From an optimization exercise on the open Yosys and OpenROAD flow, aimed at small area and a short achievable clock period; shortcuts taken in it are not production practice.
At most, simulation tests tie the RTL to the original design; equivalence was not proved.
Some runs may be left out. An edit can pass the tests and still lose a function that they never use.
No functional check of the RTL was part of runs 1, 3, 6, 7, 9 and 10.
Power is estimated from default activity; no workload was simulated.

==> flow/design.v <==
`timescale 1ns/1ps
module register #(
    parameter NUM_STAGES = 2,
    parameter DATA_WIDTH = 2,
    parameter USE_RESET  = 1
)(
    input  wire                  CLK,
    input  wire                  RESET,
    input  wire [DATA_WIDTH-1:0] DIN,
    output wire [DATA_WIDTH-1:0] DOUT
);
genvar i;
generate
if (NUM_STAGES == 0)
begin : pass
    assign DOUT = DIN;
end
else
begin : stages
    reg [NUM_STAGES*DATA_WIDTH-1:0] din_delay;
    for (i=0; i<NUM_STAGES; i=i+1)
    begin : REGISTER_STAGES
        wire [DATA_WIDTH-1:0] prev;
        if (i == 0) begin : first
            assign prev = DIN;
        end else begin : rest
            assign prev = din_delay[(i-1)*DATA_WIDTH+:DATA_WIDTH];
        end
        always @(posedge CLK)
        begin
            if (USE_RESET && RESET)
                din_delay[i*DATA_WIDTH+:DATA_WIDTH] <= 0;
            else
                din_delay[i*DATA_WIDTH+:DATA_WIDTH] <= prev;
        end
    end
    assign DOUT = din_delay[(NUM_STAGES-1)*DATA_WIDTH+:DATA_WIDTH];
end
endgenerate
endmodule
`timescale 1ns/1ps
module macc (
  input  wire                 clk,
  input  wire                 reset,
  input  wire                 enable,
  input  wire                 clear,
  input  wire [ 2 : 0 ]       op_code,
  input  wire [ 15 : 0 ]      op_0,
  input  wire [ 15 : 0 ]      op_1,
  input  wire [ 15 : 0 ]      op_add,
  output wire [ 15 : 0 ]      out
);
  reg  [15:0] a1;
  reg  [7:0] neg1, one1, two1;
  reg  [15:0] add1;
  reg  [1:0] mode1;
  reg  en1, clr1;
  wire [15:0] b = op_code[0] ? op_0 : op_1;
  wire [16:0] bx = {b, 1'b0};
  wire [7:0] neg0, one0, two0;
  genvar g;
  generate for (g = 0; g < 8; g = g + 1) begin : booth
    assign neg0[g] = bx[2*g+2];
    assign one0[g] = bx[2*g+1] ^ bx[2*g];
    assign two0[g] = (bx[2*g+2] & ~bx[2*g+1] & ~bx[2*g]) | (~bx[2*g+2] & bx[2*g+1] & bx[2*g]);
  end endgenerate
  always @(posedge clk) begin
    a1    <= op_0;
    neg1  <= neg0;
    one1  <= one0;
    two1  <= two0;
    add1  <= (op_code[2:1] == 2'b10) ? op_add : 16'd0;
    mode1 <= op_code[2:1];
    en1   <= enable && !reset;
    clr1  <= clear;
  end
  wire pp0_0;
  wire pp0_1;
  wire pp0_2;
  wire pp0_3;
  wire pp0_4;
  wire pp0_5;
  wire pp0_6;
  wire pp0_7;
  wire pp0_8;
  wire pp0_9;
  wire pp0_10;
  wire pp0_11;
  wire pp0_12;
  wire pp0_13;
  wire pp0_14;
  wire pp0_15;
  wire pp1_0;
  wire pp1_1;
  wire pp1_2;
  wire pp1_3;
  wire pp1_4;
  wire pp1_5;
  wire pp1_6;
  wire pp1_7;
  wire pp1_8;
  wire pp1_9;
  wire pp1_10;
  wire pp1_11;
  wire pp1_12;
  wire pp1_13;
  wire pp2_0;
  wire pp2_1;
  wire pp2_2;
  wire pp2_3;
  wire pp2_4;
  wire pp2_5;
  wire pp2_6;
  wire pp2_7;
  wire pp2_8;
  wire pp2_9;
  wire pp2_10;
  wire pp2_11;
  wire pp3_0;
  wire pp3_1;
  wire pp3_2;
  wire pp3_3;
  wire pp3_4;
  wire pp3_5;
  wire pp3_6;
  wire pp3_7;
  wire pp3_8;
  wire pp3_9;
  wire pp4_0;
  wire pp4_1;
  wire pp4_2;
  wire pp4_3;
  wire pp4_4;
  wire pp4_5;
  wire pp4_6;
  wire pp4_7;
  wire pp5_0;
  wire pp5_1;
  wire pp5_2;
  wire pp5_3;
  wire pp5_4;
  wire pp5_5;
  wire pp6_0;
  wire pp6_1;
  wire pp6_2;
  wire pp6_3;
  wire pp7_0;
  wire pp7_1;
  wire t2s1;
  wire t2c2;
  wire t2s3;
  wire t2c4;
  wire t2s5;
  wire t2c6;
  wire t2s7;
  wire t2c8;
  wire t2s9;
  wire t2c10;
  wire t2s11;
  wire t2c12;
  wire t2s13;
  wire t2c14;
  wire t2s15;
  wire t2c16;
  wire t2s17;
  wire t2c18;
  wire t2s19;
  wire t2c20;
  wire t2s21;
  wire t2c22;
  wire t2s23;
  wire t2c24;
  wire t2s25;
  wire t2c26;
  wire t2s27;
  wire t2c28;
  wire t2s29;
  wire t2c30;
  wire t2s31;
  wire t2c32;
  wire t2s33;
  wire t2c34;
  wire t2s35;
  wire t2c36;
  wire t2s37;
  wire t2c38;
  wire t2s39;
  wire t2c40;
  wire t2s41;
  wire t2c42;
  wire t2s43;
  wire t2c44;
  wire t2s45;
  wire t2c46;
  wire t2s47;
  wire t2c48;
  wire t2s49;
  wire t2c50;
  wire t2s51;
  wire t2c52;
  wire t2s53;
  wire t2c54;
  wire t2s55;
  wire t2c56;
  wire t2s57;
  wire t2c58;
  wire t2s59;
  wire t2c60;
  wire t2s61;
  wire t2c62;
  wire t2s63;
  wire t2c64;
  wire t2s65;
  wire t2c66;
  wire t2s67;
  wire t2c68;
  wire t2s69;
  wire t2c70;
  wire t2s71;
  wire t2c72;
  wire t2s73;
  wire t2c74;
  wire t2s75;
  wire t2c76;
  wire t2s77;
  wire t2c78;
  wire t2s79;
  wire t2c80;
  wire t2s81;
  wire t2c82;
  wire t2s83;
  wire t2c84;
  wire t2s85;
  wire t2c86;
  wire t2s87;
  wire t2c88;
  wire t2s89;
  wire t2c90;
  wire t2s91;
  wire t2c92;
  wire t2s93;
  wire t2c94;
  wire t2s95;
  wire t2c96;
  wire t2s97;
  wire t2c98;
  wire t2x99;
  wire t2x100;
  wire t2x101;
  wire t2x102;
  wire t2x103;
  wire t2x104;
  wire t2x105;
  wire t2x106;
  wire t2x107;
  wire t2x108;
  wire t2x109;
  wire t2x110;
  wire t2x111;
  assign pp0_0 = (one1[0] & a1[0]) ^ neg1[0];
  assign pp0_1 = ((one1[0] & a1[1]) | (two1[0] & a1[0])) ^ neg1[0];
  assign pp0_2 = ((one1[0] & a1[2]) | (two1[0] & a1[1])) ^ neg1[0];
  assign pp0_3 = ((one1[0] & a1[3]) | (two1[0] & a1[2])) ^ neg1[0];
  assign pp0_4 = ((one1[0] & a1[4]) | (two1[0] & a1[3])) ^ neg1[0];
  assign pp0_5 = ((one1[0] & a1[5]) | (two1[0] & a1[4])) ^ neg1[0];
  assign pp0_6 = ((one1[0] & a1[6]) | (two1[0] & a1[5])) ^ neg1[0];
  assign pp0_7 = ((one1[0] & a1[7]) | (two1[0] & a1[6])) ^ neg1[0];
  assign pp0_8 = ((one1[0] & a1[8]) | (two1[0] & a1[7])) ^ neg1[0];
  assign pp0_9 = ((one1[0] & a1[9]) | (two1[0] & a1[8])) ^ neg1[0];
  assign pp0_10 = ((one1[0] & a1[10]) | (two1[0] & a1[9])) ^ neg1[0];
  assign pp0_11 = ((one1[0] & a1[11]) | (two1[0] & a1[10])) ^ neg1[0];
  assign pp0_12 = ((one1[0] & a1[12]) | (two1[0] & a1[11])) ^ neg1[0];
  assign pp0_13 = ((one1[0] & a1[13]) | (two1[0] & a1[12])) ^ neg1[0];
  assign pp0_14 = ((one1[0] & a1[14]) | (two1[0] & a1[13])) ^ neg1[0];
  assign pp0_15 = ((one1[0] & a1[15]) | (two1[0] & a1[14])) ^ neg1[0];
  assign pp1_0 = (one1[1] & a1[0]) ^ neg1[1];
  assign pp1_1 = ((one1[1] & a1[1]) | (two1[1] & a1[0])) ^ neg1[1];
  assign pp1_2 = ((one1[1] & a1[2]) | (two1[1] & a1[1])) ^ neg1[1];
  assign pp1_3 = ((one1[1] & a1[3]) | (two1[1] & a1[2])) ^ neg1[1];
  assign pp1_4 = ((one1[1] & a1[4]) | (two1[1] & a1[3])) ^ neg1[1];
  assign pp1_5 = ((one1[1] & a1[5]) | (two1[1] & a1[4])) ^ neg1[1];
  assign pp1_6 = ((one1[1] & a1[6]) | (two1[1] & a1[5])) ^ neg1[1];
  assign pp1_7 = ((one1[1] & a1[7]) | (two1[1] & a1[6])) ^ neg1[1];
  assign pp1_8 = ((one1[1] & a1[8]) | (two1[1] & a1[7])) ^ neg1[1];
  assign pp1_9 = ((one1[1] & a1[9]) | (two1[1] & a1[8])) ^ neg1[1];
  assign pp1_10 = ((one1[1] & a1[10]) | (two1[1] & a1[9])) ^ neg1[1];
  assign pp1_11 = ((one1[1] & a1[11]) | (two1[1] & a1[10])) ^ neg1[1];
  assign pp1_12 = ((one1[1] & a1[12]) | (two1[1] & a1[11])) ^ neg1[1];
  assign pp1_13 = ((one1[1] & a1[13]) | (two1[1] & a1[12])) ^ neg1[1];
  assign pp2_0 = (one1[2] & a1[0]) ^ neg1[2];
  assign pp2_1 = ((one1[2] & a1[1]) | (two1[2] & a1[0])) ^ neg1[2];
  assign pp2_2 = ((one1[2] & a1[2]) | (two1[2] & a1[1])) ^ neg1[2];
  assign pp2_3 = ((one1[2] & a1[3]) | (two1[2] & a1[2])) ^ neg1[2];
  assign pp2_4 = ((one1[2] & a1[4]) | (two1[2] & a1[3])) ^ neg1[2];
  assign pp2_5 = ((one1[2] & a1[5]) | (two1[2] & a1[4])) ^ neg1[2];
  assign pp2_6 = ((one1[2] & a1[6]) | (two1[2] & a1[5])) ^ neg1[2];
  assign pp2_7 = ((one1[2] & a1[7]) | (two1[2] & a1[6])) ^ neg1[2];
  assign pp2_8 = ((one1[2] & a1[8]) | (two1[2] & a1[7])) ^ neg1[2];
  assign pp2_9 = ((one1[2] & a1[9]) | (two1[2] & a1[8])) ^ neg1[2];
  assign pp2_10 = ((one1[2] & a1[10]) | (two1[2] & a1[9])) ^ neg1[2];
  assign pp2_11 = ((one1[2] & a1[11]) | (two1[2] & a1[10])) ^ neg1[2];
  assign pp3_0 = (one1[3] & a1[0]) ^ neg1[3];
  assign pp3_1 = ((one1[3] & a1[1]) | (two1[3] & a1[0])) ^ neg1[3];
  assign pp3_2 = ((one1[3] & a1[2]) | (two1[3] & a1[1])) ^ neg1[3];
  assign pp3_3 = ((one1[3] & a1[3]) | (two1[3] & a1[2])) ^ neg1[3];
  assign pp3_4 = ((one1[3] & a1[4]) | (two1[3] & a1[3])) ^ neg1[3];
  assign pp3_5 = ((one1[3] & a1[5]) | (two1[3] & a1[4])) ^ neg1[3];
  assign pp3_6 = ((one1[3] & a1[6]) | (two1[3] & a1[5])) ^ neg1[3];
  assign pp3_7 = ((one1[3] & a1[7]) | (two1[3] & a1[6])) ^ neg1[3];
  assign pp3_8 = ((one1[3] & a1[8]) | (two1[3] & a1[7])) ^ neg1[3];
  assign pp3_9 = ((one1[3] & a1[9]) | (two1[3] & a1[8])) ^ neg1[3];
  assign pp4_0 = (one1[4] & a1[0]) ^ neg1[4];
  assign pp4_1 = ((one1[4] & a1[1]) | (two1[4] & a1[0])) ^ neg1[4];
  assign pp4_2 = ((one1[4] & a1[2]) | (two1[4] & a1[1])) ^ neg1[4];
  assign pp4_3 = ((one1[4] & a1[3]) | (two1[4] & a1[2])) ^ neg1[4];
  assign pp4_4 = ((one1[4] & a1[4]) | (two1[4] & a1[3])) ^ neg1[4];
  assign pp4_5 = ((one1[4] & a1[5]) | (two1[4] & a1[4])) ^ neg1[4];
  assign pp4_6 = ((one1[4] & a1[6]) | (two1[4] & a1[5])) ^ neg1[4];
  assign pp4_7 = ((one1[4] & a1[7]) | (two1[4] & a1[6])) ^ neg1[4];
  assign pp5_0 = (one1[5] & a1[0]) ^ neg1[5];
  assign pp5_1 = ((one1[5] & a1[1]) | (two1[5] & a1[0])) ^ neg1[5];
  assign pp5_2 = ((one1[5] & a1[2]) | (two1[5] & a1[1])) ^ neg1[5];
  assign pp5_3 = ((one1[5] & a1[3]) | (two1[5] & a1[2])) ^ neg1[5];
  assign pp5_4 = ((one1[5] & a1[4]) | (two1[5] & a1[3])) ^ neg1[5];
  assign pp5_5 = ((one1[5] & a1[5]) | (two1[5] & a1[4])) ^ neg1[5];
  assign pp6_0 = (one1[6] & a1[0]) ^ neg1[6];
  assign pp6_1 = ((one1[6] & a1[1]) | (two1[6] & a1[0])) ^ neg1[6];
  assign pp6_2 = ((one1[6] & a1[2]) | (two1[6] & a1[1])) ^ neg1[6];
  assign pp6_3 = ((one1[6] & a1[3]) | (two1[6] & a1[2])) ^ neg1[6];
  assign pp7_0 = (one1[7] & a1[0]) ^ neg1[7];
  assign pp7_1 = ((one1[7] & a1[1]) | (two1[7] & a1[0])) ^ neg1[7];
  assign t2s1 = add1[2] ^ neg1[1];
  assign t2c2 = add1[2] & neg1[1];
  assign t2s3 = add1[3] ^ t2c2;
  assign t2c4 = add1[3] & t2c2;
  assign t2s5 = add1[4] ^ neg1[2] ^ t2c4;
  assign t2c6 = (add1[4] & neg1[2]) | (add1[4] & t2c4) | (neg1[2] & t2c4);
  assign t2s7 = pp0_4 ^ pp1_2;
  assign t2c8 = pp0_4 & pp1_2;
  assign t2s9 = add1[5] ^ pp0_5 ^ pp1_3;
  assign t2c10 = (add1[5] & pp0_5) | (add1[5] & pp1_3) | (pp0_5 & pp1_3);
  assign t2s11 = pp2_1 ^ t2c8;
  assign t2c12 = pp2_1 & t2c8;
  assign t2s13 = add1[6] ^ neg1[3] ^ pp0_6;
  assign t2c14 = (add1[6] & neg1[3]) | (add1[6] & pp0_6) | (neg1[3] & pp0_6);
  assign t2s15 = pp1_4 ^ pp2_2 ^ pp3_0;
  assign t2c16 = (pp1_4 & pp2_2) | (pp1_4 & pp3_0) | (pp2_2 & pp3_0);
  assign t2s17 = t2c12 ^ t2c10;
  assign t2c18 = t2c12 & t2c10;
  assign t2s19 = add1[7] ^ pp0_7 ^ pp1_5;
  assign t2c20 = (add1[7] & pp0_7) | (add1[7] & pp1_5) | (pp0_7 & pp1_5);
  assign t2s21 = pp2_3 ^ pp3_1 ^ t2c14;
  assign t2c22 = (pp2_3 & pp3_1) | (pp2_3 & t2c14) | (pp3_1 & t2c14);
  assign t2s23 = t2c16 ^ t2s19;
  assign t2c24 = t2c16 & t2s19;
  assign t2s25 = add1[8] ^ neg1[4] ^ pp0_8;
  assign t2c26 = (add1[8] & neg1[4]) | (add1[8] & pp0_8) | (neg1[4] & pp0_8);
  assign t2s27 = pp1_6 ^ pp2_4 ^ pp3_2;
  assign t2c28 = (pp1_6 & pp2_4) | (pp1_6 & pp3_2) | (pp2_4 & pp3_2);
  assign t2s29 = pp4_0 ^ t2c20 ^ t2s25;
  assign t2c30 = (pp4_0 & t2c20) | (pp4_0 & t2s25) | (t2c20 & t2s25);
  assign t2s31 = t2s27 ^ t2c24;
  assign t2c32 = t2s27 & t2c24;
  assign t2s33 = add1[9] ^ pp0_9 ^ pp1_7;
  assign t2c34 = (add1[9] & pp0_9) | (add1[9] & pp1_7) | (pp0_9 & pp1_7);
  assign t2s35 = pp2_5 ^ pp3_3 ^ pp4_1;
  assign t2c36 = (pp2_5 & pp3_3) | (pp2_5 & pp4_1) | (pp3_3 & pp4_1);
  assign t2s37 = t2c26 ^ t2c28 ^ t2s33;
  assign t2c38 = (t2c26 & t2c28) | (t2c26 & t2s33) | (t2c28 & t2s33);
  assign t2s39 = t2s35 ^ t2c32;
  assign t2c40 = t2s35 & t2c32;
  assign t2s41 = add1[10] ^ neg1[5] ^ pp0_10;
  assign t2c42 = (add1[10] & neg1[5]) | (add1[10] & pp0_10) | (neg1[5] & pp0_10);
  assign t2s43 = pp1_8 ^ pp2_6 ^ pp3_4;
  assign t2c44 = (pp1_8 & pp2_6) | (pp1_8 & pp3_4) | (pp2_6 & pp3_4);
  assign t2s45 = pp4_2 ^ pp5_0 ^ t2c34;
  assign t2c46 = (pp4_2 & pp5_0) | (pp4_2 & t2c34) | (pp5_0 & t2c34);
  assign t2s47 = t2c36 ^ t2s41 ^ t2s43;
  assign t2c48 = (t2c36 & t2s41) | (t2c36 & t2s43) | (t2s41 & t2s43);
  assign t2s49 = t2c38 ^ t2s45;
  assign t2c50 = t2c38 & t2s45;
  assign t2s51 = add1[11] ^ pp0_11 ^ pp1_9;
  assign t2c52 = (add1[11] & pp0_11) | (add1[11] & pp1_9) | (pp0_11 & pp1_9);
  assign t2s53 = pp2_7 ^ pp3_5 ^ pp4_3;
  assign t2c54 = (pp2_7 & pp3_5) | (pp2_7 & pp4_3) | (pp3_5 & pp4_3);
  assign t2s55 = pp5_1 ^ t2c42 ^ t2c44;
  assign t2c56 = (pp5_1 & t2c42) | (pp5_1 & t2c44) | (t2c42 & t2c44);
  assign t2s57 = t2s51 ^ t2s53 ^ t2c46;
  assign t2c58 = (t2s51 & t2s53) | (t2s51 & t2c46) | (t2s53 & t2c46);
  assign t2s59 = t2c48 ^ t2s55;
  assign t2c60 = t2c48 & t2s55;
  assign t2s61 = add1[12] ^ neg1[6] ^ pp0_12;
  assign t2c62 = (add1[12] & neg1[6]) | (add1[12] & pp0_12) | (neg1[6] & pp0_12);
  assign t2s63 = pp1_10 ^ pp2_8 ^ pp3_6;
  assign t2c64 = (pp1_10 & pp2_8) | (pp1_10 & pp3_6) | (pp2_8 & pp3_6);
  assign t2s65 = pp4_4 ^ pp5_2 ^ pp6_0;
  assign t2c66 = (pp4_4 & pp5_2) | (pp4_4 & pp6_0) | (pp5_2 & pp6_0);
  assign t2s67 = t2c52 ^ t2c54 ^ t2s61;
  assign t2c68 = (t2c52 & t2c54) | (t2c52 & t2s61) | (t2c54 & t2s61);
  assign t2s69 = t2s63 ^ t2s65 ^ t2c56;
  assign t2c70 = (t2s63 & t2s65) | (t2s63 & t2c56) | (t2s65 & t2c56);
  assign t2s71 = t2s67 ^ t2c60;
  assign t2c72 = t2s67 & t2c60;
  assign t2s73 = add1[13] ^ pp0_13 ^ pp1_11;
  assign t2c74 = (add1[13] & pp0_13) | (add1[13] & pp1_11) | (pp0_13 & pp1_11);
  assign t2s75 = pp2_9 ^ pp3_7 ^ pp4_5;
  assign t2c76 = (pp2_9 & pp3_7) | (pp2_9 & pp4_5) | (pp3_7 & pp4_5);
  assign t2s77 = pp5_3 ^ pp6_1 ^ t2c62;
  assign t2c78 = (pp5_3 & pp6_1) | (pp5_3 & t2c62) | (pp6_1 & t2c62);
  assign t2s79 = t2c64 ^ t2c66 ^ t2s73;
  assign t2c80 = (t2c64 & t2c66) | (t2c64 & t2s73) | (t2c66 & t2s73);
  assign t2s81 = t2s75 ^ t2c68 ^ t2s77;
  assign t2c82 = (t2s75 & t2c68) | (t2s75 & t2s77) | (t2c68 & t2s77);
  assign t2s83 = t2s79 ^ t2c70;
  assign t2c84 = t2s79 & t2c70;
  assign t2s85 = add1[14] ^ neg1[7] ^ pp0_14;
  assign t2c86 = (add1[14] & neg1[7]) | (add1[14] & pp0_14) | (neg1[7] & pp0_14);
  assign t2s87 = pp1_12 ^ pp2_10 ^ pp3_8;
  assign t2c88 = (pp1_12 & pp2_10) | (pp1_12 & pp3_8) | (pp2_10 & pp3_8);
  assign t2s89 = pp4_6 ^ pp5_4 ^ pp6_2;
  assign t2c90 = (pp4_6 & pp5_4) | (pp4_6 & pp6_2) | (pp5_4 & pp6_2);
  assign t2s91 = pp7_0 ^ t2c74 ^ t2c76;
  assign t2c92 = (pp7_0 & t2c74) | (pp7_0 & t2c76) | (t2c74 & t2c76);
  assign t2s93 = t2s85 ^ t2s87 ^ t2s89;
  assign t2c94 = (t2s85 & t2s87) | (t2s85 & t2s89) | (t2s87 & t2s89);
  assign t2s95 = t2c78 ^ t2c80 ^ t2s91;
  assign t2c96 = (t2c78 & t2c80) | (t2c78 & t2s91) | (t2c80 & t2s91);
  assign t2s97 = t2s93 ^ t2c82;
  assign t2c98 = t2s93 & t2c82;
  assign t2x99 = add1[15] ^ pp0_15;
  assign t2x100 = pp1_13 ^ pp2_11;
  assign t2x101 = pp3_9 ^ pp4_7;
  assign t2x102 = pp5_5 ^ pp6_3;
  assign t2x103 = pp7_1 ^ t2x100;
  assign t2x104 = t2x101 ^ t2x102;
  assign t2x105 = t2x99 ^ t2x103;
  assign t2x106 = t2x104 ^ t2c86;
  assign t2x107 = t2c88 ^ t2c90;
  assign t2x108 = t2x105 ^ t2x106;
  assign t2x109 = t2x107 ^ t2x108;
  assign t2x110 = t2c92 ^ t2c94;
  assign t2x111 = t2x109 ^ t2x110;
  reg  p2_0_0;
  reg  p2_0_1;
  reg  p2_0_2;
  reg  p2_1_0;
  reg  p2_1_1;
  reg  p2_2_0;
  reg  p2_2_1;
  reg  p2_2_2;
  reg  p2_3_0;
  reg  p2_3_1;
  reg  p2_3_2;
  reg  p2_4_0;
  reg  p2_4_1;
  reg  p2_4_2;
  reg  p2_5_0;
  reg  p2_5_1;
  reg  p2_5_2;
  reg  p2_6_0;
  reg  p2_6_1;
  reg  p2_6_2;
  reg  p2_7_0;
  reg  p2_7_1;
  reg  p2_7_2;
  reg  p2_8_0;
  reg  p2_8_1;
  reg  p2_8_2;
  reg  p2_9_0;
  reg  p2_9_1;
  reg  p2_9_2;
  reg  p2_10_0;
  reg  p2_10_1;
  reg  p2_10_2;
  reg  p2_11_0;
  reg  p2_11_1;
  reg  p2_11_2;
  reg  p2_12_0;
  reg  p2_12_1;
  reg  p2_12_2;
  reg  p2_13_0;
  reg  p2_13_1;
  reg  p2_13_2;
  reg  p2_14_0;
  reg  p2_14_1;
  reg  p2_14_2;
  reg  p2_15_0;
  reg  p2_15_1;
  reg  p2_15_2;
  reg  [1:0] mode2;
  reg  en2, clr2;
  always @(posedge clk) begin
    p2_0_0 <= add1[0];
    p2_0_1 <= neg1[0];
    p2_0_2 <= pp0_0;
    p2_1_0 <= add1[1];
    p2_1_1 <= pp0_1;
    p2_2_0 <= t2s1;
    p2_2_1 <= pp0_2;
    p2_2_2 <= pp1_0;
    p2_3_0 <= pp0_3;
    p2_3_1 <= pp1_1;
    p2_3_2 <= t2s3;
    p2_4_0 <= pp2_0;
    p2_4_1 <= t2s7;
    p2_4_2 <= t2s5;
    p2_5_0 <= t2c6;
    p2_5_1 <= t2s11;
    p2_5_2 <= t2s9;
    p2_6_0 <= t2s13;
    p2_6_1 <= t2s15;
    p2_6_2 <= t2s17;
    p2_7_0 <= t2c18;
    p2_7_1 <= t2s23;
    p2_7_2 <= t2s21;
    p2_8_0 <= t2c22;
    p2_8_1 <= t2s29;
    p2_8_2 <= t2s31;
    p2_9_0 <= t2c30;
    p2_9_1 <= t2s37;
    p2_9_2 <= t2s39;
    p2_10_0 <= t2s47;
    p2_10_1 <= t2c40;
    p2_10_2 <= t2s49;
    p2_11_0 <= t2c50;
    p2_11_1 <= t2s59;
    p2_11_2 <= t2s57;
    p2_12_0 <= t2c58;
    p2_12_1 <= t2s69;
    p2_12_2 <= t2s71;
    p2_13_0 <= t2c72;
    p2_13_1 <= t2s81;
    p2_13_2 <= t2s83;
    p2_14_0 <= t2s95;
    p2_14_1 <= t2c84;
    p2_14_2 <= t2s97;
    p2_15_0 <= t2x111;
    p2_15_1 <= t2c96;
    p2_15_2 <= t2c98;
    mode2 <= mode1;
    en2   <= en1;
    clr2  <= clr1;
  end
  reg  [15:0] accs, accc;
  wire [15:0] dadd_s = mode2[0] ? accs : 16'd0;
  wire [15:0] dadd_c = mode2[0] ? accc : 16'd0;
  wire t3s112;
  wire t3c113;
  wire t3s114;
  wire t3c115;
  wire t3s116;
  wire t3c117;
  wire t3s118;
  wire t3c119;
  wire t3s120;
  wire t3c121;
  wire t3s122;
  wire t3c123;
  wire t3s124;
  wire t3c125;
  wire t3s126;
  wire t3c127;
  wire t3s128;
  wire t3c129;
  wire t3s130;
  wire t3c131;
  wire t3s132;
  wire t3c133;
  wire t3s134;
  wire t3c135;
  wire t3s136;
  wire t3c137;
  wire t3s138;
  wire t3c139;
  wire t3s140;
  wire t3c141;
  wire t3s142;
  wire t3c143;
  wire t3s144;
  wire t3c145;
  wire t3s146;
  wire t3c147;
  wire t3s148;
  wire t3c149;
  wire t3s150;
  wire t3c151;
  wire t3s152;
  wire t3c153;
  wire t3s154;
  wire t3c155;
  wire t3s156;
  wire t3c157;
  wire t3s158;
  wire t3c159;
  wire t3s160;
  wire t3c161;
  wire t3s162;
  wire t3c163;
  wire t3s164;
  wire t3c165;
  wire t3s166;
  wire t3c167;
  wire t3s168;
  wire t3c169;
  wire t3s170;
  wire t3c171;
  wire t3s172;
  wire t3c173;
  wire t3s174;
  wire t3c175;
  wire t3s176;
  wire t3c177;
  wire t3s178;
  wire t3c179;
  wire t3s180;
  wire t3c181;
  wire t3s182;
  wire t3c183;
  wire t3s184;
  wire t3c185;
  wire t3s186;
  wire t3c187;
  wire t3s188;
  wire t3c189;
  wire t3s190;
  wire t3c191;
  wire t3s192;
  wire t3c193;
  wire t3s194;
  wire t3c195;
  wire t3s196;
  wire t3c197;
  wire t3x198;
  wire t3x199;
  wire t3x200;
  wire t3x201;
  wire t3x202;
  wire t3x203;
  assign t3s112 = p2_0_0 ^ p2_0_1 ^ p2_0_2;
  assign t3c113 = (p2_0_0 & p2_0_1) | (p2_0_0 & p2_0_2) | (p2_0_1 & p2_0_2);
  assign t3s114 = dadd_c[0] ^ dadd_s[0];
  assign t3c115 = dadd_c[0] & dadd_s[0];
  assign t3s116 = p2_1_0 ^ p2_1_1 ^ dadd_c[1];
  assign t3c117 = (p2_1_0 & p2_1_1) | (p2_1_0 & dadd_c[1]) | (p2_1_1 & dadd_c[1]);
  assign t3s118 = dadd_s[1] ^ t3c113 ^ t3c115;
  assign t3c119 = (dadd_s[1] & t3c113) | (dadd_s[1] & t3c115) | (t3c113 & t3c115);
  assign t3s120 = p2_2_0 ^ p2_2_1 ^ p2_2_2;
  assign t3c121 = (p2_2_0 & p2_2_1) | (p2_2_0 & p2_2_2) | (p2_2_1 & p2_2_2);
  assign t3s122 = dadd_c[2] ^ dadd_s[2] ^ t3s120;
  assign t3c123 = (dadd_c[2] & dadd_s[2]) | (dadd_c[2] & t3s120) | (dadd_s[2] & t3s120);
  assign t3s124 = t3c117 ^ t3c119;
  assign t3c125 = t3c117 & t3c119;
  assign t3s126 = p2_3_0 ^ p2_3_1 ^ p2_3_2;
  assign t3c127 = (p2_3_0 & p2_3_1) | (p2_3_0 & p2_3_2) | (p2_3_1 & p2_3_2);
  assign t3s128 = dadd_c[3] ^ dadd_s[3] ^ t3c121;
  assign t3c129 = (dadd_c[3] & dadd_s[3]) | (dadd_c[3] & t3c121) | (dadd_s[3] & t3c121);
  assign t3s130 = t3s126 ^ t3c123 ^ t3s128;
  assign t3c131 = (t3s126 & t3c123) | (t3s126 & t3s128) | (t3c123 & t3s128);
  assign t3s132 = p2_4_0 ^ p2_4_1 ^ p2_4_2;
  assign t3c133 = (p2_4_0 & p2_4_1) | (p2_4_0 & p2_4_2) | (p2_4_1 & p2_4_2);
  assign t3s134 = dadd_c[4] ^ dadd_s[4] ^ t3c127;
  assign t3c135 = (dadd_c[4] & dadd_s[4]) | (dadd_c[4] & t3c127) | (dadd_s[4] & t3c127);
  assign t3s136 = t3s132 ^ t3c129 ^ t3s134;
  assign t3c137 = (t3s132 & t3c129) | (t3s132 & t3s134) | (t3c129 & t3s134);
  assign t3s138 = p2_5_0 ^ p2_5_1 ^ p2_5_2;
  assign t3c139 = (p2_5_0 & p2_5_1) | (p2_5_0 & p2_5_2) | (p2_5_1 & p2_5_2);
  assign t3s140 = dadd_c[5] ^ dadd_s[5] ^ t3c133;
  assign t3c141 = (dadd_c[5] & dadd_s[5]) | (dadd_c[5] & t3c133) | (dadd_s[5] & t3c133);
  assign t3s142 = t3s138 ^ t3c135 ^ t3s140;
  assign t3c143 = (t3s138 & t3c135) | (t3s138 & t3s140) | (t3c135 & t3s140);
  assign t3s144 = p2_6_0 ^ p2_6_1 ^ p2_6_2;
  assign t3c145 = (p2_6_0 & p2_6_1) | (p2_6_0 & p2_6_2) | (p2_6_1 & p2_6_2);
  assign t3s146 = dadd_c[6] ^ dadd_s[6] ^ t3c139;
  assign t3c147 = (dadd_c[6] & dadd_s[6]) | (dadd_c[6] & t3c139) | (dadd_s[6] & t3c139);
  assign t3s148 = t3s144 ^ t3c141 ^ t3s146;
  assign t3c149 = (t3s144 & t3c141) | (t3s144 & t3s146) | (t3c141 & t3s146);
  assign t3s150 = p2_7_0 ^ p2_7_1 ^ p2_7_2;
  assign t3c151 = (p2_7_0 & p2_7_1) | (p2_7_0 & p2_7_2) | (p2_7_1 & p2_7_2);
  assign t3s152 = dadd_c[7] ^ dadd_s[7] ^ t3c145;
  assign t3c153 = (dadd_c[7] & dadd_s[7]) | (dadd_c[7] & t3c145) | (dadd_s[7] & t3c145);
  assign t3s154 = t3s150 ^ t3c147 ^ t3s152;
  assign t3c155 = (t3s150 & t3c147) | (t3s150 & t3s152) | (t3c147 & t3s152);
  assign t3s156 = p2_8_0 ^ p2_8_1 ^ p2_8_2;
  assign t3c157 = (p2_8_0 & p2_8_1) | (p2_8_0 & p2_8_2) | (p2_8_1 & p2_8_2);
  assign t3s158 = dadd_c[8] ^ dadd_s[8] ^ t3c151;
  assign t3c159 = (dadd_c[8] & dadd_s[8]) | (dadd_c[8] & t3c151) | (dadd_s[8] & t3c151);
  assign t3s160 = t3s156 ^ t3c153 ^ t3s158;
  assign t3c161 = (t3s156 & t3c153) | (t3s156 & t3s158) | (t3c153 & t3s158);
  assign t3s162 = p2_9_0 ^ p2_9_1 ^ p2_9_2;
  assign t3c163 = (p2_9_0 & p2_9_1) | (p2_9_0 & p2_9_2) | (p2_9_1 & p2_9_2);
  assign t3s164 = dadd_c[9] ^ dadd_s[9] ^ t3c157;
  assign t3c165 = (dadd_c[9] & dadd_s[9]) | (dadd_c[9] & t3c157) | (dadd_s[9] & t3c157);
  assign t3s166 = t3s162 ^ t3c159 ^ t3s164;
  assign t3c167 = (t3s162 & t3c159) | (t3s162 & t3s164) | (t3c159 & t3s164);
  assign t3s168 = p2_10_0 ^ p2_10_1 ^ p2_10_2;
  assign t3c169 = (p2_10_0 & p2_10_1) | (p2_10_0 & p2_10_2) | (p2_10_1 & p2_10_2);
  assign t3s170 = dadd_c[10] ^ dadd_s[10] ^ t3c163;
  assign t3c171 = (dadd_c[10] & dadd_s[10]) | (dadd_c[10] & t3c163) | (dadd_s[10] & t3c163);
  assign t3s172 = t3s168 ^ t3c165 ^ t3s170;
  assign t3c173 = (t3s168 & t3c165) | (t3s168 & t3s170) | (t3c165 & t3s170);
  assign t3s174 = p2_11_0 ^ p2_11_1 ^ p2_11_2;
  assign t3c175 = (p2_11_0 & p2_11_1) | (p2_11_0 & p2_11_2) | (p2_11_1 & p2_11_2);
  assign t3s176 = dadd_c[11] ^ dadd_s[11] ^ t3c169;
  assign t3c177 = (dadd_c[11] & dadd_s[11]) | (dadd_c[11] & t3c169) | (dadd_s[11] & t3c169);
  assign t3s178 = t3s174 ^ t3c171 ^ t3s176;
  assign t3c179 = (t3s174 & t3c171) | (t3s174 & t3s176) | (t3c171 & t3s176);
  assign t3s180 = p2_12_0 ^ p2_12_1 ^ p2_12_2;
  assign t3c181 = (p2_12_0 & p2_12_1) | (p2_12_0 & p2_12_2) | (p2_12_1 & p2_12_2);
  assign t3s182 = dadd_c[12] ^ dadd_s[12] ^ t3c175;
  assign t3c183 = (dadd_c[12] & dadd_s[12]) | (dadd_c[12] & t3c175) | (dadd_s[12] & t3c175);
  assign t3s184 = t3s180 ^ t3c177 ^ t3s182;
  assign t3c185 = (t3s180 & t3c177) | (t3s180 & t3s182) | (t3c177 & t3s182);
  assign t3s186 = p2_13_0 ^ p2_13_1 ^ p2_13_2;
  assign t3c187 = (p2_13_0 & p2_13_1) | (p2_13_0 & p2_13_2) | (p2_13_1 & p2_13_2);
  assign t3s188 = dadd_c[13] ^ dadd_s[13] ^ t3c181;
  assign t3c189 = (dadd_c[13] & dadd_s[13]) | (dadd_c[13] & t3c181) | (dadd_s[13] & t3c181);
  assign t3s190 = t3s186 ^ t3c183 ^ t3s188;
  assign t3c191 = (t3s186 & t3c183) | (t3s186 & t3s188) | (t3c183 & t3s188);
  assign t3s192 = p2_14_0 ^ p2_14_1 ^ p2_14_2;
  assign t3c193 = (p2_14_0 & p2_14_1) | (p2_14_0 & p2_14_2) | (p2_14_1 & p2_14_2);
  assign t3s194 = dadd_c[14] ^ dadd_s[14] ^ t3c187;
  assign t3c195 = (dadd_c[14] & dadd_s[14]) | (dadd_c[14] & t3c187) | (dadd_s[14] & t3c187);
  assign t3s196 = t3s192 ^ t3c189 ^ t3s194;
  assign t3c197 = (t3s192 & t3c189) | (t3s192 & t3s194) | (t3c189 & t3s194);
  assign t3x198 = p2_15_0 ^ p2_15_1;
  assign t3x199 = p2_15_2 ^ t3x198;
  assign t3x200 = dadd_c[15] ^ dadd_s[15];
  assign t3x201 = t3x199 ^ t3c193;
  assign t3x202 = t3x200 ^ t3x201;
  assign t3x203 = t3x202 ^ t3c195;
  wire [15:0] rx = {t3x203, t3c191, t3c185, t3c179, t3c173, t3c167, t3c161, t3c155, t3c149, t3c143, t3c137, t3c131, t3c125, t3s122, t3s116, t3s112};
  wire [15:0] ry = {t3c197, t3s196, t3s190, t3s184, t3s178, t3s172, t3s166, t3s160, t3s154, t3s148, t3s142, t3s136, t3s130, t3s124, t3s118, t3s114};
  always @(posedge clk) begin
    if (reset || clr2) begin
      accs <= 16'd0;
      accc <= 16'd0;
    end else if (en2) begin
      accs <= rx;
      accc <= ry;
    end
  end
  assign out = accs + accc;
endmodule
module ram
#(
  parameter integer DATA_WIDTH    = 16,
  parameter integer ADDR_WIDTH    = 5
)
(
  input  wire                         clk,
  input  wire                         reset,
  input  wire                         s_read_req,
  input  wire [ ADDR_WIDTH  -1 : 0 ]  s_read_addr,
  output reg  [ DATA_WIDTH  -1 : 0 ]  s_read_data,
  input  wire                         s_write_req,
  input  wire [ ADDR_WIDTH  -1 : 0 ]  s_write_addr,
  input  wire [ DATA_WIDTH  -1 : 0 ]  s_write_data
);
  reg  [ DATA_WIDTH -1 : 0 ] mem [ 0 : (1<<ADDR_WIDTH)-1 ];
  reg  [ ADDR_WIDTH -1 : 0 ] rd_addr;
  reg  [ ADDR_WIDTH -1 : 0 ] wr_addr;
  reg  [ DATA_WIDTH -1 : 0 ] wr_data;
  reg                        rd_addr_v;
  reg                        wr_addr_v;
  always @(posedge clk) begin
    rd_addr_v <= s_read_req && !reset;
    wr_addr_v <= s_write_req && !reset;
    rd_addr   <= s_read_addr;
    wr_addr   <= s_write_addr;
    wr_data   <= s_write_data;
  end
  always @(posedge clk)
    if (wr_addr_v)
      mem[wr_addr] <= wr_data;
  reg  [ DATA_WIDTH -1 : 0 ] rd_mux;
  integer k;
  always @(*) begin
    rd_mux = {DATA_WIDTH{1'b0}};
    for (k = 0; k < (1<<ADDR_WIDTH); k = k + 1)
      rd_mux = rd_mux | (mem[k] & {DATA_WIDTH{rd_addr == k}});
  end
  always @(posedge clk)
    if (reset)
      s_read_data <= 0;
    else if (rd_addr_v)
      s_read_data <= rd_mux;
endmodule
`timescale 1ns/1ps
module fifo
#(
    parameter   DATA_WIDTH          = 16,
    parameter   ADDR_WIDTH          = 4,
    parameter   RAM_DEPTH           = (1 << ADDR_WIDTH)
)(
    input  wire                         clk,
    input  wire                         reset,
    input  wire                         push,
    input  wire                         pop,
    input  wire [ DATA_WIDTH -1 : 0 ]   data_in,
    output reg  [ DATA_WIDTH -1 : 0 ]   data_out
);
reg     [ADDR_WIDTH  :0]        wr_pointer;
reg     [ADDR_WIDTH  :0]        rd_pointer;
reg     [DATA_WIDTH-1:0]        mem[0:RAM_DEPTH-1];
wire empty = (wr_pointer == rd_pointer);
wire full  = (wr_pointer == {~rd_pointer[ADDR_WIDTH], rd_pointer[ADDR_WIDTH-1:0]});
wire do_push = push && !full;
wire do_pop  = pop && !empty;
always @ (posedge clk)
begin
  if (reset)
    wr_pointer <= 0;
  else if (do_push)
    wr_pointer <= wr_pointer + 1;
end
always @ (posedge clk)
begin
  if (reset)
    rd_pointer <= 0;
  else if (do_pop)
    rd_pointer <= rd_pointer + 1;
end
always @ (posedge clk)
  if (do_push)
    mem[wr_pointer[ADDR_WIDTH-1:0]] <= data_in;
reg [DATA_WIDTH-1:0] rd_mux;
integer k;
always @(*) begin
  rd_mux = {DATA_WIDTH{1'b0}};
  for (k = 0; k < RAM_DEPTH; k = k + 1)
    rd_mux = rd_mux | (mem[k] & {DATA_WIDTH{rd_pointer[ADDR_WIDTH-1:0] == k}});
end
always @ (posedge clk)
  if (do_pop)
    data_out <= rd_mux;
endmodule
module activation #(
  parameter OP_WIDTH  = 16
) (
  input  wire                                         clk,
  input  wire                                         enable,
  input  wire        [ OP_WIDTH           -1 : 0 ]    in,
  output wire        [ OP_WIDTH           -1 : 0 ]    out
);
reg [OP_WIDTH-1:0] activation_data;
always @(posedge clk)
  if (enable)
    activation_data <= ($signed(in) > 0) ? in : {OP_WIDTH{1'b0}};
  else
    activation_data <= in;
assign out = activation_data;
endmodule
`timescale 1ns/1ps
module PE #(
  parameter integer PE_BUF_ADDR_WIDTH   = 5,
  parameter integer OP_WIDTH            = 16,
  parameter integer ACC_WIDTH           = 16,
  parameter         LAYER_NORM          = "NO"
)
(
  input  wire                                         clk,
  input  wire                                         reset,
  input  wire                                         mask,
  input  wire  [ 10+2*PE_BUF_ADDR_WIDTH -1 : 0 ]      ctrl,
  input  wire                                         src_2_sel,
  input  wire  [ OP_WIDTH             -1 : 0 ]        read_data_0,
  input  wire  [ OP_WIDTH             -1 : 0 ]        read_data_1,
  input  wire  [ OP_WIDTH             -1 : 0 ]        read_data_2,
  output wire  [ OP_WIDTH             -1 : 0 ]        lrn_center,
  output wire  [ OP_WIDTH             -1 : 0 ]        write_data,
  output wire  [ OP_WIDTH             -1 : 0 ]        pe_buffer_read_data,
  input  wire                                         pe_neuron_read_req,
  input  wire  [ OP_WIDTH             -1 : 0 ]        pe_neuron_write_data,
  input  wire                                         pe_neuron_write_req,
  input  wire  [ PE_BUF_ADDR_WIDTH    -1 : 0 ]        pe_neuron_write_addr,
  output wire                                         write_valid
);
  localparam integer OP_CODE_WIDTH  = 3;
  wire [ OP_WIDTH           -1 : 0 ]  pe_buffer_write_data;
  wire [ OP_WIDTH           -1 : 0 ]  pe_buffer_read_data_d;
  wire                                src_2_sel_dd;
  wire                                _pe_buffer_write_req;
  wire                                pe_buffer_write_req;
  wire                                pe_buffer_read_req;
  wire                                _pe_buffer_read_req;
  wire                                flush, flush_d;
  wire                                enable;
  wire [ OP_CODE_WIDTH      -1 : 0 ]  op_code;
  wire [ PE_BUF_ADDR_WIDTH  -1 : 0 ]  buf_rd_addr;
  wire [ PE_BUF_ADDR_WIDTH  -1 : 0 ]  _buf_wr_addr;
  wire [ PE_BUF_ADDR_WIDTH  -1 : 0 ]  buf_wr_addr;
  wire [ OP_WIDTH           -1 : 0 ]  conv_out;
  wire                                norm_fifo_push;
  wire                                norm_fifo_pop;
  wire [ OP_WIDTH           -1 : 0 ]  macc_out;
  assign {norm_fifo_push, norm_fifo_pop,
    buf_rd_addr, _buf_wr_addr,
    flush, write_valid, _pe_buffer_write_req, _pe_buffer_read_req, enable, op_code} = ctrl;
  assign pe_buffer_read_req  = _pe_buffer_read_req || pe_neuron_read_req;
  assign pe_buffer_write_req = _pe_buffer_write_req || pe_neuron_write_req;
  assign buf_wr_addr = pe_neuron_write_req ? pe_neuron_write_addr : _buf_wr_addr;
  wire [OP_WIDTH-1:0] macc_op_add = src_2_sel_dd == 0 ?
    read_data_2 : pe_buffer_read_data;
  assign conv_out = !flush_d ? macc_out : pe_buffer_read_data_d;
  register #(.NUM_STAGES(2), .DATA_WIDTH(1)) src_2_delay (
    .CLK(clk), .RESET(reset), .DIN(src_2_sel), .DOUT(src_2_sel_dd));
  register #(.NUM_STAGES(3), .DATA_WIDTH(1)) macc_en_delay (
    .CLK(clk), .RESET(reset), .DIN(flush), .DOUT(flush_d));
  register #(.NUM_STAGES(3), .DATA_WIDTH(OP_WIDTH), .USE_RESET(0)) fifo_out_delay (
    .CLK(clk), .RESET(reset), .DIN(pe_buffer_read_data), .DOUT(pe_buffer_read_data_d));
  macc MACC_pe (
    .clk      ( clk                 ),
    .reset    ( reset               ),
    .enable   ( enable && mask      ),
    .clear    ( !mask               ),
    .op_code  ( op_code             ),
    .op_0     ( read_data_0         ),
    .op_1     ( read_data_1         ),
    .op_add   ( macc_op_add         ),
    .out      ( macc_out            )
  );
  assign pe_buffer_write_data = pe_neuron_write_req ? pe_neuron_write_data : conv_out;
  ram #(
    .DATA_WIDTH               ( OP_WIDTH                 ),
    .ADDR_WIDTH               ( PE_BUF_ADDR_WIDTH        )
  ) pe_buffer (
    .clk                      ( clk                      ),
    .reset                    ( reset                    ),
    .s_write_req              ( pe_buffer_write_req      ),
    .s_write_data             ( pe_buffer_write_data     ),
    .s_write_addr             ( buf_wr_addr              ),
    .s_read_req               ( pe_buffer_read_req       ),
    .s_read_data              ( pe_buffer_read_data      ),
    .s_read_addr              ( buf_rd_addr              )
  );
  activation #(
    .OP_WIDTH                 ( OP_WIDTH                 )
  ) ReLU (
    .clk                      ( clk                      ),
    .enable                   ( 1'b0                     ),
    .in                       ( conv_out                 ),
    .out                      ( write_data               )
  );
  fifo #(
    .DATA_WIDTH               ( OP_WIDTH                 ),
    .ADDR_WIDTH               ( 4                        )
  ) norm_fifo (
    .clk                      ( clk                      ),
    .reset                    ( reset                    ),
    .push                     ( norm_fifo_push           ),
    .pop                      ( norm_fifo_pop            ),
    .data_in                  ( read_data_0              ),
    .data_out                 ( lrn_center               )
  );
endmodule
==> flow/run.sh <==
#!/bin/bash
# synth_recipe.tcl (not shown) runs the flow's synth.tcl, then flattens the netlist and writes it again
# the make line also repeats each setting of config.mk as NAME=value (left out here)
make -C /OpenROAD-flow-scripts/flow DESIGN_CONFIG=/design/flow/config.mk WORK_HOME=/design/flow/orfs CLKGATE_MAP_FILE= SYNTH_SCRIPT=/design/flow/synth_recipe.tcl finish
==> flow/config.mk <==
export PLATFORM = sky130hd
export DESIGN_NAME = PE
export DESIGN_NICKNAME = PE
export VERILOG_FILES = /design/flow/design.v
export SDC_FILE = /design/flow/constraint.sdc
export NUM_CORES = 4
export LEC_CHECK = 0
export ABC_CLOCK_PERIOD_IN_PS = 2800
export CAP_MARGIN = 20
export CORE_MARGIN = 2
export CORE_UTILIZATION = 60
export CTS_CLUSTER_DIAMETER = 80
export CTS_CLUSTER_SIZE = 28
export SETUP_SLACK_MARGIN = 3.9
export SLEW_MARGIN = 20
==> flow/constraint.sdc <==
create_clock -name core_clock -period 6.5 [get_ports {clk}]
set_input_delay 1.3000 -clock core_clock [delete_from_list [all_inputs] [get_ports {clk}]]
set_output_delay 1.3000 -clock core_clock [all_outputs]
set_load 0.01 [all_outputs]
==> summary.txt, run 1 <==
Yosys cell types: 73
Met3 usage: 5.49%
Final instance area: 45700 sq um
Count leader, synth: edfxtp_1
PostCTS Resize Cnt: 202
Reg-to-reg startpoint: MACC_pe.one1[0]
Final Slew Violations: 0
Compound-Gate Fraction of Synth Area: 9.67%
Comb pwr share: 14.1%
Top cells by area, synth: edfxtp_1 (58%), dfxtp_1 (13%), a22oi_1 (6.1%), fa_1 (3.8%), mux2i_1 (1.7%)
Yosys reg bits: 1048
Int Pwr: 9.81 mW
Combinational power: 1.87 mW
Max FO, Critical Path: 1
Largest cell class by area: registers
M1 WL: 45100 microns
Hold Path Class: register to register
IO Pins: 144
Unrepaired setup endpoints after global routing: true
Tapcells: 873
Clk_skew: 0.0309 ns
Antenna Nets Post-Route: 0
Placed instance area: 43300 sq um
Metal3 WL: 11300 microns
Pwr dens: 290 nW/um^2
R2r endpoint: MACC_pe.p2_15_0
Final non-clock buffer share: 5.07%
Setup ws final: 3.90 ns
Layout buffer count excluding clock buffers: 246
Top reg by flops: pe_buffer.mem
Tcrit/Tclk final: 40.0%
N_diodes: 4
Final Hold Viols: 0
Die area: 70300 sq um
Multi-input combinational area share: 24.7%
Hold_buf cts: 0
Synthesized netlist cell count: 2710
Largest net degree at the start of global routing: 40
Post-Route Utilization: 67.9%
Top Layer Used: met5
Min-Delay Endpoint: fifo_out_delay.stages.din_delay[32]
Number of flip-flops in the largest register: 512
Post-layout nets: 3079
Average size of a mapped cell: 15.1 sq um
Max VDD drop: 0.252 mV
Post-Synthesis Cell Area: 40900 sq um
Tot Pwr: 13.2 mW
EDFF count, synth: 784
Status: no timing/DRC/antenna violations
Share of the synthesized area in the top cell type: 57.6%
Relative slew slack: 24.5%
CP Capture Point: write_valid
Crit path time final: 2.60 ns
Met1 usage: 45.7%
Top power group: registers
Crit path arrival time: 1.30 ns
Most common cell after layout, fill and taps aside: edfxtp_1
Depth of the worst hold-timing path: 0
CTS max path bufs: 3
CP Launch Type: input port
Reg power frac: 59.0%
Seq group: 7.80 mW
Ys Warns: 7
First-pass GRT wire length: 170000 microns
Clock-cell share: 3.15%
Clock Power Share: 26.9%
Inverter count: 140
Post-Place Worst Slack: 2.90 ns
DIE WIDTH: 265 microns
Synth Flop Type: edfxtp_1
Worst EP required: 5.20 ns
Met2 WL: 58100 microns
Tightest Pin Transition: 1.13 ns
Synth top cells by count: edfxtp_1 (784), a22oi_1 (330), dfxtp_1 (264)
Commonest cells after routing, fill and taps aside: edfxtp_1 (784), a22oi_1 (321), dfxtp_1 (201)
Footprint of the multi-input gates: 11300 sq um
Hold slack: 0.334 ns
Share of cells above drive strength 1: 14.3%
Non-filler cells, final: 3781
Clock sinks: 1048
Clock transition at the registers of the reported paths: 0.11 ns
Register area: 29000 sq um
Dpl cells: 3640
Area added between synthesis and finish: 11.7%
Final setup vio count: 0
Multi-input gates: 1387
CTS tree: yes
PortBufs: 141
Worst R2R Setup Slack: 3.90 ns
Switch Pwr: 3.41 mW
CLK BUF: 68
MaxCap Viol Count: 0
R2R depth: 10
P_clk: 3.56 mW
Synth Area in XOR/XNOR: 2.55%
Routability cong.: 0.912
TNS Setup: 0 ns
Via density: 6.53
Worst Setup End Kind: output pin
Critical Path Stages: 0
Most Crowded Layer GR: met2
Fraction of registers with async set/reset: 0%
Initial DRC count: 3301
Switch share: 25.8%
Grt ovf: 0
Vias in the first global route: 23865
DP HPWL: 70900 microns
Initial antenna violation count: 5
Mux cell area share after synthesis: 2.43%
First-pass DRT Iterations: 6
Syn Nets: 2921
DRC viols: 0
Leakage: 15.8 nW
Area leader, netlist: edfxtp_1
Setup bufs post-CTS: 32
Biggest regs: pe_buffer.mem x512, norm_fifo.mem x256, fifo_out_delay.stages.din_delay x48
Post-synthesis sequential area ratio: 70.5%
Post-Synth Simple-Gate Area: 6.85%
Clk Latency, worst-skew pair: 0.65 ns
Beginning of the worst hold path: fifo_out_delay.stages.din_delay[16]
Adder-Cell Fraction of Synth Area: 4.98%
Critical Path Start: ctrl[6]
Die Height: 265 microns
CP Class: input port to output pin
Starting Density: 60.8%
Fmax achieved: 385 MHz
Main combinational cell family by area after synthesis: compound AO/OA/AOI/OAI gates
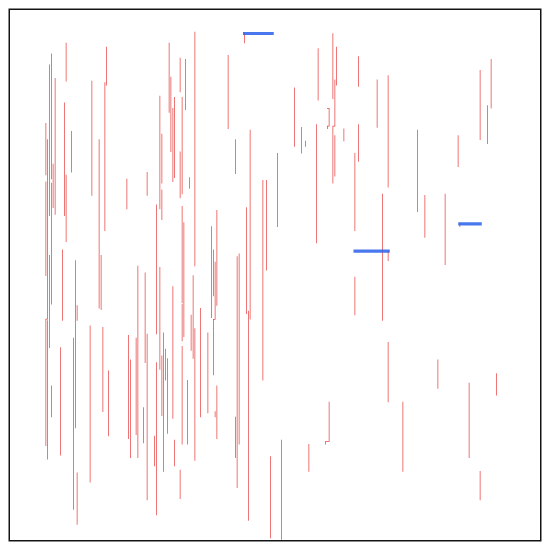
run_1/layers.png
Scale: 2 px per micron. Two of the layers only.
M5: drawn in blue, wire length 40.5 microns. M4: drawn in red, wire length 5150 microns.
routed via count: 24675
Routed WL per cell: 31.7 microns
GRT Util Overall: 34.0%
Routed WL: 120000 microns

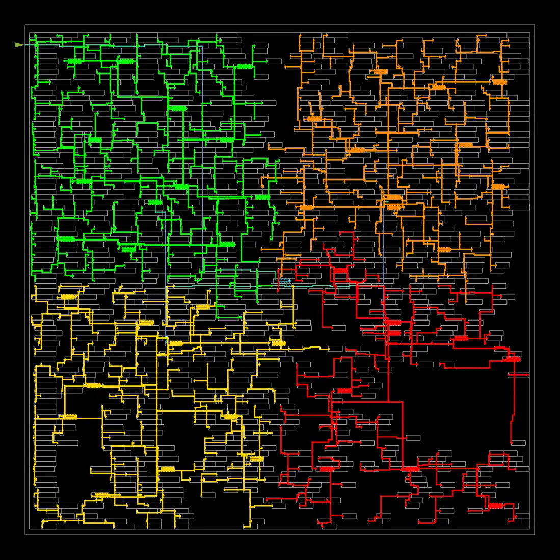
run_1/cts.png
H-tree levels: 2
CTS Buf Count: 45
clock root buffer: clkbuf_16

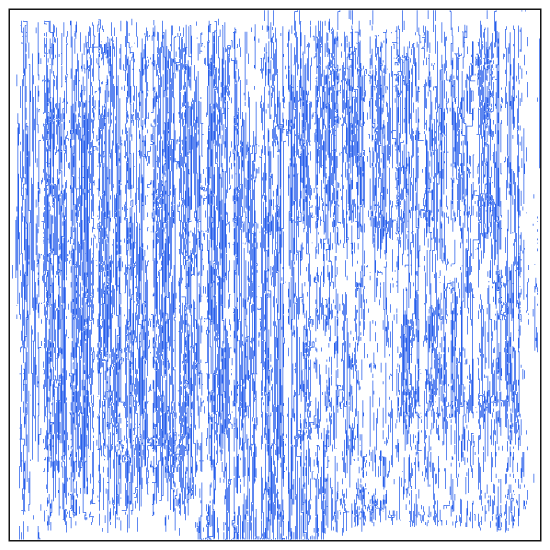
run_1/m2.png
Scale: 2 px per micron.
The longest straight run is 110 microns. The wires run mostly vertical. 2550 nets have wire on it. The layer carries 58.1 mm of wire.
met2 usage: 56.5%

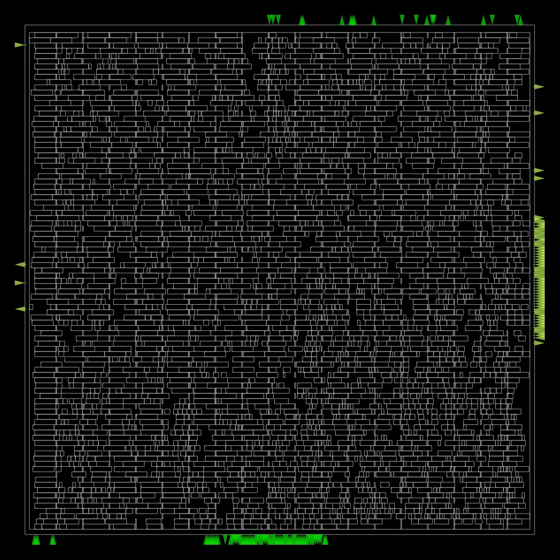
run_1/placed.png
row count: 95
fraction of area in registers: 63.5%
number of fillers in the final layout: 4631
seq_cells: 1048
Core Area: 67300 sq um

--- run 2 (diff from run 1) ---
--- a/flow/design.v
+++ b/flow/design.v
@@ -845,5 +845,6 @@
 reg [OP_WIDTH-1:0] activation_data;
+wire signed [OP_WIDTH-1:0] in_s = in;
 always @(posedge clk)
   if (enable)
-    activation_data <= ($signed(in) > 0) ? in : {OP_WIDTH{1'b0}};
+    activation_data <= (in_s > 0) ? in : {OP_WIDTH{1'b0}};
   else
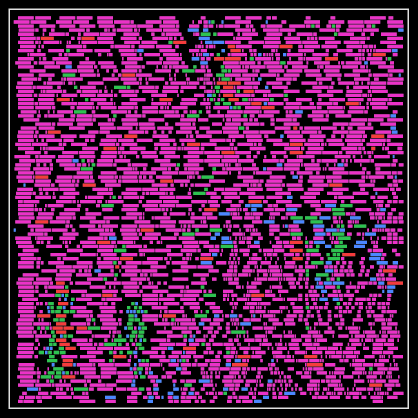
run_2/sizing.png
Scale: 1.5 px per micron.
x2: drawn in blue, cells 156, share 5.4%. x3 and x4: drawn in green, cells 182, share 6.3%. x6 and larger: drawn in red, cells 76, share 2.6%. x1 and smaller: drawn in magenta, cells 2490, share 86%.
final instance area: 45700 sq um
layout buffer count excluding clock buffers: 246
area added between synthesis and finish: 11.7%
setup ws final: 3.90 ns

==> summary.txt, run 2 <==
Min-Delay Endpoint: fifo_out_delay.stages.din_delay[32] (unchanged)
Final Slew Violations: 0 (unchanged)
First-pass GRT wire length: 170000 microns (unchanged)
CTS Buf Count: 45 (unchanged)
Post-Synthesis Cell Area: 40900 sq um (unchanged)
Clock transition at the registers of the reported paths: 0.11 ns (about the same)
Seq_cells: 1048 (unchanged)
Final non-clock buffer share: 5.07% (unchanged)
Routed WL per cell: 31.7 microns (unchanged)
Switch share: 25.8% (unchanged)
Hold Path Class: register to register (unchanged)
Post-Route Utilization: 67.9% (unchanged)
Crit path arrival time: 1.30 ns (about the same)
CTS max path bufs: 3 (unchanged)
Critical Path Stages: 0 (unchanged)
Share of the synthesized area in the top cell type: 57.6% (unchanged)
Reg-to-reg startpoint: MACC_pe.one1[0] (unchanged)
Row count: 95 (unchanged)
Adder-Cell Fraction of Synth Area: 4.98% (unchanged)
Compound-Gate Fraction of Synth Area: 9.67% (unchanged)
Antenna Nets Post-Route: 0 (unchanged)
R2r endpoint: MACC_pe.p2_15_0 (unchanged)
Fmax achieved: 385 MHz (unchanged)
Critical Path Start: ctrl[6] (unchanged)
Main combinational cell family by area after synthesis: compound AO/OA/AOI/OAI gates (unchanged)
Clk Latency, worst-skew pair: 0.65 ns (about the same)
Status: no timing/DRC/antenna violations (unchanged)
Leakage: 15.8 nW (unchanged)
IO Pins: 144 (unchanged)
Post-Place Worst Slack: 2.90 ns (unchanged)
Register area: 29000 sq um (unchanged)
Number of flip-flops in the largest register: 512 (unchanged)
Grt ovf: 0 (unchanged)
Routed via count: 24675 (unchanged)
DRC viols: 0 (unchanged)
Post-synthesis sequential area ratio: 70.5% (unchanged)
PostCTS Resize Cnt: 202 (unchanged)
Ys Warns: 7 (unchanged)
Yosys cell types: 73 (unchanged)
Met2 WL: 58100 microns (unchanged)
CLK BUF: 68 (unchanged)
CP Class: input port to output pin (unchanged)
PortBufs: 141 (unchanged)
Most Crowded Layer GR: met2 (unchanged)
CP Capture Point: write_valid (unchanged)
Share of cells above drive strength 1: 14.3% (unchanged)
Clock-cell share: 3.15% (unchanged)
Hold_buf cts: 0 (unchanged)
Routability cong.: 0.912 (unchanged)
Multi-input gates: 1387 (unchanged)
Final Hold Viols: 0 (unchanged)
Mux cell area share after synthesis: 2.43% (unchanged)
Comb pwr share: 14.1% (about the same)
DIE WIDTH: 265 microns (unchanged)
Pwr dens: 290 nW/um^2 (unchanged)
Largest net degree at the start of global routing: 40 (unchanged)
Die Height: 265 microns (unchanged)
TNS Setup: 0 ns (unchanged)
EDFF count, synth: 784 (unchanged)
Tightest Pin Transition: 1.13 ns (unchanged)
Seq group: 7.80 mW (about the same)
Max VDD drop: 0.252 mV (unchanged)
Synthesized netlist cell count: 2710 (unchanged)
Met1 usage: 45.7% (unchanged)
Syn Nets: 2921 (unchanged)
Clock Power Share: 26.9% (about the same)
Clk_skew: 0.0309 ns (unchanged)
Initial DRC count: 3301 (unchanged)
Int Pwr: 9.81 mW (unchanged)
Clock root buffer: clkbuf_16 (unchanged)
GRT Util Overall: 34.0% (unchanged)
Worst EP required: 5.20 ns (about the same)
DP HPWL: 70900 microns (unchanged)
Worst Setup End Kind: output pin (unchanged)
Top cells by area, synth: edfxtp_1 (58%), dfxtp_1 (13%), a22oi_1 (6.1%), fa_1 (3.8%), mux2i_1 (1.7%) (unchanged)
Synth Flop Type: edfxtp_1 (unchanged)
Biggest regs: pe_buffer.mem x512, norm_fifo.mem x256, fifo_out_delay.stages.din_delay x48 (unchanged)
Core Area: 67300 sq um (unchanged)
Routed WL: 120000 microns (unchanged)
Inverter count: 140 (unchanged)
Vias in the first global route: 23865 (unchanged)
Metal3 WL: 11300 microns (unchanged)
Combinational power: 1.87 mW (about the same)
Via density: 6.53 (unchanged)
Setup bufs post-CTS: 32 (unchanged)
Unrepaired setup endpoints after global routing: true (unchanged)
Depth of the worst hold-timing path: 0 (unchanged)
Met2 usage: 56.5% (unchanged)
Relative slew slack: 24.5% (unchanged)
Fraction of area in registers: 63.5% (unchanged)
Initial antenna violation count: 5 (unchanged)
Reg power frac: 59.0% (about the same)
Crit path time final: 2.60 ns (unchanged)
Clock sinks: 1048 (unchanged)
Post-Synth Simple-Gate Area: 6.85% (unchanged)
Area leader, netlist: edfxtp_1 (unchanged)
Final setup vio count: 0 (unchanged)
Synth Area in XOR/XNOR: 2.55% (unchanged)
MaxCap Viol Count: 0 (unchanged)
Hold slack: 0.334 ns (unchanged)
Count leader, synth: edfxtp_1 (unchanged)
Largest cell class by area: registers (unchanged)
Footprint of the multi-input gates: 11300 sq um (unchanged)
CTS tree: yes (unchanged)
Tcrit/Tclk final: 40.0% (unchanged)
Met3 usage: 5.49% (unchanged)
Tot Pwr: 13.2 mW (unchanged)
M1 WL: 45100 microns (unchanged)
Dpl cells: 3640 (unchanged)
Fraction of registers with async set/reset: 0% (unchanged)
Synth top cells by count: edfxtp_1 (784), a22oi_1 (330), dfxtp_1 (264) (unchanged)
Top Layer Used: met5 (unchanged)
Die area: 70300 sq um (unchanged)
Placed instance area: 43300 sq um (unchanged)
Max FO, Critical Path: 1 (unchanged)
R2R depth: 10 (unchanged)
First-pass DRT Iterations: 6 (unchanged)
Number of fillers in the final layout: 4631 (unchanged)
CP Launch Type: input port (unchanged)
Average size of a mapped cell: 15.1 sq um (unchanged)
P_clk: 3.56 mW (about the same)
Tapcells: 873 (unchanged)
Yosys reg bits: 1048 (unchanged)
Top reg by flops: pe_buffer.mem (unchanged)
N_diodes: 4 (unchanged)
Starting Density: 60.8% (unchanged)
Post-layout nets: 3079 (unchanged)
Commonest cells after routing, fill and taps aside: edfxtp_1 (784), a22oi_1 (321), dfxtp_1 (201) (unchanged)
Worst R2R Setup Slack: 3.90 ns (about the same)
Switch Pwr: 3.41 mW (unchanged)
Top power group: registers (unchanged)
Beginning of the worst hold path: fifo_out_delay.stages.din_delay[16] (unchanged)
H-tree levels: 2 (unchanged)
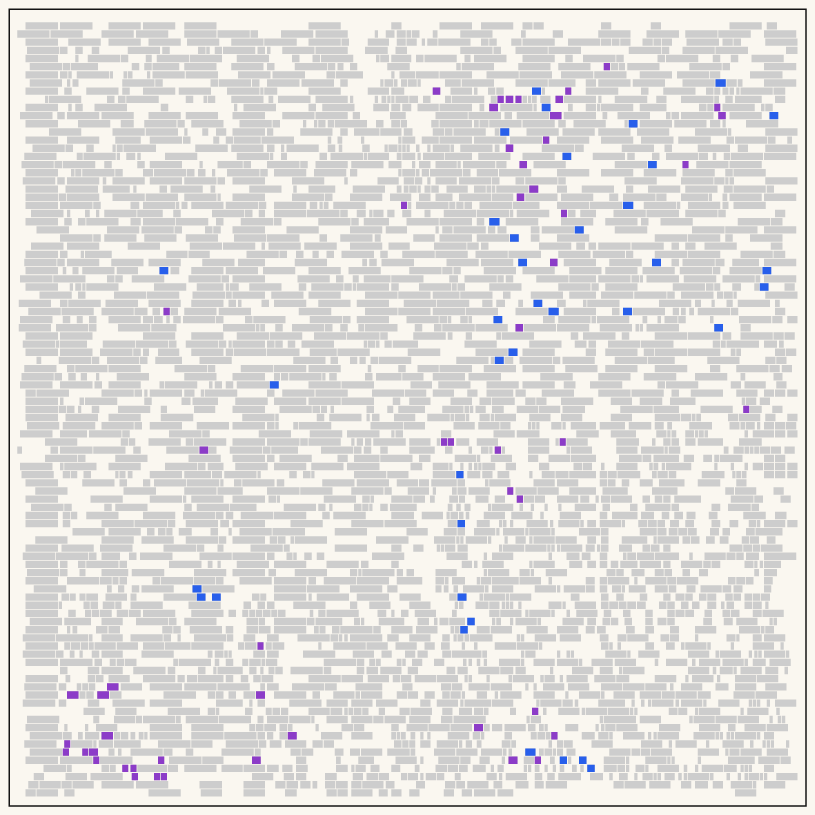
run_2/gates.png
Scale: 3 px per micron.
non-inverting ao/oa cells: drawn in blue, cells 37. and/or cells: drawn in purple, cells 54.
non-filler cells, final: 3781
most common cell after layout, fill and taps aside: edfxtp_1
multi-input combinational area share: 24.7%

## Run 3: files that changed since run 2, shown whole
removed: flow/run.sh
==> flow/design.v <==
`timescale 1ns/1ps
module register #(
    parameter NUM_STAGES = 2,
    parameter DATA_WIDTH = 2,
    parameter USE_RESET  = 1
)(
    input  wire                  CLK,
    input  wire                  RESET,
    input  wire [DATA_WIDTH-1:0] DIN,
    output wire [DATA_WIDTH-1:0] DOUT
);
genvar i;
generate
if (NUM_STAGES == 0)
begin : pass
    assign DOUT = DIN;
end
else
begin : stages
    reg [NUM_STAGES*DATA_WIDTH-1:0] din_delay;
    for (i=0; i<NUM_STAGES; i=i+1)
    begin : REGISTER_STAGES
        wire [DATA_WIDTH-1:0] prev;
        if (i == 0) begin : first
            assign prev = DIN;
        end else begin : rest
            assign prev = din_delay[(i-1)*DATA_WIDTH+:DATA_WIDTH];
        end
        always @(posedge CLK)
        begin
            if (USE_RESET && RESET)
                din_delay[i*DATA_WIDTH+:DATA_WIDTH] <= 0;
            else
                din_delay[i*DATA_WIDTH+:DATA_WIDTH] <= prev;
        end
    end
    assign DOUT = din_delay[(NUM_STAGES-1)*DATA_WIDTH+:DATA_WIDTH];
end
endgenerate
endmodule
`timescale 1ns/1ps
module macc (
  input  wire                 clk,
  input  wire                 reset,
  input  wire                 enable,
  input  wire                 clear,
  input  wire [ 2 : 0 ]       op_code,
  input  wire [ 15 : 0 ]      op_0,
  input  wire [ 15 : 0 ]      op_1,
  input  wire [ 15 : 0 ]      op_add,
  output wire [ 15 : 0 ]      out
);
  reg  [15:0] a1;
  reg  [7:0] neg1, one1, two1;
  reg  [15:0] add1;
  reg  [1:0] mode1;
  reg  en1, clr1;
  wire [15:0] b = op_code[0] ? op_0 : op_1;
  wire [16:0] bx = {b, 1'b0};
  wire [7:0] neg0, one0, two0;
  genvar g;
  generate for (g = 0; g < 8; g = g + 1) begin : booth
    assign neg0[g] = bx[2*g+2];
    assign one0[g] = bx[2*g+1] ^ bx[2*g];
    assign two0[g] = (bx[2*g+2] & ~bx[2*g+1] & ~bx[2*g]) | (~bx[2*g+2] & bx[2*g+1] & bx[2*g]);
  end endgenerate
  always @(posedge clk) begin
    a1    <= op_0;
    neg1  <= neg0;
    one1  <= one0;
    two1  <= two0;
    add1  <= (op_code[2:1] == 2'b10) ? op_add : 16'd0;
    mode1 <= op_code[2:1];
    en1   <= enable && !reset;
    clr1  <= clear;
  end
  wire pp0_0;
  wire pp0_1;
  wire pp0_2;
  wire pp0_3;
  wire pp0_4;
  wire pp0_5;
  wire pp0_6;
  wire pp0_7;
  wire pp0_8;
  wire pp0_9;
  wire pp0_10;
  wire pp0_11;
  wire pp0_12;
  wire pp0_13;
  wire pp0_14;
  wire pp0_15;
  wire pp1_0;
  wire pp1_1;
  wire pp1_2;
  wire pp1_3;
  wire pp1_4;
  wire pp1_5;
  wire pp1_6;
  wire pp1_7;
  wire pp1_8;
  wire pp1_9;
  wire pp1_10;
  wire pp1_11;
  wire pp1_12;
  wire pp1_13;
  wire pp2_0;
  wire pp2_1;
  wire pp2_2;
  wire pp2_3;
  wire pp2_4;
  wire pp2_5;
  wire pp2_6;
  wire pp2_7;
  wire pp2_8;
  wire pp2_9;
  wire pp2_10;
  wire pp2_11;
  wire pp3_0;
  wire pp3_1;
  wire pp3_2;
  wire pp3_3;
  wire pp3_4;
  wire pp3_5;
  wire pp3_6;
  wire pp3_7;
  wire pp3_8;
  wire pp3_9;
  wire pp4_0;
  wire pp4_1;
  wire pp4_2;
  wire pp4_3;
  wire pp4_4;
  wire pp4_5;
  wire pp4_6;
  wire pp4_7;
  wire pp5_0;
  wire pp5_1;
  wire pp5_2;
  wire pp5_3;
  wire pp5_4;
  wire pp5_5;
  wire pp6_0;
  wire pp6_1;
  wire pp6_2;
  wire pp6_3;
  wire pp7_0;
  wire pp7_1;
  wire t2s1;
  wire t2c2;
  wire t2s3;
  wire t2c4;
  wire t2s5;
  wire t2c6;
  wire t2s7;
  wire t2c8;
  wire t2s9;
  wire t2c10;
  wire t2s11;
  wire t2c12;
  wire t2s13;
  wire t2c14;
  wire t2s15;
  wire t2c16;
  wire t2s17;
  wire t2c18;
  wire t2s19;
  wire t2c20;
  wire t2s21;
  wire t2c22;
  wire t2s23;
  wire t2c24;
  wire t2s25;
  wire t2c26;
  wire t2s27;
  wire t2c28;
  wire t2s29;
  wire t2c30;
  wire t2s31;
  wire t2c32;
  wire t2s33;
  wire t2c34;
  wire t2s35;
  wire t2c36;
  wire t2s37;
  wire t2c38;
  wire t2s39;
  wire t2c40;
  wire t2s41;
  wire t2c42;
  wire t2s43;
  wire t2c44;
  wire t2s45;
  wire t2c46;
  wire t2s47;
  wire t2c48;
  wire t2s49;
  wire t2c50;
  wire t2s51;
  wire t2c52;
  wire t2s53;
  wire t2c54;
  wire t2s55;
  wire t2c56;
  wire t2s57;
  wire t2c58;
  wire t2s59;
  wire t2c60;
  wire t2s61;
  wire t2c62;
  wire t2s63;
  wire t2c64;
  wire t2s65;
  wire t2c66;
  wire t2s67;
  wire t2c68;
  wire t2s69;
  wire t2c70;
  wire t2s71;
  wire t2c72;
  wire t2s73;
  wire t2c74;
  wire t2s75;
  wire t2c76;
  wire t2s77;
  wire t2c78;
  wire t2s79;
  wire t2c80;
  wire t2s81;
  wire t2c82;
  wire t2s83;
  wire t2c84;
  wire t2s85;
  wire t2c86;
  wire t2s87;
  wire t2c88;
  wire t2s89;
  wire t2c90;
  wire t2x91;
  wire t2x92;
  wire t2x93;
  wire t2x94;
  wire t2x95;
  wire t2x96;
  wire t2x97;
  wire t2x98;
  wire t2x99;
  wire t2x100;
  wire t2x101;
  assign pp0_0 = (one1[0] & a1[0]) ^ neg1[0];
  assign pp0_1 = ((one1[0] & a1[1]) | (two1[0] & a1[0])) ^ neg1[0];
  assign pp0_2 = ((one1[0] & a1[2]) | (two1[0] & a1[1])) ^ neg1[0];
  assign pp0_3 = ((one1[0] & a1[3]) | (two1[0] & a1[2])) ^ neg1[0];
  assign pp0_4 = ((one1[0] & a1[4]) | (two1[0] & a1[3])) ^ neg1[0];
  assign pp0_5 = ((one1[0] & a1[5]) | (two1[0] & a1[4])) ^ neg1[0];
  assign pp0_6 = ((one1[0] & a1[6]) | (two1[0] & a1[5])) ^ neg1[0];
  assign pp0_7 = ((one1[0] & a1[7]) | (two1[0] & a1[6])) ^ neg1[0];
  assign pp0_8 = ((one1[0] & a1[8]) | (two1[0] & a1[7])) ^ neg1[0];
  assign pp0_9 = ((one1[0] & a1[9]) | (two1[0] & a1[8])) ^ neg1[0];
  assign pp0_10 = ((one1[0] & a1[10]) | (two1[0] & a1[9])) ^ neg1[0];
  assign pp0_11 = ((one1[0] & a1[11]) | (two1[0] & a1[10])) ^ neg1[0];
  assign pp0_12 = ((one1[0] & a1[12]) | (two1[0] & a1[11])) ^ neg1[0];
  assign pp0_13 = ((one1[0] & a1[13]) | (two1[0] & a1[12])) ^ neg1[0];
  assign pp0_14 = ((one1[0] & a1[14]) | (two1[0] & a1[13])) ^ neg1[0];
  assign pp0_15 = ((one1[0] & a1[15]) | (two1[0] & a1[14])) ^ neg1[0];
  assign pp1_0 = (one1[1] & a1[0]) ^ neg1[1];
  assign pp1_1 = ((one1[1] & a1[1]) | (two1[1] & a1[0])) ^ neg1[1];
  assign pp1_2 = ((one1[1] & a1[2]) | (two1[1] & a1[1])) ^ neg1[1];
  assign pp1_3 = ((one1[1] & a1[3]) | (two1[1] & a1[2])) ^ neg1[1];
  assign pp1_4 = ((one1[1] & a1[4]) | (two1[1] & a1[3])) ^ neg1[1];
  assign pp1_5 = ((one1[1] & a1[5]) | (two1[1] & a1[4])) ^ neg1[1];
  assign pp1_6 = ((one1[1] & a1[6]) | (two1[1] & a1[5])) ^ neg1[1];
  assign pp1_7 = ((one1[1] & a1[7]) | (two1[1] & a1[6])) ^ neg1[1];
  assign pp1_8 = ((one1[1] & a1[8]) | (two1[1] & a1[7])) ^ neg1[1];
  assign pp1_9 = ((one1[1] & a1[9]) | (two1[1] & a1[8])) ^ neg1[1];
  assign pp1_10 = ((one1[1] & a1[10]) | (two1[1] & a1[9])) ^ neg1[1];
  assign pp1_11 = ((one1[1] & a1[11]) | (two1[1] & a1[10])) ^ neg1[1];
  assign pp1_12 = ((one1[1] & a1[12]) | (two1[1] & a1[11])) ^ neg1[1];
  assign pp1_13 = ((one1[1] & a1[13]) | (two1[1] & a1[12])) ^ neg1[1];
  assign pp2_0 = (one1[2] & a1[0]) ^ neg1[2];
  assign pp2_1 = ((one1[2] & a1[1]) | (two1[2] & a1[0])) ^ neg1[2];
  assign pp2_2 = ((one1[2] & a1[2]) | (two1[2] & a1[1])) ^ neg1[2];
  assign pp2_3 = ((one1[2] & a1[3]) | (two1[2] & a1[2])) ^ neg1[2];
  assign pp2_4 = ((one1[2] & a1[4]) | (two1[2] & a1[3])) ^ neg1[2];
  assign pp2_5 = ((one1[2] & a1[5]) | (two1[2] & a1[4])) ^ neg1[2];
  assign pp2_6 = ((one1[2] & a1[6]) | (two1[2] & a1[5])) ^ neg1[2];
  assign pp2_7 = ((one1[2] & a1[7]) | (two1[2] & a1[6])) ^ neg1[2];
  assign pp2_8 = ((one1[2] & a1[8]) | (two1[2] & a1[7])) ^ neg1[2];
  assign pp2_9 = ((one1[2] & a1[9]) | (two1[2] & a1[8])) ^ neg1[2];
  assign pp2_10 = ((one1[2] & a1[10]) | (two1[2] & a1[9])) ^ neg1[2];
  assign pp2_11 = ((one1[2] & a1[11]) | (two1[2] & a1[10])) ^ neg1[2];
  assign pp3_0 = (one1[3] & a1[0]) ^ neg1[3];
  assign pp3_1 = ((one1[3] & a1[1]) | (two1[3] & a1[0])) ^ neg1[3];
  assign pp3_2 = ((one1[3] & a1[2]) | (two1[3] & a1[1])) ^ neg1[3];
  assign pp3_3 = ((one1[3] & a1[3]) | (two1[3] & a1[2])) ^ neg1[3];
  assign pp3_4 = ((one1[3] & a1[4]) | (two1[3] & a1[3])) ^ neg1[3];
  assign pp3_5 = ((one1[3] & a1[5]) | (two1[3] & a1[4])) ^ neg1[3];
  assign pp3_6 = ((one1[3] & a1[6]) | (two1[3] & a1[5])) ^ neg1[3];
  assign pp3_7 = ((one1[3] & a1[7]) | (two1[3] & a1[6])) ^ neg1[3];
  assign pp3_8 = ((one1[3] & a1[8]) | (two1[3] & a1[7])) ^ neg1[3];
  assign pp3_9 = ((one1[3] & a1[9]) | (two1[3] & a1[8])) ^ neg1[3];
  assign pp4_0 = (one1[4] & a1[0]) ^ neg1[4];
  assign pp4_1 = ((one1[4] & a1[1]) | (two1[4] & a1[0])) ^ neg1[4];
  assign pp4_2 = ((one1[4] & a1[2]) | (two1[4] & a1[1])) ^ neg1[4];
  assign pp4_3 = ((one1[4] & a1[3]) | (two1[4] & a1[2])) ^ neg1[4];
  assign pp4_4 = ((one1[4] & a1[4]) | (two1[4] & a1[3])) ^ neg1[4];
  assign pp4_5 = ((one1[4] & a1[5]) | (two1[4] & a1[4])) ^ neg1[4];
  assign pp4_6 = ((one1[4] & a1[6]) | (two1[4] & a1[5])) ^ neg1[4];
  assign pp4_7 = ((one1[4] & a1[7]) | (two1[4] & a1[6])) ^ neg1[4];
  assign pp5_0 = (one1[5] & a1[0]) ^ neg1[5];
  assign pp5_1 = ((one1[5] & a1[1]) | (two1[5] & a1[0])) ^ neg1[5];
  assign pp5_2 = ((one1[5] & a1[2]) | (two1[5] & a1[1])) ^ neg1[5];
  assign pp5_3 = ((one1[5] & a1[3]) | (two1[5] & a1[2])) ^ neg1[5];
  assign pp5_4 = ((one1[5] & a1[4]) | (two1[5] & a1[3])) ^ neg1[5];
  assign pp5_5 = ((one1[5] & a1[5]) | (two1[5] & a1[4])) ^ neg1[5];
  assign pp6_0 = (one1[6] & a1[0]) ^ neg1[6];
  assign pp6_1 = ((one1[6] & a1[1]) | (two1[6] & a1[0])) ^ neg1[6];
  assign pp6_2 = ((one1[6] & a1[2]) | (two1[6] & a1[1])) ^ neg1[6];
  assign pp6_3 = ((one1[6] & a1[3]) | (two1[6] & a1[2])) ^ neg1[6];
  assign pp7_0 = (one1[7] & a1[0]) ^ neg1[7];
  assign pp7_1 = ((one1[7] & a1[1]) | (two1[7] & a1[0])) ^ neg1[7];
  assign t2s1 = add1[2] ^ neg1[1];
  assign t2c2 = add1[2] & neg1[1];
  assign t2s3 = add1[3] ^ t2c2;
  assign t2c4 = add1[3] & t2c2;
  assign t2s5 = add1[4] ^ neg1[2] ^ t2c4;
  assign t2c6 = (add1[4] & neg1[2]) | (add1[4] & t2c4) | (neg1[2] & t2c4);
  assign t2s7 = pp0_4 ^ pp1_2;
  assign t2c8 = pp0_4 & pp1_2;
  assign t2s9 = add1[5] ^ pp0_5 ^ pp1_3;
  assign t2c10 = (add1[5] & pp0_5) | (add1[5] & pp1_3) | (pp0_5 & pp1_3);
  assign t2s11 = pp2_1 ^ t2c8;
  assign t2c12 = pp2_1 & t2c8;
  assign t2s13 = add1[6] ^ neg1[3] ^ pp0_6;
  assign t2c14 = (add1[6] & neg1[3]) | (add1[6] & pp0_6) | (neg1[3] & pp0_6);
  assign t2s15 = pp1_4 ^ pp2_2 ^ pp3_0;
  assign t2c16 = (pp1_4 & pp2_2) | (pp1_4 & pp3_0) | (pp2_2 & pp3_0);
  assign t2s17 = t2c12 ^ t2c10;
  assign t2c18 = t2c12 & t2c10;
  assign t2s19 = add1[7] ^ pp0_7 ^ pp1_5;
  assign t2c20 = (add1[7] & pp0_7) | (add1[7] & pp1_5) | (pp0_7 & pp1_5);
  assign t2s21 = pp2_3 ^ pp3_1 ^ t2c14;
  assign t2c22 = (pp2_3 & pp3_1) | (pp2_3 & t2c14) | (pp3_1 & t2c14);
  assign t2s23 = t2c16 ^ t2s19;
  assign t2c24 = t2c16 & t2s19;
  assign t2s25 = add1[8] ^ neg1[4] ^ pp0_8;
  assign t2c26 = (add1[8] & neg1[4]) | (add1[8] & pp0_8) | (neg1[4] & pp0_8);
  assign t2s27 = pp1_6 ^ pp2_4 ^ pp3_2;
  assign t2c28 = (pp1_6 & pp2_4) | (pp1_6 & pp3_2) | (pp2_4 & pp3_2);
  assign t2s29 = pp4_0 ^ t2c20 ^ t2s25;
  assign t2c30 = (pp4_0 & t2c20) | (pp4_0 & t2s25) | (t2c20 & t2s25);
  assign t2s31 = t2s27 ^ t2c24;
  assign t2c32 = t2s27 & t2c24;
  assign t2s33 = add1[9] ^ pp0_9 ^ pp1_7;
  assign t2c34 = (add1[9] & pp0_9) | (add1[9] & pp1_7) | (pp0_9 & pp1_7);
  assign t2s35 = pp2_5 ^ pp3_3 ^ pp4_1;
  assign t2c36 = (pp2_5 & pp3_3) | (pp2_5 & pp4_1) | (pp3_3 & pp4_1);
  assign t2s37 = t2c26 ^ t2c28 ^ t2s33;
  assign t2c38 = (t2c26 & t2c28) | (t2c26 & t2s33) | (t2c28 & t2s33);
  assign t2s39 = t2s35 ^ t2c32;
  assign t2c40 = t2s35 & t2c32;
  assign t2s41 = add1[10] ^ neg1[5] ^ pp0_10;
  assign t2c42 = (add1[10] & neg1[5]) | (add1[10] & pp0_10) | (neg1[5] & pp0_10);
  assign t2s43 = pp1_8 ^ pp2_6 ^ pp3_4;
  assign t2c44 = (pp1_8 & pp2_6) | (pp1_8 & pp3_4) | (pp2_6 & pp3_4);
  assign t2s45 = pp4_2 ^ pp5_0 ^ t2c34;
  assign t2c46 = (pp4_2 & pp5_0) | (pp4_2 & t2c34) | (pp5_0 & t2c34);
  assign t2s47 = t2c36 ^ t2s41 ^ t2s43;
  assign t2c48 = (t2c36 & t2s41) | (t2c36 & t2s43) | (t2s41 & t2s43);
  assign t2s49 = t2c38 ^ t2s45;
  assign t2c50 = t2c38 & t2s45;
  assign t2s51 = pp0_11 ^ pp1_9 ^ pp2_7;
  assign t2c52 = (pp0_11 & pp1_9) | (pp0_11 & pp2_7) | (pp1_9 & pp2_7);
  assign t2s53 = pp3_5 ^ pp4_3 ^ pp5_1;
  assign t2c54 = (pp3_5 & pp4_3) | (pp3_5 & pp5_1) | (pp4_3 & pp5_1);
  assign t2s55 = t2c42 ^ t2c44 ^ t2s51;
  assign t2c56 = (t2c42 & t2c44) | (t2c42 & t2s51) | (t2c44 & t2s51);
  assign t2s57 = t2s53 ^ t2c46 ^ t2c48;
  assign t2c58 = (t2s53 & t2c46) | (t2s53 & t2c48) | (t2c46 & t2c48);
  assign t2s59 = neg1[6] ^ pp0_12 ^ pp1_10;
  assign t2c60 = (neg1[6] & pp0_12) | (neg1[6] & pp1_10) | (pp0_12 & pp1_10);
  assign t2s61 = pp2_8 ^ pp3_6 ^ pp4_4;
  assign t2c62 = (pp2_8 & pp3_6) | (pp2_8 & pp4_4) | (pp3_6 & pp4_4);
  assign t2s63 = pp5_2 ^ pp6_0 ^ t2c52;
  assign t2c64 = (pp5_2 & pp6_0) | (pp5_2 & t2c52) | (pp6_0 & t2c52);
  assign t2s65 = t2c54 ^ t2s59 ^ t2s61;
  assign t2c66 = (t2c54 & t2s59) | (t2c54 & t2s61) | (t2s59 & t2s61);
  assign t2s67 = t2c56 ^ t2s63;
  assign t2c68 = t2c56 & t2s63;
  assign t2s69 = pp0_13 ^ pp1_11 ^ pp2_9;
  assign t2c70 = (pp0_13 & pp1_11) | (pp0_13 & pp2_9) | (pp1_11 & pp2_9);
  assign t2s71 = pp3_7 ^ pp4_5 ^ pp5_3;
  assign t2c72 = (pp3_7 & pp4_5) | (pp3_7 & pp5_3) | (pp4_5 & pp5_3);
  assign t2s73 = pp6_1 ^ t2c60 ^ t2c62;
  assign t2c74 = (pp6_1 & t2c60) | (pp6_1 & t2c62) | (t2c60 & t2c62);
  assign t2s75 = t2s69 ^ t2s71 ^ t2c64;
  assign t2c76 = (t2s69 & t2s71) | (t2s69 & t2c64) | (t2s71 & t2c64);
  assign t2s77 = t2c66 ^ t2s73;
  assign t2c78 = t2c66 & t2s73;
  assign t2s79 = neg1[7] ^ pp0_14 ^ pp1_12;
  assign t2c80 = (neg1[7] & pp0_14) | (neg1[7] & pp1_12) | (pp0_14 & pp1_12);
  assign t2s81 = pp2_10 ^ pp3_8 ^ pp4_6;
  assign t2c82 = (pp2_10 & pp3_8) | (pp2_10 & pp4_6) | (pp3_8 & pp4_6);
  assign t2s83 = pp5_4 ^ pp6_2 ^ pp7_0;
  assign t2c84 = (pp5_4 & pp6_2) | (pp5_4 & pp7_0) | (pp6_2 & pp7_0);
  assign t2s85 = t2c70 ^ t2c72 ^ t2s79;
  assign t2c86 = (t2c70 & t2c72) | (t2c70 & t2s79) | (t2c72 & t2s79);
  assign t2s87 = t2s81 ^ t2s83 ^ t2c74;
  assign t2c88 = (t2s81 & t2s83) | (t2s81 & t2c74) | (t2s83 & t2c74);
  assign t2s89 = t2s85 ^ t2c78;
  assign t2c90 = t2s85 & t2c78;
  assign t2x91 = pp0_15 ^ pp1_13;
  assign t2x92 = pp2_11 ^ pp3_9;
  assign t2x93 = pp4_7 ^ pp5_5;
  assign t2x94 = pp6_3 ^ pp7_1;
  assign t2x95 = t2x91 ^ t2x92;
  assign t2x96 = t2x93 ^ t2x94;
  assign t2x97 = t2x95 ^ t2x96;
  assign t2x98 = t2c80 ^ t2c82;
  assign t2x99 = t2c84 ^ t2x97;
  assign t2x100 = t2x98 ^ t2x99;
  assign t2x101 = t2c86 ^ t2x100;
  reg  p2_0_0;
  reg  p2_0_1;
  reg  p2_0_2;
  reg  p2_1_0;
  reg  p2_1_1;
  reg  p2_2_0;
  reg  p2_2_1;
  reg  p2_2_2;
  reg  p2_3_0;
  reg  p2_3_1;
  reg  p2_3_2;
  reg  p2_4_0;
  reg  p2_4_1;
  reg  p2_4_2;
  reg  p2_5_0;
  reg  p2_5_1;
  reg  p2_5_2;
  reg  p2_6_0;
  reg  p2_6_1;
  reg  p2_6_2;
  reg  p2_7_0;
  reg  p2_7_1;
  reg  p2_7_2;
  reg  p2_8_0;
  reg  p2_8_1;
  reg  p2_8_2;
  reg  p2_9_0;
  reg  p2_9_1;
  reg  p2_9_2;
  reg  p2_10_0;
  reg  p2_10_1;
  reg  p2_10_2;
  reg  p2_11_0;
  reg  p2_11_1;
  reg  p2_11_2;
  reg  p2_12_0;
  reg  p2_12_1;
  reg  p2_12_2;
  reg  p2_13_0;
  reg  p2_13_1;
  reg  p2_13_2;
  reg  p2_14_0;
  reg  p2_14_1;
  reg  p2_14_2;
  reg  p2_15_0;
  reg  p2_15_1;
  reg  p2_15_2;
  reg  [1:0] mode2;
  reg  en2, clr2;
  reg  [15:11] add2;
  always @(posedge clk) begin
    p2_0_0 <= add1[0];
    p2_0_1 <= neg1[0];
    p2_0_2 <= pp0_0;
    p2_1_0 <= add1[1];
    p2_1_1 <= pp0_1;
    p2_2_0 <= t2s1;
    p2_2_1 <= pp0_2;
    p2_2_2 <= pp1_0;
    p2_3_0 <= pp0_3;
    p2_3_1 <= pp1_1;
    p2_3_2 <= t2s3;
    p2_4_0 <= pp2_0;
    p2_4_1 <= t2s7;
    p2_4_2 <= t2s5;
    p2_5_0 <= t2c6;
    p2_5_1 <= t2s11;
    p2_5_2 <= t2s9;
    p2_6_0 <= t2s13;
    p2_6_1 <= t2s15;
    p2_6_2 <= t2s17;
    p2_7_0 <= t2c18;
    p2_7_1 <= t2s23;
    p2_7_2 <= t2s21;
    p2_8_0 <= t2c22;
    p2_8_1 <= t2s29;
    p2_8_2 <= t2s31;
    p2_9_0 <= t2c30;
    p2_9_1 <= t2s37;
    p2_9_2 <= t2s39;
    p2_10_0 <= t2s47;
    p2_10_1 <= t2c40;
    p2_10_2 <= t2s49;
    p2_11_0 <= t2s55;
    p2_11_1 <= t2c50;
    p2_11_2 <= t2s57;
    p2_12_0 <= t2s65;
    p2_12_1 <= t2s67;
    p2_12_2 <= t2c58;
    p2_13_0 <= t2c68;
    p2_13_1 <= t2s77;
    p2_13_2 <= t2s75;
    p2_14_0 <= t2c76;
    p2_14_1 <= t2s87;
    p2_14_2 <= t2s89;
    p2_15_0 <= t2x101;
    p2_15_1 <= t2c88;
    p2_15_2 <= t2c90;
    add2  <= add1[15:11];
    mode2 <= mode1;
    en2   <= en1;
    clr2  <= clr1;
  end
  reg  [15:0] accs, accc;
  wire [15:0] dadd_s = mode2[0] ? accs : {add2, 11'd0};
  wire [15:0] dadd_c = mode2[0] ? accc : 16'd0;
  wire t3s102;
  wire t3c103;
  wire t3s104;
  wire t3c105;
  wire t3s106;
  wire t3c107;
  wire t3s108;
  wire t3c109;
  wire t3s110;
  wire t3c111;
  wire t3s112;
  wire t3c113;
  wire t3s114;
  wire t3c115;
  wire t3s116;
  wire t3c117;
  wire t3s118;
  wire t3c119;
  wire t3s120;
  wire t3c121;
  wire t3s122;
  wire t3c123;
  wire t3s124;
  wire t3c125;
  wire t3s126;
  wire t3c127;
  wire t3s128;
  wire t3c129;
  wire t3s130;
  wire t3c131;
  wire t3s132;
  wire t3c133;
  wire t3s134;
  wire t3c135;
  wire t3s136;
  wire t3c137;
  wire t3s138;
  wire t3c139;
  wire t3s140;
  wire t3c141;
  wire t3s142;
  wire t3c143;
  wire t3s144;
  wire t3c145;
  wire t3s146;
  wire t3c147;
  wire t3s148;
  wire t3c149;
  wire t3s150;
  wire t3c151;
  wire t3s152;
  wire t3c153;
  wire t3s154;
  wire t3c155;
  wire t3s156;
  wire t3c157;
  wire t3s158;
  wire t3c159;
  wire t3s160;
  wire t3c161;
  wire t3s162;
  wire t3c163;
  wire t3s164;
  wire t3c165;
  wire t3s166;
  wire t3c167;
  wire t3s168;
  wire t3c169;
  wire t3s170;
  wire t3c171;
  wire t3s172;
  wire t3c173;
  wire t3s174;
  wire t3c175;
  wire t3s176;
  wire t3c177;
  wire t3s178;
  wire t3c179;
  wire t3s180;
  wire t3c181;
  wire t3s182;
  wire t3c183;
  wire t3s184;
  wire t3c185;
  wire t3s186;
  wire t3c187;
  wire t3x188;
  wire t3x189;
  wire t3x190;
  wire t3x191;
  wire t3x192;
  wire t3x193;
  assign t3s102 = p2_0_0 ^ p2_0_1 ^ p2_0_2;
  assign t3c103 = (p2_0_0 & p2_0_1) | (p2_0_0 & p2_0_2) | (p2_0_1 & p2_0_2);
  assign t3s104 = dadd_c[0] ^ dadd_s[0];
  assign t3c105 = dadd_c[0] & dadd_s[0];
  assign t3s106 = p2_1_0 ^ p2_1_1 ^ dadd_c[1];
  assign t3c107 = (p2_1_0 & p2_1_1) | (p2_1_0 & dadd_c[1]) | (p2_1_1 & dadd_c[1]);
  assign t3s108 = dadd_s[1] ^ t3c103 ^ t3c105;
  assign t3c109 = (dadd_s[1] & t3c103) | (dadd_s[1] & t3c105) | (t3c103 & t3c105);
  assign t3s110 = p2_2_0 ^ p2_2_1 ^ p2_2_2;
  assign t3c111 = (p2_2_0 & p2_2_1) | (p2_2_0 & p2_2_2) | (p2_2_1 & p2_2_2);
  assign t3s112 = dadd_c[2] ^ dadd_s[2] ^ t3s110;
  assign t3c113 = (dadd_c[2] & dadd_s[2]) | (dadd_c[2] & t3s110) | (dadd_s[2] & t3s110);
  assign t3s114 = t3c107 ^ t3c109;
  assign t3c115 = t3c107 & t3c109;
  assign t3s116 = p2_3_0 ^ p2_3_1 ^ p2_3_2;
  assign t3c117 = (p2_3_0 & p2_3_1) | (p2_3_0 & p2_3_2) | (p2_3_1 & p2_3_2);
  assign t3s118 = dadd_c[3] ^ dadd_s[3] ^ t3c111;
  assign t3c119 = (dadd_c[3] & dadd_s[3]) | (dadd_c[3] & t3c111) | (dadd_s[3] & t3c111);
  assign t3s120 = t3s116 ^ t3c113 ^ t3s118;
  assign t3c121 = (t3s116 & t3c113) | (t3s116 & t3s118) | (t3c113 & t3s118);
  assign t3s122 = p2_4_0 ^ p2_4_1 ^ p2_4_2;
  assign t3c123 = (p2_4_0 & p2_4_1) | (p2_4_0 & p2_4_2) | (p2_4_1 & p2_4_2);
  assign t3s124 = dadd_c[4] ^ dadd_s[4] ^ t3c117;
  assign t3c125 = (dadd_c[4] & dadd_s[4]) | (dadd_c[4] & t3c117) | (dadd_s[4] & t3c117);
  assign t3s126 = t3s122 ^ t3c119 ^ t3s124;
  assign t3c127 = (t3s122 & t3c119) | (t3s122 & t3s124) | (t3c119 & t3s124);
  assign t3s128 = p2_5_0 ^ p2_5_1 ^ p2_5_2;
  assign t3c129 = (p2_5_0 & p2_5_1) | (p2_5_0 & p2_5_2) | (p2_5_1 & p2_5_2);
  assign t3s130 = dadd_c[5] ^ dadd_s[5] ^ t3c123;
  assign t3c131 = (dadd_c[5] & dadd_s[5]) | (dadd_c[5] & t3c123) | (dadd_s[5] & t3c123);
  assign t3s132 = t3s128 ^ t3c125 ^ t3s130;
  assign t3c133 = (t3s128 & t3c125) | (t3s128 & t3s130) | (t3c125 & t3s130);
  assign t3s134 = p2_6_0 ^ p2_6_1 ^ p2_6_2;
  assign t3c135 = (p2_6_0 & p2_6_1) | (p2_6_0 & p2_6_2) | (p2_6_1 & p2_6_2);
  assign t3s136 = dadd_c[6] ^ dadd_s[6] ^ t3c129;
  assign t3c137 = (dadd_c[6] & dadd_s[6]) | (dadd_c[6] & t3c129) | (dadd_s[6] & t3c129);
  assign t3s138 = t3s134 ^ t3c131 ^ t3s136;
  assign t3c139 = (t3s134 & t3c131) | (t3s134 & t3s136) | (t3c131 & t3s136);
  assign t3s140 = p2_7_0 ^ p2_7_1 ^ p2_7_2;
  assign t3c141 = (p2_7_0 & p2_7_1) | (p2_7_0 & p2_7_2) | (p2_7_1 & p2_7_2);
  assign t3s142 = dadd_c[7] ^ dadd_s[7] ^ t3c135;
  assign t3c143 = (dadd_c[7] & dadd_s[7]) | (dadd_c[7] & t3c135) | (dadd_s[7] & t3c135);
  assign t3s144 = t3s140 ^ t3c137 ^ t3s142;
  assign t3c145 = (t3s140 & t3c137) | (t3s140 & t3s142) | (t3c137 & t3s142);
  assign t3s146 = p2_8_0 ^ p2_8_1 ^ p2_8_2;
  assign t3c147 = (p2_8_0 & p2_8_1) | (p2_8_0 & p2_8_2) | (p2_8_1 & p2_8_2);
  assign t3s148 = dadd_c[8] ^ dadd_s[8] ^ t3c141;
  assign t3c149 = (dadd_c[8] & dadd_s[8]) | (dadd_c[8] & t3c141) | (dadd_s[8] & t3c141);
  assign t3s150 = t3s146 ^ t3c143 ^ t3s148;
  assign t3c151 = (t3s146 & t3c143) | (t3s146 & t3s148) | (t3c143 & t3s148);
  assign t3s152 = p2_9_0 ^ p2_9_1 ^ p2_9_2;
  assign t3c153 = (p2_9_0 & p2_9_1) | (p2_9_0 & p2_9_2) | (p2_9_1 & p2_9_2);
  assign t3s154 = dadd_c[9] ^ dadd_s[9] ^ t3c147;
  assign t3c155 = (dadd_c[9] & dadd_s[9]) | (dadd_c[9] & t3c147) | (dadd_s[9] & t3c147);
  assign t3s156 = t3s152 ^ t3c149 ^ t3s154;
  assign t3c157 = (t3s152 & t3c149) | (t3s152 & t3s154) | (t3c149 & t3s154);
  assign t3s158 = p2_10_0 ^ p2_10_1 ^ p2_10_2;
  assign t3c159 = (p2_10_0 & p2_10_1) | (p2_10_0 & p2_10_2) | (p2_10_1 & p2_10_2);
  assign t3s160 = dadd_c[10] ^ dadd_s[10] ^ t3c153;
  assign t3c161 = (dadd_c[10] & dadd_s[10]) | (dadd_c[10] & t3c153) | (dadd_s[10] & t3c153);
  assign t3s162 = t3s158 ^ t3c155 ^ t3s160;
  assign t3c163 = (t3s158 & t3c155) | (t3s158 & t3s160) | (t3c155 & t3s160);
  assign t3s164 = p2_11_0 ^ p2_11_1 ^ p2_11_2;
  assign t3c165 = (p2_11_0 & p2_11_1) | (p2_11_0 & p2_11_2) | (p2_11_1 & p2_11_2);
  assign t3s166 = dadd_c[11] ^ dadd_s[11] ^ t3c159;
  assign t3c167 = (dadd_c[11] & dadd_s[11]) | (dadd_c[11] & t3c159) | (dadd_s[11] & t3c159);
  assign t3s168 = t3s164 ^ t3c161 ^ t3s166;
  assign t3c169 = (t3s164 & t3c161) | (t3s164 & t3s166) | (t3c161 & t3s166);
  assign t3s170 = p2_12_0 ^ p2_12_1 ^ p2_12_2;
  assign t3c171 = (p2_12_0 & p2_12_1) | (p2_12_0 & p2_12_2) | (p2_12_1 & p2_12_2);
  assign t3s172 = dadd_c[12] ^ dadd_s[12] ^ t3c165;
  assign t3c173 = (dadd_c[12] & dadd_s[12]) | (dadd_c[12] & t3c165) | (dadd_s[12] & t3c165);
  assign t3s174 = t3s170 ^ t3c167 ^ t3s172;
  assign t3c175 = (t3s170 & t3c167) | (t3s170 & t3s172) | (t3c167 & t3s172);
  assign t3s176 = p2_13_0 ^ p2_13_1 ^ p2_13_2;
  assign t3c177 = (p2_13_0 & p2_13_1) | (p2_13_0 & p2_13_2) | (p2_13_1 & p2_13_2);
  assign t3s178 = dadd_c[13] ^ dadd_s[13] ^ t3c171;
  assign t3c179 = (dadd_c[13] & dadd_s[13]) | (dadd_c[13] & t3c171) | (dadd_s[13] & t3c171);
  assign t3s180 = t3s176 ^ t3c173 ^ t3s178;
  assign t3c181 = (t3s176 & t3c173) | (t3s176 & t3s178) | (t3c173 & t3s178);
  assign t3s182 = p2_14_0 ^ p2_14_1 ^ p2_14_2;
  assign t3c183 = (p2_14_0 & p2_14_1) | (p2_14_0 & p2_14_2) | (p2_14_1 & p2_14_2);
  assign t3s184 = dadd_c[14] ^ dadd_s[14] ^ t3c177;
  assign t3c185 = (dadd_c[14] & dadd_s[14]) | (dadd_c[14] & t3c177) | (dadd_s[14] & t3c177);
  assign t3s186 = t3s182 ^ t3c179 ^ t3s184;
  assign t3c187 = (t3s182 & t3c179) | (t3s182 & t3s184) | (t3c179 & t3s184);
  assign t3x188 = p2_15_0 ^ p2_15_1;
  assign t3x189 = p2_15_2 ^ t3x188;
  assign t3x190 = dadd_c[15] ^ dadd_s[15];
  assign t3x191 = t3x189 ^ t3c183;
  assign t3x192 = t3x190 ^ t3x191;
  assign t3x193 = t3x192 ^ t3c185;
  wire [15:0] rx = {t3x193, t3c181, t3c175, t3c169, t3c163, t3c157, t3c151, t3c145, t3c139, t3c133, t3c127, t3c121, t3c115, t3s112, t3s106, t3s102};
  wire [15:0] ry = {t3c187, t3s186, t3s180, t3s174, t3s168, t3s162, t3s156, t3s150, t3s144, t3s138, t3s132, t3s126, t3s120, t3s114, t3s108, t3s104};
  always @(posedge clk) begin
    if (reset || clr2) begin
      accs <= 16'd0;
      accc <= 16'd0;
    end else if (en2) begin
      accs <= rx;
      accc <= ry;
    end
  end
  assign out = accs + accc;
endmodule
module ram
#(
  parameter integer DATA_WIDTH    = 16,
  parameter integer ADDR_WIDTH    = 5
)
(
  input  wire                         clk,
  input  wire                         reset,
  input  wire                         s_read_req,
  input  wire [ ADDR_WIDTH  -1 : 0 ]  s_read_addr,
  output reg  [ DATA_WIDTH  -1 : 0 ]  s_read_data,
  input  wire                         s_write_req,
  input  wire [ ADDR_WIDTH  -1 : 0 ]  s_write_addr,
  input  wire [ DATA_WIDTH  -1 : 0 ]  s_write_data
);
  reg  [ DATA_WIDTH -1 : 0 ] mem [ 0 : (1<<ADDR_WIDTH)-1 ];
  reg  [ ADDR_WIDTH -1 : 0 ] rd_addr;
  reg  [ ADDR_WIDTH -1 : 0 ] wr_addr;
  reg  [ DATA_WIDTH -1 : 0 ] wr_data;
  reg                        rd_addr_v;
  reg                        wr_addr_v;
  always @(posedge clk) begin
    rd_addr_v <= s_read_req && !reset;
    wr_addr_v <= s_write_req && !reset;
    rd_addr   <= s_read_addr;
    wr_addr   <= s_write_addr;
    wr_data   <= s_write_data;
  end
  always @(posedge clk)
    if (wr_addr_v)
      mem[wr_addr] <= wr_data;
  reg  [ DATA_WIDTH -1 : 0 ] rd_mux;
  integer k;
  always @(*) begin
    rd_mux = {DATA_WIDTH{1'b0}};
    for (k = 0; k < (1<<ADDR_WIDTH); k = k + 1)
      rd_mux = rd_mux | (mem[k] & {DATA_WIDTH{rd_addr == k}});
  end
  always @(posedge clk)
    if (reset)
      s_read_data <= 0;
    else if (rd_addr_v)
      s_read_data <= rd_mux;
endmodule
`timescale 1ns/1ps
module fifo
#(
    parameter   DATA_WIDTH          = 16,
    parameter   ADDR_WIDTH          = 4,
    parameter   RAM_DEPTH           = (1 << ADDR_WIDTH)
)(
    input  wire                         clk,
    input  wire                         reset,
    input  wire                         push,
    input  wire                         pop,
    input  wire [ DATA_WIDTH -1 : 0 ]   data_in,
    output reg  [ DATA_WIDTH -1 : 0 ]   data_out
);
reg     [ADDR_WIDTH  :0]        wr_pointer;
reg     [ADDR_WIDTH  :0]        rd_pointer;
reg     [DATA_WIDTH-1:0]        mem[0:RAM_DEPTH-1];
wire empty = (wr_pointer == rd_pointer);
wire full  = (wr_pointer == {~rd_pointer[ADDR_WIDTH], rd_pointer[ADDR_WIDTH-1:0]});
wire do_push = push && !full;
wire do_pop  = pop && !empty;
always @ (posedge clk)
begin
  if (reset)
    wr_pointer <= 0;
  else if (do_push)
    wr_pointer <= wr_pointer + 1;
end
always @ (posedge clk)
begin
  if (reset)
    rd_pointer <= 0;
  else if (do_pop)
    rd_pointer <= rd_pointer + 1;
end
always @ (posedge clk)
  if (do_push)
    mem[wr_pointer[ADDR_WIDTH-1:0]] <= data_in;
reg [DATA_WIDTH-1:0] rd_mux;
integer k;
always @(*) begin
  rd_mux = {DATA_WIDTH{1'b0}};
  for (k = 0; k < RAM_DEPTH; k = k + 1)
    rd_mux = rd_mux | (mem[k] & {DATA_WIDTH{rd_pointer[ADDR_WIDTH-1:0] == k}});
end
always @ (posedge clk)
  if (do_pop)
    data_out <= rd_mux;
endmodule
module activation #(
  parameter OP_WIDTH  = 16
) (
  input  wire                                         clk,
  input  wire                                         enable,
  input  wire        [ OP_WIDTH           -1 : 0 ]    in,
  output wire        [ OP_WIDTH           -1 : 0 ]    out
);
reg [OP_WIDTH-1:0] activation_data;
always @(posedge clk)
  if (enable)
    activation_data <= ($signed(in) > 0) ? in : {OP_WIDTH{1'b0}};
  else
    activation_data <= in;
assign out = activation_data;
endmodule
`timescale 1ns/1ps
module PE #(
  parameter integer PE_BUF_ADDR_WIDTH   = 5,
  parameter integer OP_WIDTH            = 16,
  parameter integer ACC_WIDTH           = 16,
  parameter         LAYER_NORM          = "NO"
)
(
  input  wire                                         clk,
  input  wire                                         reset,
  input  wire                                         mask,
  input  wire  [ 10+2*PE_BUF_ADDR_WIDTH -1 : 0 ]      ctrl,
  input  wire                                         src_2_sel,
  input  wire  [ OP_WIDTH             -1 : 0 ]        read_data_0,
  input  wire  [ OP_WIDTH             -1 : 0 ]        read_data_1,
  input  wire  [ OP_WIDTH             -1 : 0 ]        read_data_2,
  output wire  [ OP_WIDTH             -1 : 0 ]        lrn_center,
  output wire  [ OP_WIDTH             -1 : 0 ]        write_data,
  output wire  [ OP_WIDTH             -1 : 0 ]        pe_buffer_read_data,
  input  wire                                         pe_neuron_read_req,
  input  wire  [ OP_WIDTH             -1 : 0 ]        pe_neuron_write_data,
  input  wire                                         pe_neuron_write_req,
  input  wire  [ PE_BUF_ADDR_WIDTH    -1 : 0 ]        pe_neuron_write_addr,
  output wire                                         write_valid
);
  localparam integer OP_CODE_WIDTH  = 3;
  wire [ OP_WIDTH           -1 : 0 ]  pe_buffer_write_data;
  wire [ OP_WIDTH           -1 : 0 ]  pe_buffer_read_data_d;
  wire                                src_2_sel_dd;
  wire                                _pe_buffer_write_req;
  wire                                pe_buffer_write_req;
  wire                                pe_buffer_read_req;
  wire                                _pe_buffer_read_req;
  wire                                flush, flush_d;
  wire                                enable;
  wire [ OP_CODE_WIDTH      -1 : 0 ]  op_code;
  wire [ PE_BUF_ADDR_WIDTH  -1 : 0 ]  buf_rd_addr;
  wire [ PE_BUF_ADDR_WIDTH  -1 : 0 ]  _buf_wr_addr;
  wire [ PE_BUF_ADDR_WIDTH  -1 : 0 ]  buf_wr_addr;
  wire [ OP_WIDTH           -1 : 0 ]  conv_out;
  wire                                norm_fifo_push;
  wire                                norm_fifo_pop;
  wire [ OP_WIDTH           -1 : 0 ]  macc_out;
  assign {norm_fifo_push, norm_fifo_pop,
    buf_rd_addr, _buf_wr_addr,
    flush, write_valid, _pe_buffer_write_req, _pe_buffer_read_req, enable, op_code} = ctrl;
  assign pe_buffer_read_req  = _pe_buffer_read_req || pe_neuron_read_req;
  assign pe_buffer_write_req = _pe_buffer_write_req || pe_neuron_write_req;
  assign buf_wr_addr = pe_neuron_write_req ? pe_neuron_write_addr : _buf_wr_addr;
  wire [OP_WIDTH-1:0] macc_op_add = src_2_sel_dd == 0 ?
    read_data_2 : pe_buffer_read_data;
  assign conv_out = !flush_d ? macc_out : pe_buffer_read_data_d;
  register #(.NUM_STAGES(2), .DATA_WIDTH(1)) src_2_delay (
    .CLK(clk), .RESET(reset), .DIN(src_2_sel), .DOUT(src_2_sel_dd));
  register #(.NUM_STAGES(3), .DATA_WIDTH(1)) macc_en_delay (
    .CLK(clk), .RESET(reset), .DIN(flush), .DOUT(flush_d));
  register #(.NUM_STAGES(3), .DATA_WIDTH(OP_WIDTH), .USE_RESET(0)) fifo_out_delay (
    .CLK(clk), .RESET(reset), .DIN(pe_buffer_read_data), .DOUT(pe_buffer_read_data_d));
  macc MACC_pe (
    .clk      ( clk                 ),
    .reset    ( reset               ),
    .enable   ( enable && mask      ),
    .clear    ( !mask               ),
    .op_code  ( op_code             ),
    .op_0     ( read_data_0         ),
    .op_1     ( read_data_1         ),
    .op_add   ( macc_op_add         ),
    .out      ( macc_out            )
  );
  assign pe_buffer_write_data = pe_neuron_write_req ? pe_neuron_write_data : conv_out;
  ram #(
    .DATA_WIDTH               ( OP_WIDTH                 ),
    .ADDR_WIDTH               ( PE_BUF_ADDR_WIDTH        )
  ) pe_buffer (
    .clk                      ( clk                      ),
    .reset                    ( reset                    ),
    .s_write_req              ( pe_buffer_write_req      ),
    .s_write_data             ( pe_buffer_write_data     ),
    .s_write_addr             ( buf_wr_addr              ),
    .s_read_req               ( pe_buffer_read_req       ),
    .s_read_data              ( pe_buffer_read_data      ),
    .s_read_addr              ( buf_rd_addr              )
  );
  activation #(
    .OP_WIDTH                 ( OP_WIDTH                 )
  ) ReLU (
    .clk                      ( clk                      ),
    .enable                   ( 1'b0                     ),
    .in                       ( conv_out                 ),
    .out                      ( write_data               )
  );
  fifo #(
    .DATA_WIDTH               ( OP_WIDTH                 ),
    .ADDR_WIDTH               ( 4                        )
  ) norm_fifo (
    .clk                      ( clk                      ),
    .reset                    ( reset                    ),
    .push                     ( norm_fifo_push           ),
    .pop                      ( norm_fifo_pop            ),
    .data_in                  ( read_data_0              ),
    .data_out                 ( lrn_center               )
  );
endmodule
==> flow/flow/run.sh <==
#!/bin/bash
set -e
export BUFFER_PORTS_ARGS="-buffer_cell sky130_fd_sc_hd__buf_1"
export CTS_ARGS="-sink_clustering_enable -repair_clock_nets -sink_clustering_size 28 -sink_clustering_max_diameter 80 -dont_use_dummy_load"
bash standard.sh > standard.log 2>&1
==> flow/standard.sh <==
#!/bin/bash
# synth_recipe.tcl (not shown) runs the flow's synth.tcl, then flattens the netlist and writes it again
# the make line also repeats each setting of config.mk as NAME=value (left out here)
make -C /OpenROAD-flow-scripts/flow DESIGN_CONFIG=/design/flow/config.mk WORK_HOME=/design/flow/orfs CLKGATE_MAP_FILE= SYNTH_SCRIPT=/design/flow/synth_recipe.tcl "${@:-finish}"
==> flow/config.mk <==
export PLATFORM = sky130hd
export DESIGN_NAME = PE
export DESIGN_NICKNAME = PE
export VERILOG_FILES = /design/flow/design.v
export SDC_FILE = /design/flow/constraint.sdc
export NUM_CORES = 4
export LEC_CHECK = 0
export ABC_CLOCK_PERIOD_IN_PS = 2800
export CAP_MARGIN = 20
export CORE_MARGIN = 2
export CORE_UTILIZATION = 60
export SETUP_SLACK_MARGIN = 4.0
export SLEW_MARGIN = 20
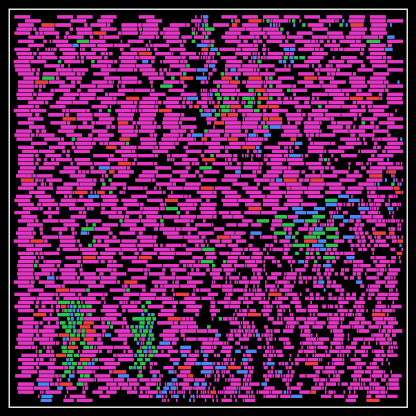
run_3/sizing.png
Scale: 1.5 px per micron.
x3 and x4: drawn in green, cells 186, share 6.5%. x1 and smaller: drawn in magenta, cells 2448, share 85%. x6 and larger: drawn in red, cells 89, share 3.1%. x2: drawn in blue, cells 149, share 5.2%.
final instance area: 44900 sq um
layout buffer count excluding clock buffers: 275
setup ws final: 3.90 ns

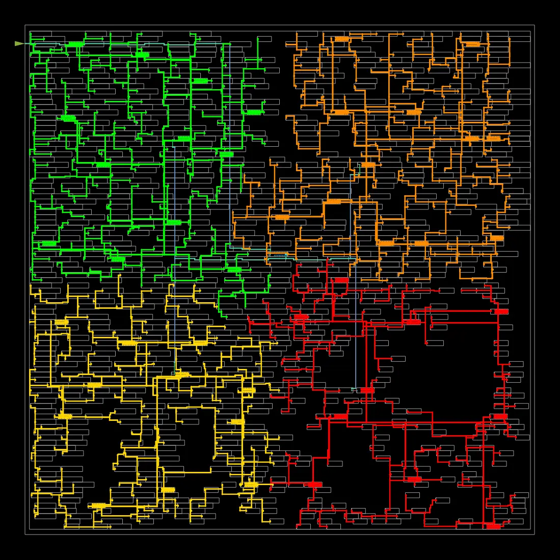
run_3/cts.png
clock sinks: 1053
seq_cells: 1053
CTS Buf Count: 46

==> summary.txt, run 3 <==
N_diodes: 2 (was 4)
Combinational power: 1.87 mW (about the same)
Area leader, netlist: edfxtp_1 (unchanged)
Comb pwr share: 14.4% (was 14.1%)
Crit path time final: 2.60 ns (about the same)
Inverter count: 131 (was 140)
Initial DRC count: 3348 (was 3301)
Int Pwr: 9.60 mW (was 9.81 mW)
Met3 usage: 5.72% (was 5.49%)
Vias in the first global route: 24130 (was 23865)
PostCTS Resize Cnt: 129 (was 202)
Top reg by flops: pe_buffer.mem (unchanged)
Reg-to-reg startpoint: MACC_pe.a1[11] (was MACC_pe.one1[0])
Main combinational cell family by area after synthesis: compound AO/OA/AOI/OAI gates (unchanged)
MaxCap Viol Count: 0 (unchanged)
Top cells by area, synth: edfxtp_1 (58%), dfxtp_1 (13%), a22oi_1 (5.4%), fa_1 (3.7%), mux2i_1 (1.8%) (was edfxtp_1 (58%), dfxtp_1 (13%), a22oi_1 (6.1%), fa_1 (3.8%), mux2i_1 (1.7%))
Post-Place Worst Slack: 3.27 ns (was 2.90 ns)
Syn Nets: 2892 (was 2921)
Routability cong.: 0.911 (was 0.912)
Tot Pwr: 12.9 mW (was 13.2 mW)
CP Launch Type: input port (unchanged)
Max FO, Critical Path: 1 (unchanged)
Post-synthesis sequential area ratio: 71.1% (was 70.5%)
P_clk: 3.24 mW (was 3.56 mW)
Status: no timing/DRC/antenna violations (unchanged)
Starting Density: 60.5% (was 60.8%)
Hold Path Class: register to register (unchanged)
Synthesized netlist cell count: 2685 (was 2710)
Register area: 29100 sq um (was 29000 sq um)
Row count: 95 (unchanged)
Ys Warns: 7 (unchanged)
Count leader, synth: edfxtp_1 (unchanged)
Post-Synth Simple-Gate Area: 6.07% (was 6.85%)
Core Area: 67200 sq um (was 67300 sq um)
Antenna Nets Post-Route: 0 (unchanged)
Leakage: 15.2 nW (was 15.8 nW)
Synth Flop Type: edfxtp_1 (unchanged)
Final non-clock buffer share: 4.36% (was 5.07%)
Dpl cells: 3626 (was 3640)
Hold slack: 0.316 ns (was 0.334 ns)
Switch share: 25.8% (about the same)
Top power group: registers (unchanged)
Clock root buffer: clkbuf_16 (unchanged)
GRT Util Overall: 34.7% (was 34.0%)
Share of the synthesized area in the top cell type: 57.9% (was 57.6%)
Synth top cells by count: edfxtp_1 (784), a22oi_1 (294), dfxtp_1 (269) (was edfxtp_1 (784), a22oi_1 (330), dfxtp_1 (264))
M1 WL: 45900 microns (was 45100 microns)
CTS max path bufs: 3 (unchanged)
CP Capture Point: write_valid (unchanged)
TNS Setup: 0 ns (unchanged)
Reg power frac: 60.5% (was 59.0%)
Final Slew Violations: 0 (unchanged)
Worst R2R Setup Slack: 4.04 ns (was 3.90 ns)
Post-layout nets: 3081 (was 3079)
Fmax achieved: 385 MHz (about the same)
Setup bufs post-CTS: 61 (was 32)
Fraction of registers with async set/reset: 0% (unchanged)
Adder-Cell Fraction of Synth Area: 4.83% (was 4.98%)
Unrepaired setup endpoints after global routing: true (unchanged)
Clk Latency, worst-skew pair: 0.65 ns (about the same)
Crit path arrival time: 1.30 ns (about the same)
CLK BUF: 46 (was 68)
Post-Synthesis Cell Area: 40700 sq um (was 40900 sq um)
Number of fillers in the final layout: 4746 (was 4631)
Switch Pwr: 3.33 mW (was 3.41 mW)
Tapcells: 873 (unchanged)
Footprint of the multi-input gates: 11200 sq um (was 11300 sq um)
PortBufs: 141 (unchanged)
R2R depth: 9 (was 10)
Placed instance area: 42400 sq um (was 43300 sq um)
Final setup vio count: 0 (unchanged)
Clk_skew: 0.0563 ns (was 0.0309 ns)
Critical Path Start: ctrl[6] (unchanged)
Die area: 69900 sq um (was 70300 sq um)
IO Pins: 144 (unchanged)
Depth of the worst hold-timing path: 0 (unchanged)
CTS tree: yes (unchanged)
Largest cell class by area: registers (unchanged)
Worst EP required: 5.20 ns (about the same)
DP HPWL: 72800 microns (was 70900 microns)
Final Hold Viols: 0 (unchanged)
Met1 usage: 45.9% (was 45.7%)
Biggest regs: pe_buffer.mem x512, norm_fifo.mem x256, fifo_out_delay.stages.din_delay x48 (unchanged)
Worst Setup End Kind: output pin (unchanged)
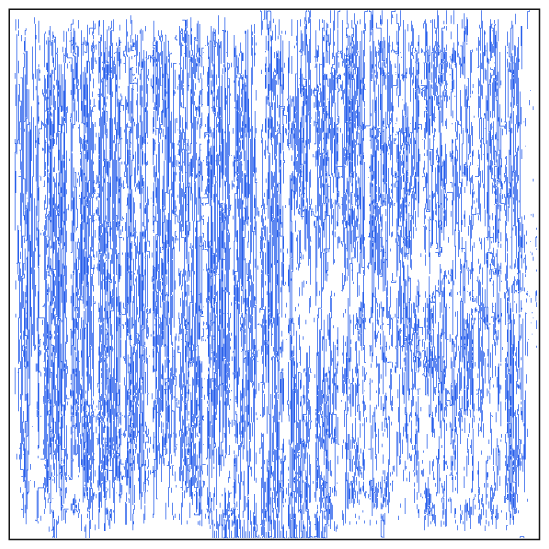
run_3/m2.png
Scale: 2 px per micron.
The wires run mostly vertical. The longest straight run is 156 microns. The layer holds 49% of the routed length.
met2 usage: 58.1%
routed via count: 24740
Routed WL: 122000 microns

--- run 4 (diff from run 3) ---
--- a/flow/design.v
+++ b/flow/design.v
@@ -827,5 +827,6 @@
 reg [OP_WIDTH-1:0] activation_data;
+wire signed [OP_WIDTH-1:0] in_s = in;
 always @(posedge clk)
   if (enable)
-    activation_data <= ($signed(in) > 0) ? in : {OP_WIDTH{1'b0}};
+    activation_data <= (in_s > 0) ? in : {OP_WIDTH{1'b0}};
   else
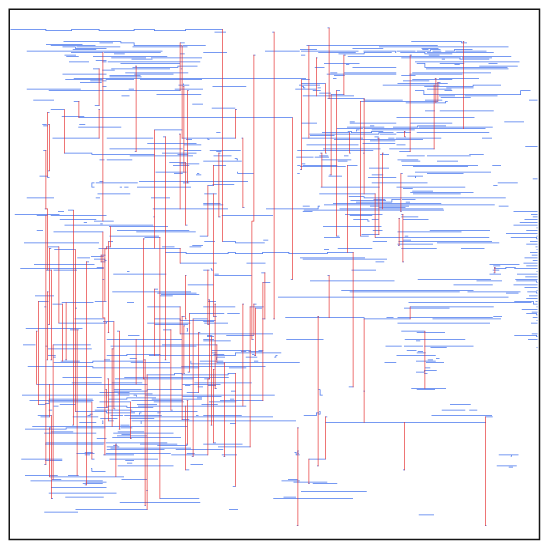
run_4/layers.png
Scale: 2 px per micron. Two of the layers only.
M4: drawn in red, wire length 5250 microns. M3: drawn in blue, wire length 11200 microns.
GRT Util Overall: 34.7%
Routed WL per cell: 32.5 microns

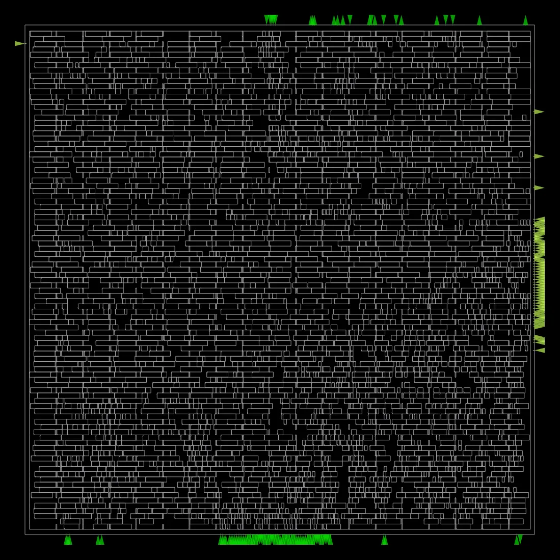
run_4/placed.png
number of fillers in the final layout: 4746
non-filler cells, final: 3747

==> summary.txt, run 4 <==
Final instance area: 44900 sq um (unchanged)
M1 WL: 45900 microns (unchanged)
Ys Warns: 7 (unchanged)
CP Launch Type: input port (unchanged)
Antenna Nets Post-Route: 0 (unchanged)
Vias in the first global route: 24130 (unchanged)
Mux cell area share after synthesis: 2.55% (unchanged)
Post-synthesis sequential area ratio: 71.1% (unchanged)
Comb pwr share: 14.4% (about the same)
Beginning of the worst hold path: fifo_out_delay.stages.din_delay[23] (unchanged)
Relative slew slack: 20.9% (unchanged)
Synth Flop Type: edfxtp_1 (unchanged)
Tightest Pin Transition: 1.19 ns (unchanged)
Met3 usage: 5.72% (unchanged)
H-tree levels: 2 (unchanged)
Worst R2R Setup Slack: 4.04 ns (about the same)
Main combinational cell family by area after synthesis: compound AO/OA/AOI/OAI gates (unchanged)
Commonest cells after routing, fill and taps aside: edfxtp_1 (784), a22oi_1 (288), dfxtp_1 (211) (unchanged)
Placed instance area: 42400 sq um (unchanged)
Crit path arrival time: 1.30 ns (about the same)
Starting Density: 60.5% (unchanged)
Top cells by area, synth: edfxtp_1 (58%), dfxtp_1 (13%), a22oi_1 (5.4%), fa_1 (3.7%), mux2i_1 (1.8%) (unchanged)
Routed via count: 24740 (unchanged)
Initial antenna violation count: 5 (unchanged)
Area added between synthesis and finish: 10.5% (unchanged)
Syn Nets: 2892 (unchanged)
PortBufs: 141 (unchanged)
Tot Pwr: 12.9 mW (unchanged)
Adder-Cell Fraction of Synth Area: 4.83% (unchanged)
Via density: 6.60 (unchanged)
DP HPWL: 72800 microns (unchanged)
Met1 usage: 45.9% (unchanged)
Footprint of the multi-input gates: 11200 sq um (unchanged)
Number of flip-flops in the largest register: 512 (unchanged)
Die area: 69900 sq um (unchanged)
Hold Path Class: register to register (unchanged)
Reg power frac: 60.5% (about the same)
Post-Place Worst Slack: 3.27 ns (unchanged)
Clock Power Share: 25.1% (about the same)
Crit path time final: 2.60 ns (unchanged)
EDFF count, synth: 784 (unchanged)
Tapcells: 873 (unchanged)
Combinational power: 1.87 mW (about the same)
Biggest regs: pe_buffer.mem x512, norm_fifo.mem x256, fifo_out_delay.stages.din_delay x48 (unchanged)
First-pass DRT Iterations: 8 (unchanged)
Compound-Gate Fraction of Synth Area: 10.0% (unchanged)
Synthesized netlist cell count: 2685 (unchanged)
Yosys cell types: 76 (unchanged)
First-pass GRT wire length: 172000 microns (unchanged)
Tcrit/Tclk final: 40.0% (unchanged)
Core Area: 67200 sq um (unchanged)
Layout buffer count excluding clock buffers: 275 (unchanged)
N_diodes: 2 (unchanged)
Most Crowded Layer GR: met2 (unchanged)
Synth Area in XOR/XNOR: 2.66% (unchanged)
Switch share: 25.8% (unchanged)
Seq group: 7.83 mW (about the same)
Clk Latency, worst-skew pair: 0.65 ns (about the same)
CLK BUF: 46 (unchanged)
Post-Route Utilization: 66.9% (unchanged)
Final Hold Viols: 0 (unchanged)
Average size of a mapped cell: 15.1 sq um (unchanged)
CTS tree: yes (unchanged)
P_clk: 3.24 mW (about the same)
Final Slew Violations: 0 (unchanged)
Critical Path Stages: 0 (unchanged)
MaxCap Viol Count: 0 (unchanged)
DIE WIDTH: 264 microns (unchanged)
Metal3 WL: 11200 microns (unchanged)
Fraction of area in registers: 64.7% (unchanged)
CP Class: input port to output pin (unchanged)
CP Capture Point: write_valid (unchanged)
Worst Setup End Kind: output pin (unchanged)
Area leader, netlist: edfxtp_1 (unchanged)
Routed WL: 122000 microns (unchanged)
Top reg by flops: pe_buffer.mem (unchanged)
TNS Setup: 0 ns (unchanged)
Synth top cells by count: edfxtp_1 (784), a22oi_1 (294), dfxtp_1 (269) (unchanged)
Yosys reg bits: 1053 (unchanged)
Routability cong.: 0.911 (unchanged)
Clock transition at the registers of the reported paths: 0.09 ns (about the same)
Depth of the worst hold-timing path: 0 (unchanged)
Register area: 29100 sq um (unchanged)
Inverter count: 131 (unchanged)
Status: no timing/DRC/antenna violations (unchanged)
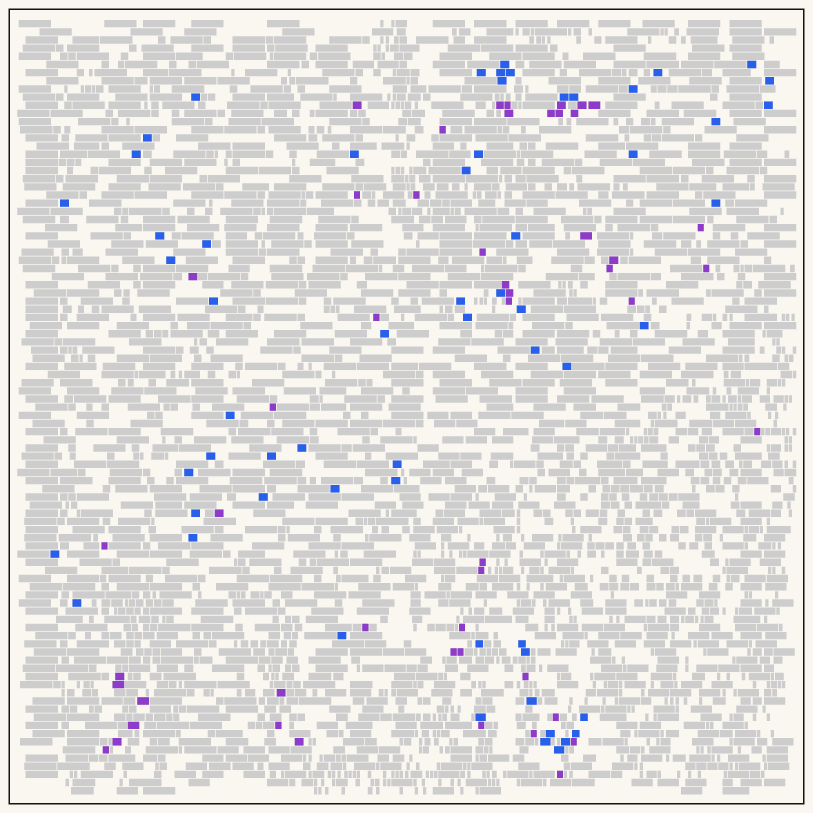
run_4/gates.png
Scale: 3 px per micron.
and/or cells: drawn in purple, cells 50, where widely spread. non-inverting ao/oa cells: drawn in blue, cells 60.
multi-input combinational area share: 24.8%

--- run 5 (diff from run 4) ---
--- a/flow/config.mk
+++ b/flow/config.mk
@@ -10,3 +10,3 @@
 export CORE_MARGIN = 2
-export CORE_UTILIZATION = 60
+export CORE_UTILIZATION = 70
 export SETUP_SLACK_MARGIN = 4.0
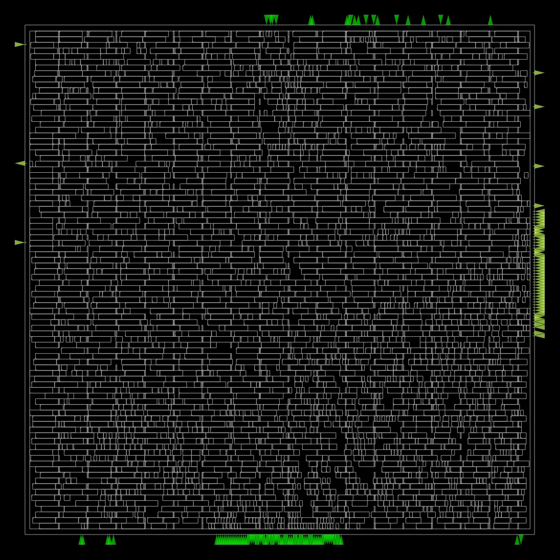
run_5/placed.png
non-filler cells, final: 3629
fraction of area in registers: 65.5%

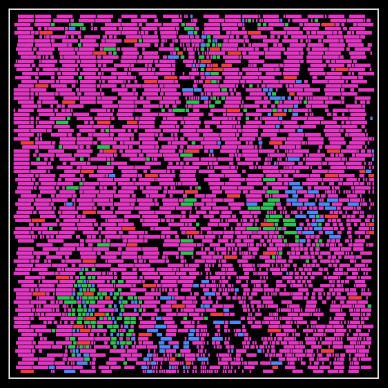
run_5/sizing.png
Scale: 1.5 px per micron.
x1 and smaller: drawn in magenta, cells 2468, share 86%. x6 and larger: drawn in red, cells 69, share 2.4%. x2: drawn in blue, cells 145, share 5.1%. x3 and x4: drawn in green, cells 180, share 6.3%.
setup ws final: 3.89 ns
area added between synthesis and finish: 9.08%
final instance area: 44400 sq um
layout buffer count excluding clock buffers: 266

==> summary.txt, run 5 <==
Routed via count: 25135 (was 24740)
Leakage: 15.1 nW (was 15.2 nW)
Metal3 WL: 13400 microns (was 11200 microns)
CLK BUF: 45 (was 46)
Max FO, Critical Path: 16 (was 1)
Antenna Nets Post-Route: 0 (unchanged)
Routed WL per cell: 31.8 microns (was 32.5 microns)
Switch Pwr: 3.24 mW (was 3.33 mW)
Fraction of registers with async set/reset: 0% (unchanged)
Routability cong.: 0.917 (was 0.911)
Final Hold Viols: 0 (unchanged)
Clock sinks: 1053 (unchanged)
Tcrit/Tclk final: 40.1% (was 40.0%)
Post-Synthesis Cell Area: 40700 sq um (unchanged)
PostCTS Resize Cnt: 107 (was 129)
Critical Path Start: pe_buffer.rd_addr[3] (was ctrl[6])
Final setup vio count: 0 (unchanged)
Top Layer Used: met5 (was met4)
CTS max path bufs: 3 (unchanged)
Fmax achieved: 384 MHz (was 385 MHz)
CP Launch Type: register (was input port)
First-pass GRT wire length: 163000 microns (was 172000 microns)
Starting Density: 70.6% (was 60.5%)
CP Class: register to register (was input port to output pin)
Top cells by area, synth: edfxtp_1 (58%), dfxtp_1 (13%), a22oi_1 (5.4%), fa_1 (3.7%), mux2i_1 (1.8%) (unchanged)
Met2 WL: 54800 microns (was 59300 microns)
CTS tree: yes (unchanged)
Via density: 6.93 (was 6.60)
Row count: 88 (was 95)
Post-layout nets: 3071 (was 3081)
Vias in the first global route: 24107 (was 24130)
Initial antenna violation count: 3 (was 5)
Worst EP required: 6.98 ns (was 5.20 ns)
Status: no timing/DRC/antenna violations (unchanged)
Tot Pwr: 12.8 mW (was 12.9 mW)
TNS Setup: 0 ns (unchanged)
Hold Path Class: register to register (unchanged)
Met1 usage: 49.9% (was 45.9%)
H-tree levels: 2 (unchanged)
Dpl cells: 3520 (was 3626)
Biggest regs: pe_buffer.mem x512, norm_fifo.mem x256, fifo_out_delay.stages.din_delay x48 (unchanged)
DRC viols: 0 (unchanged)
Post-Synth Simple-Gate Area: 6.07% (unchanged)
Area leader, netlist: edfxtp_1 (unchanged)
M1 WL: 39800 microns (was 45900 microns)
Met2 usage: 62.3% (was 58.1%)
Die Height: 245 microns (was 264 microns)
R2R depth: 6 (was 9)
IO Pins: 144 (unchanged)
Commonest cells after routing, fill and taps aside: edfxtp_1 (784), a22oi_1 (290), dfxtp_1 (211) (was edfxtp_1 (784), a22oi_1 (288), dfxtp_1 (211))
Met3 usage: 7.53% (was 5.72%)
Yosys cell types: 76 (unchanged)
Most common cell after layout, fill and taps aside: edfxtp_1 (unchanged)
Critical Path Stages: 6 (was 0)
EDFF count, synth: 784 (unchanged)
Clk Latency, worst-skew pair: 0.63 ns (was 0.65 ns)
Hold slack: 0.323 ns (was 0.316 ns)
Unrepaired setup endpoints after global routing: true (unchanged)
Reg-to-reg startpoint: pe_buffer.rd_addr[3] (was MACC_pe.a1[11])
Setup bufs post-CTS: 34 (was 61)
Average size of a mapped cell: 15.1 sq um (unchanged)
DIE WIDTH: 245 microns (was 264 microns)
Mux cell area share after synthesis: 2.55% (unchanged)
Main combinational cell family by area after synthesis: compound AO/OA/AOI/OAI gates (unchanged)
Clock transition at the registers of the reported paths: 0.10 ns (was 0.09 ns)
Initial DRC count: 3914 (was 3348)
CP Capture Point: pe_buffer.s_read_data[1] (was write_valid)
Clk_skew: 0.0429 ns (was 0.0563 ns)
Crit path time final: 2.61 ns (was 2.60 ns)
Hold_buf cts: 0 (unchanged)
Switch share: 25.3% (was 25.8%)
Top power group: registers (unchanged)
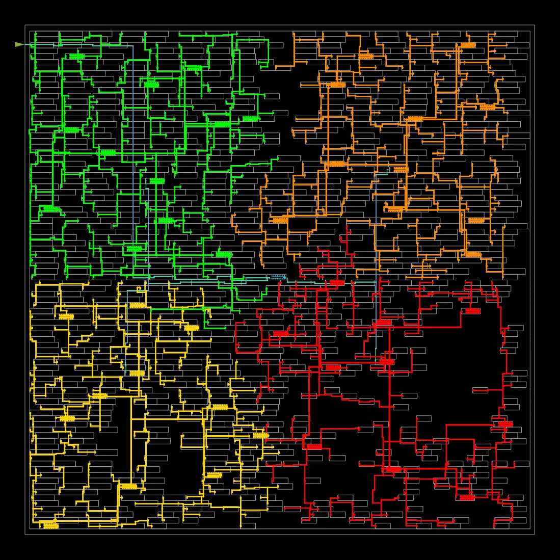
run_5/cts.png
CTS Buf Count: 45

--- run 6 (diff from run 5) ---
--- a/flow/design.v
+++ b/flow/design.v
@@ -247,4 +247,2 @@
   wire t2x99;
-  wire t2x100;
-  wire t2x101;
   assign pp0_0 = (one1[0] & a1[0]) ^ neg1[0];
@@ -420,4 +418,2 @@
   assign t2x99 = t2c84 ^ t2x97;
-  assign t2x100 = t2x98 ^ t2x99;
-  assign t2x101 = t2c86 ^ t2x100;
   reg  p2_0_0;
@@ -469,2 +465,4 @@
   reg  p2_15_2;
+  reg  p2_15_3;
+  reg  p2_15_4;
   reg  [1:0] mode2;
@@ -517,5 +515,7 @@
     p2_14_2 <= t2s89;
-    p2_15_0 <= t2x101;
-    p2_15_1 <= t2c88;
-    p2_15_2 <= t2c90;
+    p2_15_0 <= t2x98;
+    p2_15_1 <= t2x99;
+    p2_15_2 <= t2c86;
+    p2_15_3 <= t2c88;
+    p2_15_4 <= t2c90;
     add2  <= add1[15:11];
@@ -528,2 +528,4 @@
   wire [15:0] dadd_c = mode2[0] ? accc : 16'd0;
+  wire t3s100;
+  wire t3c101;
   wire t3s102;
@@ -612,4 +614,4 @@
   wire t3c185;
-  wire t3s186;
-  wire t3c187;
+  wire t3x186;
+  wire t3x187;
   wire t3x188;
@@ -620,96 +622,98 @@
   wire t3x193;
-  assign t3s102 = p2_0_0 ^ p2_0_1 ^ p2_0_2;
-  assign t3c103 = (p2_0_0 & p2_0_1) | (p2_0_0 & p2_0_2) | (p2_0_1 & p2_0_2);
-  assign t3s104 = dadd_c[0] ^ dadd_s[0];
-  assign t3c105 = dadd_c[0] & dadd_s[0];
-  assign t3s106 = p2_1_0 ^ p2_1_1 ^ dadd_c[1];
-  assign t3c107 = (p2_1_0 & p2_1_1) | (p2_1_0 & dadd_c[1]) | (p2_1_1 & dadd_c[1]);
-  assign t3s108 = dadd_s[1] ^ t3c103 ^ t3c105;
-  assign t3c109 = (dadd_s[1] & t3c103) | (dadd_s[1] & t3c105) | (t3c103 & t3c105);
-  assign t3s110 = p2_2_0 ^ p2_2_1 ^ p2_2_2;
-  assign t3c111 = (p2_2_0 & p2_2_1) | (p2_2_0 & p2_2_2) | (p2_2_1 & p2_2_2);
-  assign t3s112 = dadd_c[2] ^ dadd_s[2] ^ t3s110;
-  assign t3c113 = (dadd_c[2] & dadd_s[2]) | (dadd_c[2] & t3s110) | (dadd_s[2] & t3s110);
-  assign t3s114 = t3c107 ^ t3c109;
-  assign t3c115 = t3c107 & t3c109;
-  assign t3s116 = p2_3_0 ^ p2_3_1 ^ p2_3_2;
-  assign t3c117 = (p2_3_0 & p2_3_1) | (p2_3_0 & p2_3_2) | (p2_3_1 & p2_3_2);
-  assign t3s118 = dadd_c[3] ^ dadd_s[3] ^ t3c111;
-  assign t3c119 = (dadd_c[3] & dadd_s[3]) | (dadd_c[3] & t3c111) | (dadd_s[3] & t3c111);
-  assign t3s120 = t3s116 ^ t3c113 ^ t3s118;
-  assign t3c121 = (t3s116 & t3c113) | (t3s116 & t3s118) | (t3c113 & t3s118);
-  assign t3s122 = p2_4_0 ^ p2_4_1 ^ p2_4_2;
-  assign t3c123 = (p2_4_0 & p2_4_1) | (p2_4_0 & p2_4_2) | (p2_4_1 & p2_4_2);
-  assign t3s124 = dadd_c[4] ^ dadd_s[4] ^ t3c117;
-  assign t3c125 = (dadd_c[4] & dadd_s[4]) | (dadd_c[4] & t3c117) | (dadd_s[4] & t3c117);
-  assign t3s126 = t3s122 ^ t3c119 ^ t3s124;
-  assign t3c127 = (t3s122 & t3c119) | (t3s122 & t3s124) | (t3c119 & t3s124);
-  assign t3s128 = p2_5_0 ^ p2_5_1 ^ p2_5_2;
-  assign t3c129 = (p2_5_0 & p2_5_1) | (p2_5_0 & p2_5_2) | (p2_5_1 & p2_5_2);
-  assign t3s130 = dadd_c[5] ^ dadd_s[5] ^ t3c123;
-  assign t3c131 = (dadd_c[5] & dadd_s[5]) | (dadd_c[5] & t3c123) | (dadd_s[5] & t3c123);
-  assign t3s132 = t3s128 ^ t3c125 ^ t3s130;
-  assign t3c133 = (t3s128 & t3c125) | (t3s128 & t3s130) | (t3c125 & t3s130);
-  assign t3s134 = p2_6_0 ^ p2_6_1 ^ p2_6_2;
-  assign t3c135 = (p2_6_0 & p2_6_1) | (p2_6_0 & p2_6_2) | (p2_6_1 & p2_6_2);
-  assign t3s136 = dadd_c[6] ^ dadd_s[6] ^ t3c129;
-  assign t3c137 = (dadd_c[6] & dadd_s[6]) | (dadd_c[6] & t3c129) | (dadd_s[6] & t3c129);
-  assign t3s138 = t3s134 ^ t3c131 ^ t3s136;
-  assign t3c139 = (t3s134 & t3c131) | (t3s134 & t3s136) | (t3c131 & t3s136);
-  assign t3s140 = p2_7_0 ^ p2_7_1 ^ p2_7_2;
-  assign t3c141 = (p2_7_0 & p2_7_1) | (p2_7_0 & p2_7_2) | (p2_7_1 & p2_7_2);
-  assign t3s142 = dadd_c[7] ^ dadd_s[7] ^ t3c135;
-  assign t3c143 = (dadd_c[7] & dadd_s[7]) | (dadd_c[7] & t3c135) | (dadd_s[7] & t3c135);
-  assign t3s144 = t3s140 ^ t3c137 ^ t3s142;
-  assign t3c145 = (t3s140 & t3c137) | (t3s140 & t3s142) | (t3c137 & t3s142);
-  assign t3s146 = p2_8_0 ^ p2_8_1 ^ p2_8_2;
-  assign t3c147 = (p2_8_0 & p2_8_1) | (p2_8_0 & p2_8_2) | (p2_8_1 & p2_8_2);
-  assign t3s148 = dadd_c[8] ^ dadd_s[8] ^ t3c141;
-  assign t3c149 = (dadd_c[8] & dadd_s[8]) | (dadd_c[8] & t3c141) | (dadd_s[8] & t3c141);
-  assign t3s150 = t3s146 ^ t3c143 ^ t3s148;
-  assign t3c151 = (t3s146 & t3c143) | (t3s146 & t3s148) | (t3c143 & t3s148);
-  assign t3s152 = p2_9_0 ^ p2_9_1 ^ p2_9_2;
-  assign t3c153 = (p2_9_0 & p2_9_1) | (p2_9_0 & p2_9_2) | (p2_9_1 & p2_9_2);
-  assign t3s154 = dadd_c[9] ^ dadd_s[9] ^ t3c147;
-  assign t3c155 = (dadd_c[9] & dadd_s[9]) | (dadd_c[9] & t3c147) | (dadd_s[9] & t3c147);
-  assign t3s156 = t3s152 ^ t3c149 ^ t3s154;
-  assign t3c157 = (t3s152 & t3c149) | (t3s152 & t3s154) | (t3c149 & t3s154);
-  assign t3s158 = p2_10_0 ^ p2_10_1 ^ p2_10_2;
-  assign t3c159 = (p2_10_0 & p2_10_1) | (p2_10_0 & p2_10_2) | (p2_10_1 & p2_10_2);
-  assign t3s160 = dadd_c[10] ^ dadd_s[10] ^ t3c153;
-  assign t3c161 = (dadd_c[10] & dadd_s[10]) | (dadd_c[10] & t3c153) | (dadd_s[10] & t3c153);
-  assign t3s162 = t3s158 ^ t3c155 ^ t3s160;
-  assign t3c163 = (t3s158 & t3c155) | (t3s158 & t3s160) | (t3c155 & t3s160);
-  assign t3s164 = p2_11_0 ^ p2_11_1 ^ p2_11_2;
-  assign t3c165 = (p2_11_0 & p2_11_1) | (p2_11_0 & p2_11_2) | (p2_11_1 & p2_11_2);
-  assign t3s166 = dadd_c[11] ^ dadd_s[11] ^ t3c159;
-  assign t3c167 = (dadd_c[11] & dadd_s[11]) | (dadd_c[11] & t3c159) | (dadd_s[11] & t3c159);
-  assign t3s168 = t3s164 ^ t3c161 ^ t3s166;
-  assign t3c169 = (t3s164 & t3c161) | (t3s164 & t3s166) | (t3c161 & t3s166);
-  assign t3s170 = p2_12_0 ^ p2_12_1 ^ p2_12_2;
-  assign t3c171 = (p2_12_0 & p2_12_1) | (p2_12_0 & p2_12_2) | (p2_12_1 & p2_12_2);
-  assign t3s172 = dadd_c[12] ^ dadd_s[12] ^ t3c165;
-  assign t3c173 = (dadd_c[12] & dadd_s[12]) | (dadd_c[12] & t3c165) | (dadd_s[12] & t3c165);
-  assign t3s174 = t3s170 ^ t3c167 ^ t3s172;
-  assign t3c175 = (t3s170 & t3c167) | (t3s170 & t3s172) | (t3c167 & t3s172);
-  assign t3s176 = p2_13_0 ^ p2_13_1 ^ p2_13_2;
-  assign t3c177 = (p2_13_0 & p2_13_1) | (p2_13_0 & p2_13_2) | (p2_13_1 & p2_13_2);
-  assign t3s178 = dadd_c[13] ^ dadd_s[13] ^ t3c171;
-  assign t3c179 = (dadd_c[13] & dadd_s[13]) | (dadd_c[13] & t3c171) | (dadd_s[13] & t3c171);
-  assign t3s180 = t3s176 ^ t3c173 ^ t3s178;
-  assign t3c181 = (t3s176 & t3c173) | (t3s176 & t3s178) | (t3c173 & t3s178);
-  assign t3s182 = p2_14_0 ^ p2_14_1 ^ p2_14_2;
-  assign t3c183 = (p2_14_0 & p2_14_1) | (p2_14_0 & p2_14_2) | (p2_14_1 & p2_14_2);
-  assign t3s184 = dadd_c[14] ^ dadd_s[14] ^ t3c177;
-  assign t3c185 = (dadd_c[14] & dadd_s[14]) | (dadd_c[14] & t3c177) | (dadd_s[14] & t3c177);
-  assign t3s186 = t3s182 ^ t3c179 ^ t3s184;
-  assign t3c187 = (t3s182 & t3c179) | (t3s182 & t3s184) | (t3c179 & t3s184);
-  assign t3x188 = p2_15_0 ^ p2_15_1;
-  assign t3x189 = p2_15_2 ^ t3x188;
-  assign t3x190 = dadd_c[15] ^ dadd_s[15];
-  assign t3x191 = t3x189 ^ t3c183;
+  assign t3s100 = p2_0_0 ^ p2_0_1 ^ p2_0_2;
+  assign t3c101 = (p2_0_0 & p2_0_1) | (p2_0_0 & p2_0_2) | (p2_0_1 & p2_0_2);
+  assign t3s102 = dadd_c[0] ^ dadd_s[0];
+  assign t3c103 = dadd_c[0] & dadd_s[0];
+  assign t3s104 = p2_1_0 ^ p2_1_1 ^ dadd_c[1];
+  assign t3c105 = (p2_1_0 & p2_1_1) | (p2_1_0 & dadd_c[1]) | (p2_1_1 & dadd_c[1]);
+  assign t3s106 = dadd_s[1] ^ t3c101 ^ t3c103;
+  assign t3c107 = (dadd_s[1] & t3c101) | (dadd_s[1] & t3c103) | (t3c101 & t3c103);
+  assign t3s108 = p2_2_0 ^ p2_2_1 ^ p2_2_2;
+  assign t3c109 = (p2_2_0 & p2_2_1) | (p2_2_0 & p2_2_2) | (p2_2_1 & p2_2_2);
+  assign t3s110 = dadd_c[2] ^ dadd_s[2] ^ t3s108;
+  assign t3c111 = (dadd_c[2] & dadd_s[2]) | (dadd_c[2] & t3s108) | (dadd_s[2] & t3s108);
+  assign t3s112 = t3c105 ^ t3c107;
+  assign t3c113 = t3c105 & t3c107;
+  assign t3s114 = p2_3_0 ^ p2_3_1 ^ p2_3_2;
+  assign t3c115 = (p2_3_0 & p2_3_1) | (p2_3_0 & p2_3_2) | (p2_3_1 & p2_3_2);
+  assign t3s116 = dadd_c[3] ^ dadd_s[3] ^ t3c109;
+  assign t3c117 = (dadd_c[3] & dadd_s[3]) | (dadd_c[3] & t3c109) | (dadd_s[3] & t3c109);
+  assign t3s118 = t3s114 ^ t3c111 ^ t3s116;
+  assign t3c119 = (t3s114 & t3c111) | (t3s114 & t3s116) | (t3c111 & t3s116);
+  assign t3s120 = p2_4_0 ^ p2_4_1 ^ p2_4_2;
+  assign t3c121 = (p2_4_0 & p2_4_1) | (p2_4_0 & p2_4_2) | (p2_4_1 & p2_4_2);
+  assign t3s122 = dadd_c[4] ^ dadd_s[4] ^ t3c115;
+  assign t3c123 = (dadd_c[4] & dadd_s[4]) | (dadd_c[4] & t3c115) | (dadd_s[4] & t3c115);
+  assign t3s124 = t3s120 ^ t3c117 ^ t3s122;
+  assign t3c125 = (t3s120 & t3c117) | (t3s120 & t3s122) | (t3c117 & t3s122);
+  assign t3s126 = p2_5_0 ^ p2_5_1 ^ p2_5_2;
+  assign t3c127 = (p2_5_0 & p2_5_1) | (p2_5_0 & p2_5_2) | (p2_5_1 & p2_5_2);
+  assign t3s128 = dadd_c[5] ^ dadd_s[5] ^ t3c121;
+  assign t3c129 = (dadd_c[5] & dadd_s[5]) | (dadd_c[5] & t3c121) | (dadd_s[5] & t3c121);
+  assign t3s130 = t3s126 ^ t3c123 ^ t3s128;
+  assign t3c131 = (t3s126 & t3c123) | (t3s126 & t3s128) | (t3c123 & t3s128);
+  assign t3s132 = p2_6_0 ^ p2_6_1 ^ p2_6_2;
+  assign t3c133 = (p2_6_0 & p2_6_1) | (p2_6_0 & p2_6_2) | (p2_6_1 & p2_6_2);
+  assign t3s134 = dadd_c[6] ^ dadd_s[6] ^ t3c127;
+  assign t3c135 = (dadd_c[6] & dadd_s[6]) | (dadd_c[6] & t3c127) | (dadd_s[6] & t3c127);
+  assign t3s136 = t3s132 ^ t3c129 ^ t3s134;
+  assign t3c137 = (t3s132 & t3c129) | (t3s132 & t3s134) | (t3c129 & t3s134);
+  assign t3s138 = p2_7_0 ^ p2_7_1 ^ p2_7_2;
+  assign t3c139 = (p2_7_0 & p2_7_1) | (p2_7_0 & p2_7_2) | (p2_7_1 & p2_7_2);
+  assign t3s140 = dadd_c[7] ^ dadd_s[7] ^ t3c133;
+  assign t3c141 = (dadd_c[7] & dadd_s[7]) | (dadd_c[7] & t3c133) | (dadd_s[7] & t3c133);
+  assign t3s142 = t3s138 ^ t3c135 ^ t3s140;
+  assign t3c143 = (t3s138 & t3c135) | (t3s138 & t3s140) | (t3c135 & t3s140);
+  assign t3s144 = p2_8_0 ^ p2_8_1 ^ p2_8_2;
+  assign t3c145 = (p2_8_0 & p2_8_1) | (p2_8_0 & p2_8_2) | (p2_8_1 & p2_8_2);
+  assign t3s146 = dadd_c[8] ^ dadd_s[8] ^ t3c139;
+  assign t3c147 = (dadd_c[8] & dadd_s[8]) | (dadd_c[8] & t3c139) | (dadd_s[8] & t3c139);
+  assign t3s148 = t3s144 ^ t3c141 ^ t3s146;
+  assign t3c149 = (t3s144 & t3c141) | (t3s144 & t3s146) | (t3c141 & t3s146);
+  assign t3s150 = p2_9_0 ^ p2_9_1 ^ p2_9_2;
+  assign t3c151 = (p2_9_0 & p2_9_1) | (p2_9_0 & p2_9_2) | (p2_9_1 & p2_9_2);
+  assign t3s152 = dadd_c[9] ^ dadd_s[9] ^ t3c145;
+  assign t3c153 = (dadd_c[9] & dadd_s[9]) | (dadd_c[9] & t3c145) | (dadd_s[9] & t3c145);
+  assign t3s154 = t3s150 ^ t3c147 ^ t3s152;
+  assign t3c155 = (t3s150 & t3c147) | (t3s150 & t3s152) | (t3c147 & t3s152);
+  assign t3s156 = p2_10_0 ^ p2_10_1 ^ p2_10_2;
+  assign t3c157 = (p2_10_0 & p2_10_1) | (p2_10_0 & p2_10_2) | (p2_10_1 & p2_10_2);
+  assign t3s158 = dadd_c[10] ^ dadd_s[10] ^ t3c151;
+  assign t3c159 = (dadd_c[10] & dadd_s[10]) | (dadd_c[10] & t3c151) | (dadd_s[10] & t3c151);
+  assign t3s160 = t3s156 ^ t3c153 ^ t3s158;
+  assign t3c161 = (t3s156 & t3c153) | (t3s156 & t3s158) | (t3c153 & t3s158);
+  assign t3s162 = p2_11_0 ^ p2_11_1 ^ p2_11_2;
+  assign t3c163 = (p2_11_0 & p2_11_1) | (p2_11_0 & p2_11_2) | (p2_11_1 & p2_11_2);
+  assign t3s164 = dadd_c[11] ^ dadd_s[11] ^ t3c157;
+  assign t3c165 = (dadd_c[11] & dadd_s[11]) | (dadd_c[11] & t3c157) | (dadd_s[11] & t3c157);
+  assign t3s166 = t3s162 ^ t3c159 ^ t3s164;
+  assign t3c167 = (t3s162 & t3c159) | (t3s162 & t3s164) | (t3c159 & t3s164);
+  assign t3s168 = p2_12_0 ^ p2_12_1 ^ p2_12_2;
+  assign t3c169 = (p2_12_0 & p2_12_1) | (p2_12_0 & p2_12_2) | (p2_12_1 & p2_12_2);
+  assign t3s170 = dadd_c[12] ^ dadd_s[12] ^ t3c163;
+  assign t3c171 = (dadd_c[12] & dadd_s[12]) | (dadd_c[12] & t3c163) | (dadd_s[12] & t3c163);
+  assign t3s172 = t3s168 ^ t3c165 ^ t3s170;
+  assign t3c173 = (t3s168 & t3c165) | (t3s168 & t3s170) | (t3c165 & t3s170);
+  assign t3s174 = p2_13_0 ^ p2_13_1 ^ p2_13_2;
+  assign t3c175 = (p2_13_0 & p2_13_1) | (p2_13_0 & p2_13_2) | (p2_13_1 & p2_13_2);
+  assign t3s176 = dadd_c[13] ^ dadd_s[13] ^ t3c169;
+  assign t3c177 = (dadd_c[13] & dadd_s[13]) | (dadd_c[13] & t3c169) | (dadd_s[13] & t3c169);
+  assign t3s178 = t3s174 ^ t3c171 ^ t3s176;
+  assign t3c179 = (t3s174 & t3c171) | (t3s174 & t3s176) | (t3c171 & t3s176);
+  assign t3s180 = p2_14_0 ^ p2_14_1 ^ p2_14_2;
+  assign t3c181 = (p2_14_0 & p2_14_1) | (p2_14_0 & p2_14_2) | (p2_14_1 & p2_14_2);
+  assign t3s182 = dadd_c[14] ^ dadd_s[14] ^ t3c175;
+  assign t3c183 = (dadd_c[14] & dadd_s[14]) | (dadd_c[14] & t3c175) | (dadd_s[14] & t3c175);
+  assign t3s184 = t3s180 ^ t3c177 ^ t3s182;
+  assign t3c185 = (t3s180 & t3c177) | (t3s180 & t3s182) | (t3c177 & t3s182);
+  assign t3x186 = p2_15_0 ^ p2_15_1;
+  assign t3x187 = p2_15_2 ^ p2_15_3;
+  assign t3x188 = p2_15_4 ^ t3x186;
+  assign t3x189 = t3x187 ^ dadd_c[15];
+  assign t3x190 = dadd_s[15] ^ t3x188;
+  assign t3x191 = t3c181 ^ t3x189;
   assign t3x192 = t3x190 ^ t3x191;
-  assign t3x193 = t3x192 ^ t3c185;
-  wire [15:0] rx = {t3x193, t3c181, t3c175, t3c169, t3c163, t3c157, t3c151, t3c145, t3c139, t3c133, t3c127, t3c121, t3c115, t3s112, t3s106, t3s102};
-  wire [15:0] ry = {t3c187, t3s186, t3s180, t3s174, t3s168, t3s162, t3s156, t3s150, t3s144, t3s138, t3s132, t3s126, t3s120, t3s114, t3s108, t3s104};
+  assign t3x193 = t3c183 ^ t3x192;
+  wire [15:0] rx = {t3x193, t3c179, t3c173, t3c167, t3c161, t3c155, t3c149, t3c143, t3c137, t3c131, t3c125, t3c119, t3c113, t3s110, t3s104, t3s100};
+  wire [15:0] ry = {t3c185, t3s184, t3s178, t3s172, t3s166, t3s160, t3s154, t3s148, t3s142, t3s136, t3s130, t3s124, t3s118, t3s112, t3s106, t3s102};
   always @(posedge clk) begin
--- a/flow/config.mk
+++ b/flow/config.mk
@@ -10,3 +10,3 @@
 export CORE_MARGIN = 2
-export CORE_UTILIZATION = 70
+export CORE_UTILIZATION = 60
 export SETUP_SLACK_MARGIN = 4.0
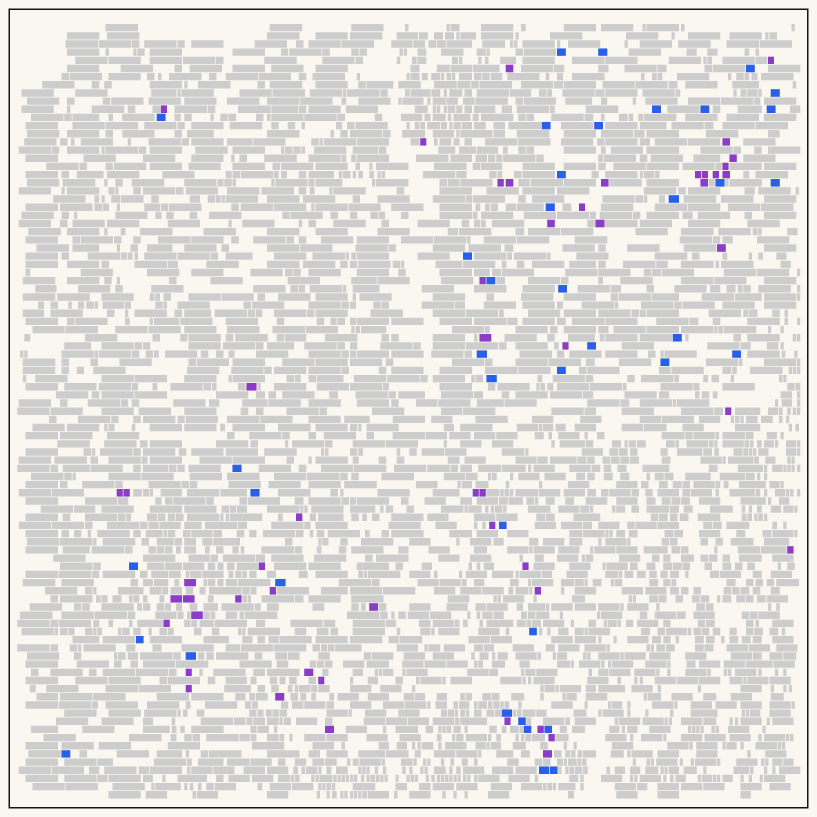
run_6/gates.png
Scale: 3 px per micron.
non-inverting ao/oa cells: drawn in blue, cells 40, where widely spread. and/or cells: drawn in purple, cells 52, where widely spread.
multi-input combinational area share: 25.3%
non-filler cells, final: 3832

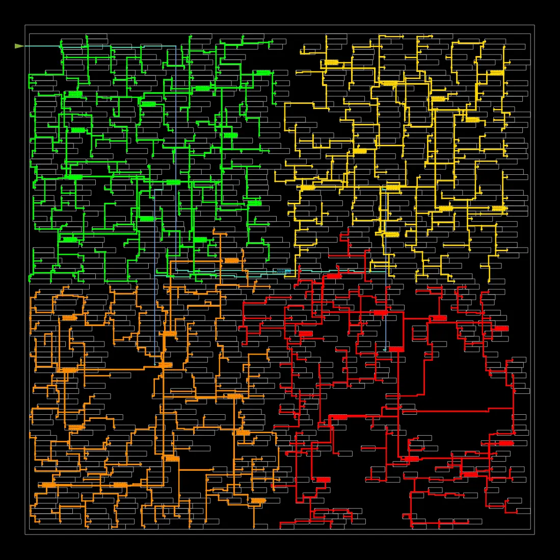
run_6/cts.png
clock sinks: 1055
seq_cells: 1055
CTS Buf Count: 47

==> summary.txt, run 6 <==
Status: no timing/DRC/antenna violations (unchanged)
Top reg by flops: pe_buffer.mem (unchanged)
Combinational power: 1.87 mW (was 1.84 mW)
Row count: 95 (was 88)
DIE WIDTH: 266 microns (was 245 microns)
Tightest Pin Transition: 1.18 ns (was 1.16 ns)
CP Launch Type: input port (was register)
Post-Synth Simple-Gate Area: 6.87% (was 6.07%)
Met2 WL: 58300 microns (was 54800 microns)
Clk Latency, worst-skew pair: 0.64 ns (was 0.63 ns)
Average size of a mapped cell: 14.8 sq um (was 15.1 sq um)
Syn Nets: 2987 (was 2892)
R2R depth: 8 (was 6)
Crit path arrival time: 1.30 ns (was 3.09 ns)
Worst Setup End Kind: output pin (was register)
Met2 usage: 56.3% (was 62.3%)
Worst EP required: 5.20 ns (was 6.98 ns)
Placed instance area: 42800 sq um (was 42200 sq um)
Met3 usage: 5.33% (was 7.53%)
Share of cells above drive strength 1: 13.9% (was 13.8%)
Metal3 WL: 11700 microns (was 13400 microns)
Relative slew slack: 20.4% (was 22.8%)
Worst R2R Setup Slack: 4.02 ns (was 3.89 ns)
Max VDD drop: 0.228 mV (was 0.294 mV)
Die area: 70600 sq um (was 60000 sq um)
Die Height: 266 microns (was 245 microns)
Multi-input gates: 1451 (was 1367)
P_clk: 3.25 mW (was 3.15 mW)
MaxCap Viol Count: 0 (unchanged)
Starting Density: 60.8% (was 70.6%)
Area added between synthesis and finish: 9.98% (was 9.08%)
Dpl cells: 3717 (was 3520)
Top power group: registers (unchanged)
Final Hold Viols: 0 (unchanged)
Inverter count: 129 (was 131)
Top Layer Used: met5 (unchanged)
Yosys reg bits: 1055 (was 1053)
First-pass DRT Iterations: 8 (unchanged)
Commonest cells after routing, fill and taps aside: edfxtp_1 (784), a22oi_1 (303), dfxtp_1 (209) (was edfxtp_1 (784), a22oi_1 (290), dfxtp_1 (211))
CP Class: input port to output pin (was register to register)
Beginning of the worst hold path: MACC_pe.clr1 (unchanged)
Antenna Nets Post-Route: 0 (unchanged)
Share of the synthesized area in the top cell type: 57.3% (was 57.9%)
Tapcells: 873 (was 765)
DRC viols: 0 (unchanged)
First-pass GRT wire length: 175000 microns (was 163000 microns)
Comb pwr share: 14.4% (was 14.3%)
Clock transition at the registers of the reported paths: 0.10 ns (about the same)
Biggest regs: pe_buffer.mem x512, norm_fifo.mem x256, fifo_out_delay.stages.din_delay x48 (unchanged)
CTS max path bufs: 3 (unchanged)
Routability cong.: 0.935 (was 0.917)
CTS tree: yes (unchanged)
Fraction of registers with async set/reset: 0% (unchanged)
Count leader, synth: edfxtp_1 (unchanged)
M1 WL: 45900 microns (was 39800 microns)
Via density: 6.62 (was 6.93)
Setup bufs post-CTS: 44 (was 34)
Fmax achieved: 385 MHz (was 384 MHz)
Tcrit/Tclk final: 40.0% (was 40.1%)
Critical Path Start: ctrl[6] (was pe_buffer.rd_addr[3])
Met1 usage: 46.7% (was 49.9%)
Post-synthesis sequential area ratio: 70.5% (was 71.1%)
TNS Setup: 0 ns (unchanged)
Min-Delay Endpoint: MACC_pe.clr2 (unchanged)
Footprint of the multi-input gates: 11400 sq um (was 11000 sq um)
Synthesized netlist cell count: 2780 (was 2685)
Unrepaired setup endpoints after global routing: true (unchanged)
Seq group: 7.84 mW (was 7.83 mW)
Synth Area in XOR/XNOR: 2.54% (was 2.66%)
Yosys cell types: 77 (was 76)
Crit path time final: 2.60 ns (was 2.61 ns)
Area leader, netlist: edfxtp_1 (unchanged)
Switch Pwr: 3.34 mW (was 3.24 mW)
Final Slew Violations: 0 (unchanged)
Initial antenna violation count: 5 (was 3)
Largest net degree at the start of global routing: 45 (was 40)
IO Pins: 144 (unchanged)
Final instance area: 45200 sq um (was 44400 sq um)
Vias in the first global route: 24633 (was 24107)
Switch share: 25.8% (was 25.3%)
Adder-Cell Fraction of Synth Area: 4.78% (was 4.83%)
Clk_skew: 0.0684 ns (was 0.0429 ns)
Hold slack: 0.324 ns (was 0.323 ns)
Depth of the worst hold-timing path: 0 (unchanged)
Most Crowded Layer GR: met2 (unchanged)
Core Area: 67500 sq um (was 57600 sq um)
PortBufs: 141 (unchanged)
Int Pwr: 9.62 mW (was 9.58 mW)
CLK BUF: 47 (was 45)
Post-Route Utilization: 66.9% (was 77.0%)
Clock root buffer: clkbuf_16 (unchanged)
Number of flip-flops in the largest register: 512 (unchanged)
Post-Place Worst Slack: 3.22 ns (was 3.35 ns)
H-tree levels: 2 (unchanged)
Final setup vio count: 0 (unchanged)
Main combinational cell family by area after synthesis: compound AO/OA/AOI/OAI gates (unchanged)
Initial DRC count: 3565 (was 3914)
N_diodes: 3 (was 2)
Most common cell after layout, fill and taps aside: edfxtp_1 (unchanged)
Max FO, Critical Path: 1 (was 16)
Largest cell class by area: registers (unchanged)
Fraction of area in registers: 64.5% (was 65.5%)
Synth top cells by count: edfxtp_1 (784), a22oi_1 (304), dfxtp_1 (271) (was edfxtp_1 (784), a22oi_1 (294), dfxtp_1 (269))
CP Capture Point: write_valid (was pe_buffer.s_read_data[1])
Ys Warns: 7 (unchanged)
Compound-Gate Fraction of Synth Area: 9.63% (was 10.0%)
Clock Power Share: 25.1% (was 24.6%)
Register area: 29100 sq um (about the same)
R2r endpoint: pe_buffer.s_read_data[4] (was pe_buffer.s_read_data[1])
Post-Synthesis Cell Area: 41100 sq um (was 40700 sq um)
Pwr dens: 287 nW/um^2 (was 289 nW/um^2)
Critical Path Stages: 0 (was 6)
Post-layout nets: 3165 (was 3071)
Reg power frac: 60.5% (was 61.1%)
DP HPWL: 75600 microns (was 68500 microns)
PostCTS Resize Cnt: 136 (was 107)
Grt ovf: 0 (unchanged)
Number of fillers in the final layout: 4795 (was 3433)
Leakage: 15.4 nW (was 15.1 nW)
Hold Path Class: register to register (unchanged)
Layout buffer count excluding clock buffers: 274 (was 266)
Top cells by area, synth: edfxtp_1 (57%), dfxtp_1 (13%), a22oi_1 (5.6%), fa_1 (3.7%), mux2i_1 (2.2%) (was edfxtp_1 (58%), dfxtp_1 (13%), a22oi_1 (5.4%), fa_1 (3.7%), mux2i_1 (1.8%))
Mux cell area share after synthesis: 2.85% (was 2.55%)
Final non-clock buffer share: 4.08% (was 3.83%)
EDFF count, synth: 784 (unchanged)
Hold_buf cts: 0 (unchanged)
Synth Flop Type: edfxtp_1 (unchanged)
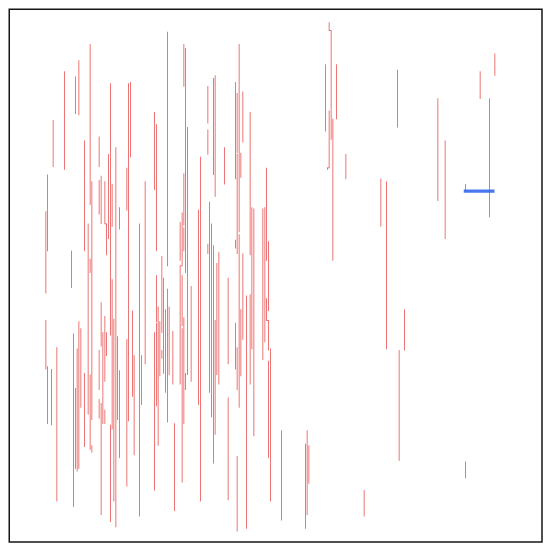
run_6/layers.png
Scale: 2 px per micron. Two of the layers only.
M4: drawn in red, wire length 7220 microns. M5: drawn in blue, wire length 13.8 microns.
Routed WL per cell: 32.1 microns
GRT Util Overall: 35.0%
Routed WL: 123000 microns
routed via count: 25364

--- run 7 (diff from run 6) ---
==> flow/flow/run.sh (replaced) <==
#!/bin/bash
set -e
export BUFFER_PORTS_ARGS="-buffer_cell sky130_fd_sc_hd__buf_1"
export CTS_ARGS="-sink_clustering_enable -repair_clock_nets -sink_clustering_size 18 -sink_clustering_max_diameter 60 -buf_list sky130_fd_sc_hd__clkbuf_8 -dont_use_dummy_load"
bash standard.sh > standard.log 2>&1
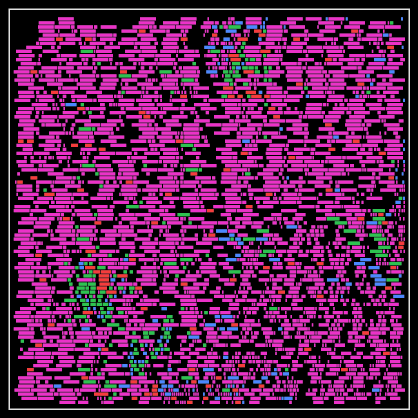
run_7/sizing.png
Scale: 1.5 px per micron.
x2: drawn in blue, cells 147, share 4.9%. x1 and smaller: drawn in magenta, cells 2512, share 84%. x3 and x4: drawn in green, cells 195, share 6.6%. x6 and larger: drawn in red, cells 121, share 4.1%.
setup ws final: 3.88 ns
area added between synthesis and finish: 9.89%
final instance area: 45100 sq um

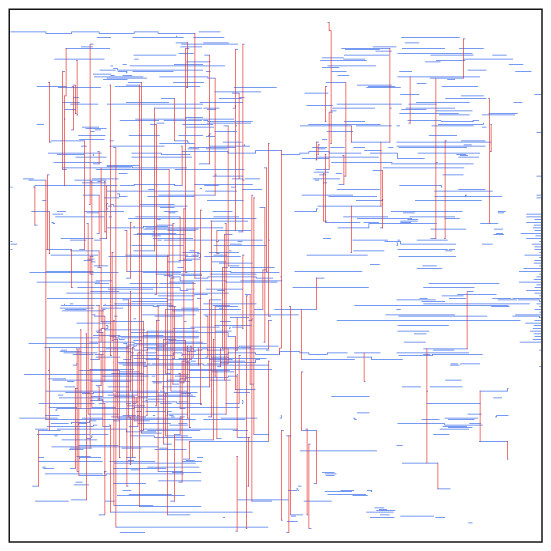
run_7/layers.png
Scale: 2 px per micron. Two of the layers only.
M3: drawn in blue, wire length 11800 microns. M4: drawn in red, wire length 7570 microns.
routed via count: 25559
Routed WL per cell: 32.2 microns
GRT Util Overall: 35.3%
Routed WL: 124000 microns

==> summary.txt, run 7 <==
P_clk: 3.00 mW (was 3.25 mW)
Critical Path Start: norm_fifo.data_out[5] (was ctrl[6])
Top reg by flops: pe_buffer.mem (unchanged)
CLK BUF: 74 (was 47)
Hold Path Class: register to register (unchanged)
Share of the synthesized area in the top cell type: 57.3% (unchanged)
Synthesized netlist cell count: 2780 (unchanged)
Starting Density: 60.8% (unchanged)
Vias in the first global route: 24944 (was 24633)
Antenna Nets Post-Route: 0 (unchanged)
Worst EP required: 5.20 ns (about the same)
Hold slack: 0.333 ns (was 0.324 ns)
CTS tree: yes (unchanged)
Average size of a mapped cell: 14.8 sq um (unchanged)
Clk Latency, worst-skew pair: 0.72 ns (was 0.64 ns)
Switch Pwr: 3.36 mW (was 3.34 mW)
Syn Nets: 2987 (unchanged)
Row count: 95 (unchanged)
Post-layout nets: 3184 (was 3165)
Die Height: 266 microns (unchanged)
Top power group: registers (unchanged)
CTS Buf Count: 74 (was 47)
Int Pwr: 9.36 mW (was 9.62 mW)
Worst Setup End Kind: output pin (unchanged)
Min-Delay Endpoint: fifo_out_delay.stages.din_delay[28] (was MACC_pe.clr2)
Main combinational cell family by area after synthesis: compound AO/OA/AOI/OAI gates (unchanged)
Comb pwr share: 14.7% (was 14.4%)
Register area: 29100 sq um (about the same)
TNS Setup: 0 ns (unchanged)
PortBufs: 141 (unchanged)
CTS max path bufs: 3 (unchanged)
Clk_skew: 0.0894 ns (was 0.0684 ns)
Fraction of registers with async set/reset: 0% (unchanged)
Number of flip-flops in the largest register: 512 (unchanged)
Reg power frac: 61.7% (was 60.5%)
Post-Route Utilization: 66.9% (about the same)
Tightest Pin Transition: 1.09 ns (was 1.18 ns)
First-pass DRT Iterations: 6 (was 8)
CP Launch Type: register (was input port)
Final Slew Violations: 0 (unchanged)
Grt ovf: 0 (unchanged)
Adder-Cell Fraction of Synth Area: 4.78% (unchanged)
Footprint of the multi-input gates: 11500 sq um (was 11400 sq um)
Post-Place Worst Slack: 3.22 ns (unchanged)
M1 WL: 46100 microns (was 45900 microns)
DIE WIDTH: 266 microns (unchanged)
H-tree levels: 3 (was 2)
CP Capture Point: lrn_center[5] (was write_valid)
Largest net degree at the start of global routing: 45 (unchanged)
Final non-clock buffer share: 4.30% (was 4.08%)
Post-Synth Simple-Gate Area: 6.87% (unchanged)
Via density: 6.64 (was 6.62)
Depth of the worst hold-timing path: 0 (unchanged)
Relative slew slack: 27.5% (was 20.4%)
Count leader, synth: edfxtp_1 (unchanged)
Number of fillers in the final layout: 4847 (was 4795)
Compound-Gate Fraction of Synth Area: 9.63% (unchanged)
Seq group: 7.85 mW (was 7.84 mW)
Area leader, netlist: edfxtp_1 (unchanged)
R2r endpoint: pe_buffer.s_read_data[1] (was pe_buffer.s_read_data[4])
Seq_cells: 1055 (unchanged)
Max VDD drop: 0.192 mV (was 0.228 mV)
Fraction of area in registers: 64.6% (was 64.5%)
Post-synthesis sequential area ratio: 70.5% (unchanged)
Synth top cells by count: edfxtp_1 (784), a22oi_1 (304), dfxtp_1 (271) (unchanged)
Ys Warns: 7 (unchanged)
Hold_buf cts: 0 (unchanged)
Reg-to-reg startpoint: pe_buffer.rd_addr[0] (unchanged)
Met3 usage: 5.87% (was 5.33%)
Initial antenna violation count: 4 (was 5)
DRC viols: 0 (unchanged)
Switch share: 26.4% (was 25.8%)
Met1 usage: 46.8% (was 46.7%)
DP HPWL: 75600 microns (unchanged)
IO Pins: 144 (unchanged)
Crit path arrival time: 1.32 ns (was 1.30 ns)
Met2 usage: 56.8% (was 56.3%)
Die area: 70600 sq um (unchanged)
Biggest regs: pe_buffer.mem x512, norm_fifo.mem x256, fifo_out_delay.stages.din_delay x48 (unchanged)
Post-Synthesis Cell Area: 41100 sq um (unchanged)
Clock sinks: 1055 (unchanged)
Top Layer Used: met4 (was met5)
PostCTS Resize Cnt: 172 (was 136)
Share of cells above drive strength 1: 15.6% (was 13.9%)
EDFF count, synth: 784 (unchanged)
N_diodes: 2 (was 3)
Critical Path Stages: 1 (was 0)
Synth Area in XOR/XNOR: 2.54% (unchanged)
Pwr dens: 282 nW/um^2 (was 287 nW/um^2)
Metal3 WL: 11800 microns (was 11700 microns)
Final setup vio count: 0 (unchanged)
CP Class: register to output pin (was input port to output pin)
Status: no timing/DRC/antenna violations (unchanged)
Yosys cell types: 77 (unchanged)
Initial DRC count: 3720 (was 3565)
Clock root buffer: clkbuf_8 (was clkbuf_16)
Most Crowded Layer GR: met2 (unchanged)
Mux cell area share after synthesis: 2.85% (unchanged)
Placed instance area: 42800 sq um (unchanged)
Clock Power Share: 23.6% (was 25.1%)
Fmax achieved: 381 MHz (was 385 MHz)
Most common cell after layout, fill and taps aside: edfxtp_1 (unchanged)
First-pass GRT wire length: 176000 microns (was 175000 microns)
Largest cell class by area: registers (unchanged)
Multi-input gates: 1451 (unchanged)
Worst R2R Setup Slack: 4.03 ns (was 4.02 ns)
Dpl cells: 3717 (unchanged)
Clock transition at the registers of the reported paths: 0.11 ns (was 0.10 ns)
Setup bufs post-CTS: 44 (unchanged)
Yosys reg bits: 1055 (unchanged)
Inverter count: 129 (unchanged)
R2R depth: 8 (unchanged)
Multi-input combinational area share: 25.4% (was 25.3%)
Max FO, Critical Path: 1 (unchanged)
Combinational power: 1.87 mW (about the same)
Final Hold Viols: 0 (unchanged)
Worst path top cell family by delay: flip-flops
Met2 WL: 58400 microns (was 58300 microns)
Crit path time final: 2.62 ns (was 2.60 ns)
Routability cong.: 0.935 (unchanged)
Clock-cell share: 2.26% (was 2.60%)
Tcrit/Tclk final: 40.4% (was 40.0%)
Leakage: 15.4 nW (about the same)
Tot Pwr: 12.7 mW (was 13.0 mW)
Top cells by area, synth: edfxtp_1 (57%), dfxtp_1 (13%), a22oi_1 (5.6%), fa_1 (3.7%), mux2i_1 (2.2%) (unchanged)
Synth Flop Type: edfxtp_1 (unchanged)
Unrepaired setup endpoints after global routing: true (unchanged)
MaxCap Viol Count: 0 (unchanged)
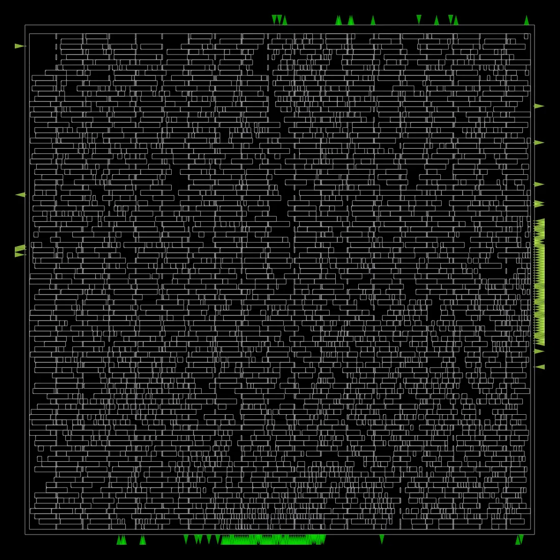
run_7/placed.png
Tapcells: 873
non-filler cells, final: 3850
Core Area: 67500 sq um

## Run 8: files that changed since run 7, shown whole
==> flow/design.v <==
`timescale 1ns/1ps
module register #(
    parameter NUM_STAGES = 2,
    parameter DATA_WIDTH = 2,
    parameter USE_RESET  = 1
)(
    input  wire                  CLK,
    input  wire                  RESET,
    input  wire [DATA_WIDTH-1:0] DIN,
    output wire [DATA_WIDTH-1:0] DOUT
);
genvar i;
generate
if (NUM_STAGES == 0)
begin : pass
    assign DOUT = DIN;
end
else
begin : stages
    reg [NUM_STAGES*DATA_WIDTH-1:0] din_delay;
    for (i=0; i<NUM_STAGES; i=i+1)
    begin : REGISTER_STAGES
        wire [DATA_WIDTH-1:0] prev;
        if (i == 0) begin : first
            assign prev = DIN;
        end else begin : rest
            assign prev = din_delay[(i-1)*DATA_WIDTH+:DATA_WIDTH];
        end
        always @(posedge CLK)
        begin
            if (USE_RESET && RESET)
                din_delay[i*DATA_WIDTH+:DATA_WIDTH] <= 0;
            else
                din_delay[i*DATA_WIDTH+:DATA_WIDTH] <= prev;
        end
    end
    assign DOUT = din_delay[(NUM_STAGES-1)*DATA_WIDTH+:DATA_WIDTH];
end
endgenerate
endmodule
`timescale 1ns/1ps
module macc (
  input  wire                 clk,
  input  wire                 reset,
  input  wire                 enable,
  input  wire                 clear,
  input  wire [ 2 : 0 ]       op_code,
  input  wire [ 15 : 0 ]      op_0,
  input  wire [ 15 : 0 ]      op_1,
  input  wire [ 15 : 0 ]      op_add,
  output wire [ 15 : 0 ]      out
);
  reg  [15:0] a1;
  reg  [7:0] neg1, one1, two1;
  reg  [15:0] add1;
  reg  [1:0] mode1;
  reg  en1, clr1;
  wire [15:0] b = op_code[0] ? op_0 : op_1;
  wire [16:0] bx = {b, 1'b0};
  wire [7:0] neg0, one0, two0;
  genvar g;
  generate for (g = 0; g < 8; g = g + 1) begin : booth
    assign neg0[g] = bx[2*g+2];
    assign one0[g] = bx[2*g+1] ^ bx[2*g];
    assign two0[g] = (bx[2*g+2] & ~bx[2*g+1] & ~bx[2*g]) | (~bx[2*g+2] & bx[2*g+1] & bx[2*g]);
  end endgenerate
  always @(posedge clk) begin
    a1    <= op_0;
    neg1  <= neg0;
    one1  <= one0;
    two1  <= two0;
    add1  <= (op_code[2:1] == 2'b10) ? op_add : 16'd0;
    mode1 <= op_code[2:1];
    en1   <= enable && !reset;
    clr1  <= clear;
  end
  wire pp0_0;
  wire pp0_1;
  wire pp0_2;
  wire pp0_3;
  wire pp0_4;
  wire pp0_5;
  wire pp0_6;
  wire pp0_7;
  wire pp0_8;
  wire pp0_9;
  wire pp0_10;
  wire pp0_11;
  wire pp0_12;
  wire pp0_13;
  wire pp0_14;
  wire pp0_15;
  wire pp1_0;
  wire pp1_1;
  wire pp1_2;
  wire pp1_3;
  wire pp1_4;
  wire pp1_5;
  wire pp1_6;
  wire pp1_7;
  wire pp1_8;
  wire pp1_9;
  wire pp1_10;
  wire pp1_11;
  wire pp1_12;
  wire pp1_13;
  wire pp2_0;
  wire pp2_1;
  wire pp2_2;
  wire pp2_3;
  wire pp2_4;
  wire pp2_5;
  wire pp2_6;
  wire pp2_7;
  wire pp2_8;
  wire pp2_9;
  wire pp2_10;
  wire pp2_11;
  wire pp3_0;
  wire pp3_1;
  wire pp3_2;
  wire pp3_3;
  wire pp3_4;
  wire pp3_5;
  wire pp3_6;
  wire pp3_7;
  wire pp3_8;
  wire pp3_9;
  wire pp4_0;
  wire pp4_1;
  wire pp4_2;
  wire pp4_3;
  wire pp4_4;
  wire pp4_5;
  wire pp4_6;
  wire pp4_7;
  wire pp5_0;
  wire pp5_1;
  wire pp5_2;
  wire pp5_3;
  wire pp5_4;
  wire pp5_5;
  wire pp6_0;
  wire pp6_1;
  wire pp6_2;
  wire pp6_3;
  wire pp7_0;
  wire pp7_1;
  wire t2s1;
  wire t2c2;
  wire t2s3;
  wire t2c4;
  wire t2s5;
  wire t2c6;
  wire t2s7;
  wire t2c8;
  wire t2s9;
  wire t2c10;
  wire t2s11;
  wire t2c12;
  wire t2s13;
  wire t2c14;
  wire t2s15;
  wire t2c16;
  wire t2s17;
  wire t2c18;
  wire t2s19;
  wire t2c20;
  wire t2s21;
  wire t2c22;
  wire t2s23;
  wire t2c24;
  wire t2s25;
  wire t2c26;
  wire t2s27;
  wire t2c28;
  wire t2s29;
  wire t2c30;
  wire t2s31;
  wire t2c32;
  wire t2s33;
  wire t2c34;
  wire t2s35;
  wire t2c36;
  wire t2s37;
  wire t2c38;
  wire t2s39;
  wire t2c40;
  wire t2s41;
  wire t2c42;
  wire t2s43;
  wire t2c44;
  wire t2s45;
  wire t2c46;
  wire t2s47;
  wire t2c48;
  wire t2s49;
  wire t2c50;
  wire t2s51;
  wire t2c52;
  wire t2s53;
  wire t2c54;
  wire t2s55;
  wire t2c56;
  wire t2s57;
  wire t2c58;
  wire t2s59;
  wire t2c60;
  wire t2s61;
  wire t2c62;
  wire t2s63;
  wire t2c64;
  wire t2s65;
  wire t2c66;
  wire t2s67;
  wire t2c68;
  wire t2s69;
  wire t2c70;
  wire t2s71;
  wire t2c72;
  wire t2s73;
  wire t2c74;
  wire t2s75;
  wire t2c76;
  wire t2s77;
  wire t2c78;
  wire t2s79;
  wire t2c80;
  wire t2s81;
  wire t2c82;
  wire t2s83;
  wire t2c84;
  wire t2s85;
  wire t2c86;
  wire t2s87;
  wire t2c88;
  wire t2s89;
  wire t2c90;
  wire t2s91;
  wire t2c92;
  wire t2s93;
  wire t2c94;
  wire t2s95;
  wire t2c96;
  wire t2x97;
  wire t2x98;
  wire t2x99;
  wire t2x100;
  wire t2x101;
  wire t2x102;
  wire t2x103;
  wire t2x104;
  wire t2x105;
  assign pp0_0 = (one1[0] & a1[0]) ^ neg1[0];
  assign pp0_1 = ((one1[0] & a1[1]) | (two1[0] & a1[0])) ^ neg1[0];
  assign pp0_2 = ((one1[0] & a1[2]) | (two1[0] & a1[1])) ^ neg1[0];
  assign pp0_3 = ((one1[0] & a1[3]) | (two1[0] & a1[2])) ^ neg1[0];
  assign pp0_4 = ((one1[0] & a1[4]) | (two1[0] & a1[3])) ^ neg1[0];
  assign pp0_5 = ((one1[0] & a1[5]) | (two1[0] & a1[4])) ^ neg1[0];
  assign pp0_6 = ((one1[0] & a1[6]) | (two1[0] & a1[5])) ^ neg1[0];
  assign pp0_7 = ((one1[0] & a1[7]) | (two1[0] & a1[6])) ^ neg1[0];
  assign pp0_8 = ((one1[0] & a1[8]) | (two1[0] & a1[7])) ^ neg1[0];
  assign pp0_9 = ((one1[0] & a1[9]) | (two1[0] & a1[8])) ^ neg1[0];
  assign pp0_10 = ((one1[0] & a1[10]) | (two1[0] & a1[9])) ^ neg1[0];
  assign pp0_11 = ((one1[0] & a1[11]) | (two1[0] & a1[10])) ^ neg1[0];
  assign pp0_12 = ((one1[0] & a1[12]) | (two1[0] & a1[11])) ^ neg1[0];
  assign pp0_13 = ((one1[0] & a1[13]) | (two1[0] & a1[12])) ^ neg1[0];
  assign pp0_14 = ((one1[0] & a1[14]) | (two1[0] & a1[13])) ^ neg1[0];
  assign pp0_15 = ((one1[0] & a1[15]) | (two1[0] & a1[14])) ^ neg1[0];
  assign pp1_0 = (one1[1] & a1[0]) ^ neg1[1];
  assign pp1_1 = ((one1[1] & a1[1]) | (two1[1] & a1[0])) ^ neg1[1];
  assign pp1_2 = ((one1[1] & a1[2]) | (two1[1] & a1[1])) ^ neg1[1];
  assign pp1_3 = ((one1[1] & a1[3]) | (two1[1] & a1[2])) ^ neg1[1];
  assign pp1_4 = ((one1[1] & a1[4]) | (two1[1] & a1[3])) ^ neg1[1];
  assign pp1_5 = ((one1[1] & a1[5]) | (two1[1] & a1[4])) ^ neg1[1];
  assign pp1_6 = ((one1[1] & a1[6]) | (two1[1] & a1[5])) ^ neg1[1];
  assign pp1_7 = ((one1[1] & a1[7]) | (two1[1] & a1[6])) ^ neg1[1];
  assign pp1_8 = ((one1[1] & a1[8]) | (two1[1] & a1[7])) ^ neg1[1];
  assign pp1_9 = ((one1[1] & a1[9]) | (two1[1] & a1[8])) ^ neg1[1];
  assign pp1_10 = ((one1[1] & a1[10]) | (two1[1] & a1[9])) ^ neg1[1];
  assign pp1_11 = ((one1[1] & a1[11]) | (two1[1] & a1[10])) ^ neg1[1];
  assign pp1_12 = ((one1[1] & a1[12]) | (two1[1] & a1[11])) ^ neg1[1];
  assign pp1_13 = ((one1[1] & a1[13]) | (two1[1] & a1[12])) ^ neg1[1];
  assign pp2_0 = (one1[2] & a1[0]) ^ neg1[2];
  assign pp2_1 = ((one1[2] & a1[1]) | (two1[2] & a1[0])) ^ neg1[2];
  assign pp2_2 = ((one1[2] & a1[2]) | (two1[2] & a1[1])) ^ neg1[2];
  assign pp2_3 = ((one1[2] & a1[3]) | (two1[2] & a1[2])) ^ neg1[2];
  assign pp2_4 = ((one1[2] & a1[4]) | (two1[2] & a1[3])) ^ neg1[2];
  assign pp2_5 = ((one1[2] & a1[5]) | (two1[2] & a1[4])) ^ neg1[2];
  assign pp2_6 = ((one1[2] & a1[6]) | (two1[2] & a1[5])) ^ neg1[2];
  assign pp2_7 = ((one1[2] & a1[7]) | (two1[2] & a1[6])) ^ neg1[2];
  assign pp2_8 = ((one1[2] & a1[8]) | (two1[2] & a1[7])) ^ neg1[2];
  assign pp2_9 = ((one1[2] & a1[9]) | (two1[2] & a1[8])) ^ neg1[2];
  assign pp2_10 = ((one1[2] & a1[10]) | (two1[2] & a1[9])) ^ neg1[2];
  assign pp2_11 = ((one1[2] & a1[11]) | (two1[2] & a1[10])) ^ neg1[2];
  assign pp3_0 = (one1[3] & a1[0]) ^ neg1[3];
  assign pp3_1 = ((one1[3] & a1[1]) | (two1[3] & a1[0])) ^ neg1[3];
  assign pp3_2 = ((one1[3] & a1[2]) | (two1[3] & a1[1])) ^ neg1[3];
  assign pp3_3 = ((one1[3] & a1[3]) | (two1[3] & a1[2])) ^ neg1[3];
  assign pp3_4 = ((one1[3] & a1[4]) | (two1[3] & a1[3])) ^ neg1[3];
  assign pp3_5 = ((one1[3] & a1[5]) | (two1[3] & a1[4])) ^ neg1[3];
  assign pp3_6 = ((one1[3] & a1[6]) | (two1[3] & a1[5])) ^ neg1[3];
  assign pp3_7 = ((one1[3] & a1[7]) | (two1[3] & a1[6])) ^ neg1[3];
  assign pp3_8 = ((one1[3] & a1[8]) | (two1[3] & a1[7])) ^ neg1[3];
  assign pp3_9 = ((one1[3] & a1[9]) | (two1[3] & a1[8])) ^ neg1[3];
  assign pp4_0 = (one1[4] & a1[0]) ^ neg1[4];
  assign pp4_1 = ((one1[4] & a1[1]) | (two1[4] & a1[0])) ^ neg1[4];
  assign pp4_2 = ((one1[4] & a1[2]) | (two1[4] & a1[1])) ^ neg1[4];
  assign pp4_3 = ((one1[4] & a1[3]) | (two1[4] & a1[2])) ^ neg1[4];
  assign pp4_4 = ((one1[4] & a1[4]) | (two1[4] & a1[3])) ^ neg1[4];
  assign pp4_5 = ((one1[4] & a1[5]) | (two1[4] & a1[4])) ^ neg1[4];
  assign pp4_6 = ((one1[4] & a1[6]) | (two1[4] & a1[5])) ^ neg1[4];
  assign pp4_7 = ((one1[4] & a1[7]) | (two1[4] & a1[6])) ^ neg1[4];
  assign pp5_0 = (one1[5] & a1[0]) ^ neg1[5];
  assign pp5_1 = ((one1[5] & a1[1]) | (two1[5] & a1[0])) ^ neg1[5];
  assign pp5_2 = ((one1[5] & a1[2]) | (two1[5] & a1[1])) ^ neg1[5];
  assign pp5_3 = ((one1[5] & a1[3]) | (two1[5] & a1[2])) ^ neg1[5];
  assign pp5_4 = ((one1[5] & a1[4]) | (two1[5] & a1[3])) ^ neg1[5];
  assign pp5_5 = ((one1[5] & a1[5]) | (two1[5] & a1[4])) ^ neg1[5];
  assign pp6_0 = (one1[6] & a1[0]) ^ neg1[6];
  assign pp6_1 = ((one1[6] & a1[1]) | (two1[6] & a1[0])) ^ neg1[6];
  assign pp6_2 = ((one1[6] & a1[2]) | (two1[6] & a1[1])) ^ neg1[6];
  assign pp6_3 = ((one1[6] & a1[3]) | (two1[6] & a1[2])) ^ neg1[6];
  assign pp7_0 = (one1[7] & a1[0]) ^ neg1[7];
  assign pp7_1 = ((one1[7] & a1[1]) | (two1[7] & a1[0])) ^ neg1[7];
  assign t2s1 = add1[0] ^ neg1[0] ^ pp0_0;
  assign t2c2 = (add1[0] & neg1[0]) | (add1[0] & pp0_0) | (neg1[0] & pp0_0);
  assign t2s3 = add1[1] ^ pp0_1 ^ t2c2;
  assign t2c4 = (add1[1] & pp0_1) | (add1[1] & t2c2) | (pp0_1 & t2c2);
  assign t2s5 = add1[2] ^ neg1[1] ^ pp0_2;
  assign t2c6 = (add1[2] & neg1[1]) | (add1[2] & pp0_2) | (neg1[1] & pp0_2);
  assign t2s7 = pp1_0 ^ t2s5 ^ t2c4;
  assign t2c8 = (pp1_0 & t2s5) | (pp1_0 & t2c4) | (t2s5 & t2c4);
  assign t2s9 = add1[3] ^ pp0_3 ^ pp1_1;
  assign t2c10 = (add1[3] & pp0_3) | (add1[3] & pp1_1) | (pp0_3 & pp1_1);
  assign t2s11 = add1[4] ^ neg1[2] ^ pp0_4;
  assign t2c12 = (add1[4] & neg1[2]) | (add1[4] & pp0_4) | (neg1[2] & pp0_4);
  assign t2s13 = pp1_2 ^ pp2_0 ^ t2c10;
  assign t2c14 = (pp1_2 & pp2_0) | (pp1_2 & t2c10) | (pp2_0 & t2c10);
  assign t2s15 = add1[5] ^ pp0_5 ^ pp1_3;
  assign t2c16 = (add1[5] & pp0_5) | (add1[5] & pp1_3) | (pp0_5 & pp1_3);
  assign t2s17 = pp2_1 ^ t2c12 ^ t2s15;
  assign t2c18 = (pp2_1 & t2c12) | (pp2_1 & t2s15) | (t2c12 & t2s15);
  assign t2s19 = add1[6] ^ neg1[3] ^ pp0_6;
  assign t2c20 = (add1[6] & neg1[3]) | (add1[6] & pp0_6) | (neg1[3] & pp0_6);
  assign t2s21 = pp1_4 ^ pp2_2 ^ pp3_0;
  assign t2c22 = (pp1_4 & pp2_2) | (pp1_4 & pp3_0) | (pp2_2 & pp3_0);
  assign t2s23 = t2c16 ^ t2s19 ^ t2s21;
  assign t2c24 = (t2c16 & t2s19) | (t2c16 & t2s21) | (t2s19 & t2s21);
  assign t2s25 = add1[7] ^ pp0_7 ^ pp1_5;
  assign t2c26 = (add1[7] & pp0_7) | (add1[7] & pp1_5) | (pp0_7 & pp1_5);
  assign t2s27 = pp2_3 ^ pp3_1 ^ t2c20;
  assign t2c28 = (pp2_3 & pp3_1) | (pp2_3 & t2c20) | (pp3_1 & t2c20);
  assign t2s29 = t2c22 ^ t2s25 ^ t2c24;
  assign t2c30 = (t2c22 & t2s25) | (t2c22 & t2c24) | (t2s25 & t2c24);
  assign t2s31 = add1[8] ^ neg1[4] ^ pp0_8;
  assign t2c32 = (add1[8] & neg1[4]) | (add1[8] & pp0_8) | (neg1[4] & pp0_8);
  assign t2s33 = pp1_6 ^ pp2_4 ^ pp3_2;
  assign t2c34 = (pp1_6 & pp2_4) | (pp1_6 & pp3_2) | (pp2_4 & pp3_2);
  assign t2s35 = pp4_0 ^ t2c26 ^ t2s31;
  assign t2c36 = (pp4_0 & t2c26) | (pp4_0 & t2s31) | (t2c26 & t2s31);
  assign t2s37 = t2s33 ^ t2c28;
  assign t2c38 = t2s33 & t2c28;
  assign t2s39 = add1[9] ^ pp0_9 ^ pp1_7;
  assign t2c40 = (add1[9] & pp0_9) | (add1[9] & pp1_7) | (pp0_9 & pp1_7);
  assign t2s41 = pp2_5 ^ pp3_3 ^ pp4_1;
  assign t2c42 = (pp2_5 & pp3_3) | (pp2_5 & pp4_1) | (pp3_3 & pp4_1);
  assign t2s43 = t2c32 ^ t2c34 ^ t2s39;
  assign t2c44 = (t2c32 & t2c34) | (t2c32 & t2s39) | (t2c34 & t2s39);
  assign t2s45 = t2s41 ^ t2c36;
  assign t2c46 = t2s41 & t2c36;
  assign t2s47 = add1[10] ^ neg1[5] ^ pp0_10;
  assign t2c48 = (add1[10] & neg1[5]) | (add1[10] & pp0_10) | (neg1[5] & pp0_10);
  assign t2s49 = pp1_8 ^ pp2_6 ^ pp3_4;
  assign t2c50 = (pp1_8 & pp2_6) | (pp1_8 & pp3_4) | (pp2_6 & pp3_4);
  assign t2s51 = pp4_2 ^ pp5_0 ^ t2c40;
  assign t2c52 = (pp4_2 & pp5_0) | (pp4_2 & t2c40) | (pp5_0 & t2c40);
  assign t2s53 = t2c42 ^ t2s47 ^ t2s49;
  assign t2c54 = (t2c42 & t2s47) | (t2c42 & t2s49) | (t2s47 & t2s49);
  assign t2s55 = t2c44 ^ t2s51;
  assign t2c56 = t2c44 & t2s51;
  assign t2s57 = pp0_11 ^ pp1_9 ^ pp2_7;
  assign t2c58 = (pp0_11 & pp1_9) | (pp0_11 & pp2_7) | (pp1_9 & pp2_7);
  assign t2s59 = pp3_5 ^ pp4_3 ^ pp5_1;
  assign t2c60 = (pp3_5 & pp4_3) | (pp3_5 & pp5_1) | (pp4_3 & pp5_1);
  assign t2s61 = t2c48 ^ t2c50 ^ t2s57;
  assign t2c62 = (t2c48 & t2c50) | (t2c48 & t2s57) | (t2c50 & t2s57);
  assign t2s63 = t2s59 ^ t2c52 ^ t2c54;
  assign t2c64 = (t2s59 & t2c52) | (t2s59 & t2c54) | (t2c52 & t2c54);
  assign t2s65 = neg1[6] ^ pp0_12 ^ pp1_10;
  assign t2c66 = (neg1[6] & pp0_12) | (neg1[6] & pp1_10) | (pp0_12 & pp1_10);
  assign t2s67 = pp2_8 ^ pp3_6 ^ pp4_4;
  assign t2c68 = (pp2_8 & pp3_6) | (pp2_8 & pp4_4) | (pp3_6 & pp4_4);
  assign t2s69 = pp5_2 ^ pp6_0 ^ t2c58;
  assign t2c70 = (pp5_2 & pp6_0) | (pp5_2 & t2c58) | (pp6_0 & t2c58);
  assign t2s71 = t2c60 ^ t2s65 ^ t2s67;
  assign t2c72 = (t2c60 & t2s65) | (t2c60 & t2s67) | (t2s65 & t2s67);
  assign t2s73 = t2c62 ^ t2s69;
  assign t2c74 = t2c62 & t2s69;
  assign t2s75 = pp0_13 ^ pp1_11 ^ pp2_9;
  assign t2c76 = (pp0_13 & pp1_11) | (pp0_13 & pp2_9) | (pp1_11 & pp2_9);
  assign t2s77 = pp3_7 ^ pp4_5 ^ pp5_3;
  assign t2c78 = (pp3_7 & pp4_5) | (pp3_7 & pp5_3) | (pp4_5 & pp5_3);
  assign t2s79 = pp6_1 ^ t2c66 ^ t2c68;
  assign t2c80 = (pp6_1 & t2c66) | (pp6_1 & t2c68) | (t2c66 & t2c68);
  assign t2s81 = t2s75 ^ t2s77 ^ t2c70;
  assign t2c82 = (t2s75 & t2s77) | (t2s75 & t2c70) | (t2s77 & t2c70);
  assign t2s83 = t2c72 ^ t2s79;
  assign t2c84 = t2c72 & t2s79;
  assign t2s85 = neg1[7] ^ pp0_14 ^ pp1_12;
  assign t2c86 = (neg1[7] & pp0_14) | (neg1[7] & pp1_12) | (pp0_14 & pp1_12);
  assign t2s87 = pp2_10 ^ pp3_8 ^ pp4_6;
  assign t2c88 = (pp2_10 & pp3_8) | (pp2_10 & pp4_6) | (pp3_8 & pp4_6);
  assign t2s89 = pp5_4 ^ pp6_2 ^ pp7_0;
  assign t2c90 = (pp5_4 & pp6_2) | (pp5_4 & pp7_0) | (pp6_2 & pp7_0);
  assign t2s91 = t2c76 ^ t2c78 ^ t2s85;
  assign t2c92 = (t2c76 & t2c78) | (t2c76 & t2s85) | (t2c78 & t2s85);
  assign t2s93 = t2s87 ^ t2s89 ^ t2c80;
  assign t2c94 = (t2s87 & t2s89) | (t2s87 & t2c80) | (t2s89 & t2c80);
  assign t2s95 = t2s91 ^ t2c84;
  assign t2c96 = t2s91 & t2c84;
  assign t2x97 = pp0_15 ^ pp1_13;
  assign t2x98 = pp2_11 ^ pp3_9;
  assign t2x99 = pp4_7 ^ pp5_5;
  assign t2x100 = pp6_3 ^ pp7_1;
  assign t2x101 = t2x100 ^ t2x97;
  assign t2x102 = t2x98 ^ t2x99;
  assign t2x103 = t2x101 ^ t2x102;
  assign t2x104 = t2c86 ^ t2c88;
  assign t2x105 = t2c90 ^ t2x103;
  reg  p2_0_0;
  reg  p2_1_0;
  reg  p2_2_0;
  reg  p2_3_0;
  reg  p2_3_1;
  reg  p2_3_2;
  reg  p2_4_0;
  reg  p2_4_1;
  reg  p2_5_0;
  reg  p2_5_1;
  reg  p2_6_0;
  reg  p2_6_1;
  reg  p2_7_0;
  reg  p2_7_1;
  reg  p2_8_0;
  reg  p2_8_1;
  reg  p2_8_2;
  reg  p2_9_0;
  reg  p2_9_1;
  reg  p2_9_2;
  reg  p2_10_0;
  reg  p2_10_1;
  reg  p2_10_2;
  reg  p2_11_0;
  reg  p2_11_1;
  reg  p2_11_2;
  reg  p2_12_0;
  reg  p2_12_1;
  reg  p2_12_2;
  reg  p2_13_0;
  reg  p2_13_1;
  reg  p2_13_2;
  reg  p2_14_0;
  reg  p2_14_1;
  reg  p2_14_2;
  reg  p2_15_0;
  reg  p2_15_1;
  reg  p2_15_2;
  reg  p2_15_3;
  reg  p2_15_4;
  reg  [1:0] mode2;
  reg  en2, clr2;
  reg  [15:11] add2;
  always @(posedge clk) begin
    p2_0_0 <= t2s1;
    p2_1_0 <= t2s3;
    p2_2_0 <= t2s7;
    p2_3_0 <= t2c6;
    p2_3_1 <= t2s9;
    p2_3_2 <= t2c8;
    p2_4_0 <= t2s11;
    p2_4_1 <= t2s13;
    p2_5_0 <= t2c14;
    p2_5_1 <= t2s17;
    p2_6_0 <= t2c18;
    p2_6_1 <= t2s23;
    p2_7_0 <= t2s27;
    p2_7_1 <= t2s29;
    p2_8_0 <= t2s35;
    p2_8_1 <= t2s37;
    p2_8_2 <= t2c30;
    p2_9_0 <= t2s43;
    p2_9_1 <= t2c38;
    p2_9_2 <= t2s45;
    p2_10_0 <= t2s53;
    p2_10_1 <= t2c46;
    p2_10_2 <= t2s55;
    p2_11_0 <= t2s61;
    p2_11_1 <= t2c56;
    p2_11_2 <= t2s63;
    p2_12_0 <= t2s71;
    p2_12_1 <= t2s73;
    p2_12_2 <= t2c64;
    p2_13_0 <= t2c74;
    p2_13_1 <= t2s83;
    p2_13_2 <= t2s81;
    p2_14_0 <= t2c82;
    p2_14_1 <= t2s93;
    p2_14_2 <= t2s95;
    p2_15_0 <= t2x104;
    p2_15_1 <= t2x105;
    p2_15_2 <= t2c92;
    p2_15_3 <= t2c94;
    p2_15_4 <= t2c96;
    add2  <= add1[15:11];
    mode2 <= mode1;
    en2   <= en1;
    clr2  <= clr1;
  end
  reg  [15:0] accs, accc;
  wire [15:0] dadd_s = mode2[0] ? accs : {add2, 11'd0};
  wire [15:0] dadd_c = mode2[0] ? accc : 16'd0;
  wire t3s106;
  wire t3c107;
  wire t3s108;
  wire t3c109;
  wire t3s110;
  wire t3c111;
  wire t3s112;
  wire t3c113;
  wire t3s114;
  wire t3c115;
  wire t3s116;
  wire t3c117;
  wire t3s118;
  wire t3c119;
  wire t3s120;
  wire t3c121;
  wire t3s122;
  wire t3c123;
  wire t3s124;
  wire t3c125;
  wire t3s126;
  wire t3c127;
  wire t3s128;
  wire t3c129;
  wire t3s130;
  wire t3c131;
  wire t3s132;
  wire t3c133;
  wire t3s134;
  wire t3c135;
  wire t3s136;
  wire t3c137;
  wire t3s138;
  wire t3c139;
  wire t3s140;
  wire t3c141;
  wire t3s142;
  wire t3c143;
  wire t3s144;
  wire t3c145;
  wire t3s146;
  wire t3c147;
  wire t3s148;
  wire t3c149;
  wire t3s150;
  wire t3c151;
  wire t3s152;
  wire t3c153;
  wire t3s154;
  wire t3c155;
  wire t3s156;
  wire t3c157;
  wire t3s158;
  wire t3c159;
  wire t3s160;
  wire t3c161;
  wire t3s162;
  wire t3c163;
  wire t3s164;
  wire t3c165;
  wire t3s166;
  wire t3c167;
  wire t3s168;
  wire t3c169;
  wire t3s170;
  wire t3c171;
  wire t3s172;
  wire t3c173;
  wire t3x174;
  wire t3x175;
  wire t3x176;
  wire t3x177;
  wire t3x178;
  wire t3x179;
  wire t3x180;
  wire t3x181;
  assign t3s106 = p2_0_0 ^ dadd_c[0];
  assign t3c107 = p2_0_0 & dadd_c[0];
  assign t3s108 = p2_1_0 ^ dadd_c[1] ^ dadd_s[1];
  assign t3c109 = (p2_1_0 & dadd_c[1]) | (p2_1_0 & dadd_s[1]) | (dadd_c[1] & dadd_s[1]);
  assign t3s110 = p2_2_0 ^ dadd_c[2] ^ dadd_s[2];
  assign t3c111 = (p2_2_0 & dadd_c[2]) | (p2_2_0 & dadd_s[2]) | (dadd_c[2] & dadd_s[2]);
  assign t3s112 = p2_3_0 ^ p2_3_1 ^ p2_3_2;
  assign t3c113 = (p2_3_0 & p2_3_1) | (p2_3_0 & p2_3_2) | (p2_3_1 & p2_3_2);
  assign t3s114 = dadd_c[3] ^ dadd_s[3] ^ t3s112;
  assign t3c115 = (dadd_c[3] & dadd_s[3]) | (dadd_c[3] & t3s112) | (dadd_s[3] & t3s112);
  assign t3s116 = p2_4_0 ^ p2_4_1 ^ dadd_c[4];
  assign t3c117 = (p2_4_0 & p2_4_1) | (p2_4_0 & dadd_c[4]) | (p2_4_1 & dadd_c[4]);
  assign t3s118 = dadd_s[4] ^ t3c113 ^ t3s116;
  assign t3c119 = (dadd_s[4] & t3c113) | (dadd_s[4] & t3s116) | (t3c113 & t3s116);
  assign t3s120 = p2_5_0 ^ p2_5_1 ^ dadd_c[5];
  assign t3c121 = (p2_5_0 & p2_5_1) | (p2_5_0 & dadd_c[5]) | (p2_5_1 & dadd_c[5]);
  assign t3s122 = dadd_s[5] ^ t3c117 ^ t3s120;
  assign t3c123 = (dadd_s[5] & t3c117) | (dadd_s[5] & t3s120) | (t3c117 & t3s120);
  assign t3s124 = p2_6_0 ^ p2_6_1 ^ dadd_c[6];
  assign t3c125 = (p2_6_0 & p2_6_1) | (p2_6_0 & dadd_c[6]) | (p2_6_1 & dadd_c[6]);
  assign t3s126 = dadd_s[6] ^ t3c121 ^ t3s124;
  assign t3c127 = (dadd_s[6] & t3c121) | (dadd_s[6] & t3s124) | (t3c121 & t3s124);
  assign t3s128 = p2_7_0 ^ p2_7_1 ^ dadd_c[7];
  assign t3c129 = (p2_7_0 & p2_7_1) | (p2_7_0 & dadd_c[7]) | (p2_7_1 & dadd_c[7]);
  assign t3s130 = dadd_s[7] ^ t3c125 ^ t3s128;
  assign t3c131 = (dadd_s[7] & t3c125) | (dadd_s[7] & t3s128) | (t3c125 & t3s128);
  assign t3s132 = p2_8_0 ^ p2_8_1 ^ p2_8_2;
  assign t3c133 = (p2_8_0 & p2_8_1) | (p2_8_0 & p2_8_2) | (p2_8_1 & p2_8_2);
  assign t3s134 = dadd_c[8] ^ dadd_s[8] ^ t3s132;
  assign t3c135 = (dadd_c[8] & dadd_s[8]) | (dadd_c[8] & t3s132) | (dadd_s[8] & t3s132);
  assign t3s136 = t3c129 ^ t3s134;
  assign t3c137 = t3c129 & t3s134;
  assign t3s138 = p2_9_0 ^ p2_9_1 ^ p2_9_2;
  assign t3c139 = (p2_9_0 & p2_9_1) | (p2_9_0 & p2_9_2) | (p2_9_1 & p2_9_2);
  assign t3s140 = dadd_c[9] ^ dadd_s[9] ^ t3c133;
  assign t3c141 = (dadd_c[9] & dadd_s[9]) | (dadd_c[9] & t3c133) | (dadd_s[9] & t3c133);
  assign t3s142 = t3s138 ^ t3c135 ^ t3s140;
  assign t3c143 = (t3s138 & t3c135) | (t3s138 & t3s140) | (t3c135 & t3s140);
  assign t3s144 = p2_10_0 ^ p2_10_1 ^ p2_10_2;
  assign t3c145 = (p2_10_0 & p2_10_1) | (p2_10_0 & p2_10_2) | (p2_10_1 & p2_10_2);
  assign t3s146 = dadd_c[10] ^ dadd_s[10] ^ t3c139;
  assign t3c147 = (dadd_c[10] & dadd_s[10]) | (dadd_c[10] & t3c139) | (dadd_s[10] & t3c139);
  assign t3s148 = t3s144 ^ t3c141 ^ t3s146;
  assign t3c149 = (t3s144 & t3c141) | (t3s144 & t3s146) | (t3c141 & t3s146);
  assign t3s150 = p2_11_0 ^ p2_11_1 ^ p2_11_2;
  assign t3c151 = (p2_11_0 & p2_11_1) | (p2_11_0 & p2_11_2) | (p2_11_1 & p2_11_2);
  assign t3s152 = dadd_c[11] ^ dadd_s[11] ^ t3c145;
  assign t3c153 = (dadd_c[11] & dadd_s[11]) | (dadd_c[11] & t3c145) | (dadd_s[11] & t3c145);
  assign t3s154 = t3s150 ^ t3c147 ^ t3s152;
  assign t3c155 = (t3s150 & t3c147) | (t3s150 & t3s152) | (t3c147 & t3s152);
  assign t3s156 = p2_12_0 ^ p2_12_1 ^ p2_12_2;
  assign t3c157 = (p2_12_0 & p2_12_1) | (p2_12_0 & p2_12_2) | (p2_12_1 & p2_12_2);
  assign t3s158 = dadd_c[12] ^ dadd_s[12] ^ t3c151;
  assign t3c159 = (dadd_c[12] & dadd_s[12]) | (dadd_c[12] & t3c151) | (dadd_s[12] & t3c151);
  assign t3s160 = t3s156 ^ t3c153 ^ t3s158;
  assign t3c161 = (t3s156 & t3c153) | (t3s156 & t3s158) | (t3c153 & t3s158);
  assign t3s162 = p2_13_0 ^ p2_13_1 ^ p2_13_2;
  assign t3c163 = (p2_13_0 & p2_13_1) | (p2_13_0 & p2_13_2) | (p2_13_1 & p2_13_2);
  assign t3s164 = dadd_c[13] ^ dadd_s[13] ^ t3c157;
  assign t3c165 = (dadd_c[13] & dadd_s[13]) | (dadd_c[13] & t3c157) | (dadd_s[13] & t3c157);
  assign t3s166 = t3s162 ^ t3c159 ^ t3s164;
  assign t3c167 = (t3s162 & t3c159) | (t3s162 & t3s164) | (t3c159 & t3s164);
  assign t3s168 = p2_14_0 ^ p2_14_1 ^ p2_14_2;
  assign t3c169 = (p2_14_0 & p2_14_1) | (p2_14_0 & p2_14_2) | (p2_14_1 & p2_14_2);
  assign t3s170 = dadd_c[14] ^ dadd_s[14] ^ t3c163;
  assign t3c171 = (dadd_c[14] & dadd_s[14]) | (dadd_c[14] & t3c163) | (dadd_s[14] & t3c163);
  assign t3s172 = t3s168 ^ t3c165 ^ t3s170;
  assign t3c173 = (t3s168 & t3c165) | (t3s168 & t3s170) | (t3c165 & t3s170);
  assign t3x174 = p2_15_0 ^ p2_15_1;
  assign t3x175 = p2_15_2 ^ p2_15_3;
  assign t3x176 = p2_15_4 ^ t3x174;
  assign t3x177 = t3x175 ^ dadd_c[15];
  assign t3x178 = dadd_s[15] ^ t3x176;
  assign t3x179 = t3c169 ^ t3x177;
  assign t3x180 = t3x178 ^ t3x179;
  assign t3x181 = t3c171 ^ t3x180;
  wire [15:0] rx = {t3x181, t3c167, t3c161, t3c155, t3c149, t3c143, t3c137, t3c131, t3c127, t3c123, t3c119, t3c115, t3c111, t3c109, t3c107, dadd_s[0]};
  wire [15:0] ry = {t3c173, t3s172, t3s166, t3s160, t3s154, t3s148, t3s142, t3s136, t3s130, t3s126, t3s122, t3s118, t3s114, t3s110, t3s108, t3s106};
  always @(posedge clk) begin
    if (reset || clr2) begin
      accs <= 16'd0;
      accc <= 16'd0;
    end else if (en2) begin
      accs <= rx;
      accc <= ry;
    end
  end
  assign out = accs + accc;
endmodule
module ram
#(
  parameter integer DATA_WIDTH    = 16,
  parameter integer ADDR_WIDTH    = 5
)
(
  input  wire                         clk,
  input  wire                         reset,
  input  wire                         s_read_req,
  input  wire [ ADDR_WIDTH  -1 : 0 ]  s_read_addr,
  output reg  [ DATA_WIDTH  -1 : 0 ]  s_read_data,
  input  wire                         s_write_req,
  input  wire [ ADDR_WIDTH  -1 : 0 ]  s_write_addr,
  input  wire [ DATA_WIDTH  -1 : 0 ]  s_write_data
);
  reg  [ DATA_WIDTH -1 : 0 ] mem [ 0 : (1<<ADDR_WIDTH)-1 ];
  reg  [ ADDR_WIDTH -1 : 0 ] rd_addr;
  reg  [ ADDR_WIDTH -1 : 0 ] wr_addr;
  reg  [ DATA_WIDTH -1 : 0 ] wr_data;
  reg                        rd_addr_v;
  reg                        wr_addr_v;
  always @(posedge clk) begin
    rd_addr_v <= s_read_req && !reset;
    wr_addr_v <= s_write_req && !reset;
    rd_addr   <= s_read_addr;
    wr_addr   <= s_write_addr;
    wr_data   <= s_write_data;
  end
  always @(posedge clk)
    if (wr_addr_v)
      mem[wr_addr] <= wr_data;
  reg  [ DATA_WIDTH -1 : 0 ] rd_mux;
  integer k;
  always @(*) begin
    rd_mux = {DATA_WIDTH{1'b0}};
    for (k = 0; k < (1<<ADDR_WIDTH); k = k + 1)
      rd_mux = rd_mux | (mem[k] & {DATA_WIDTH{rd_addr == k}});
  end
  always @(posedge clk)
    if (reset)
      s_read_data <= 0;
    else if (rd_addr_v)
      s_read_data <= rd_mux;
endmodule
`timescale 1ns/1ps
module fifo
#(
    parameter   DATA_WIDTH          = 16,
    parameter   ADDR_WIDTH          = 4,
    parameter   RAM_DEPTH           = (1 << ADDR_WIDTH)
)(
    input  wire                         clk,
    input  wire                         reset,
    input  wire                         push,
    input  wire                         pop,
    input  wire [ DATA_WIDTH -1 : 0 ]   data_in,
    output reg  [ DATA_WIDTH -1 : 0 ]   data_out
);
reg     [ADDR_WIDTH  :0]        wr_pointer;
reg     [ADDR_WIDTH  :0]        rd_pointer;
reg     [DATA_WIDTH-1:0]        mem[0:RAM_DEPTH-1];
wire empty = (wr_pointer == rd_pointer);
wire full  = (wr_pointer == {~rd_pointer[ADDR_WIDTH], rd_pointer[ADDR_WIDTH-1:0]});
wire do_push = push && !full;
wire do_pop  = pop && !empty;
always @ (posedge clk)
begin
  if (reset)
    wr_pointer <= 0;
  else if (do_push)
    wr_pointer <= wr_pointer + 1;
end
always @ (posedge clk)
begin
  if (reset)
    rd_pointer <= 0;
  else if (do_pop)
    rd_pointer <= rd_pointer + 1;
end
always @ (posedge clk)
  if (do_push)
    mem[wr_pointer[ADDR_WIDTH-1:0]] <= data_in;
reg [DATA_WIDTH-1:0] rd_mux;
integer k;
always @(*) begin
  rd_mux = {DATA_WIDTH{1'b0}};
  for (k = 0; k < RAM_DEPTH; k = k + 1)
    rd_mux = rd_mux | (mem[k] & {DATA_WIDTH{rd_pointer[ADDR_WIDTH-1:0] == k}});
end
always @ (posedge clk)
  if (do_pop)
    data_out <= rd_mux;
endmodule
module activation #(
  parameter OP_WIDTH  = 16
) (
  input  wire                                         clk,
  input  wire                                         enable,
  input  wire        [ OP_WIDTH           -1 : 0 ]    in,
  output wire        [ OP_WIDTH           -1 : 0 ]    out
);
reg [OP_WIDTH-1:0] activation_data;
wire signed [OP_WIDTH-1:0] in_s = in;
always @(posedge clk)
  if (enable)
    activation_data <= (in_s > 0) ? in : {OP_WIDTH{1'b0}};
  else
    activation_data <= in;
assign out = activation_data;
endmodule
`timescale 1ns/1ps
module PE #(
  parameter integer PE_BUF_ADDR_WIDTH   = 5,
  parameter integer OP_WIDTH            = 16,
  parameter integer ACC_WIDTH           = 16,
  parameter         LAYER_NORM          = "NO"
)
(
  input  wire                                         clk,
  input  wire                                         reset,
  input  wire                                         mask,
  input  wire  [ 10+2*PE_BUF_ADDR_WIDTH -1 : 0 ]      ctrl,
  input  wire                                         src_2_sel,
  input  wire  [ OP_WIDTH             -1 : 0 ]        read_data_0,
  input  wire  [ OP_WIDTH             -1 : 0 ]        read_data_1,
  input  wire  [ OP_WIDTH             -1 : 0 ]        read_data_2,
  output wire  [ OP_WIDTH             -1 : 0 ]        lrn_center,
  output wire  [ OP_WIDTH             -1 : 0 ]        write_data,
  output wire  [ OP_WIDTH             -1 : 0 ]        pe_buffer_read_data,
  input  wire                                         pe_neuron_read_req,
  input  wire  [ OP_WIDTH             -1 : 0 ]        pe_neuron_write_data,
  input  wire                                         pe_neuron_write_req,
  input  wire  [ PE_BUF_ADDR_WIDTH    -1 : 0 ]        pe_neuron_write_addr,
  output wire                                         write_valid
);
  localparam integer OP_CODE_WIDTH  = 3;
  wire [ OP_WIDTH           -1 : 0 ]  pe_buffer_write_data;
  wire [ OP_WIDTH           -1 : 0 ]  pe_buffer_read_data_d;
  wire                                src_2_sel_dd;
  wire                                _pe_buffer_write_req;
  wire                                pe_buffer_write_req;
  wire                                pe_buffer_read_req;
  wire                                _pe_buffer_read_req;
  wire                                flush, flush_d;
  wire                                enable;
  wire [ OP_CODE_WIDTH      -1 : 0 ]  op_code;
  wire [ PE_BUF_ADDR_WIDTH  -1 : 0 ]  buf_rd_addr;
  wire [ PE_BUF_ADDR_WIDTH  -1 : 0 ]  _buf_wr_addr;
  wire [ PE_BUF_ADDR_WIDTH  -1 : 0 ]  buf_wr_addr;
  wire [ OP_WIDTH           -1 : 0 ]  conv_out;
  wire                                norm_fifo_push;
  wire                                norm_fifo_pop;
  wire [ OP_WIDTH           -1 : 0 ]  macc_out;
  assign {norm_fifo_push, norm_fifo_pop,
    buf_rd_addr, _buf_wr_addr,
    flush, write_valid, _pe_buffer_write_req, _pe_buffer_read_req, enable, op_code} = ctrl;
  assign pe_buffer_read_req  = _pe_buffer_read_req || pe_neuron_read_req;
  assign pe_buffer_write_req = _pe_buffer_write_req || pe_neuron_write_req;
  assign buf_wr_addr = pe_neuron_write_req ? pe_neuron_write_addr : _buf_wr_addr;
  wire [OP_WIDTH-1:0] macc_op_add = src_2_sel_dd == 0 ?
    read_data_2 : pe_buffer_read_data;
  assign conv_out = !flush_d ? macc_out : pe_buffer_read_data_d;
  register #(.NUM_STAGES(2), .DATA_WIDTH(1)) src_2_delay (
    .CLK(clk), .RESET(reset), .DIN(src_2_sel), .DOUT(src_2_sel_dd));
  register #(.NUM_STAGES(3), .DATA_WIDTH(1)) macc_en_delay (
    .CLK(clk), .RESET(reset), .DIN(flush), .DOUT(flush_d));
  register #(.NUM_STAGES(3), .DATA_WIDTH(OP_WIDTH), .USE_RESET(0)) fifo_out_delay (
    .CLK(clk), .RESET(reset), .DIN(pe_buffer_read_data), .DOUT(pe_buffer_read_data_d));
  macc MACC_pe (
    .clk      ( clk                 ),
    .reset    ( reset               ),
    .enable   ( enable && mask      ),
    .clear    ( !mask               ),
    .op_code  ( op_code             ),
    .op_0     ( read_data_0         ),
    .op_1     ( read_data_1         ),
    .op_add   ( macc_op_add         ),
    .out      ( macc_out            )
  );
  assign pe_buffer_write_data = pe_neuron_write_req ? pe_neuron_write_data : conv_out;
  ram #(
    .DATA_WIDTH               ( OP_WIDTH                 ),
    .ADDR_WIDTH               ( PE_BUF_ADDR_WIDTH        )
  ) pe_buffer (
    .clk                      ( clk                      ),
    .reset                    ( reset                    ),
    .s_write_req              ( pe_buffer_write_req      ),
    .s_write_data             ( pe_buffer_write_data     ),
    .s_write_addr             ( buf_wr_addr              ),
    .s_read_req               ( pe_buffer_read_req       ),
    .s_read_data              ( pe_buffer_read_data      ),
    .s_read_addr              ( buf_rd_addr              )
  );
  activation #(
    .OP_WIDTH                 ( OP_WIDTH                 )
  ) ReLU (
    .clk                      ( clk                      ),
    .enable                   ( 1'b0                     ),
    .in                       ( conv_out                 ),
    .out                      ( write_data               )
  );
  fifo #(
    .DATA_WIDTH               ( OP_WIDTH                 ),
    .ADDR_WIDTH               ( 4                        )
  ) norm_fifo (
    .clk                      ( clk                      ),
    .reset                    ( reset                    ),
    .push                     ( norm_fifo_push           ),
    .pop                      ( norm_fifo_pop            ),
    .data_in                  ( read_data_0              ),
    .data_out                 ( lrn_center               )
  );
endmodule
==> flow/flow/run.sh <==
#!/bin/bash
set -e
export BUFFER_PORTS_ARGS="-buffer_cell sky130_fd_sc_hd__buf_1"
export CTS_ARGS="-sink_clustering_enable -repair_clock_nets -sink_clustering_size 28 -sink_clustering_max_diameter 80 -dont_use_dummy_load"
bash standard.sh > standard.log 2>&1
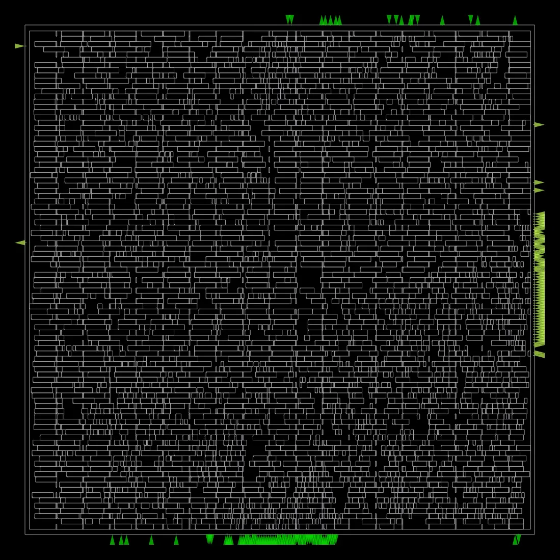
run_8/placed.png
number of fillers in the final layout: 4742
fraction of area in registers: 64.7%

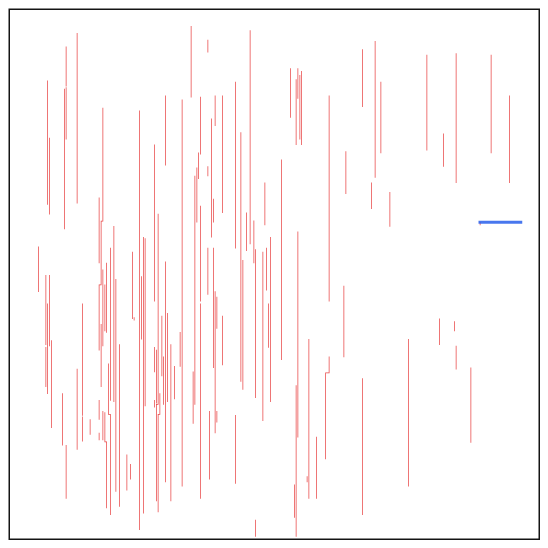
run_8/layers.png
Scale: 2 px per micron. Two of the layers only.
M4: drawn in red, wire length 5740 microns. M5: drawn in blue, wire length 20.2 microns.
Routed WL: 123000 microns
routed via count: 24920

==> summary.txt, run 8 <==
Status: no timing/DRC/antenna violations (unchanged)
DIE WIDTH: 264 microns (was 266 microns)
Seq group: 7.82 mW (was 7.85 mW)
Syn Nets: 2899 (was 2987)
IO Pins: 144 (unchanged)
Routability cong.: 0.883 (was 0.935)
Tightest Pin Transition: 1.16 ns (was 1.09 ns)
Leakage: 15.2 nW (was 15.4 nW)
Core Area: 67200 sq um (was 67500 sq um)
Fraction of registers with async set/reset: 0% (unchanged)
Post-layout nets: 3069 (was 3184)
Seq_cells: 1045 (was 1055)
Most common cell after layout, fill and taps aside: edfxtp_1 (unchanged)
CP Capture Point: write_valid (was lrn_center[5])
P_clk: 3.24 mW (was 3.00 mW)
Final setup vio count: 0 (unchanged)
Top power group: registers (unchanged)
GRT Util Overall: 35.1% (was 35.3%)
Dpl cells: 3638 (was 3717)
Clock-cell share: 2.63% (was 2.26%)
First-pass DRT Iterations: 8 (was 6)
Commonest cells after routing, fill and taps aside: edfxtp_1 (784), a22oi_1 (318), dfxtp_1 (199) (was edfxtp_1 (784), a22oi_1 (303), dfxtp_1 (207))
Average size of a mapped cell: 15.0 sq um (was 14.8 sq um)
Final instance area: 44700 sq um (was 45100 sq um)
Clk_skew: 0.0717 ns (was 0.0894 ns)
R2R depth: 8 (unchanged)
Critical Path Start: ctrl[6] (was norm_fifo.data_out[5])
Multi-input combinational area share: 25.3% (was 25.4%)
Tot Pwr: 12.9 mW (was 12.7 mW)
Starting Density: 60.5% (was 60.8%)
Top cells by area, synth: edfxtp_1 (58%), dfxtp_1 (13%), a22oi_1 (5.9%), fa_1 (3.6%), mux2i_1 (1.7%) (was edfxtp_1 (57%), dfxtp_1 (13%), a22oi_1 (5.6%), fa_1 (3.7%), mux2i_1 (2.2%))
Int Pwr: 9.57 mW (was 9.36 mW)
Area added between synthesis and finish: 9.97% (was 9.89%)
Metal3 WL: 12400 microns (was 11800 microns)
Met3 usage: 6.59% (was 5.87%)
Compound-Gate Fraction of Synth Area: 9.94% (was 9.63%)
Number of flip-flops in the largest register: 512 (unchanged)
Post-Place Worst Slack: 3.24 ns (was 3.22 ns)
Post-Synth Simple-Gate Area: 7.14% (was 6.87%)
Final non-clock buffer share: 4.07% (was 4.30%)
TNS Setup: 0 ns (unchanged)
Fmax achieved: 385 MHz (was 381 MHz)
CLK BUF: 47 (was 74)
Grt ovf: 0 (unchanged)
MaxCap Viol Count: 0 (unchanged)
Clock transition at the registers of the reported paths: 0.10 ns (was 0.11 ns)
PortBufs: 141 (unchanged)
Top Layer Used: met5 (was met4)
Beginning of the worst hold path: fifo_out_delay.stages.din_delay[5] (was fifo_out_delay.stages.din_delay[12])
Min-Delay Endpoint: fifo_out_delay.stages.din_delay[21] (was fifo_out_delay.stages.din_delay[28])
Met1 usage: 47.5% (was 46.8%)
Final Hold Viols: 0 (unchanged)
Critical Path Stages: 0 (was 1)
CTS max path bufs: 3 (unchanged)
Footprint of the multi-input gates: 11300 sq um (was 11500 sq um)
Multi-input gates: 1417 (was 1451)
Via density: 6.65 (was 6.64)
Post-Route Utilization: 66.5% (was 66.9%)
Post-Synthesis Cell Area: 40600 sq um (was 41100 sq um)
Combinational power: 1.84 mW (was 1.87 mW)
Register area: 28900 sq um (was 29100 sq um)
Layout buffer count excluding clock buffers: 261 (was 266)
Share of the synthesized area in the top cell type: 57.9% (was 57.3%)
Crit path arrival time: 1.30 ns (was 1.32 ns)
Unrepaired setup endpoints after global routing: true (unchanged)
Crit path time final: 2.60 ns (was 2.62 ns)
Biggest regs: pe_buffer.mem x512, norm_fifo.mem x256, fifo_out_delay.stages.din_delay x48 (unchanged)
Yosys cell types: 80 (was 77)
Most Crowded Layer GR: met2 (unchanged)
Adder-Cell Fraction of Synth Area: 4.57% (was 4.78%)
Hold slack: 0.302 ns (was 0.333 ns)
Worst EP required: 5.20 ns (about the same)
Largest cell class by area: registers (unchanged)
Inverter count: 98 (was 129)
Vias in the first global route: 23998 (was 24944)
Depth of the worst hold-timing path: 0 (unchanged)
Reg power frac: 60.6% (was 61.7%)
Synth Flop Type: edfxtp_1 (unchanged)
Worst R2R Setup Slack: 4.04 ns (was 4.03 ns)
Placed instance area: 42300 sq um (was 42800 sq um)
Switch Pwr: 3.33 mW (was 3.36 mW)
Tcrit/Tclk final: 40.0% (was 40.4%)
CP Launch Type: input port (was register)
Hold Path Class: register to register (unchanged)
Final Slew Violations: 0 (unchanged)
Clock root buffer: clkbuf_16 (was clkbuf_8)
Share of cells above drive strength 1: 14.3% (was 15.6%)
EDFF count, synth: 784 (unchanged)
N_diodes: 4 (was 2)
Post-synthesis sequential area ratio: 70.8% (was 70.5%)
Main combinational cell family by area after synthesis: compound AO/OA/AOI/OAI gates (unchanged)
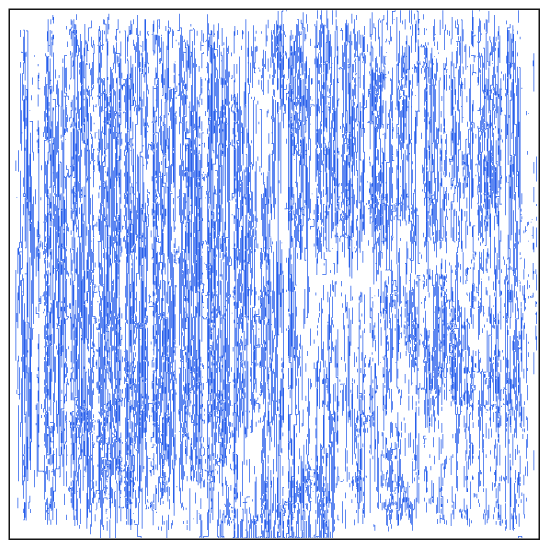
run_8/m2.png
Scale: 2 px per micron.
The wires run mostly vertical. The longest straight run is 143 microns.
met2 usage: 56.7%

--- run 9 (diff from run 8) ---
--- a/flow/design.v
+++ b/flow/design.v
@@ -253,2 +253,4 @@
   wire t2x105;
+  wire t2x106;
+  wire t2x107;
   assign pp0_0 = (one1[0] & a1[0]) ^ neg1[0];
@@ -430,2 +432,4 @@
   assign t2x105 = t2c90 ^ t2x103;
+  assign t2x106 = t2x104 ^ t2x105;
+  assign t2x107 = t2c92 ^ t2x106;
   reg  p2_0_0;
@@ -468,4 +472,2 @@
   reg  p2_15_2;
-  reg  p2_15_3;
-  reg  p2_15_4;
   reg  [1:0] mode2;
@@ -509,7 +511,5 @@
     p2_14_2 <= t2s95;
-    p2_15_0 <= t2x104;
-    p2_15_1 <= t2x105;
-    p2_15_2 <= t2c92;
-    p2_15_3 <= t2c94;
-    p2_15_4 <= t2c96;
+    p2_15_0 <= t2x107;
+    p2_15_1 <= t2c94;
+    p2_15_2 <= t2c96;
     add2  <= add1[15:11];
@@ -522,4 +522,2 @@
   wire [15:0] dadd_c = mode2[0] ? accc : 16'd0;
-  wire t3s106;
-  wire t3c107;
   wire t3s108;
@@ -590,4 +588,4 @@
   wire t3c173;
-  wire t3x174;
-  wire t3x175;
+  wire t3s174;
+  wire t3c175;
   wire t3x176;
@@ -598,80 +596,78 @@
   wire t3x181;
-  assign t3s106 = p2_0_0 ^ dadd_c[0];
-  assign t3c107 = p2_0_0 & dadd_c[0];
-  assign t3s108 = p2_1_0 ^ dadd_c[1] ^ dadd_s[1];
-  assign t3c109 = (p2_1_0 & dadd_c[1]) | (p2_1_0 & dadd_s[1]) | (dadd_c[1] & dadd_s[1]);
-  assign t3s110 = p2_2_0 ^ dadd_c[2] ^ dadd_s[2];
-  assign t3c111 = (p2_2_0 & dadd_c[2]) | (p2_2_0 & dadd_s[2]) | (dadd_c[2] & dadd_s[2]);
-  assign t3s112 = p2_3_0 ^ p2_3_1 ^ p2_3_2;
-  assign t3c113 = (p2_3_0 & p2_3_1) | (p2_3_0 & p2_3_2) | (p2_3_1 & p2_3_2);
-  assign t3s114 = dadd_c[3] ^ dadd_s[3] ^ t3s112;
-  assign t3c115 = (dadd_c[3] & dadd_s[3]) | (dadd_c[3] & t3s112) | (dadd_s[3] & t3s112);
-  assign t3s116 = p2_4_0 ^ p2_4_1 ^ dadd_c[4];
-  assign t3c117 = (p2_4_0 & p2_4_1) | (p2_4_0 & dadd_c[4]) | (p2_4_1 & dadd_c[4]);
-  assign t3s118 = dadd_s[4] ^ t3c113 ^ t3s116;
-  assign t3c119 = (dadd_s[4] & t3c113) | (dadd_s[4] & t3s116) | (t3c113 & t3s116);
-  assign t3s120 = p2_5_0 ^ p2_5_1 ^ dadd_c[5];
-  assign t3c121 = (p2_5_0 & p2_5_1) | (p2_5_0 & dadd_c[5]) | (p2_5_1 & dadd_c[5]);
-  assign t3s122 = dadd_s[5] ^ t3c117 ^ t3s120;
-  assign t3c123 = (dadd_s[5] & t3c117) | (dadd_s[5] & t3s120) | (t3c117 & t3s120);
-  assign t3s124 = p2_6_0 ^ p2_6_1 ^ dadd_c[6];
-  assign t3c125 = (p2_6_0 & p2_6_1) | (p2_6_0 & dadd_c[6]) | (p2_6_1 & dadd_c[6]);
-  assign t3s126 = dadd_s[6] ^ t3c121 ^ t3s124;
-  assign t3c127 = (dadd_s[6] & t3c121) | (dadd_s[6] & t3s124) | (t3c121 & t3s124);
-  assign t3s128 = p2_7_0 ^ p2_7_1 ^ dadd_c[7];
-  assign t3c129 = (p2_7_0 & p2_7_1) | (p2_7_0 & dadd_c[7]) | (p2_7_1 & dadd_c[7]);
-  assign t3s130 = dadd_s[7] ^ t3c125 ^ t3s128;
-  assign t3c131 = (dadd_s[7] & t3c125) | (dadd_s[7] & t3s128) | (t3c125 & t3s128);
-  assign t3s132 = p2_8_0 ^ p2_8_1 ^ p2_8_2;
-  assign t3c133 = (p2_8_0 & p2_8_1) | (p2_8_0 & p2_8_2) | (p2_8_1 & p2_8_2);
-  assign t3s134 = dadd_c[8] ^ dadd_s[8] ^ t3s132;
-  assign t3c135 = (dadd_c[8] & dadd_s[8]) | (dadd_c[8] & t3s132) | (dadd_s[8] & t3s132);
-  assign t3s136 = t3c129 ^ t3s134;
-  assign t3c137 = t3c129 & t3s134;
-  assign t3s138 = p2_9_0 ^ p2_9_1 ^ p2_9_2;
-  assign t3c139 = (p2_9_0 & p2_9_1) | (p2_9_0 & p2_9_2) | (p2_9_1 & p2_9_2);
-  assign t3s140 = dadd_c[9] ^ dadd_s[9] ^ t3c133;
-  assign t3c141 = (dadd_c[9] & dadd_s[9]) | (dadd_c[9] & t3c133) | (dadd_s[9] & t3c133);
-  assign t3s142 = t3s138 ^ t3c135 ^ t3s140;
-  assign t3c143 = (t3s138 & t3c135) | (t3s138 & t3s140) | (t3c135 & t3s140);
-  assign t3s144 = p2_10_0 ^ p2_10_1 ^ p2_10_2;
-  assign t3c145 = (p2_10_0 & p2_10_1) | (p2_10_0 & p2_10_2) | (p2_10_1 & p2_10_2);
-  assign t3s146 = dadd_c[10] ^ dadd_s[10] ^ t3c139;
-  assign t3c147 = (dadd_c[10] & dadd_s[10]) | (dadd_c[10] & t3c139) | (dadd_s[10] & t3c139);
-  assign t3s148 = t3s144 ^ t3c141 ^ t3s146;
-  assign t3c149 = (t3s144 & t3c141) | (t3s144 & t3s146) | (t3c141 & t3s146);
-  assign t3s150 = p2_11_0 ^ p2_11_1 ^ p2_11_2;
-  assign t3c151 = (p2_11_0 & p2_11_1) | (p2_11_0 & p2_11_2) | (p2_11_1 & p2_11_2);
-  assign t3s152 = dadd_c[11] ^ dadd_s[11] ^ t3c145;
-  assign t3c153 = (dadd_c[11] & dadd_s[11]) | (dadd_c[11] & t3c145) | (dadd_s[11] & t3c145);
-  assign t3s154 = t3s150 ^ t3c147 ^ t3s152;
-  assign t3c155 = (t3s150 & t3c147) | (t3s150 & t3s152) | (t3c147 & t3s152);
-  assign t3s156 = p2_12_0 ^ p2_12_1 ^ p2_12_2;
-  assign t3c157 = (p2_12_0 & p2_12_1) | (p2_12_0 & p2_12_2) | (p2_12_1 & p2_12_2);
-  assign t3s158 = dadd_c[12] ^ dadd_s[12] ^ t3c151;
-  assign t3c159 = (dadd_c[12] & dadd_s[12]) | (dadd_c[12] & t3c151) | (dadd_s[12] & t3c151);
-  assign t3s160 = t3s156 ^ t3c153 ^ t3s158;
-  assign t3c161 = (t3s156 & t3c153) | (t3s156 & t3s158) | (t3c153 & t3s158);
-  assign t3s162 = p2_13_0 ^ p2_13_1 ^ p2_13_2;
-  assign t3c163 = (p2_13_0 & p2_13_1) | (p2_13_0 & p2_13_2) | (p2_13_1 & p2_13_2);
-  assign t3s164 = dadd_c[13] ^ dadd_s[13] ^ t3c157;
-  assign t3c165 = (dadd_c[13] & dadd_s[13]) | (dadd_c[13] & t3c157) | (dadd_s[13] & t3c157);
-  assign t3s166 = t3s162 ^ t3c159 ^ t3s164;
-  assign t3c167 = (t3s162 & t3c159) | (t3s162 & t3s164) | (t3c159 & t3s164);
-  assign t3s168 = p2_14_0 ^ p2_14_1 ^ p2_14_2;
-  assign t3c169 = (p2_14_0 & p2_14_1) | (p2_14_0 & p2_14_2) | (p2_14_1 & p2_14_2);
-  assign t3s170 = dadd_c[14] ^ dadd_s[14] ^ t3c163;
-  assign t3c171 = (dadd_c[14] & dadd_s[14]) | (dadd_c[14] & t3c163) | (dadd_s[14] & t3c163);
-  assign t3s172 = t3s168 ^ t3c165 ^ t3s170;
-  assign t3c173 = (t3s168 & t3c165) | (t3s168 & t3s170) | (t3c165 & t3s170);
-  assign t3x174 = p2_15_0 ^ p2_15_1;
-  assign t3x175 = p2_15_2 ^ p2_15_3;
-  assign t3x176 = p2_15_4 ^ t3x174;
-  assign t3x177 = t3x175 ^ dadd_c[15];
-  assign t3x178 = dadd_s[15] ^ t3x176;
-  assign t3x179 = t3c169 ^ t3x177;
+  assign t3s108 = p2_0_0 ^ dadd_c[0];
+  assign t3c109 = p2_0_0 & dadd_c[0];
+  assign t3s110 = p2_1_0 ^ dadd_c[1] ^ dadd_s[1];
+  assign t3c111 = (p2_1_0 & dadd_c[1]) | (p2_1_0 & dadd_s[1]) | (dadd_c[1] & dadd_s[1]);
+  assign t3s112 = p2_2_0 ^ dadd_c[2] ^ dadd_s[2];
+  assign t3c113 = (p2_2_0 & dadd_c[2]) | (p2_2_0 & dadd_s[2]) | (dadd_c[2] & dadd_s[2]);
+  assign t3s114 = p2_3_0 ^ p2_3_1 ^ p2_3_2;
+  assign t3c115 = (p2_3_0 & p2_3_1) | (p2_3_0 & p2_3_2) | (p2_3_1 & p2_3_2);
+  assign t3s116 = dadd_c[3] ^ dadd_s[3] ^ t3s114;
+  assign t3c117 = (dadd_c[3] & dadd_s[3]) | (dadd_c[3] & t3s114) | (dadd_s[3] & t3s114);
+  assign t3s118 = p2_4_0 ^ p2_4_1 ^ dadd_c[4];
+  assign t3c119 = (p2_4_0 & p2_4_1) | (p2_4_0 & dadd_c[4]) | (p2_4_1 & dadd_c[4]);
+  assign t3s120 = dadd_s[4] ^ t3c115 ^ t3s118;
+  assign t3c121 = (dadd_s[4] & t3c115) | (dadd_s[4] & t3s118) | (t3c115 & t3s118);
+  assign t3s122 = p2_5_0 ^ p2_5_1 ^ dadd_c[5];
+  assign t3c123 = (p2_5_0 & p2_5_1) | (p2_5_0 & dadd_c[5]) | (p2_5_1 & dadd_c[5]);
+  assign t3s124 = dadd_s[5] ^ t3c119 ^ t3s122;
+  assign t3c125 = (dadd_s[5] & t3c119) | (dadd_s[5] & t3s122) | (t3c119 & t3s122);
+  assign t3s126 = p2_6_0 ^ p2_6_1 ^ dadd_c[6];
+  assign t3c127 = (p2_6_0 & p2_6_1) | (p2_6_0 & dadd_c[6]) | (p2_6_1 & dadd_c[6]);
+  assign t3s128 = dadd_s[6] ^ t3c123 ^ t3s126;
+  assign t3c129 = (dadd_s[6] & t3c123) | (dadd_s[6] & t3s126) | (t3c123 & t3s126);
+  assign t3s130 = p2_7_0 ^ p2_7_1 ^ dadd_c[7];
+  assign t3c131 = (p2_7_0 & p2_7_1) | (p2_7_0 & dadd_c[7]) | (p2_7_1 & dadd_c[7]);
+  assign t3s132 = dadd_s[7] ^ t3c127 ^ t3s130;
+  assign t3c133 = (dadd_s[7] & t3c127) | (dadd_s[7] & t3s130) | (t3c127 & t3s130);
+  assign t3s134 = p2_8_0 ^ p2_8_1 ^ p2_8_2;
+  assign t3c135 = (p2_8_0 & p2_8_1) | (p2_8_0 & p2_8_2) | (p2_8_1 & p2_8_2);
+  assign t3s136 = dadd_c[8] ^ dadd_s[8] ^ t3s134;
+  assign t3c137 = (dadd_c[8] & dadd_s[8]) | (dadd_c[8] & t3s134) | (dadd_s[8] & t3s134);
+  assign t3s138 = t3c131 ^ t3s136;
+  assign t3c139 = t3c131 & t3s136;
+  assign t3s140 = p2_9_0 ^ p2_9_1 ^ p2_9_2;
+  assign t3c141 = (p2_9_0 & p2_9_1) | (p2_9_0 & p2_9_2) | (p2_9_1 & p2_9_2);
+  assign t3s142 = dadd_c[9] ^ dadd_s[9] ^ t3c135;
+  assign t3c143 = (dadd_c[9] & dadd_s[9]) | (dadd_c[9] & t3c135) | (dadd_s[9] & t3c135);
+  assign t3s144 = t3s140 ^ t3c137 ^ t3s142;
+  assign t3c145 = (t3s140 & t3c137) | (t3s140 & t3s142) | (t3c137 & t3s142);
+  assign t3s146 = p2_10_0 ^ p2_10_1 ^ p2_10_2;
+  assign t3c147 = (p2_10_0 & p2_10_1) | (p2_10_0 & p2_10_2) | (p2_10_1 & p2_10_2);
+  assign t3s148 = dadd_c[10] ^ dadd_s[10] ^ t3c141;
+  assign t3c149 = (dadd_c[10] & dadd_s[10]) | (dadd_c[10] & t3c141) | (dadd_s[10] & t3c141);
+  assign t3s150 = t3s146 ^ t3c143 ^ t3s148;
+  assign t3c151 = (t3s146 & t3c143) | (t3s146 & t3s148) | (t3c143 & t3s148);
+  assign t3s152 = p2_11_0 ^ p2_11_1 ^ p2_11_2;
+  assign t3c153 = (p2_11_0 & p2_11_1) | (p2_11_0 & p2_11_2) | (p2_11_1 & p2_11_2);
+  assign t3s154 = dadd_c[11] ^ dadd_s[11] ^ t3c147;
+  assign t3c155 = (dadd_c[11] & dadd_s[11]) | (dadd_c[11] & t3c147) | (dadd_s[11] & t3c147);
+  assign t3s156 = t3s152 ^ t3c149 ^ t3s154;
+  assign t3c157 = (t3s152 & t3c149) | (t3s152 & t3s154) | (t3c149 & t3s154);
+  assign t3s158 = p2_12_0 ^ p2_12_1 ^ p2_12_2;
+  assign t3c159 = (p2_12_0 & p2_12_1) | (p2_12_0 & p2_12_2) | (p2_12_1 & p2_12_2);
+  assign t3s160 = dadd_c[12] ^ dadd_s[12] ^ t3c153;
+  assign t3c161 = (dadd_c[12] & dadd_s[12]) | (dadd_c[12] & t3c153) | (dadd_s[12] & t3c153);
+  assign t3s162 = t3s158 ^ t3c155 ^ t3s160;
+  assign t3c163 = (t3s158 & t3c155) | (t3s158 & t3s160) | (t3c155 & t3s160);
+  assign t3s164 = p2_13_0 ^ p2_13_1 ^ p2_13_2;
+  assign t3c165 = (p2_13_0 & p2_13_1) | (p2_13_0 & p2_13_2) | (p2_13_1 & p2_13_2);
+  assign t3s166 = dadd_c[13] ^ dadd_s[13] ^ t3c159;
+  assign t3c167 = (dadd_c[13] & dadd_s[13]) | (dadd_c[13] & t3c159) | (dadd_s[13] & t3c159);
+  assign t3s168 = t3s164 ^ t3c161 ^ t3s166;
+  assign t3c169 = (t3s164 & t3c161) | (t3s164 & t3s166) | (t3c161 & t3s166);
+  assign t3s170 = p2_14_0 ^ p2_14_1 ^ p2_14_2;
+  assign t3c171 = (p2_14_0 & p2_14_1) | (p2_14_0 & p2_14_2) | (p2_14_1 & p2_14_2);
+  assign t3s172 = dadd_c[14] ^ dadd_s[14] ^ t3c165;
+  assign t3c173 = (dadd_c[14] & dadd_s[14]) | (dadd_c[14] & t3c165) | (dadd_s[14] & t3c165);
+  assign t3s174 = t3s170 ^ t3c167 ^ t3s172;
+  assign t3c175 = (t3s170 & t3c167) | (t3s170 & t3s172) | (t3c167 & t3s172);
+  assign t3x176 = p2_15_0 ^ p2_15_1;
+  assign t3x177 = p2_15_2 ^ t3x176;
+  assign t3x178 = dadd_c[15] ^ dadd_s[15];
+  assign t3x179 = t3x177 ^ t3c171;
   assign t3x180 = t3x178 ^ t3x179;
-  assign t3x181 = t3c171 ^ t3x180;
-  wire [15:0] rx = {t3x181, t3c167, t3c161, t3c155, t3c149, t3c143, t3c137, t3c131, t3c127, t3c123, t3c119, t3c115, t3c111, t3c109, t3c107, dadd_s[0]};
-  wire [15:0] ry = {t3c173, t3s172, t3s166, t3s160, t3s154, t3s148, t3s142, t3s136, t3s130, t3s126, t3s122, t3s118, t3s114, t3s110, t3s108, t3s106};
+  assign t3x181 = t3x180 ^ t3c173;
+  wire [15:0] rx = {t3x181, t3c169, t3c163, t3c157, t3c151, t3c145, t3c139, t3c133, t3c129, t3c125, t3c121, t3c117, t3c113, t3c111, t3c109, dadd_s[0]};
+  wire [15:0] ry = {t3c175, t3s174, t3s168, t3s162, t3s156, t3s150, t3s144, t3s138, t3s132, t3s128, t3s124, t3s120, t3s116, t3s112, t3s110, t3s108};
   always @(posedge clk) begin
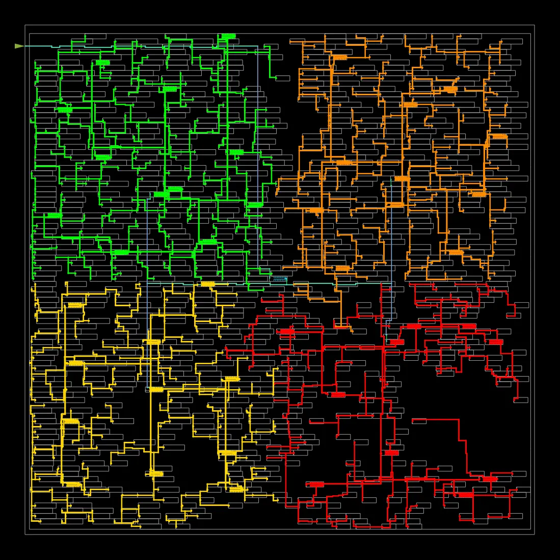
run_9/cts.png
clock sinks: 1043
seq_cells: 1043
CTS Buf Count: 45

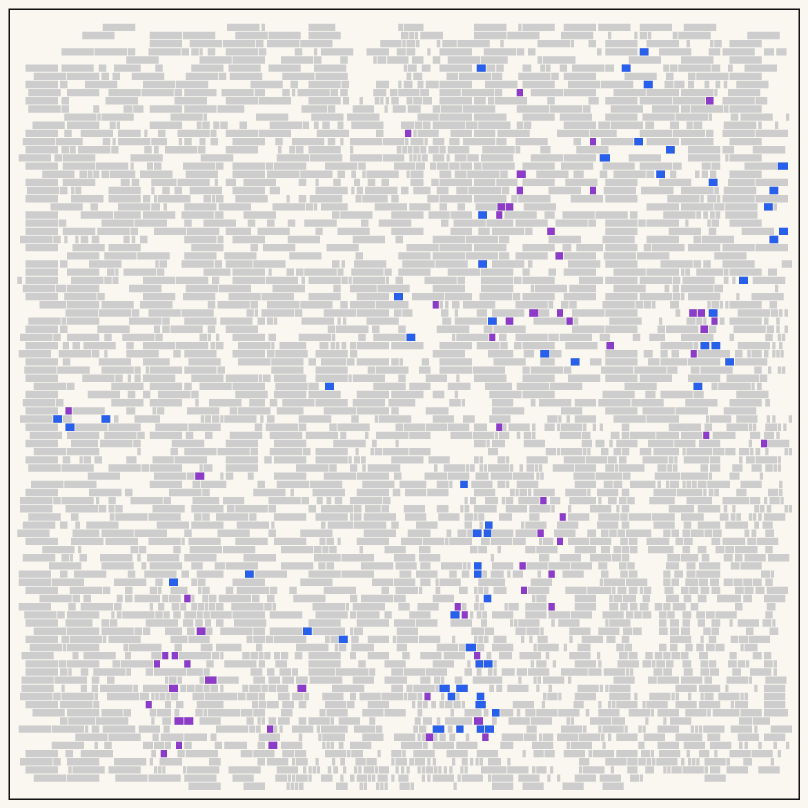
run_9/gates.png
Scale: 3 px per micron.
and/or cells: drawn in purple, cells 60, where widely spread. non-inverting ao/oa cells: drawn in blue, cells 56.
non-filler cells, final: 3716
multi-input combinational area share: 24.9%

==> summary.txt, run 9 <==
Met2 WL: 56100 microns (was 58100 microns)
DP HPWL: 71600 microns (was 74100 microns)
Placed instance area: 42000 sq um (was 42300 sq um)
Max FO, Critical Path: 1 (unchanged)
Top reg by flops: pe_buffer.mem (unchanged)
Top power group: registers (unchanged)
Final Slew Violations: 0 (unchanged)
Post-Place Worst Slack: 3.32 ns (was 3.24 ns)
Most Crowded Layer GR: met2 (unchanged)
Inverter count: 100 (was 98)
Hold Path Class: register to register (unchanged)
Starting Density: 60.8% (was 60.5%)
Footprint of the multi-input gates: 11000 sq um (was 11300 sq um)
Clk_skew: 0.0648 ns (was 0.0717 ns)
Reg-to-reg startpoint: norm_fifo.rd_pointer[1] (was MACC_pe.accs[2])
Main combinational cell family by area after synthesis: compound AO/OA/AOI/OAI gates (unchanged)
GRT Util Overall: 33.8% (was 35.1%)
H-tree levels: 2 (unchanged)
Int Pwr: 9.52 mW (was 9.57 mW)
Final non-clock buffer share: 4.24% (was 4.07%)
R2r endpoint: norm_fifo.data_out[12] (was pe_buffer.wr_data[12])
Depth of the worst hold-timing path: 0 (unchanged)
Dpl cells: 3598 (was 3638)
Share of cells above drive strength 1: 15.0% (was 14.3%)
Setup ws final: 3.90 ns (about the same)
Worst Setup End Kind: output pin (unchanged)
Reg power frac: 60.9% (was 60.6%)
Tot Pwr: 12.8 mW (was 12.9 mW)
Metal3 WL: 11300 microns (was 12400 microns)
Tcrit/Tclk final: 40.0% (about the same)
Crit path arrival time: 1.30 ns (about the same)
Average size of a mapped cell: 15.1 sq um (was 15.0 sq um)
Number of flip-flops in the largest register: 512 (unchanged)
Met3 usage: 5.10% (was 6.59%)
Compound-Gate Fraction of Synth Area: 10.0% (was 9.94%)
Die area: 69100 sq um (was 69800 sq um)
EDFF count, synth: 784 (unchanged)
Worst EP required: 5.20 ns (about the same)
Count leader, synth: edfxtp_1 (unchanged)
Routed WL: 118000 microns (was 123000 microns)
DRC viols: 0 (unchanged)
Switch Pwr: 3.27 mW (was 3.33 mW)
Routed WL per cell: 31.7 microns (was 32.7 microns)
Yosys reg bits: 1043 (was 1045)
Worst R2R Setup Slack: 3.93 ns (was 4.04 ns)
Routability cong.: 0.908 (was 0.883)
Relative slew slack: 23.9% (was 22.4%)
Pwr dens: 288 nW/um^2 (was 289 nW/um^2)
Final setup vio count: 0 (unchanged)
N_diodes: 4 (unchanged)
Synth Flop Type: edfxtp_1 (unchanged)
Initial antenna violation count: 5 (was 8)
P_clk: 3.15 mW (was 3.24 mW)
CP Launch Type: input port (unchanged)
Critical Path Stages: 0 (unchanged)
Area leader, netlist: edfxtp_1 (unchanged)
Leakage: 15.1 nW (was 15.2 nW)
Post-Synth Simple-Gate Area: 6.49% (was 7.14%)
Post-Synthesis Cell Area: 40200 sq um (was 40600 sq um)
Register area: 28900 sq um (about the same)
Top cells by area, synth: edfxtp_1 (59%), dfxtp_1 (13%), a22oi_1 (6.1%), fa_1 (3.7%), mux2i_1 (1.7%) (was edfxtp_1 (58%), dfxtp_1 (13%), a22oi_1 (5.9%), fa_1 (3.6%), mux2i_1 (1.7%))
Mux cell area share after synthesis: 2.51% (was 2.47%)
Largest cell class by area: registers (unchanged)
Syn Nets: 2858 (was 2899)
MaxCap Viol Count: 0 (unchanged)
Switch share: 25.6% (was 25.8%)
IO Pins: 144 (unchanged)
Yosys cell types: 78 (was 80)
First-pass DRT Iterations: 6 (was 8)
TNS Setup: 0 ns (unchanged)
Clock transition at the registers of the reported paths: 0.10 ns (about the same)
Ys Warns: 7 (unchanged)
Setup bufs post-CTS: 39 (was 49)
Fraction of registers with async set/reset: 0% (unchanged)
Grt ovf: 0 (unchanged)
Die Height: 263 microns (was 264 microns)
Share of the synthesized area in the top cell type: 58.6% (was 57.9%)
PostCTS Resize Cnt: 143 (was 140)
CP Class: input port to output pin (unchanged)
Beginning of the worst hold path: fifo_out_delay.stages.din_delay[0] (was fifo_out_delay.stages.din_delay[5])
Largest net degree at the start of global routing: 42 (was 38)
Fmax achieved: 385 MHz (about the same)
Post-layout nets: 3049 (was 3069)
Area added between synthesis and finish: 10.4% (was 9.97%)
Vias in the first global route: 23905 (was 23998)
Max VDD drop: 0.231 mV (was 0.319 mV)
Clock-cell share: 2.54% (was 2.63%)
DIE WIDTH: 263 microns (was 264 microns)
CLK BUF: 45 (was 47)
Final instance area: 44400 sq um (was 44700 sq um)
Layout buffer count excluding clock buffers: 276 (was 261)
CTS max path bufs: 3 (unchanged)
Commonest cells after routing, fill and taps aside: edfxtp_1 (784), a22oi_1 (319), dfxtp_1 (197) (was edfxtp_1 (784), a22oi_1 (318), dfxtp_1 (199))
Synthesized netlist cell count: 2659 (was 2700)
Clock root buffer: clkbuf_16 (unchanged)
R2R depth: 8 (unchanged)
Biggest regs: pe_buffer.mem x512, norm_fifo.mem x256, fifo_out_delay.stages.din_delay x48 (unchanged)
CP Capture Point: write_valid (unchanged)
Synth top cells by count: edfxtp_1 (784), a22oi_1 (327), dfxtp_1 (259) (was edfxtp_1 (784), a22oi_1 (320), dfxtp_1 (261))
PortBufs: 141 (unchanged)
Combinational power: 1.85 mW (was 1.84 mW)
M1 WL: 43700 microns (was 46300 microns)
Final Hold Viols: 0 (unchanged)
Clk Latency, worst-skew pair: 0.64 ns (was 0.66 ns)
Antenna Nets Post-Route: 0 (unchanged)
Via density: 6.62 (was 6.65)
Tightest Pin Transition: 1.14 ns (was 1.16 ns)
Hold_buf cts: 0 (unchanged)
Top Layer Used: met5 (unchanged)
Status: no timing/DRC/antenna violations (unchanged)
Tapcells: 864 (was 873)
Routed via count: 24597 (was 24920)
CTS tree: yes (unchanged)
Met1 usage: 44.6% (was 47.5%)
Hold slack: 0.317 ns (was 0.302 ns)
First-pass GRT wire length: 167000 microns (was 173000 microns)
Adder-Cell Fraction of Synth Area: 4.62% (was 4.57%)
Synth Area in XOR/XNOR: 2.52% (was 2.46%)
Multi-input gates: 1384 (was 1417)
Met2 usage: 55.4% (was 56.7%)
Critical Path Start: ctrl[6] (unchanged)
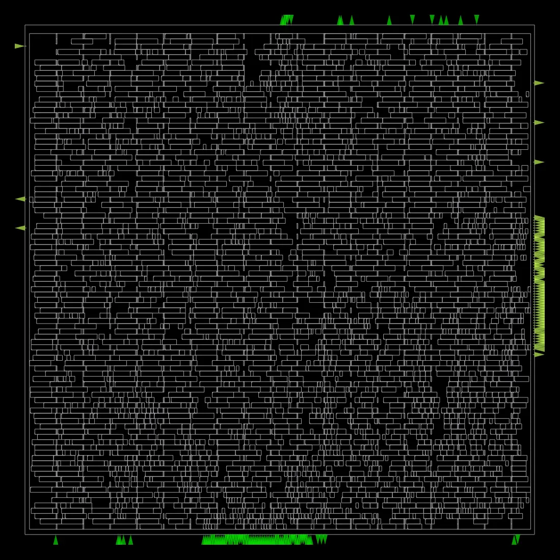
run_9/placed.png
row count: 94
Post-Route Utilization: 67.2%
fraction of area in registers: 65.1%
number of fillers in the final layout: 4634
Core Area: 66100 sq um

--- run 10 (diff from run 9) ---
--- a/flow/design.v
+++ b/flow/design.v
@@ -741,7 +741,6 @@
 );
-reg     [ADDR_WIDTH  :0]        wr_pointer;
-reg     [ADDR_WIDTH  :0]        rd_pointer;
+reg     [ADDR_WIDTH  :0]        head;
 reg     [DATA_WIDTH-1:0]        mem[0:RAM_DEPTH-1];
-wire empty = (wr_pointer == rd_pointer);
-wire full  = (wr_pointer == {~rd_pointer[ADDR_WIDTH], rd_pointer[ADDR_WIDTH-1:0]});
+wire empty = head[ADDR_WIDTH];
+wire full  = (head == RAM_DEPTH - 1);
 wire do_push = push && !full;
@@ -751,16 +750,15 @@
   if (reset)
-    wr_pointer <= 0;
-  else if (do_push)
-    wr_pointer <= wr_pointer + 1;
+    head <= {(ADDR_WIDTH+1){1'b1}};
+  else if (do_push && !do_pop)
+    head <= head + 1;
+  else if (do_pop && !do_push)
+    head <= head - 1;
 end
+integer i;
 always @ (posedge clk)
-begin
-  if (reset)
-    rd_pointer <= 0;
-  else if (do_pop)
-    rd_pointer <= rd_pointer + 1;
-end
-always @ (posedge clk)
-  if (do_push)
-    mem[wr_pointer[ADDR_WIDTH-1:0]] <= data_in;
+  if (do_push) begin
+    mem[0] <= data_in;
+    for (i = 1; i < RAM_DEPTH; i = i + 1)
+      mem[i] <= mem[i-1];
+  end
 reg [DATA_WIDTH-1:0] rd_mux;
@@ -770,3 +768,3 @@
   for (k = 0; k < RAM_DEPTH; k = k + 1)
-    rd_mux = rd_mux | (mem[k] & {DATA_WIDTH{rd_pointer[ADDR_WIDTH-1:0] == k}});
+    rd_mux = rd_mux | (mem[k] & {DATA_WIDTH{head[ADDR_WIDTH-1:0] == k}});
 end
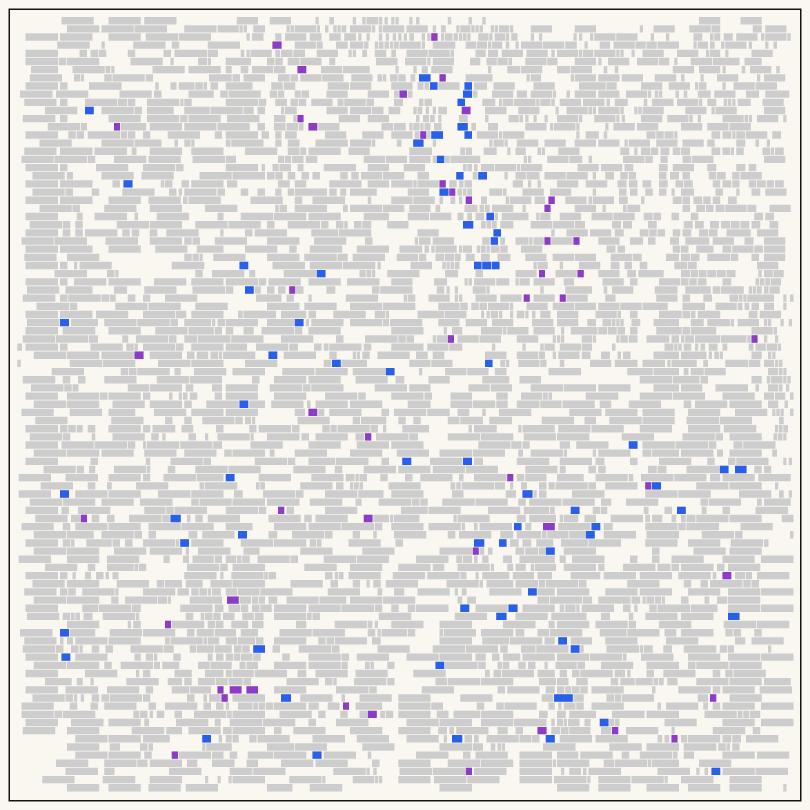
run_10/gates.png
Scale: 3 px per micron.
and/or cells: drawn in purple, cells 49. non-inverting ao/oa cells: drawn in blue, cells 71.
non-filler cells, final: 3698
multi-input combinational area share: 25.4%

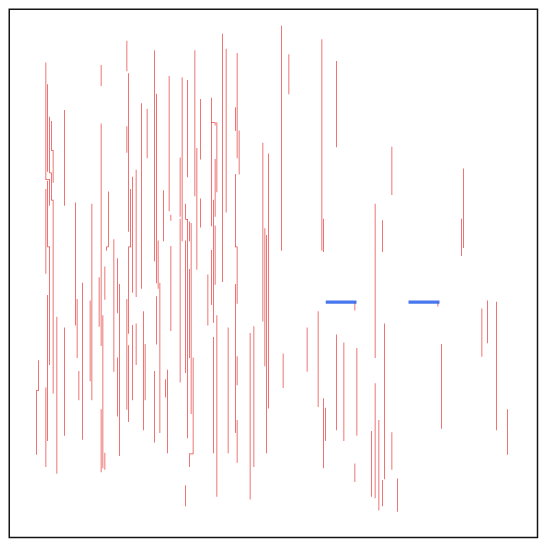
run_10/layers.png
Scale: 2 px per micron. Two of the layers only.
M4: drawn in red, wire length 6310 microns. M5: drawn in blue, wire length 27.6 microns.
Routed WL: 119000 microns
GRT Util Overall: 34.4%
routed via count: 24555
Routed WL per cell: 32.3 microns

==> summary.txt, run 10 <==
Int Pwr: 10.5 mW (was 9.52 mW)
Routability cong.: 0.874 (was 0.908)
Area added between synthesis and finish: 10.4% (about the same)
Initial DRC count: 3413 (was 3392)
Largest net degree at the start of global routing: 190 (was 42)
Layout buffer count excluding clock buffers: 271 (was 276)
Register area: 28800 sq um (was 28900 sq um)
Crit path arrival time: 1.30 ns (about the same)
CTS max path bufs: 3 (unchanged)
Post-Route Utilization: 66.6% (was 67.2%)
Core Area: 66900 sq um (was 66100 sq um)
Worst EP required: 5.20 ns (about the same)
H-tree levels: 2 (unchanged)
Min-Delay Endpoint: MACC_pe.mode2[0] (was fifo_out_delay.stages.din_delay[16])
Clock-cell share: 2.58% (was 2.54%)
Top power group: registers (unchanged)
Status: no timing/DRC/antenna violations (unchanged)
Final Hold Viols: 0 (unchanged)
Comb pwr share: 21.1% (was 14.4%)
Met2 WL: 58100 microns (was 56100 microns)
PostCTS Resize Cnt: 141 (was 143)
Commonest cells after routing, fill and taps aside: edfxtp_1 (784), a22oi_1 (291), dfxtp_1 (195) (was edfxtp_1 (784), a22oi_1 (319), dfxtp_1 (197))
CLK BUF: 46 (was 45)
DIE WIDTH: 263 microns (about the same)
TNS Setup: 0 ns (unchanged)
R2r endpoint: MACC_pe.p2_15_0 (was norm_fifo.data_out[12])
Pwr dens: 331 nW/um^2 (was 288 nW/um^2)
Clock Power Share: 21.8% (was 24.7%)
Seq_cells: 1038 (was 1043)
Synth Flop Type: edfxtp_1 (unchanged)
Dpl cells: 3567 (was 3598)
Final Slew Violations: 0 (unchanged)
Average size of a mapped cell: 15.3 sq um (was 15.1 sq um)
Relative slew slack: 21.8% (was 23.9%)
Yosys cell types: 87 (was 78)
Placed instance area: 42000 sq um (about the same)
CTS tree: yes (unchanged)
Hold Path Class: register to register (unchanged)
Initial antenna violation count: 6 (was 5)
Yosys reg bits: 1038 (was 1043)
CTS Buf Count: 46 (was 45)
CP Capture Point: write_valid (unchanged)
R2R depth: 9 (was 8)
Fraction of registers with async set/reset: 0% (unchanged)
Post-Place Worst Slack: 2.41 ns (was 3.32 ns)
Metal3 WL: 10600 microns (was 11300 microns)
Leakage: 15.3 nW (was 15.1 nW)
Tapcells: 873 (was 864)
Switch share: 29.1% (was 25.6%)
Inverter count: 97 (was 100)
Grt ovf: 0 (unchanged)
Starting Density: 60.3% (was 60.8%)
Tcrit/Tclk final: 40.0% (about the same)
Area leader, netlist: edfxtp_1 (unchanged)
Top reg by flops: pe_buffer.mem (unchanged)
Top cells by area, synth: edfxtp_1 (58%), dfxtp_1 (13%), a22oi_1 (5.5%), fa_1 (3.7%), mux2i_1 (1.8%) (was edfxtp_1 (59%), dfxtp_1 (13%), a22oi_1 (6.1%), fa_1 (3.7%), mux2i_1 (1.7%))
Clock root buffer: clkbuf_16 (unchanged)
MaxCap Viol Count: 0 (unchanged)
Count leader, synth: edfxtp_1 (unchanged)
Tot Pwr: 14.7 mW (was 12.8 mW)
Clk_skew: 0.0597 ns (was 0.0648 ns)
Biggest regs: pe_buffer.mem x512, norm_fifo.mem x256, fifo_out_delay.stages.din_delay x48 (unchanged)
Final instance area: 44600 sq um (was 44400 sq um)
Hold slack: 0.312 ns (was 0.317 ns)
Multi-input gates: 1369 (was 1384)
Setup ws final: 3.90 ns (about the same)
Top Layer Used: met5 (unchanged)
Reg power frac: 57.1% (was 60.9%)
Critical Path Stages: 0 (unchanged)
Largest cell class by area: registers (unchanged)
Worst R2R Setup Slack: 3.98 ns (was 3.93 ns)
First-pass DRT Iterations: 6 (unchanged)
Number of flip-flops in the largest register: 512 (unchanged)
Unrepaired setup endpoints after global routing: true (unchanged)
Mux cell area share after synthesis: 2.70% (was 2.51%)
Max FO, Critical Path: 1 (unchanged)
Ys Warns: 8 (was 7)
DP HPWL: 72200 microns (was 71600 microns)
Seq group: 8.41 mW (was 7.79 mW)
Post-layout nets: 3019 (was 3049)
Most Crowded Layer GR: met2 (unchanged)
Share of the synthesized area in the top cell type: 58.3% (was 58.6%)
Synth top cells by count: edfxtp_1 (784), a22oi_1 (298), dfxtp_1 (254) (was edfxtp_1 (784), a22oi_1 (327), dfxtp_1 (259))
IO Pins: 144 (unchanged)
Final setup vio count: 0 (unchanged)
P_clk: 3.22 mW (was 3.15 mW)
Switch Pwr: 4.29 mW (was 3.27 mW)
Depth of the worst hold-timing path: 0 (unchanged)
Beginning of the worst hold path: MACC_pe.mode1[0] (was fifo_out_delay.stages.din_delay[0])
Footprint of the multi-input gates: 11300 sq um (was 11000 sq um)
Reg-to-reg startpoint: MACC_pe.a1[13] (was norm_fifo.rd_pointer[1])
Met1 usage: 45.3% (was 44.6%)
Synthesized netlist cell count: 2630 (was 2659)
M1 WL: 44400 microns (was 43700 microns)
CP Launch Type: input port (unchanged)
Worst Setup End Kind: output pin (unchanged)
Vias in the first global route: 24097 (was 23905)
Share of cells above drive strength 1: 15.5% (was 15.0%)
Fmax achieved: 385 MHz (about the same)
Tightest Pin Transition: 1.17 ns (was 1.14 ns)
Met3 usage: 5.28% (was 5.10%)
Combinational power: 3.11 mW (was 1.85 mW)
Critical Path Start: ctrl[6] (unchanged)
Clk Latency, worst-skew pair: 0.65 ns (was 0.64 ns)
Syn Nets: 2826 (was 2858)
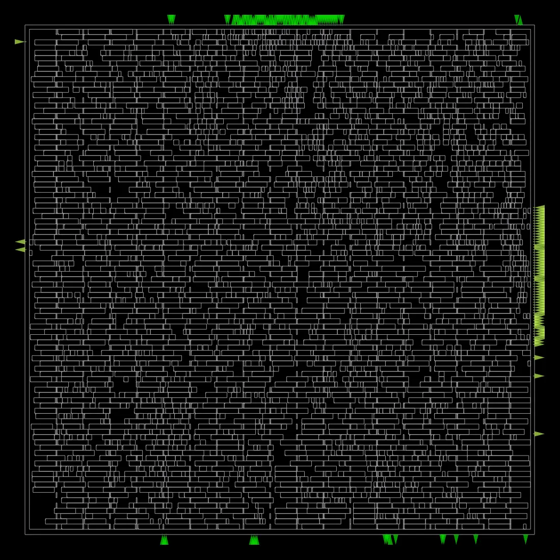
run_10/placed.png
fraction of area in registers: 64.6%
number of fillers in the final layout: 4709
row count: 95

--- run 11 (diff from run 10) ---
--- a/flow/design.v
+++ b/flow/design.v
@@ -741,6 +741,6 @@
 );
-reg     [ADDR_WIDTH  :0]        head;
+reg     [ADDR_WIDTH  :0]        fifo_count;
 reg     [DATA_WIDTH-1:0]        mem[0:RAM_DEPTH-1];
-wire empty = head[ADDR_WIDTH];
-wire full  = (head == RAM_DEPTH - 1);
+wire empty = (fifo_count == 0);
+wire full  = fifo_count[ADDR_WIDTH];
 wire do_push = push && !full;
@@ -750,7 +750,7 @@
   if (reset)
-    head <= {(ADDR_WIDTH+1){1'b1}};
+    fifo_count <= 0;
   else if (do_push && !do_pop)
-    head <= head + 1;
+    fifo_count <= fifo_count + 1;
   else if (do_pop && !do_push)
-    head <= head - 1;
+    fifo_count <= fifo_count - 1;
 end
@@ -768,3 +768,3 @@
   for (k = 0; k < RAM_DEPTH; k = k + 1)
-    rd_mux = rd_mux | (mem[k] & {DATA_WIDTH{head[ADDR_WIDTH-1:0] == k}});
+    rd_mux = rd_mux | (mem[k] & {DATA_WIDTH{fifo_count == k + 1}});
 end
--- a/flow/config.mk
+++ b/flow/config.mk
@@ -10,3 +10,3 @@
 export CORE_MARGIN = 2
-export CORE_UTILIZATION = 60
+export CORE_UTILIZATION = 70
 export SETUP_SLACK_MARGIN = 4.0
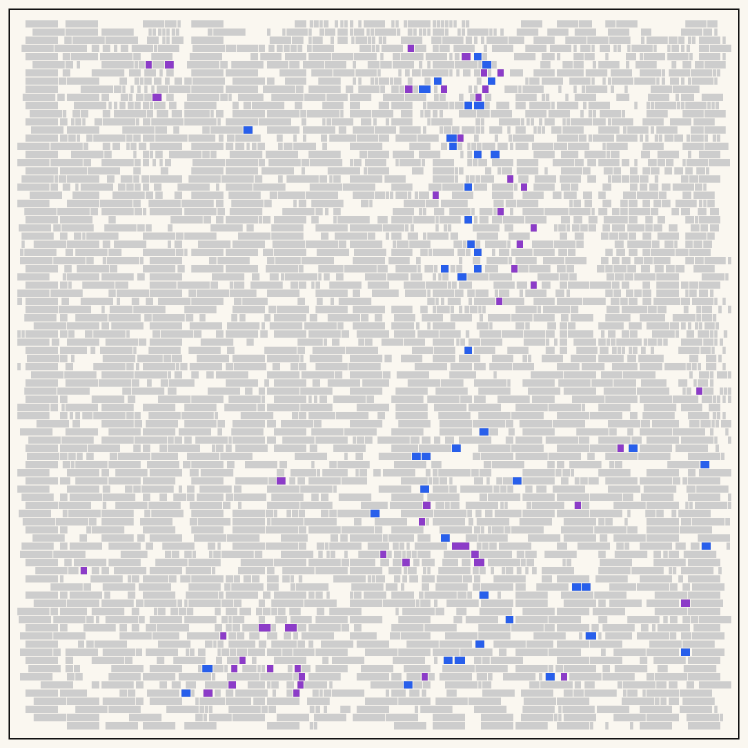
run_11/gates.png
Scale: 3 px per micron.
non-inverting ao/oa cells: drawn in blue, cells 44. and/or cells: drawn in purple, cells 48.
non-filler cells, final: 3538
multi-input combinational area share: 24.6%

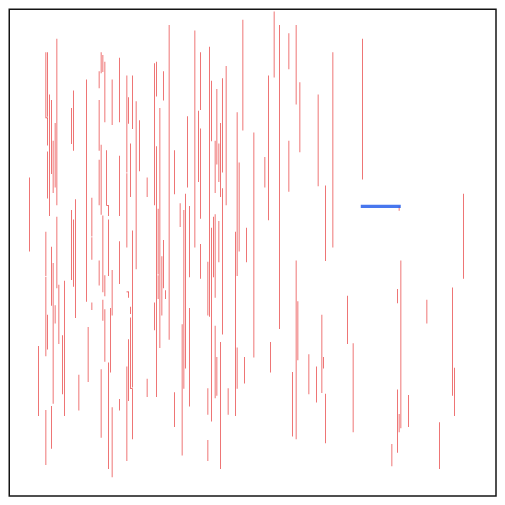
run_11/layers.png
Scale: 2 px per micron. Two of the layers only.
M5: drawn in blue, wire length 18.4 microns. M4: drawn in red, wire length 6090 microns.
GRT Util Overall: 36.7%
Routed WL: 109000 microns
Routed WL per cell: 30.7 microns
routed via count: 24323

==> summary.txt, run 11 <==
Clock root buffer: clkbuf_16 (unchanged)
Metal3 WL: 12000 microns (was 10600 microns)
Area added between synthesis and finish: 8.78% (was 10.4%)
Worst R2R Setup Slack: 3.96 ns (was 3.98 ns)
Vias in the first global route: 23452 (was 24097)
Fraction of registers with async set/reset: 0% (unchanged)
Adder-Cell Fraction of Synth Area: 4.63% (was 4.53%)
Initial antenna violation count: 3 (was 6)
Count leader, synth: edfxtp_1 (unchanged)
Final non-clock buffer share: 3.36% (was 4.17%)
First-pass DRT Iterations: 6 (unchanged)
Combinational power: 2.38 mW (was 3.11 mW)
PostCTS Resize Cnt: 106 (was 141)
DRC viols: 0 (unchanged)
Clk_skew: 0.0631 ns (was 0.0597 ns)
MaxCap Viol Count: 0 (unchanged)
Multi-input gates: 1347 (was 1369)
Post-layout nets: 2977 (was 3019)
Syn Nets: 2818 (was 2826)
Setup bufs post-CTS: 10 (was 64)
Dpl cells: 3449 (was 3567)
Reg-to-reg startpoint: MACC_pe.a1[10] (was MACC_pe.a1[13])
Max VDD drop: 0.274 mV (was 0.290 mV)
CP Class: input port to output pin (unchanged)
Final setup vio count: 0 (unchanged)
Core Area: 56400 sq um (was 66900 sq um)
Largest cell class by area: registers (unchanged)
Comb pwr share: 17.0% (was 21.1%)
DIE WIDTH: 243 microns (was 263 microns)
CLK BUF: 44 (was 46)
Seq group: 8.54 mW (was 8.41 mW)
CTS max path bufs: 3 (unchanged)
Largest net degree at the start of global routing: 99 (was 190)
Post-synthesis sequential area ratio: 71.8% (was 70.9%)
Post-Synth Simple-Gate Area: 6.44% (was 6.70%)
Post-Route Utilization: 76.9% (was 66.6%)
Starting Density: 70.7% (was 60.3%)
Met2 WL: 51400 microns (was 58100 microns)
Pwr dens: 323 nW/um^2 (was 331 nW/um^2)
Number of fillers in the final layout: 3382 (was 4709)
Crit path time final: 2.60 ns (about the same)
CTS Buf Count: 44 (was 46)
Top cells by area, synth: edfxtp_1 (59%), dfxtp_1 (13%), a22oi_1 (6.0%), fa_1 (3.7%), mux2i_1 (1.8%) (was edfxtp_1 (58%), dfxtp_1 (13%), a22oi_1 (5.5%), fa_1 (3.7%), mux2i_1 (1.8%))
Switch share: 27.3% (was 29.1%)
Via density: 6.87 (was 6.64)
Clock-cell share: 2.54% (was 2.58%)
Hold_buf cts: 0 (unchanged)
Die Height: 243 microns (was 263 microns)
N_diodes: 5 (was 4)
Row count: 87 (was 95)
R2R depth: 9 (unchanged)
Synth top cells by count: edfxtp_1 (784), a22oi_1 (319), dfxtp_1 (254) (was edfxtp_1 (784), a22oi_1 (298), dfxtp_1 (254))
Compound-Gate Fraction of Synth Area: 10.0% (was 10.3%)
Hold slack: 0.323 ns (was 0.312 ns)
Seq_cells: 1038 (unchanged)
Layout buffer count excluding clock buffers: 244 (was 271)
Post-Place Worst Slack: 3.08 ns (was 2.41 ns)
Yosys reg bits: 1038 (unchanged)
Share of the synthesized area in the top cell type: 59.1% (was 58.3%)
Fmax achieved: 385 MHz (about the same)
Synth Area in XOR/XNOR: 2.32% (was 2.31%)
Beginning of the worst hold path: fifo_out_delay.stages.din_delay[25] (was MACC_pe.mode1[0])
Crit path arrival time: 1.30 ns (about the same)
Most common cell after layout, fill and taps aside: edfxtp_1 (unchanged)
Critical Path Start: ctrl[6] (unchanged)
Top reg by flops: pe_buffer.mem (unchanged)
Worst Setup End Kind: output pin (unchanged)
Final Slew Violations: 0 (unchanged)
Relative slew slack: 23.1% (was 21.8%)
Footprint of the multi-input gates: 10700 sq um (was 11300 sq um)
Tot Pwr: 14.0 mW (was 14.7 mW)
Switch Pwr: 3.82 mW (was 4.29 mW)
Area leader, netlist: edfxtp_1 (unchanged)
DP HPWL: 67000 microns (was 72200 microns)
Post-Synthesis Cell Area: 39900 sq um (was 40400 sq um)
Main combinational cell family by area after synthesis: compound AO/OA/AOI/OAI gates (unchanged)
Leakage: 14.9 nW (was 15.3 nW)
Top Layer Used: met5 (unchanged)
Tapcells: 756 (was 873)
Ys Warns: 8 (unchanged)
Inverter count: 104 (was 97)
Status: no timing/DRC/antenna violations (unchanged)
Reg power frac: 61.0% (was 57.1%)
Hold Path Class: register to register (unchanged)
First-pass GRT wire length: 156000 microns (was 171000 microns)
Critical Path Stages: 0 (unchanged)
Setup ws final: 3.90 ns (about the same)
R2r endpoint: MACC_pe.p2_15_0 (unchanged)
Fraction of area in registers: 66.4% (was 64.6%)
EDFF count, synth: 784 (unchanged)
Commonest cells after routing, fill and taps aside: edfxtp_1 (784), a22oi_1 (312), dfxtp_1 (188) (was edfxtp_1 (784), a22oi_1 (291), dfxtp_1 (195))
IO Pins: 144 (unchanged)
Met3 usage: 6.17% (was 5.28%)
Synth Flop Type: edfxtp_1 (unchanged)
Initial DRC count: 3845 (was 3413)
Tightest Pin Transition: 1.15 ns (was 1.17 ns)
TNS Setup: 0 ns (unchanged)
Max FO, Critical Path: 1 (unchanged)
Number of flip-flops in the largest register: 512 (unchanged)
P_clk: 3.08 mW (was 3.22 mW)
Clock Power Share: 22.0% (was 21.8%)
Int Pwr: 10.2 mW (was 10.5 mW)
PortBufs: 141 (unchanged)
Share of cells above drive strength 1: 12.9% (was 15.5%)
CTS tree: yes (unchanged)
Final instance area: 43400 sq um (was 44600 sq um)
H-tree levels: 2 (unchanged)
Die area: 58900 sq um (was 69300 sq um)
Tcrit/Tclk final: 40.0% (about the same)
Final Hold Viols: 0 (unchanged)
Clock sinks: 1038 (unchanged)
Yosys cell types: 71 (was 87)
M1 WL: 39100 microns (was 44400 microns)
Met1 usage: 49.9% (was 45.3%)
Antenna Nets Post-Route: 0 (unchanged)
Synthesized netlist cell count: 2620 (was 2630)
Most Crowded Layer GR: met2 (unchanged)
Depth of the worst hold-timing path: 0 (unchanged)
Top power group: registers (unchanged)
Average size of a mapped cell: 15.2 sq um (was 15.3 sq um)
Worst EP required: 5.20 ns (about the same)
Grt ovf: 0 (unchanged)
CP Launch Type: input port (unchanged)
Placed instance area: 41500 sq um (was 42000 sq um)
Clk Latency, worst-skew pair: 0.63 ns (was 0.65 ns)
Clock transition at the registers of the reported paths: 0.11 ns (was 0.10 ns)
Min-Delay Endpoint: fifo_out_delay.stages.din_delay[41] (was MACC_pe.mode2[0])
Routability cong.: 0.947 (was 0.874)
Biggest regs: pe_buffer.mem x512, norm_fifo.mem x256, fifo_out_delay.stages.din_delay x48 (unchanged)
Unrepaired setup endpoints after global routing: true (unchanged)
Mux cell area share after synthesis: 2.38% (was 2.70%)
Register area: 28800 sq um (about the same)
CP Capture Point: write_valid (unchanged)
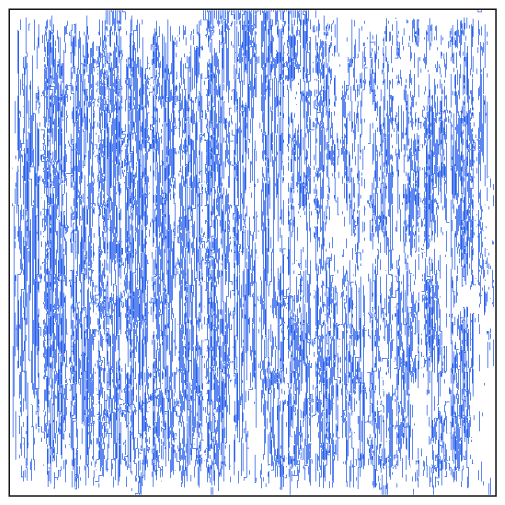
run_11/m2.png
Scale: 2 px per micron.
The layer holds 47% of the routed length. The layer carries 51.4 mm of wire. The wires run mostly vertical.
met2 usage: 59.3%

==> what the ideal ports hide <==
How much do the figures lean on ideal ports? The routed layouts below were timed once more, with nothing changed but the port constraints.
Step 1 sets driving cells, clkbuf_16 on the clock port and buf_2 on the other inputs (assumed; they add their load-dependent delay and slew).
Step 2 times the ports against the registers' clock, not the clock port: input delays grow and output delays shrink by t, the midpoint of the rising clock arrivals with the driver on.
Slacks: ideal / step 1 / step 2; pairs: ideal / step 1.
run | shift t [ns] | setup WS [ns] | cell pins on the clock port's net
run 1 | 0.700 | 3.900 / 3.851 / 3.275 | 1
run 2 | 0.700 | 3.900 / 3.851 / 3.275 | 1
run 3 | 0.686 | 3.900 / 3.859 / 3.461 | 1
run 4 | 0.686 | 3.900 / 3.859 / 3.461 | 1
run 5 | 0.675 | 3.895 / 3.859 / 3.451 | 1
run 6 | 0.678 | 3.900 / 3.859 / 3.526 | 1
run 7 | 0.744 | 3.876 / 3.812 / 3.522 | 1
run 8 | 0.688 | 3.900 / 3.857 / 3.429 | 1
run 9 | 0.660 | 3.900 / 3.859 / 3.501 | 1
run 10 | 0.682 | 3.900 / 3.859 / 3.311 | 1
run 11 | 0.667 | 3.900 / 3.859 / 3.435 | 1
After both steps setup and hold are still met in every run listed.
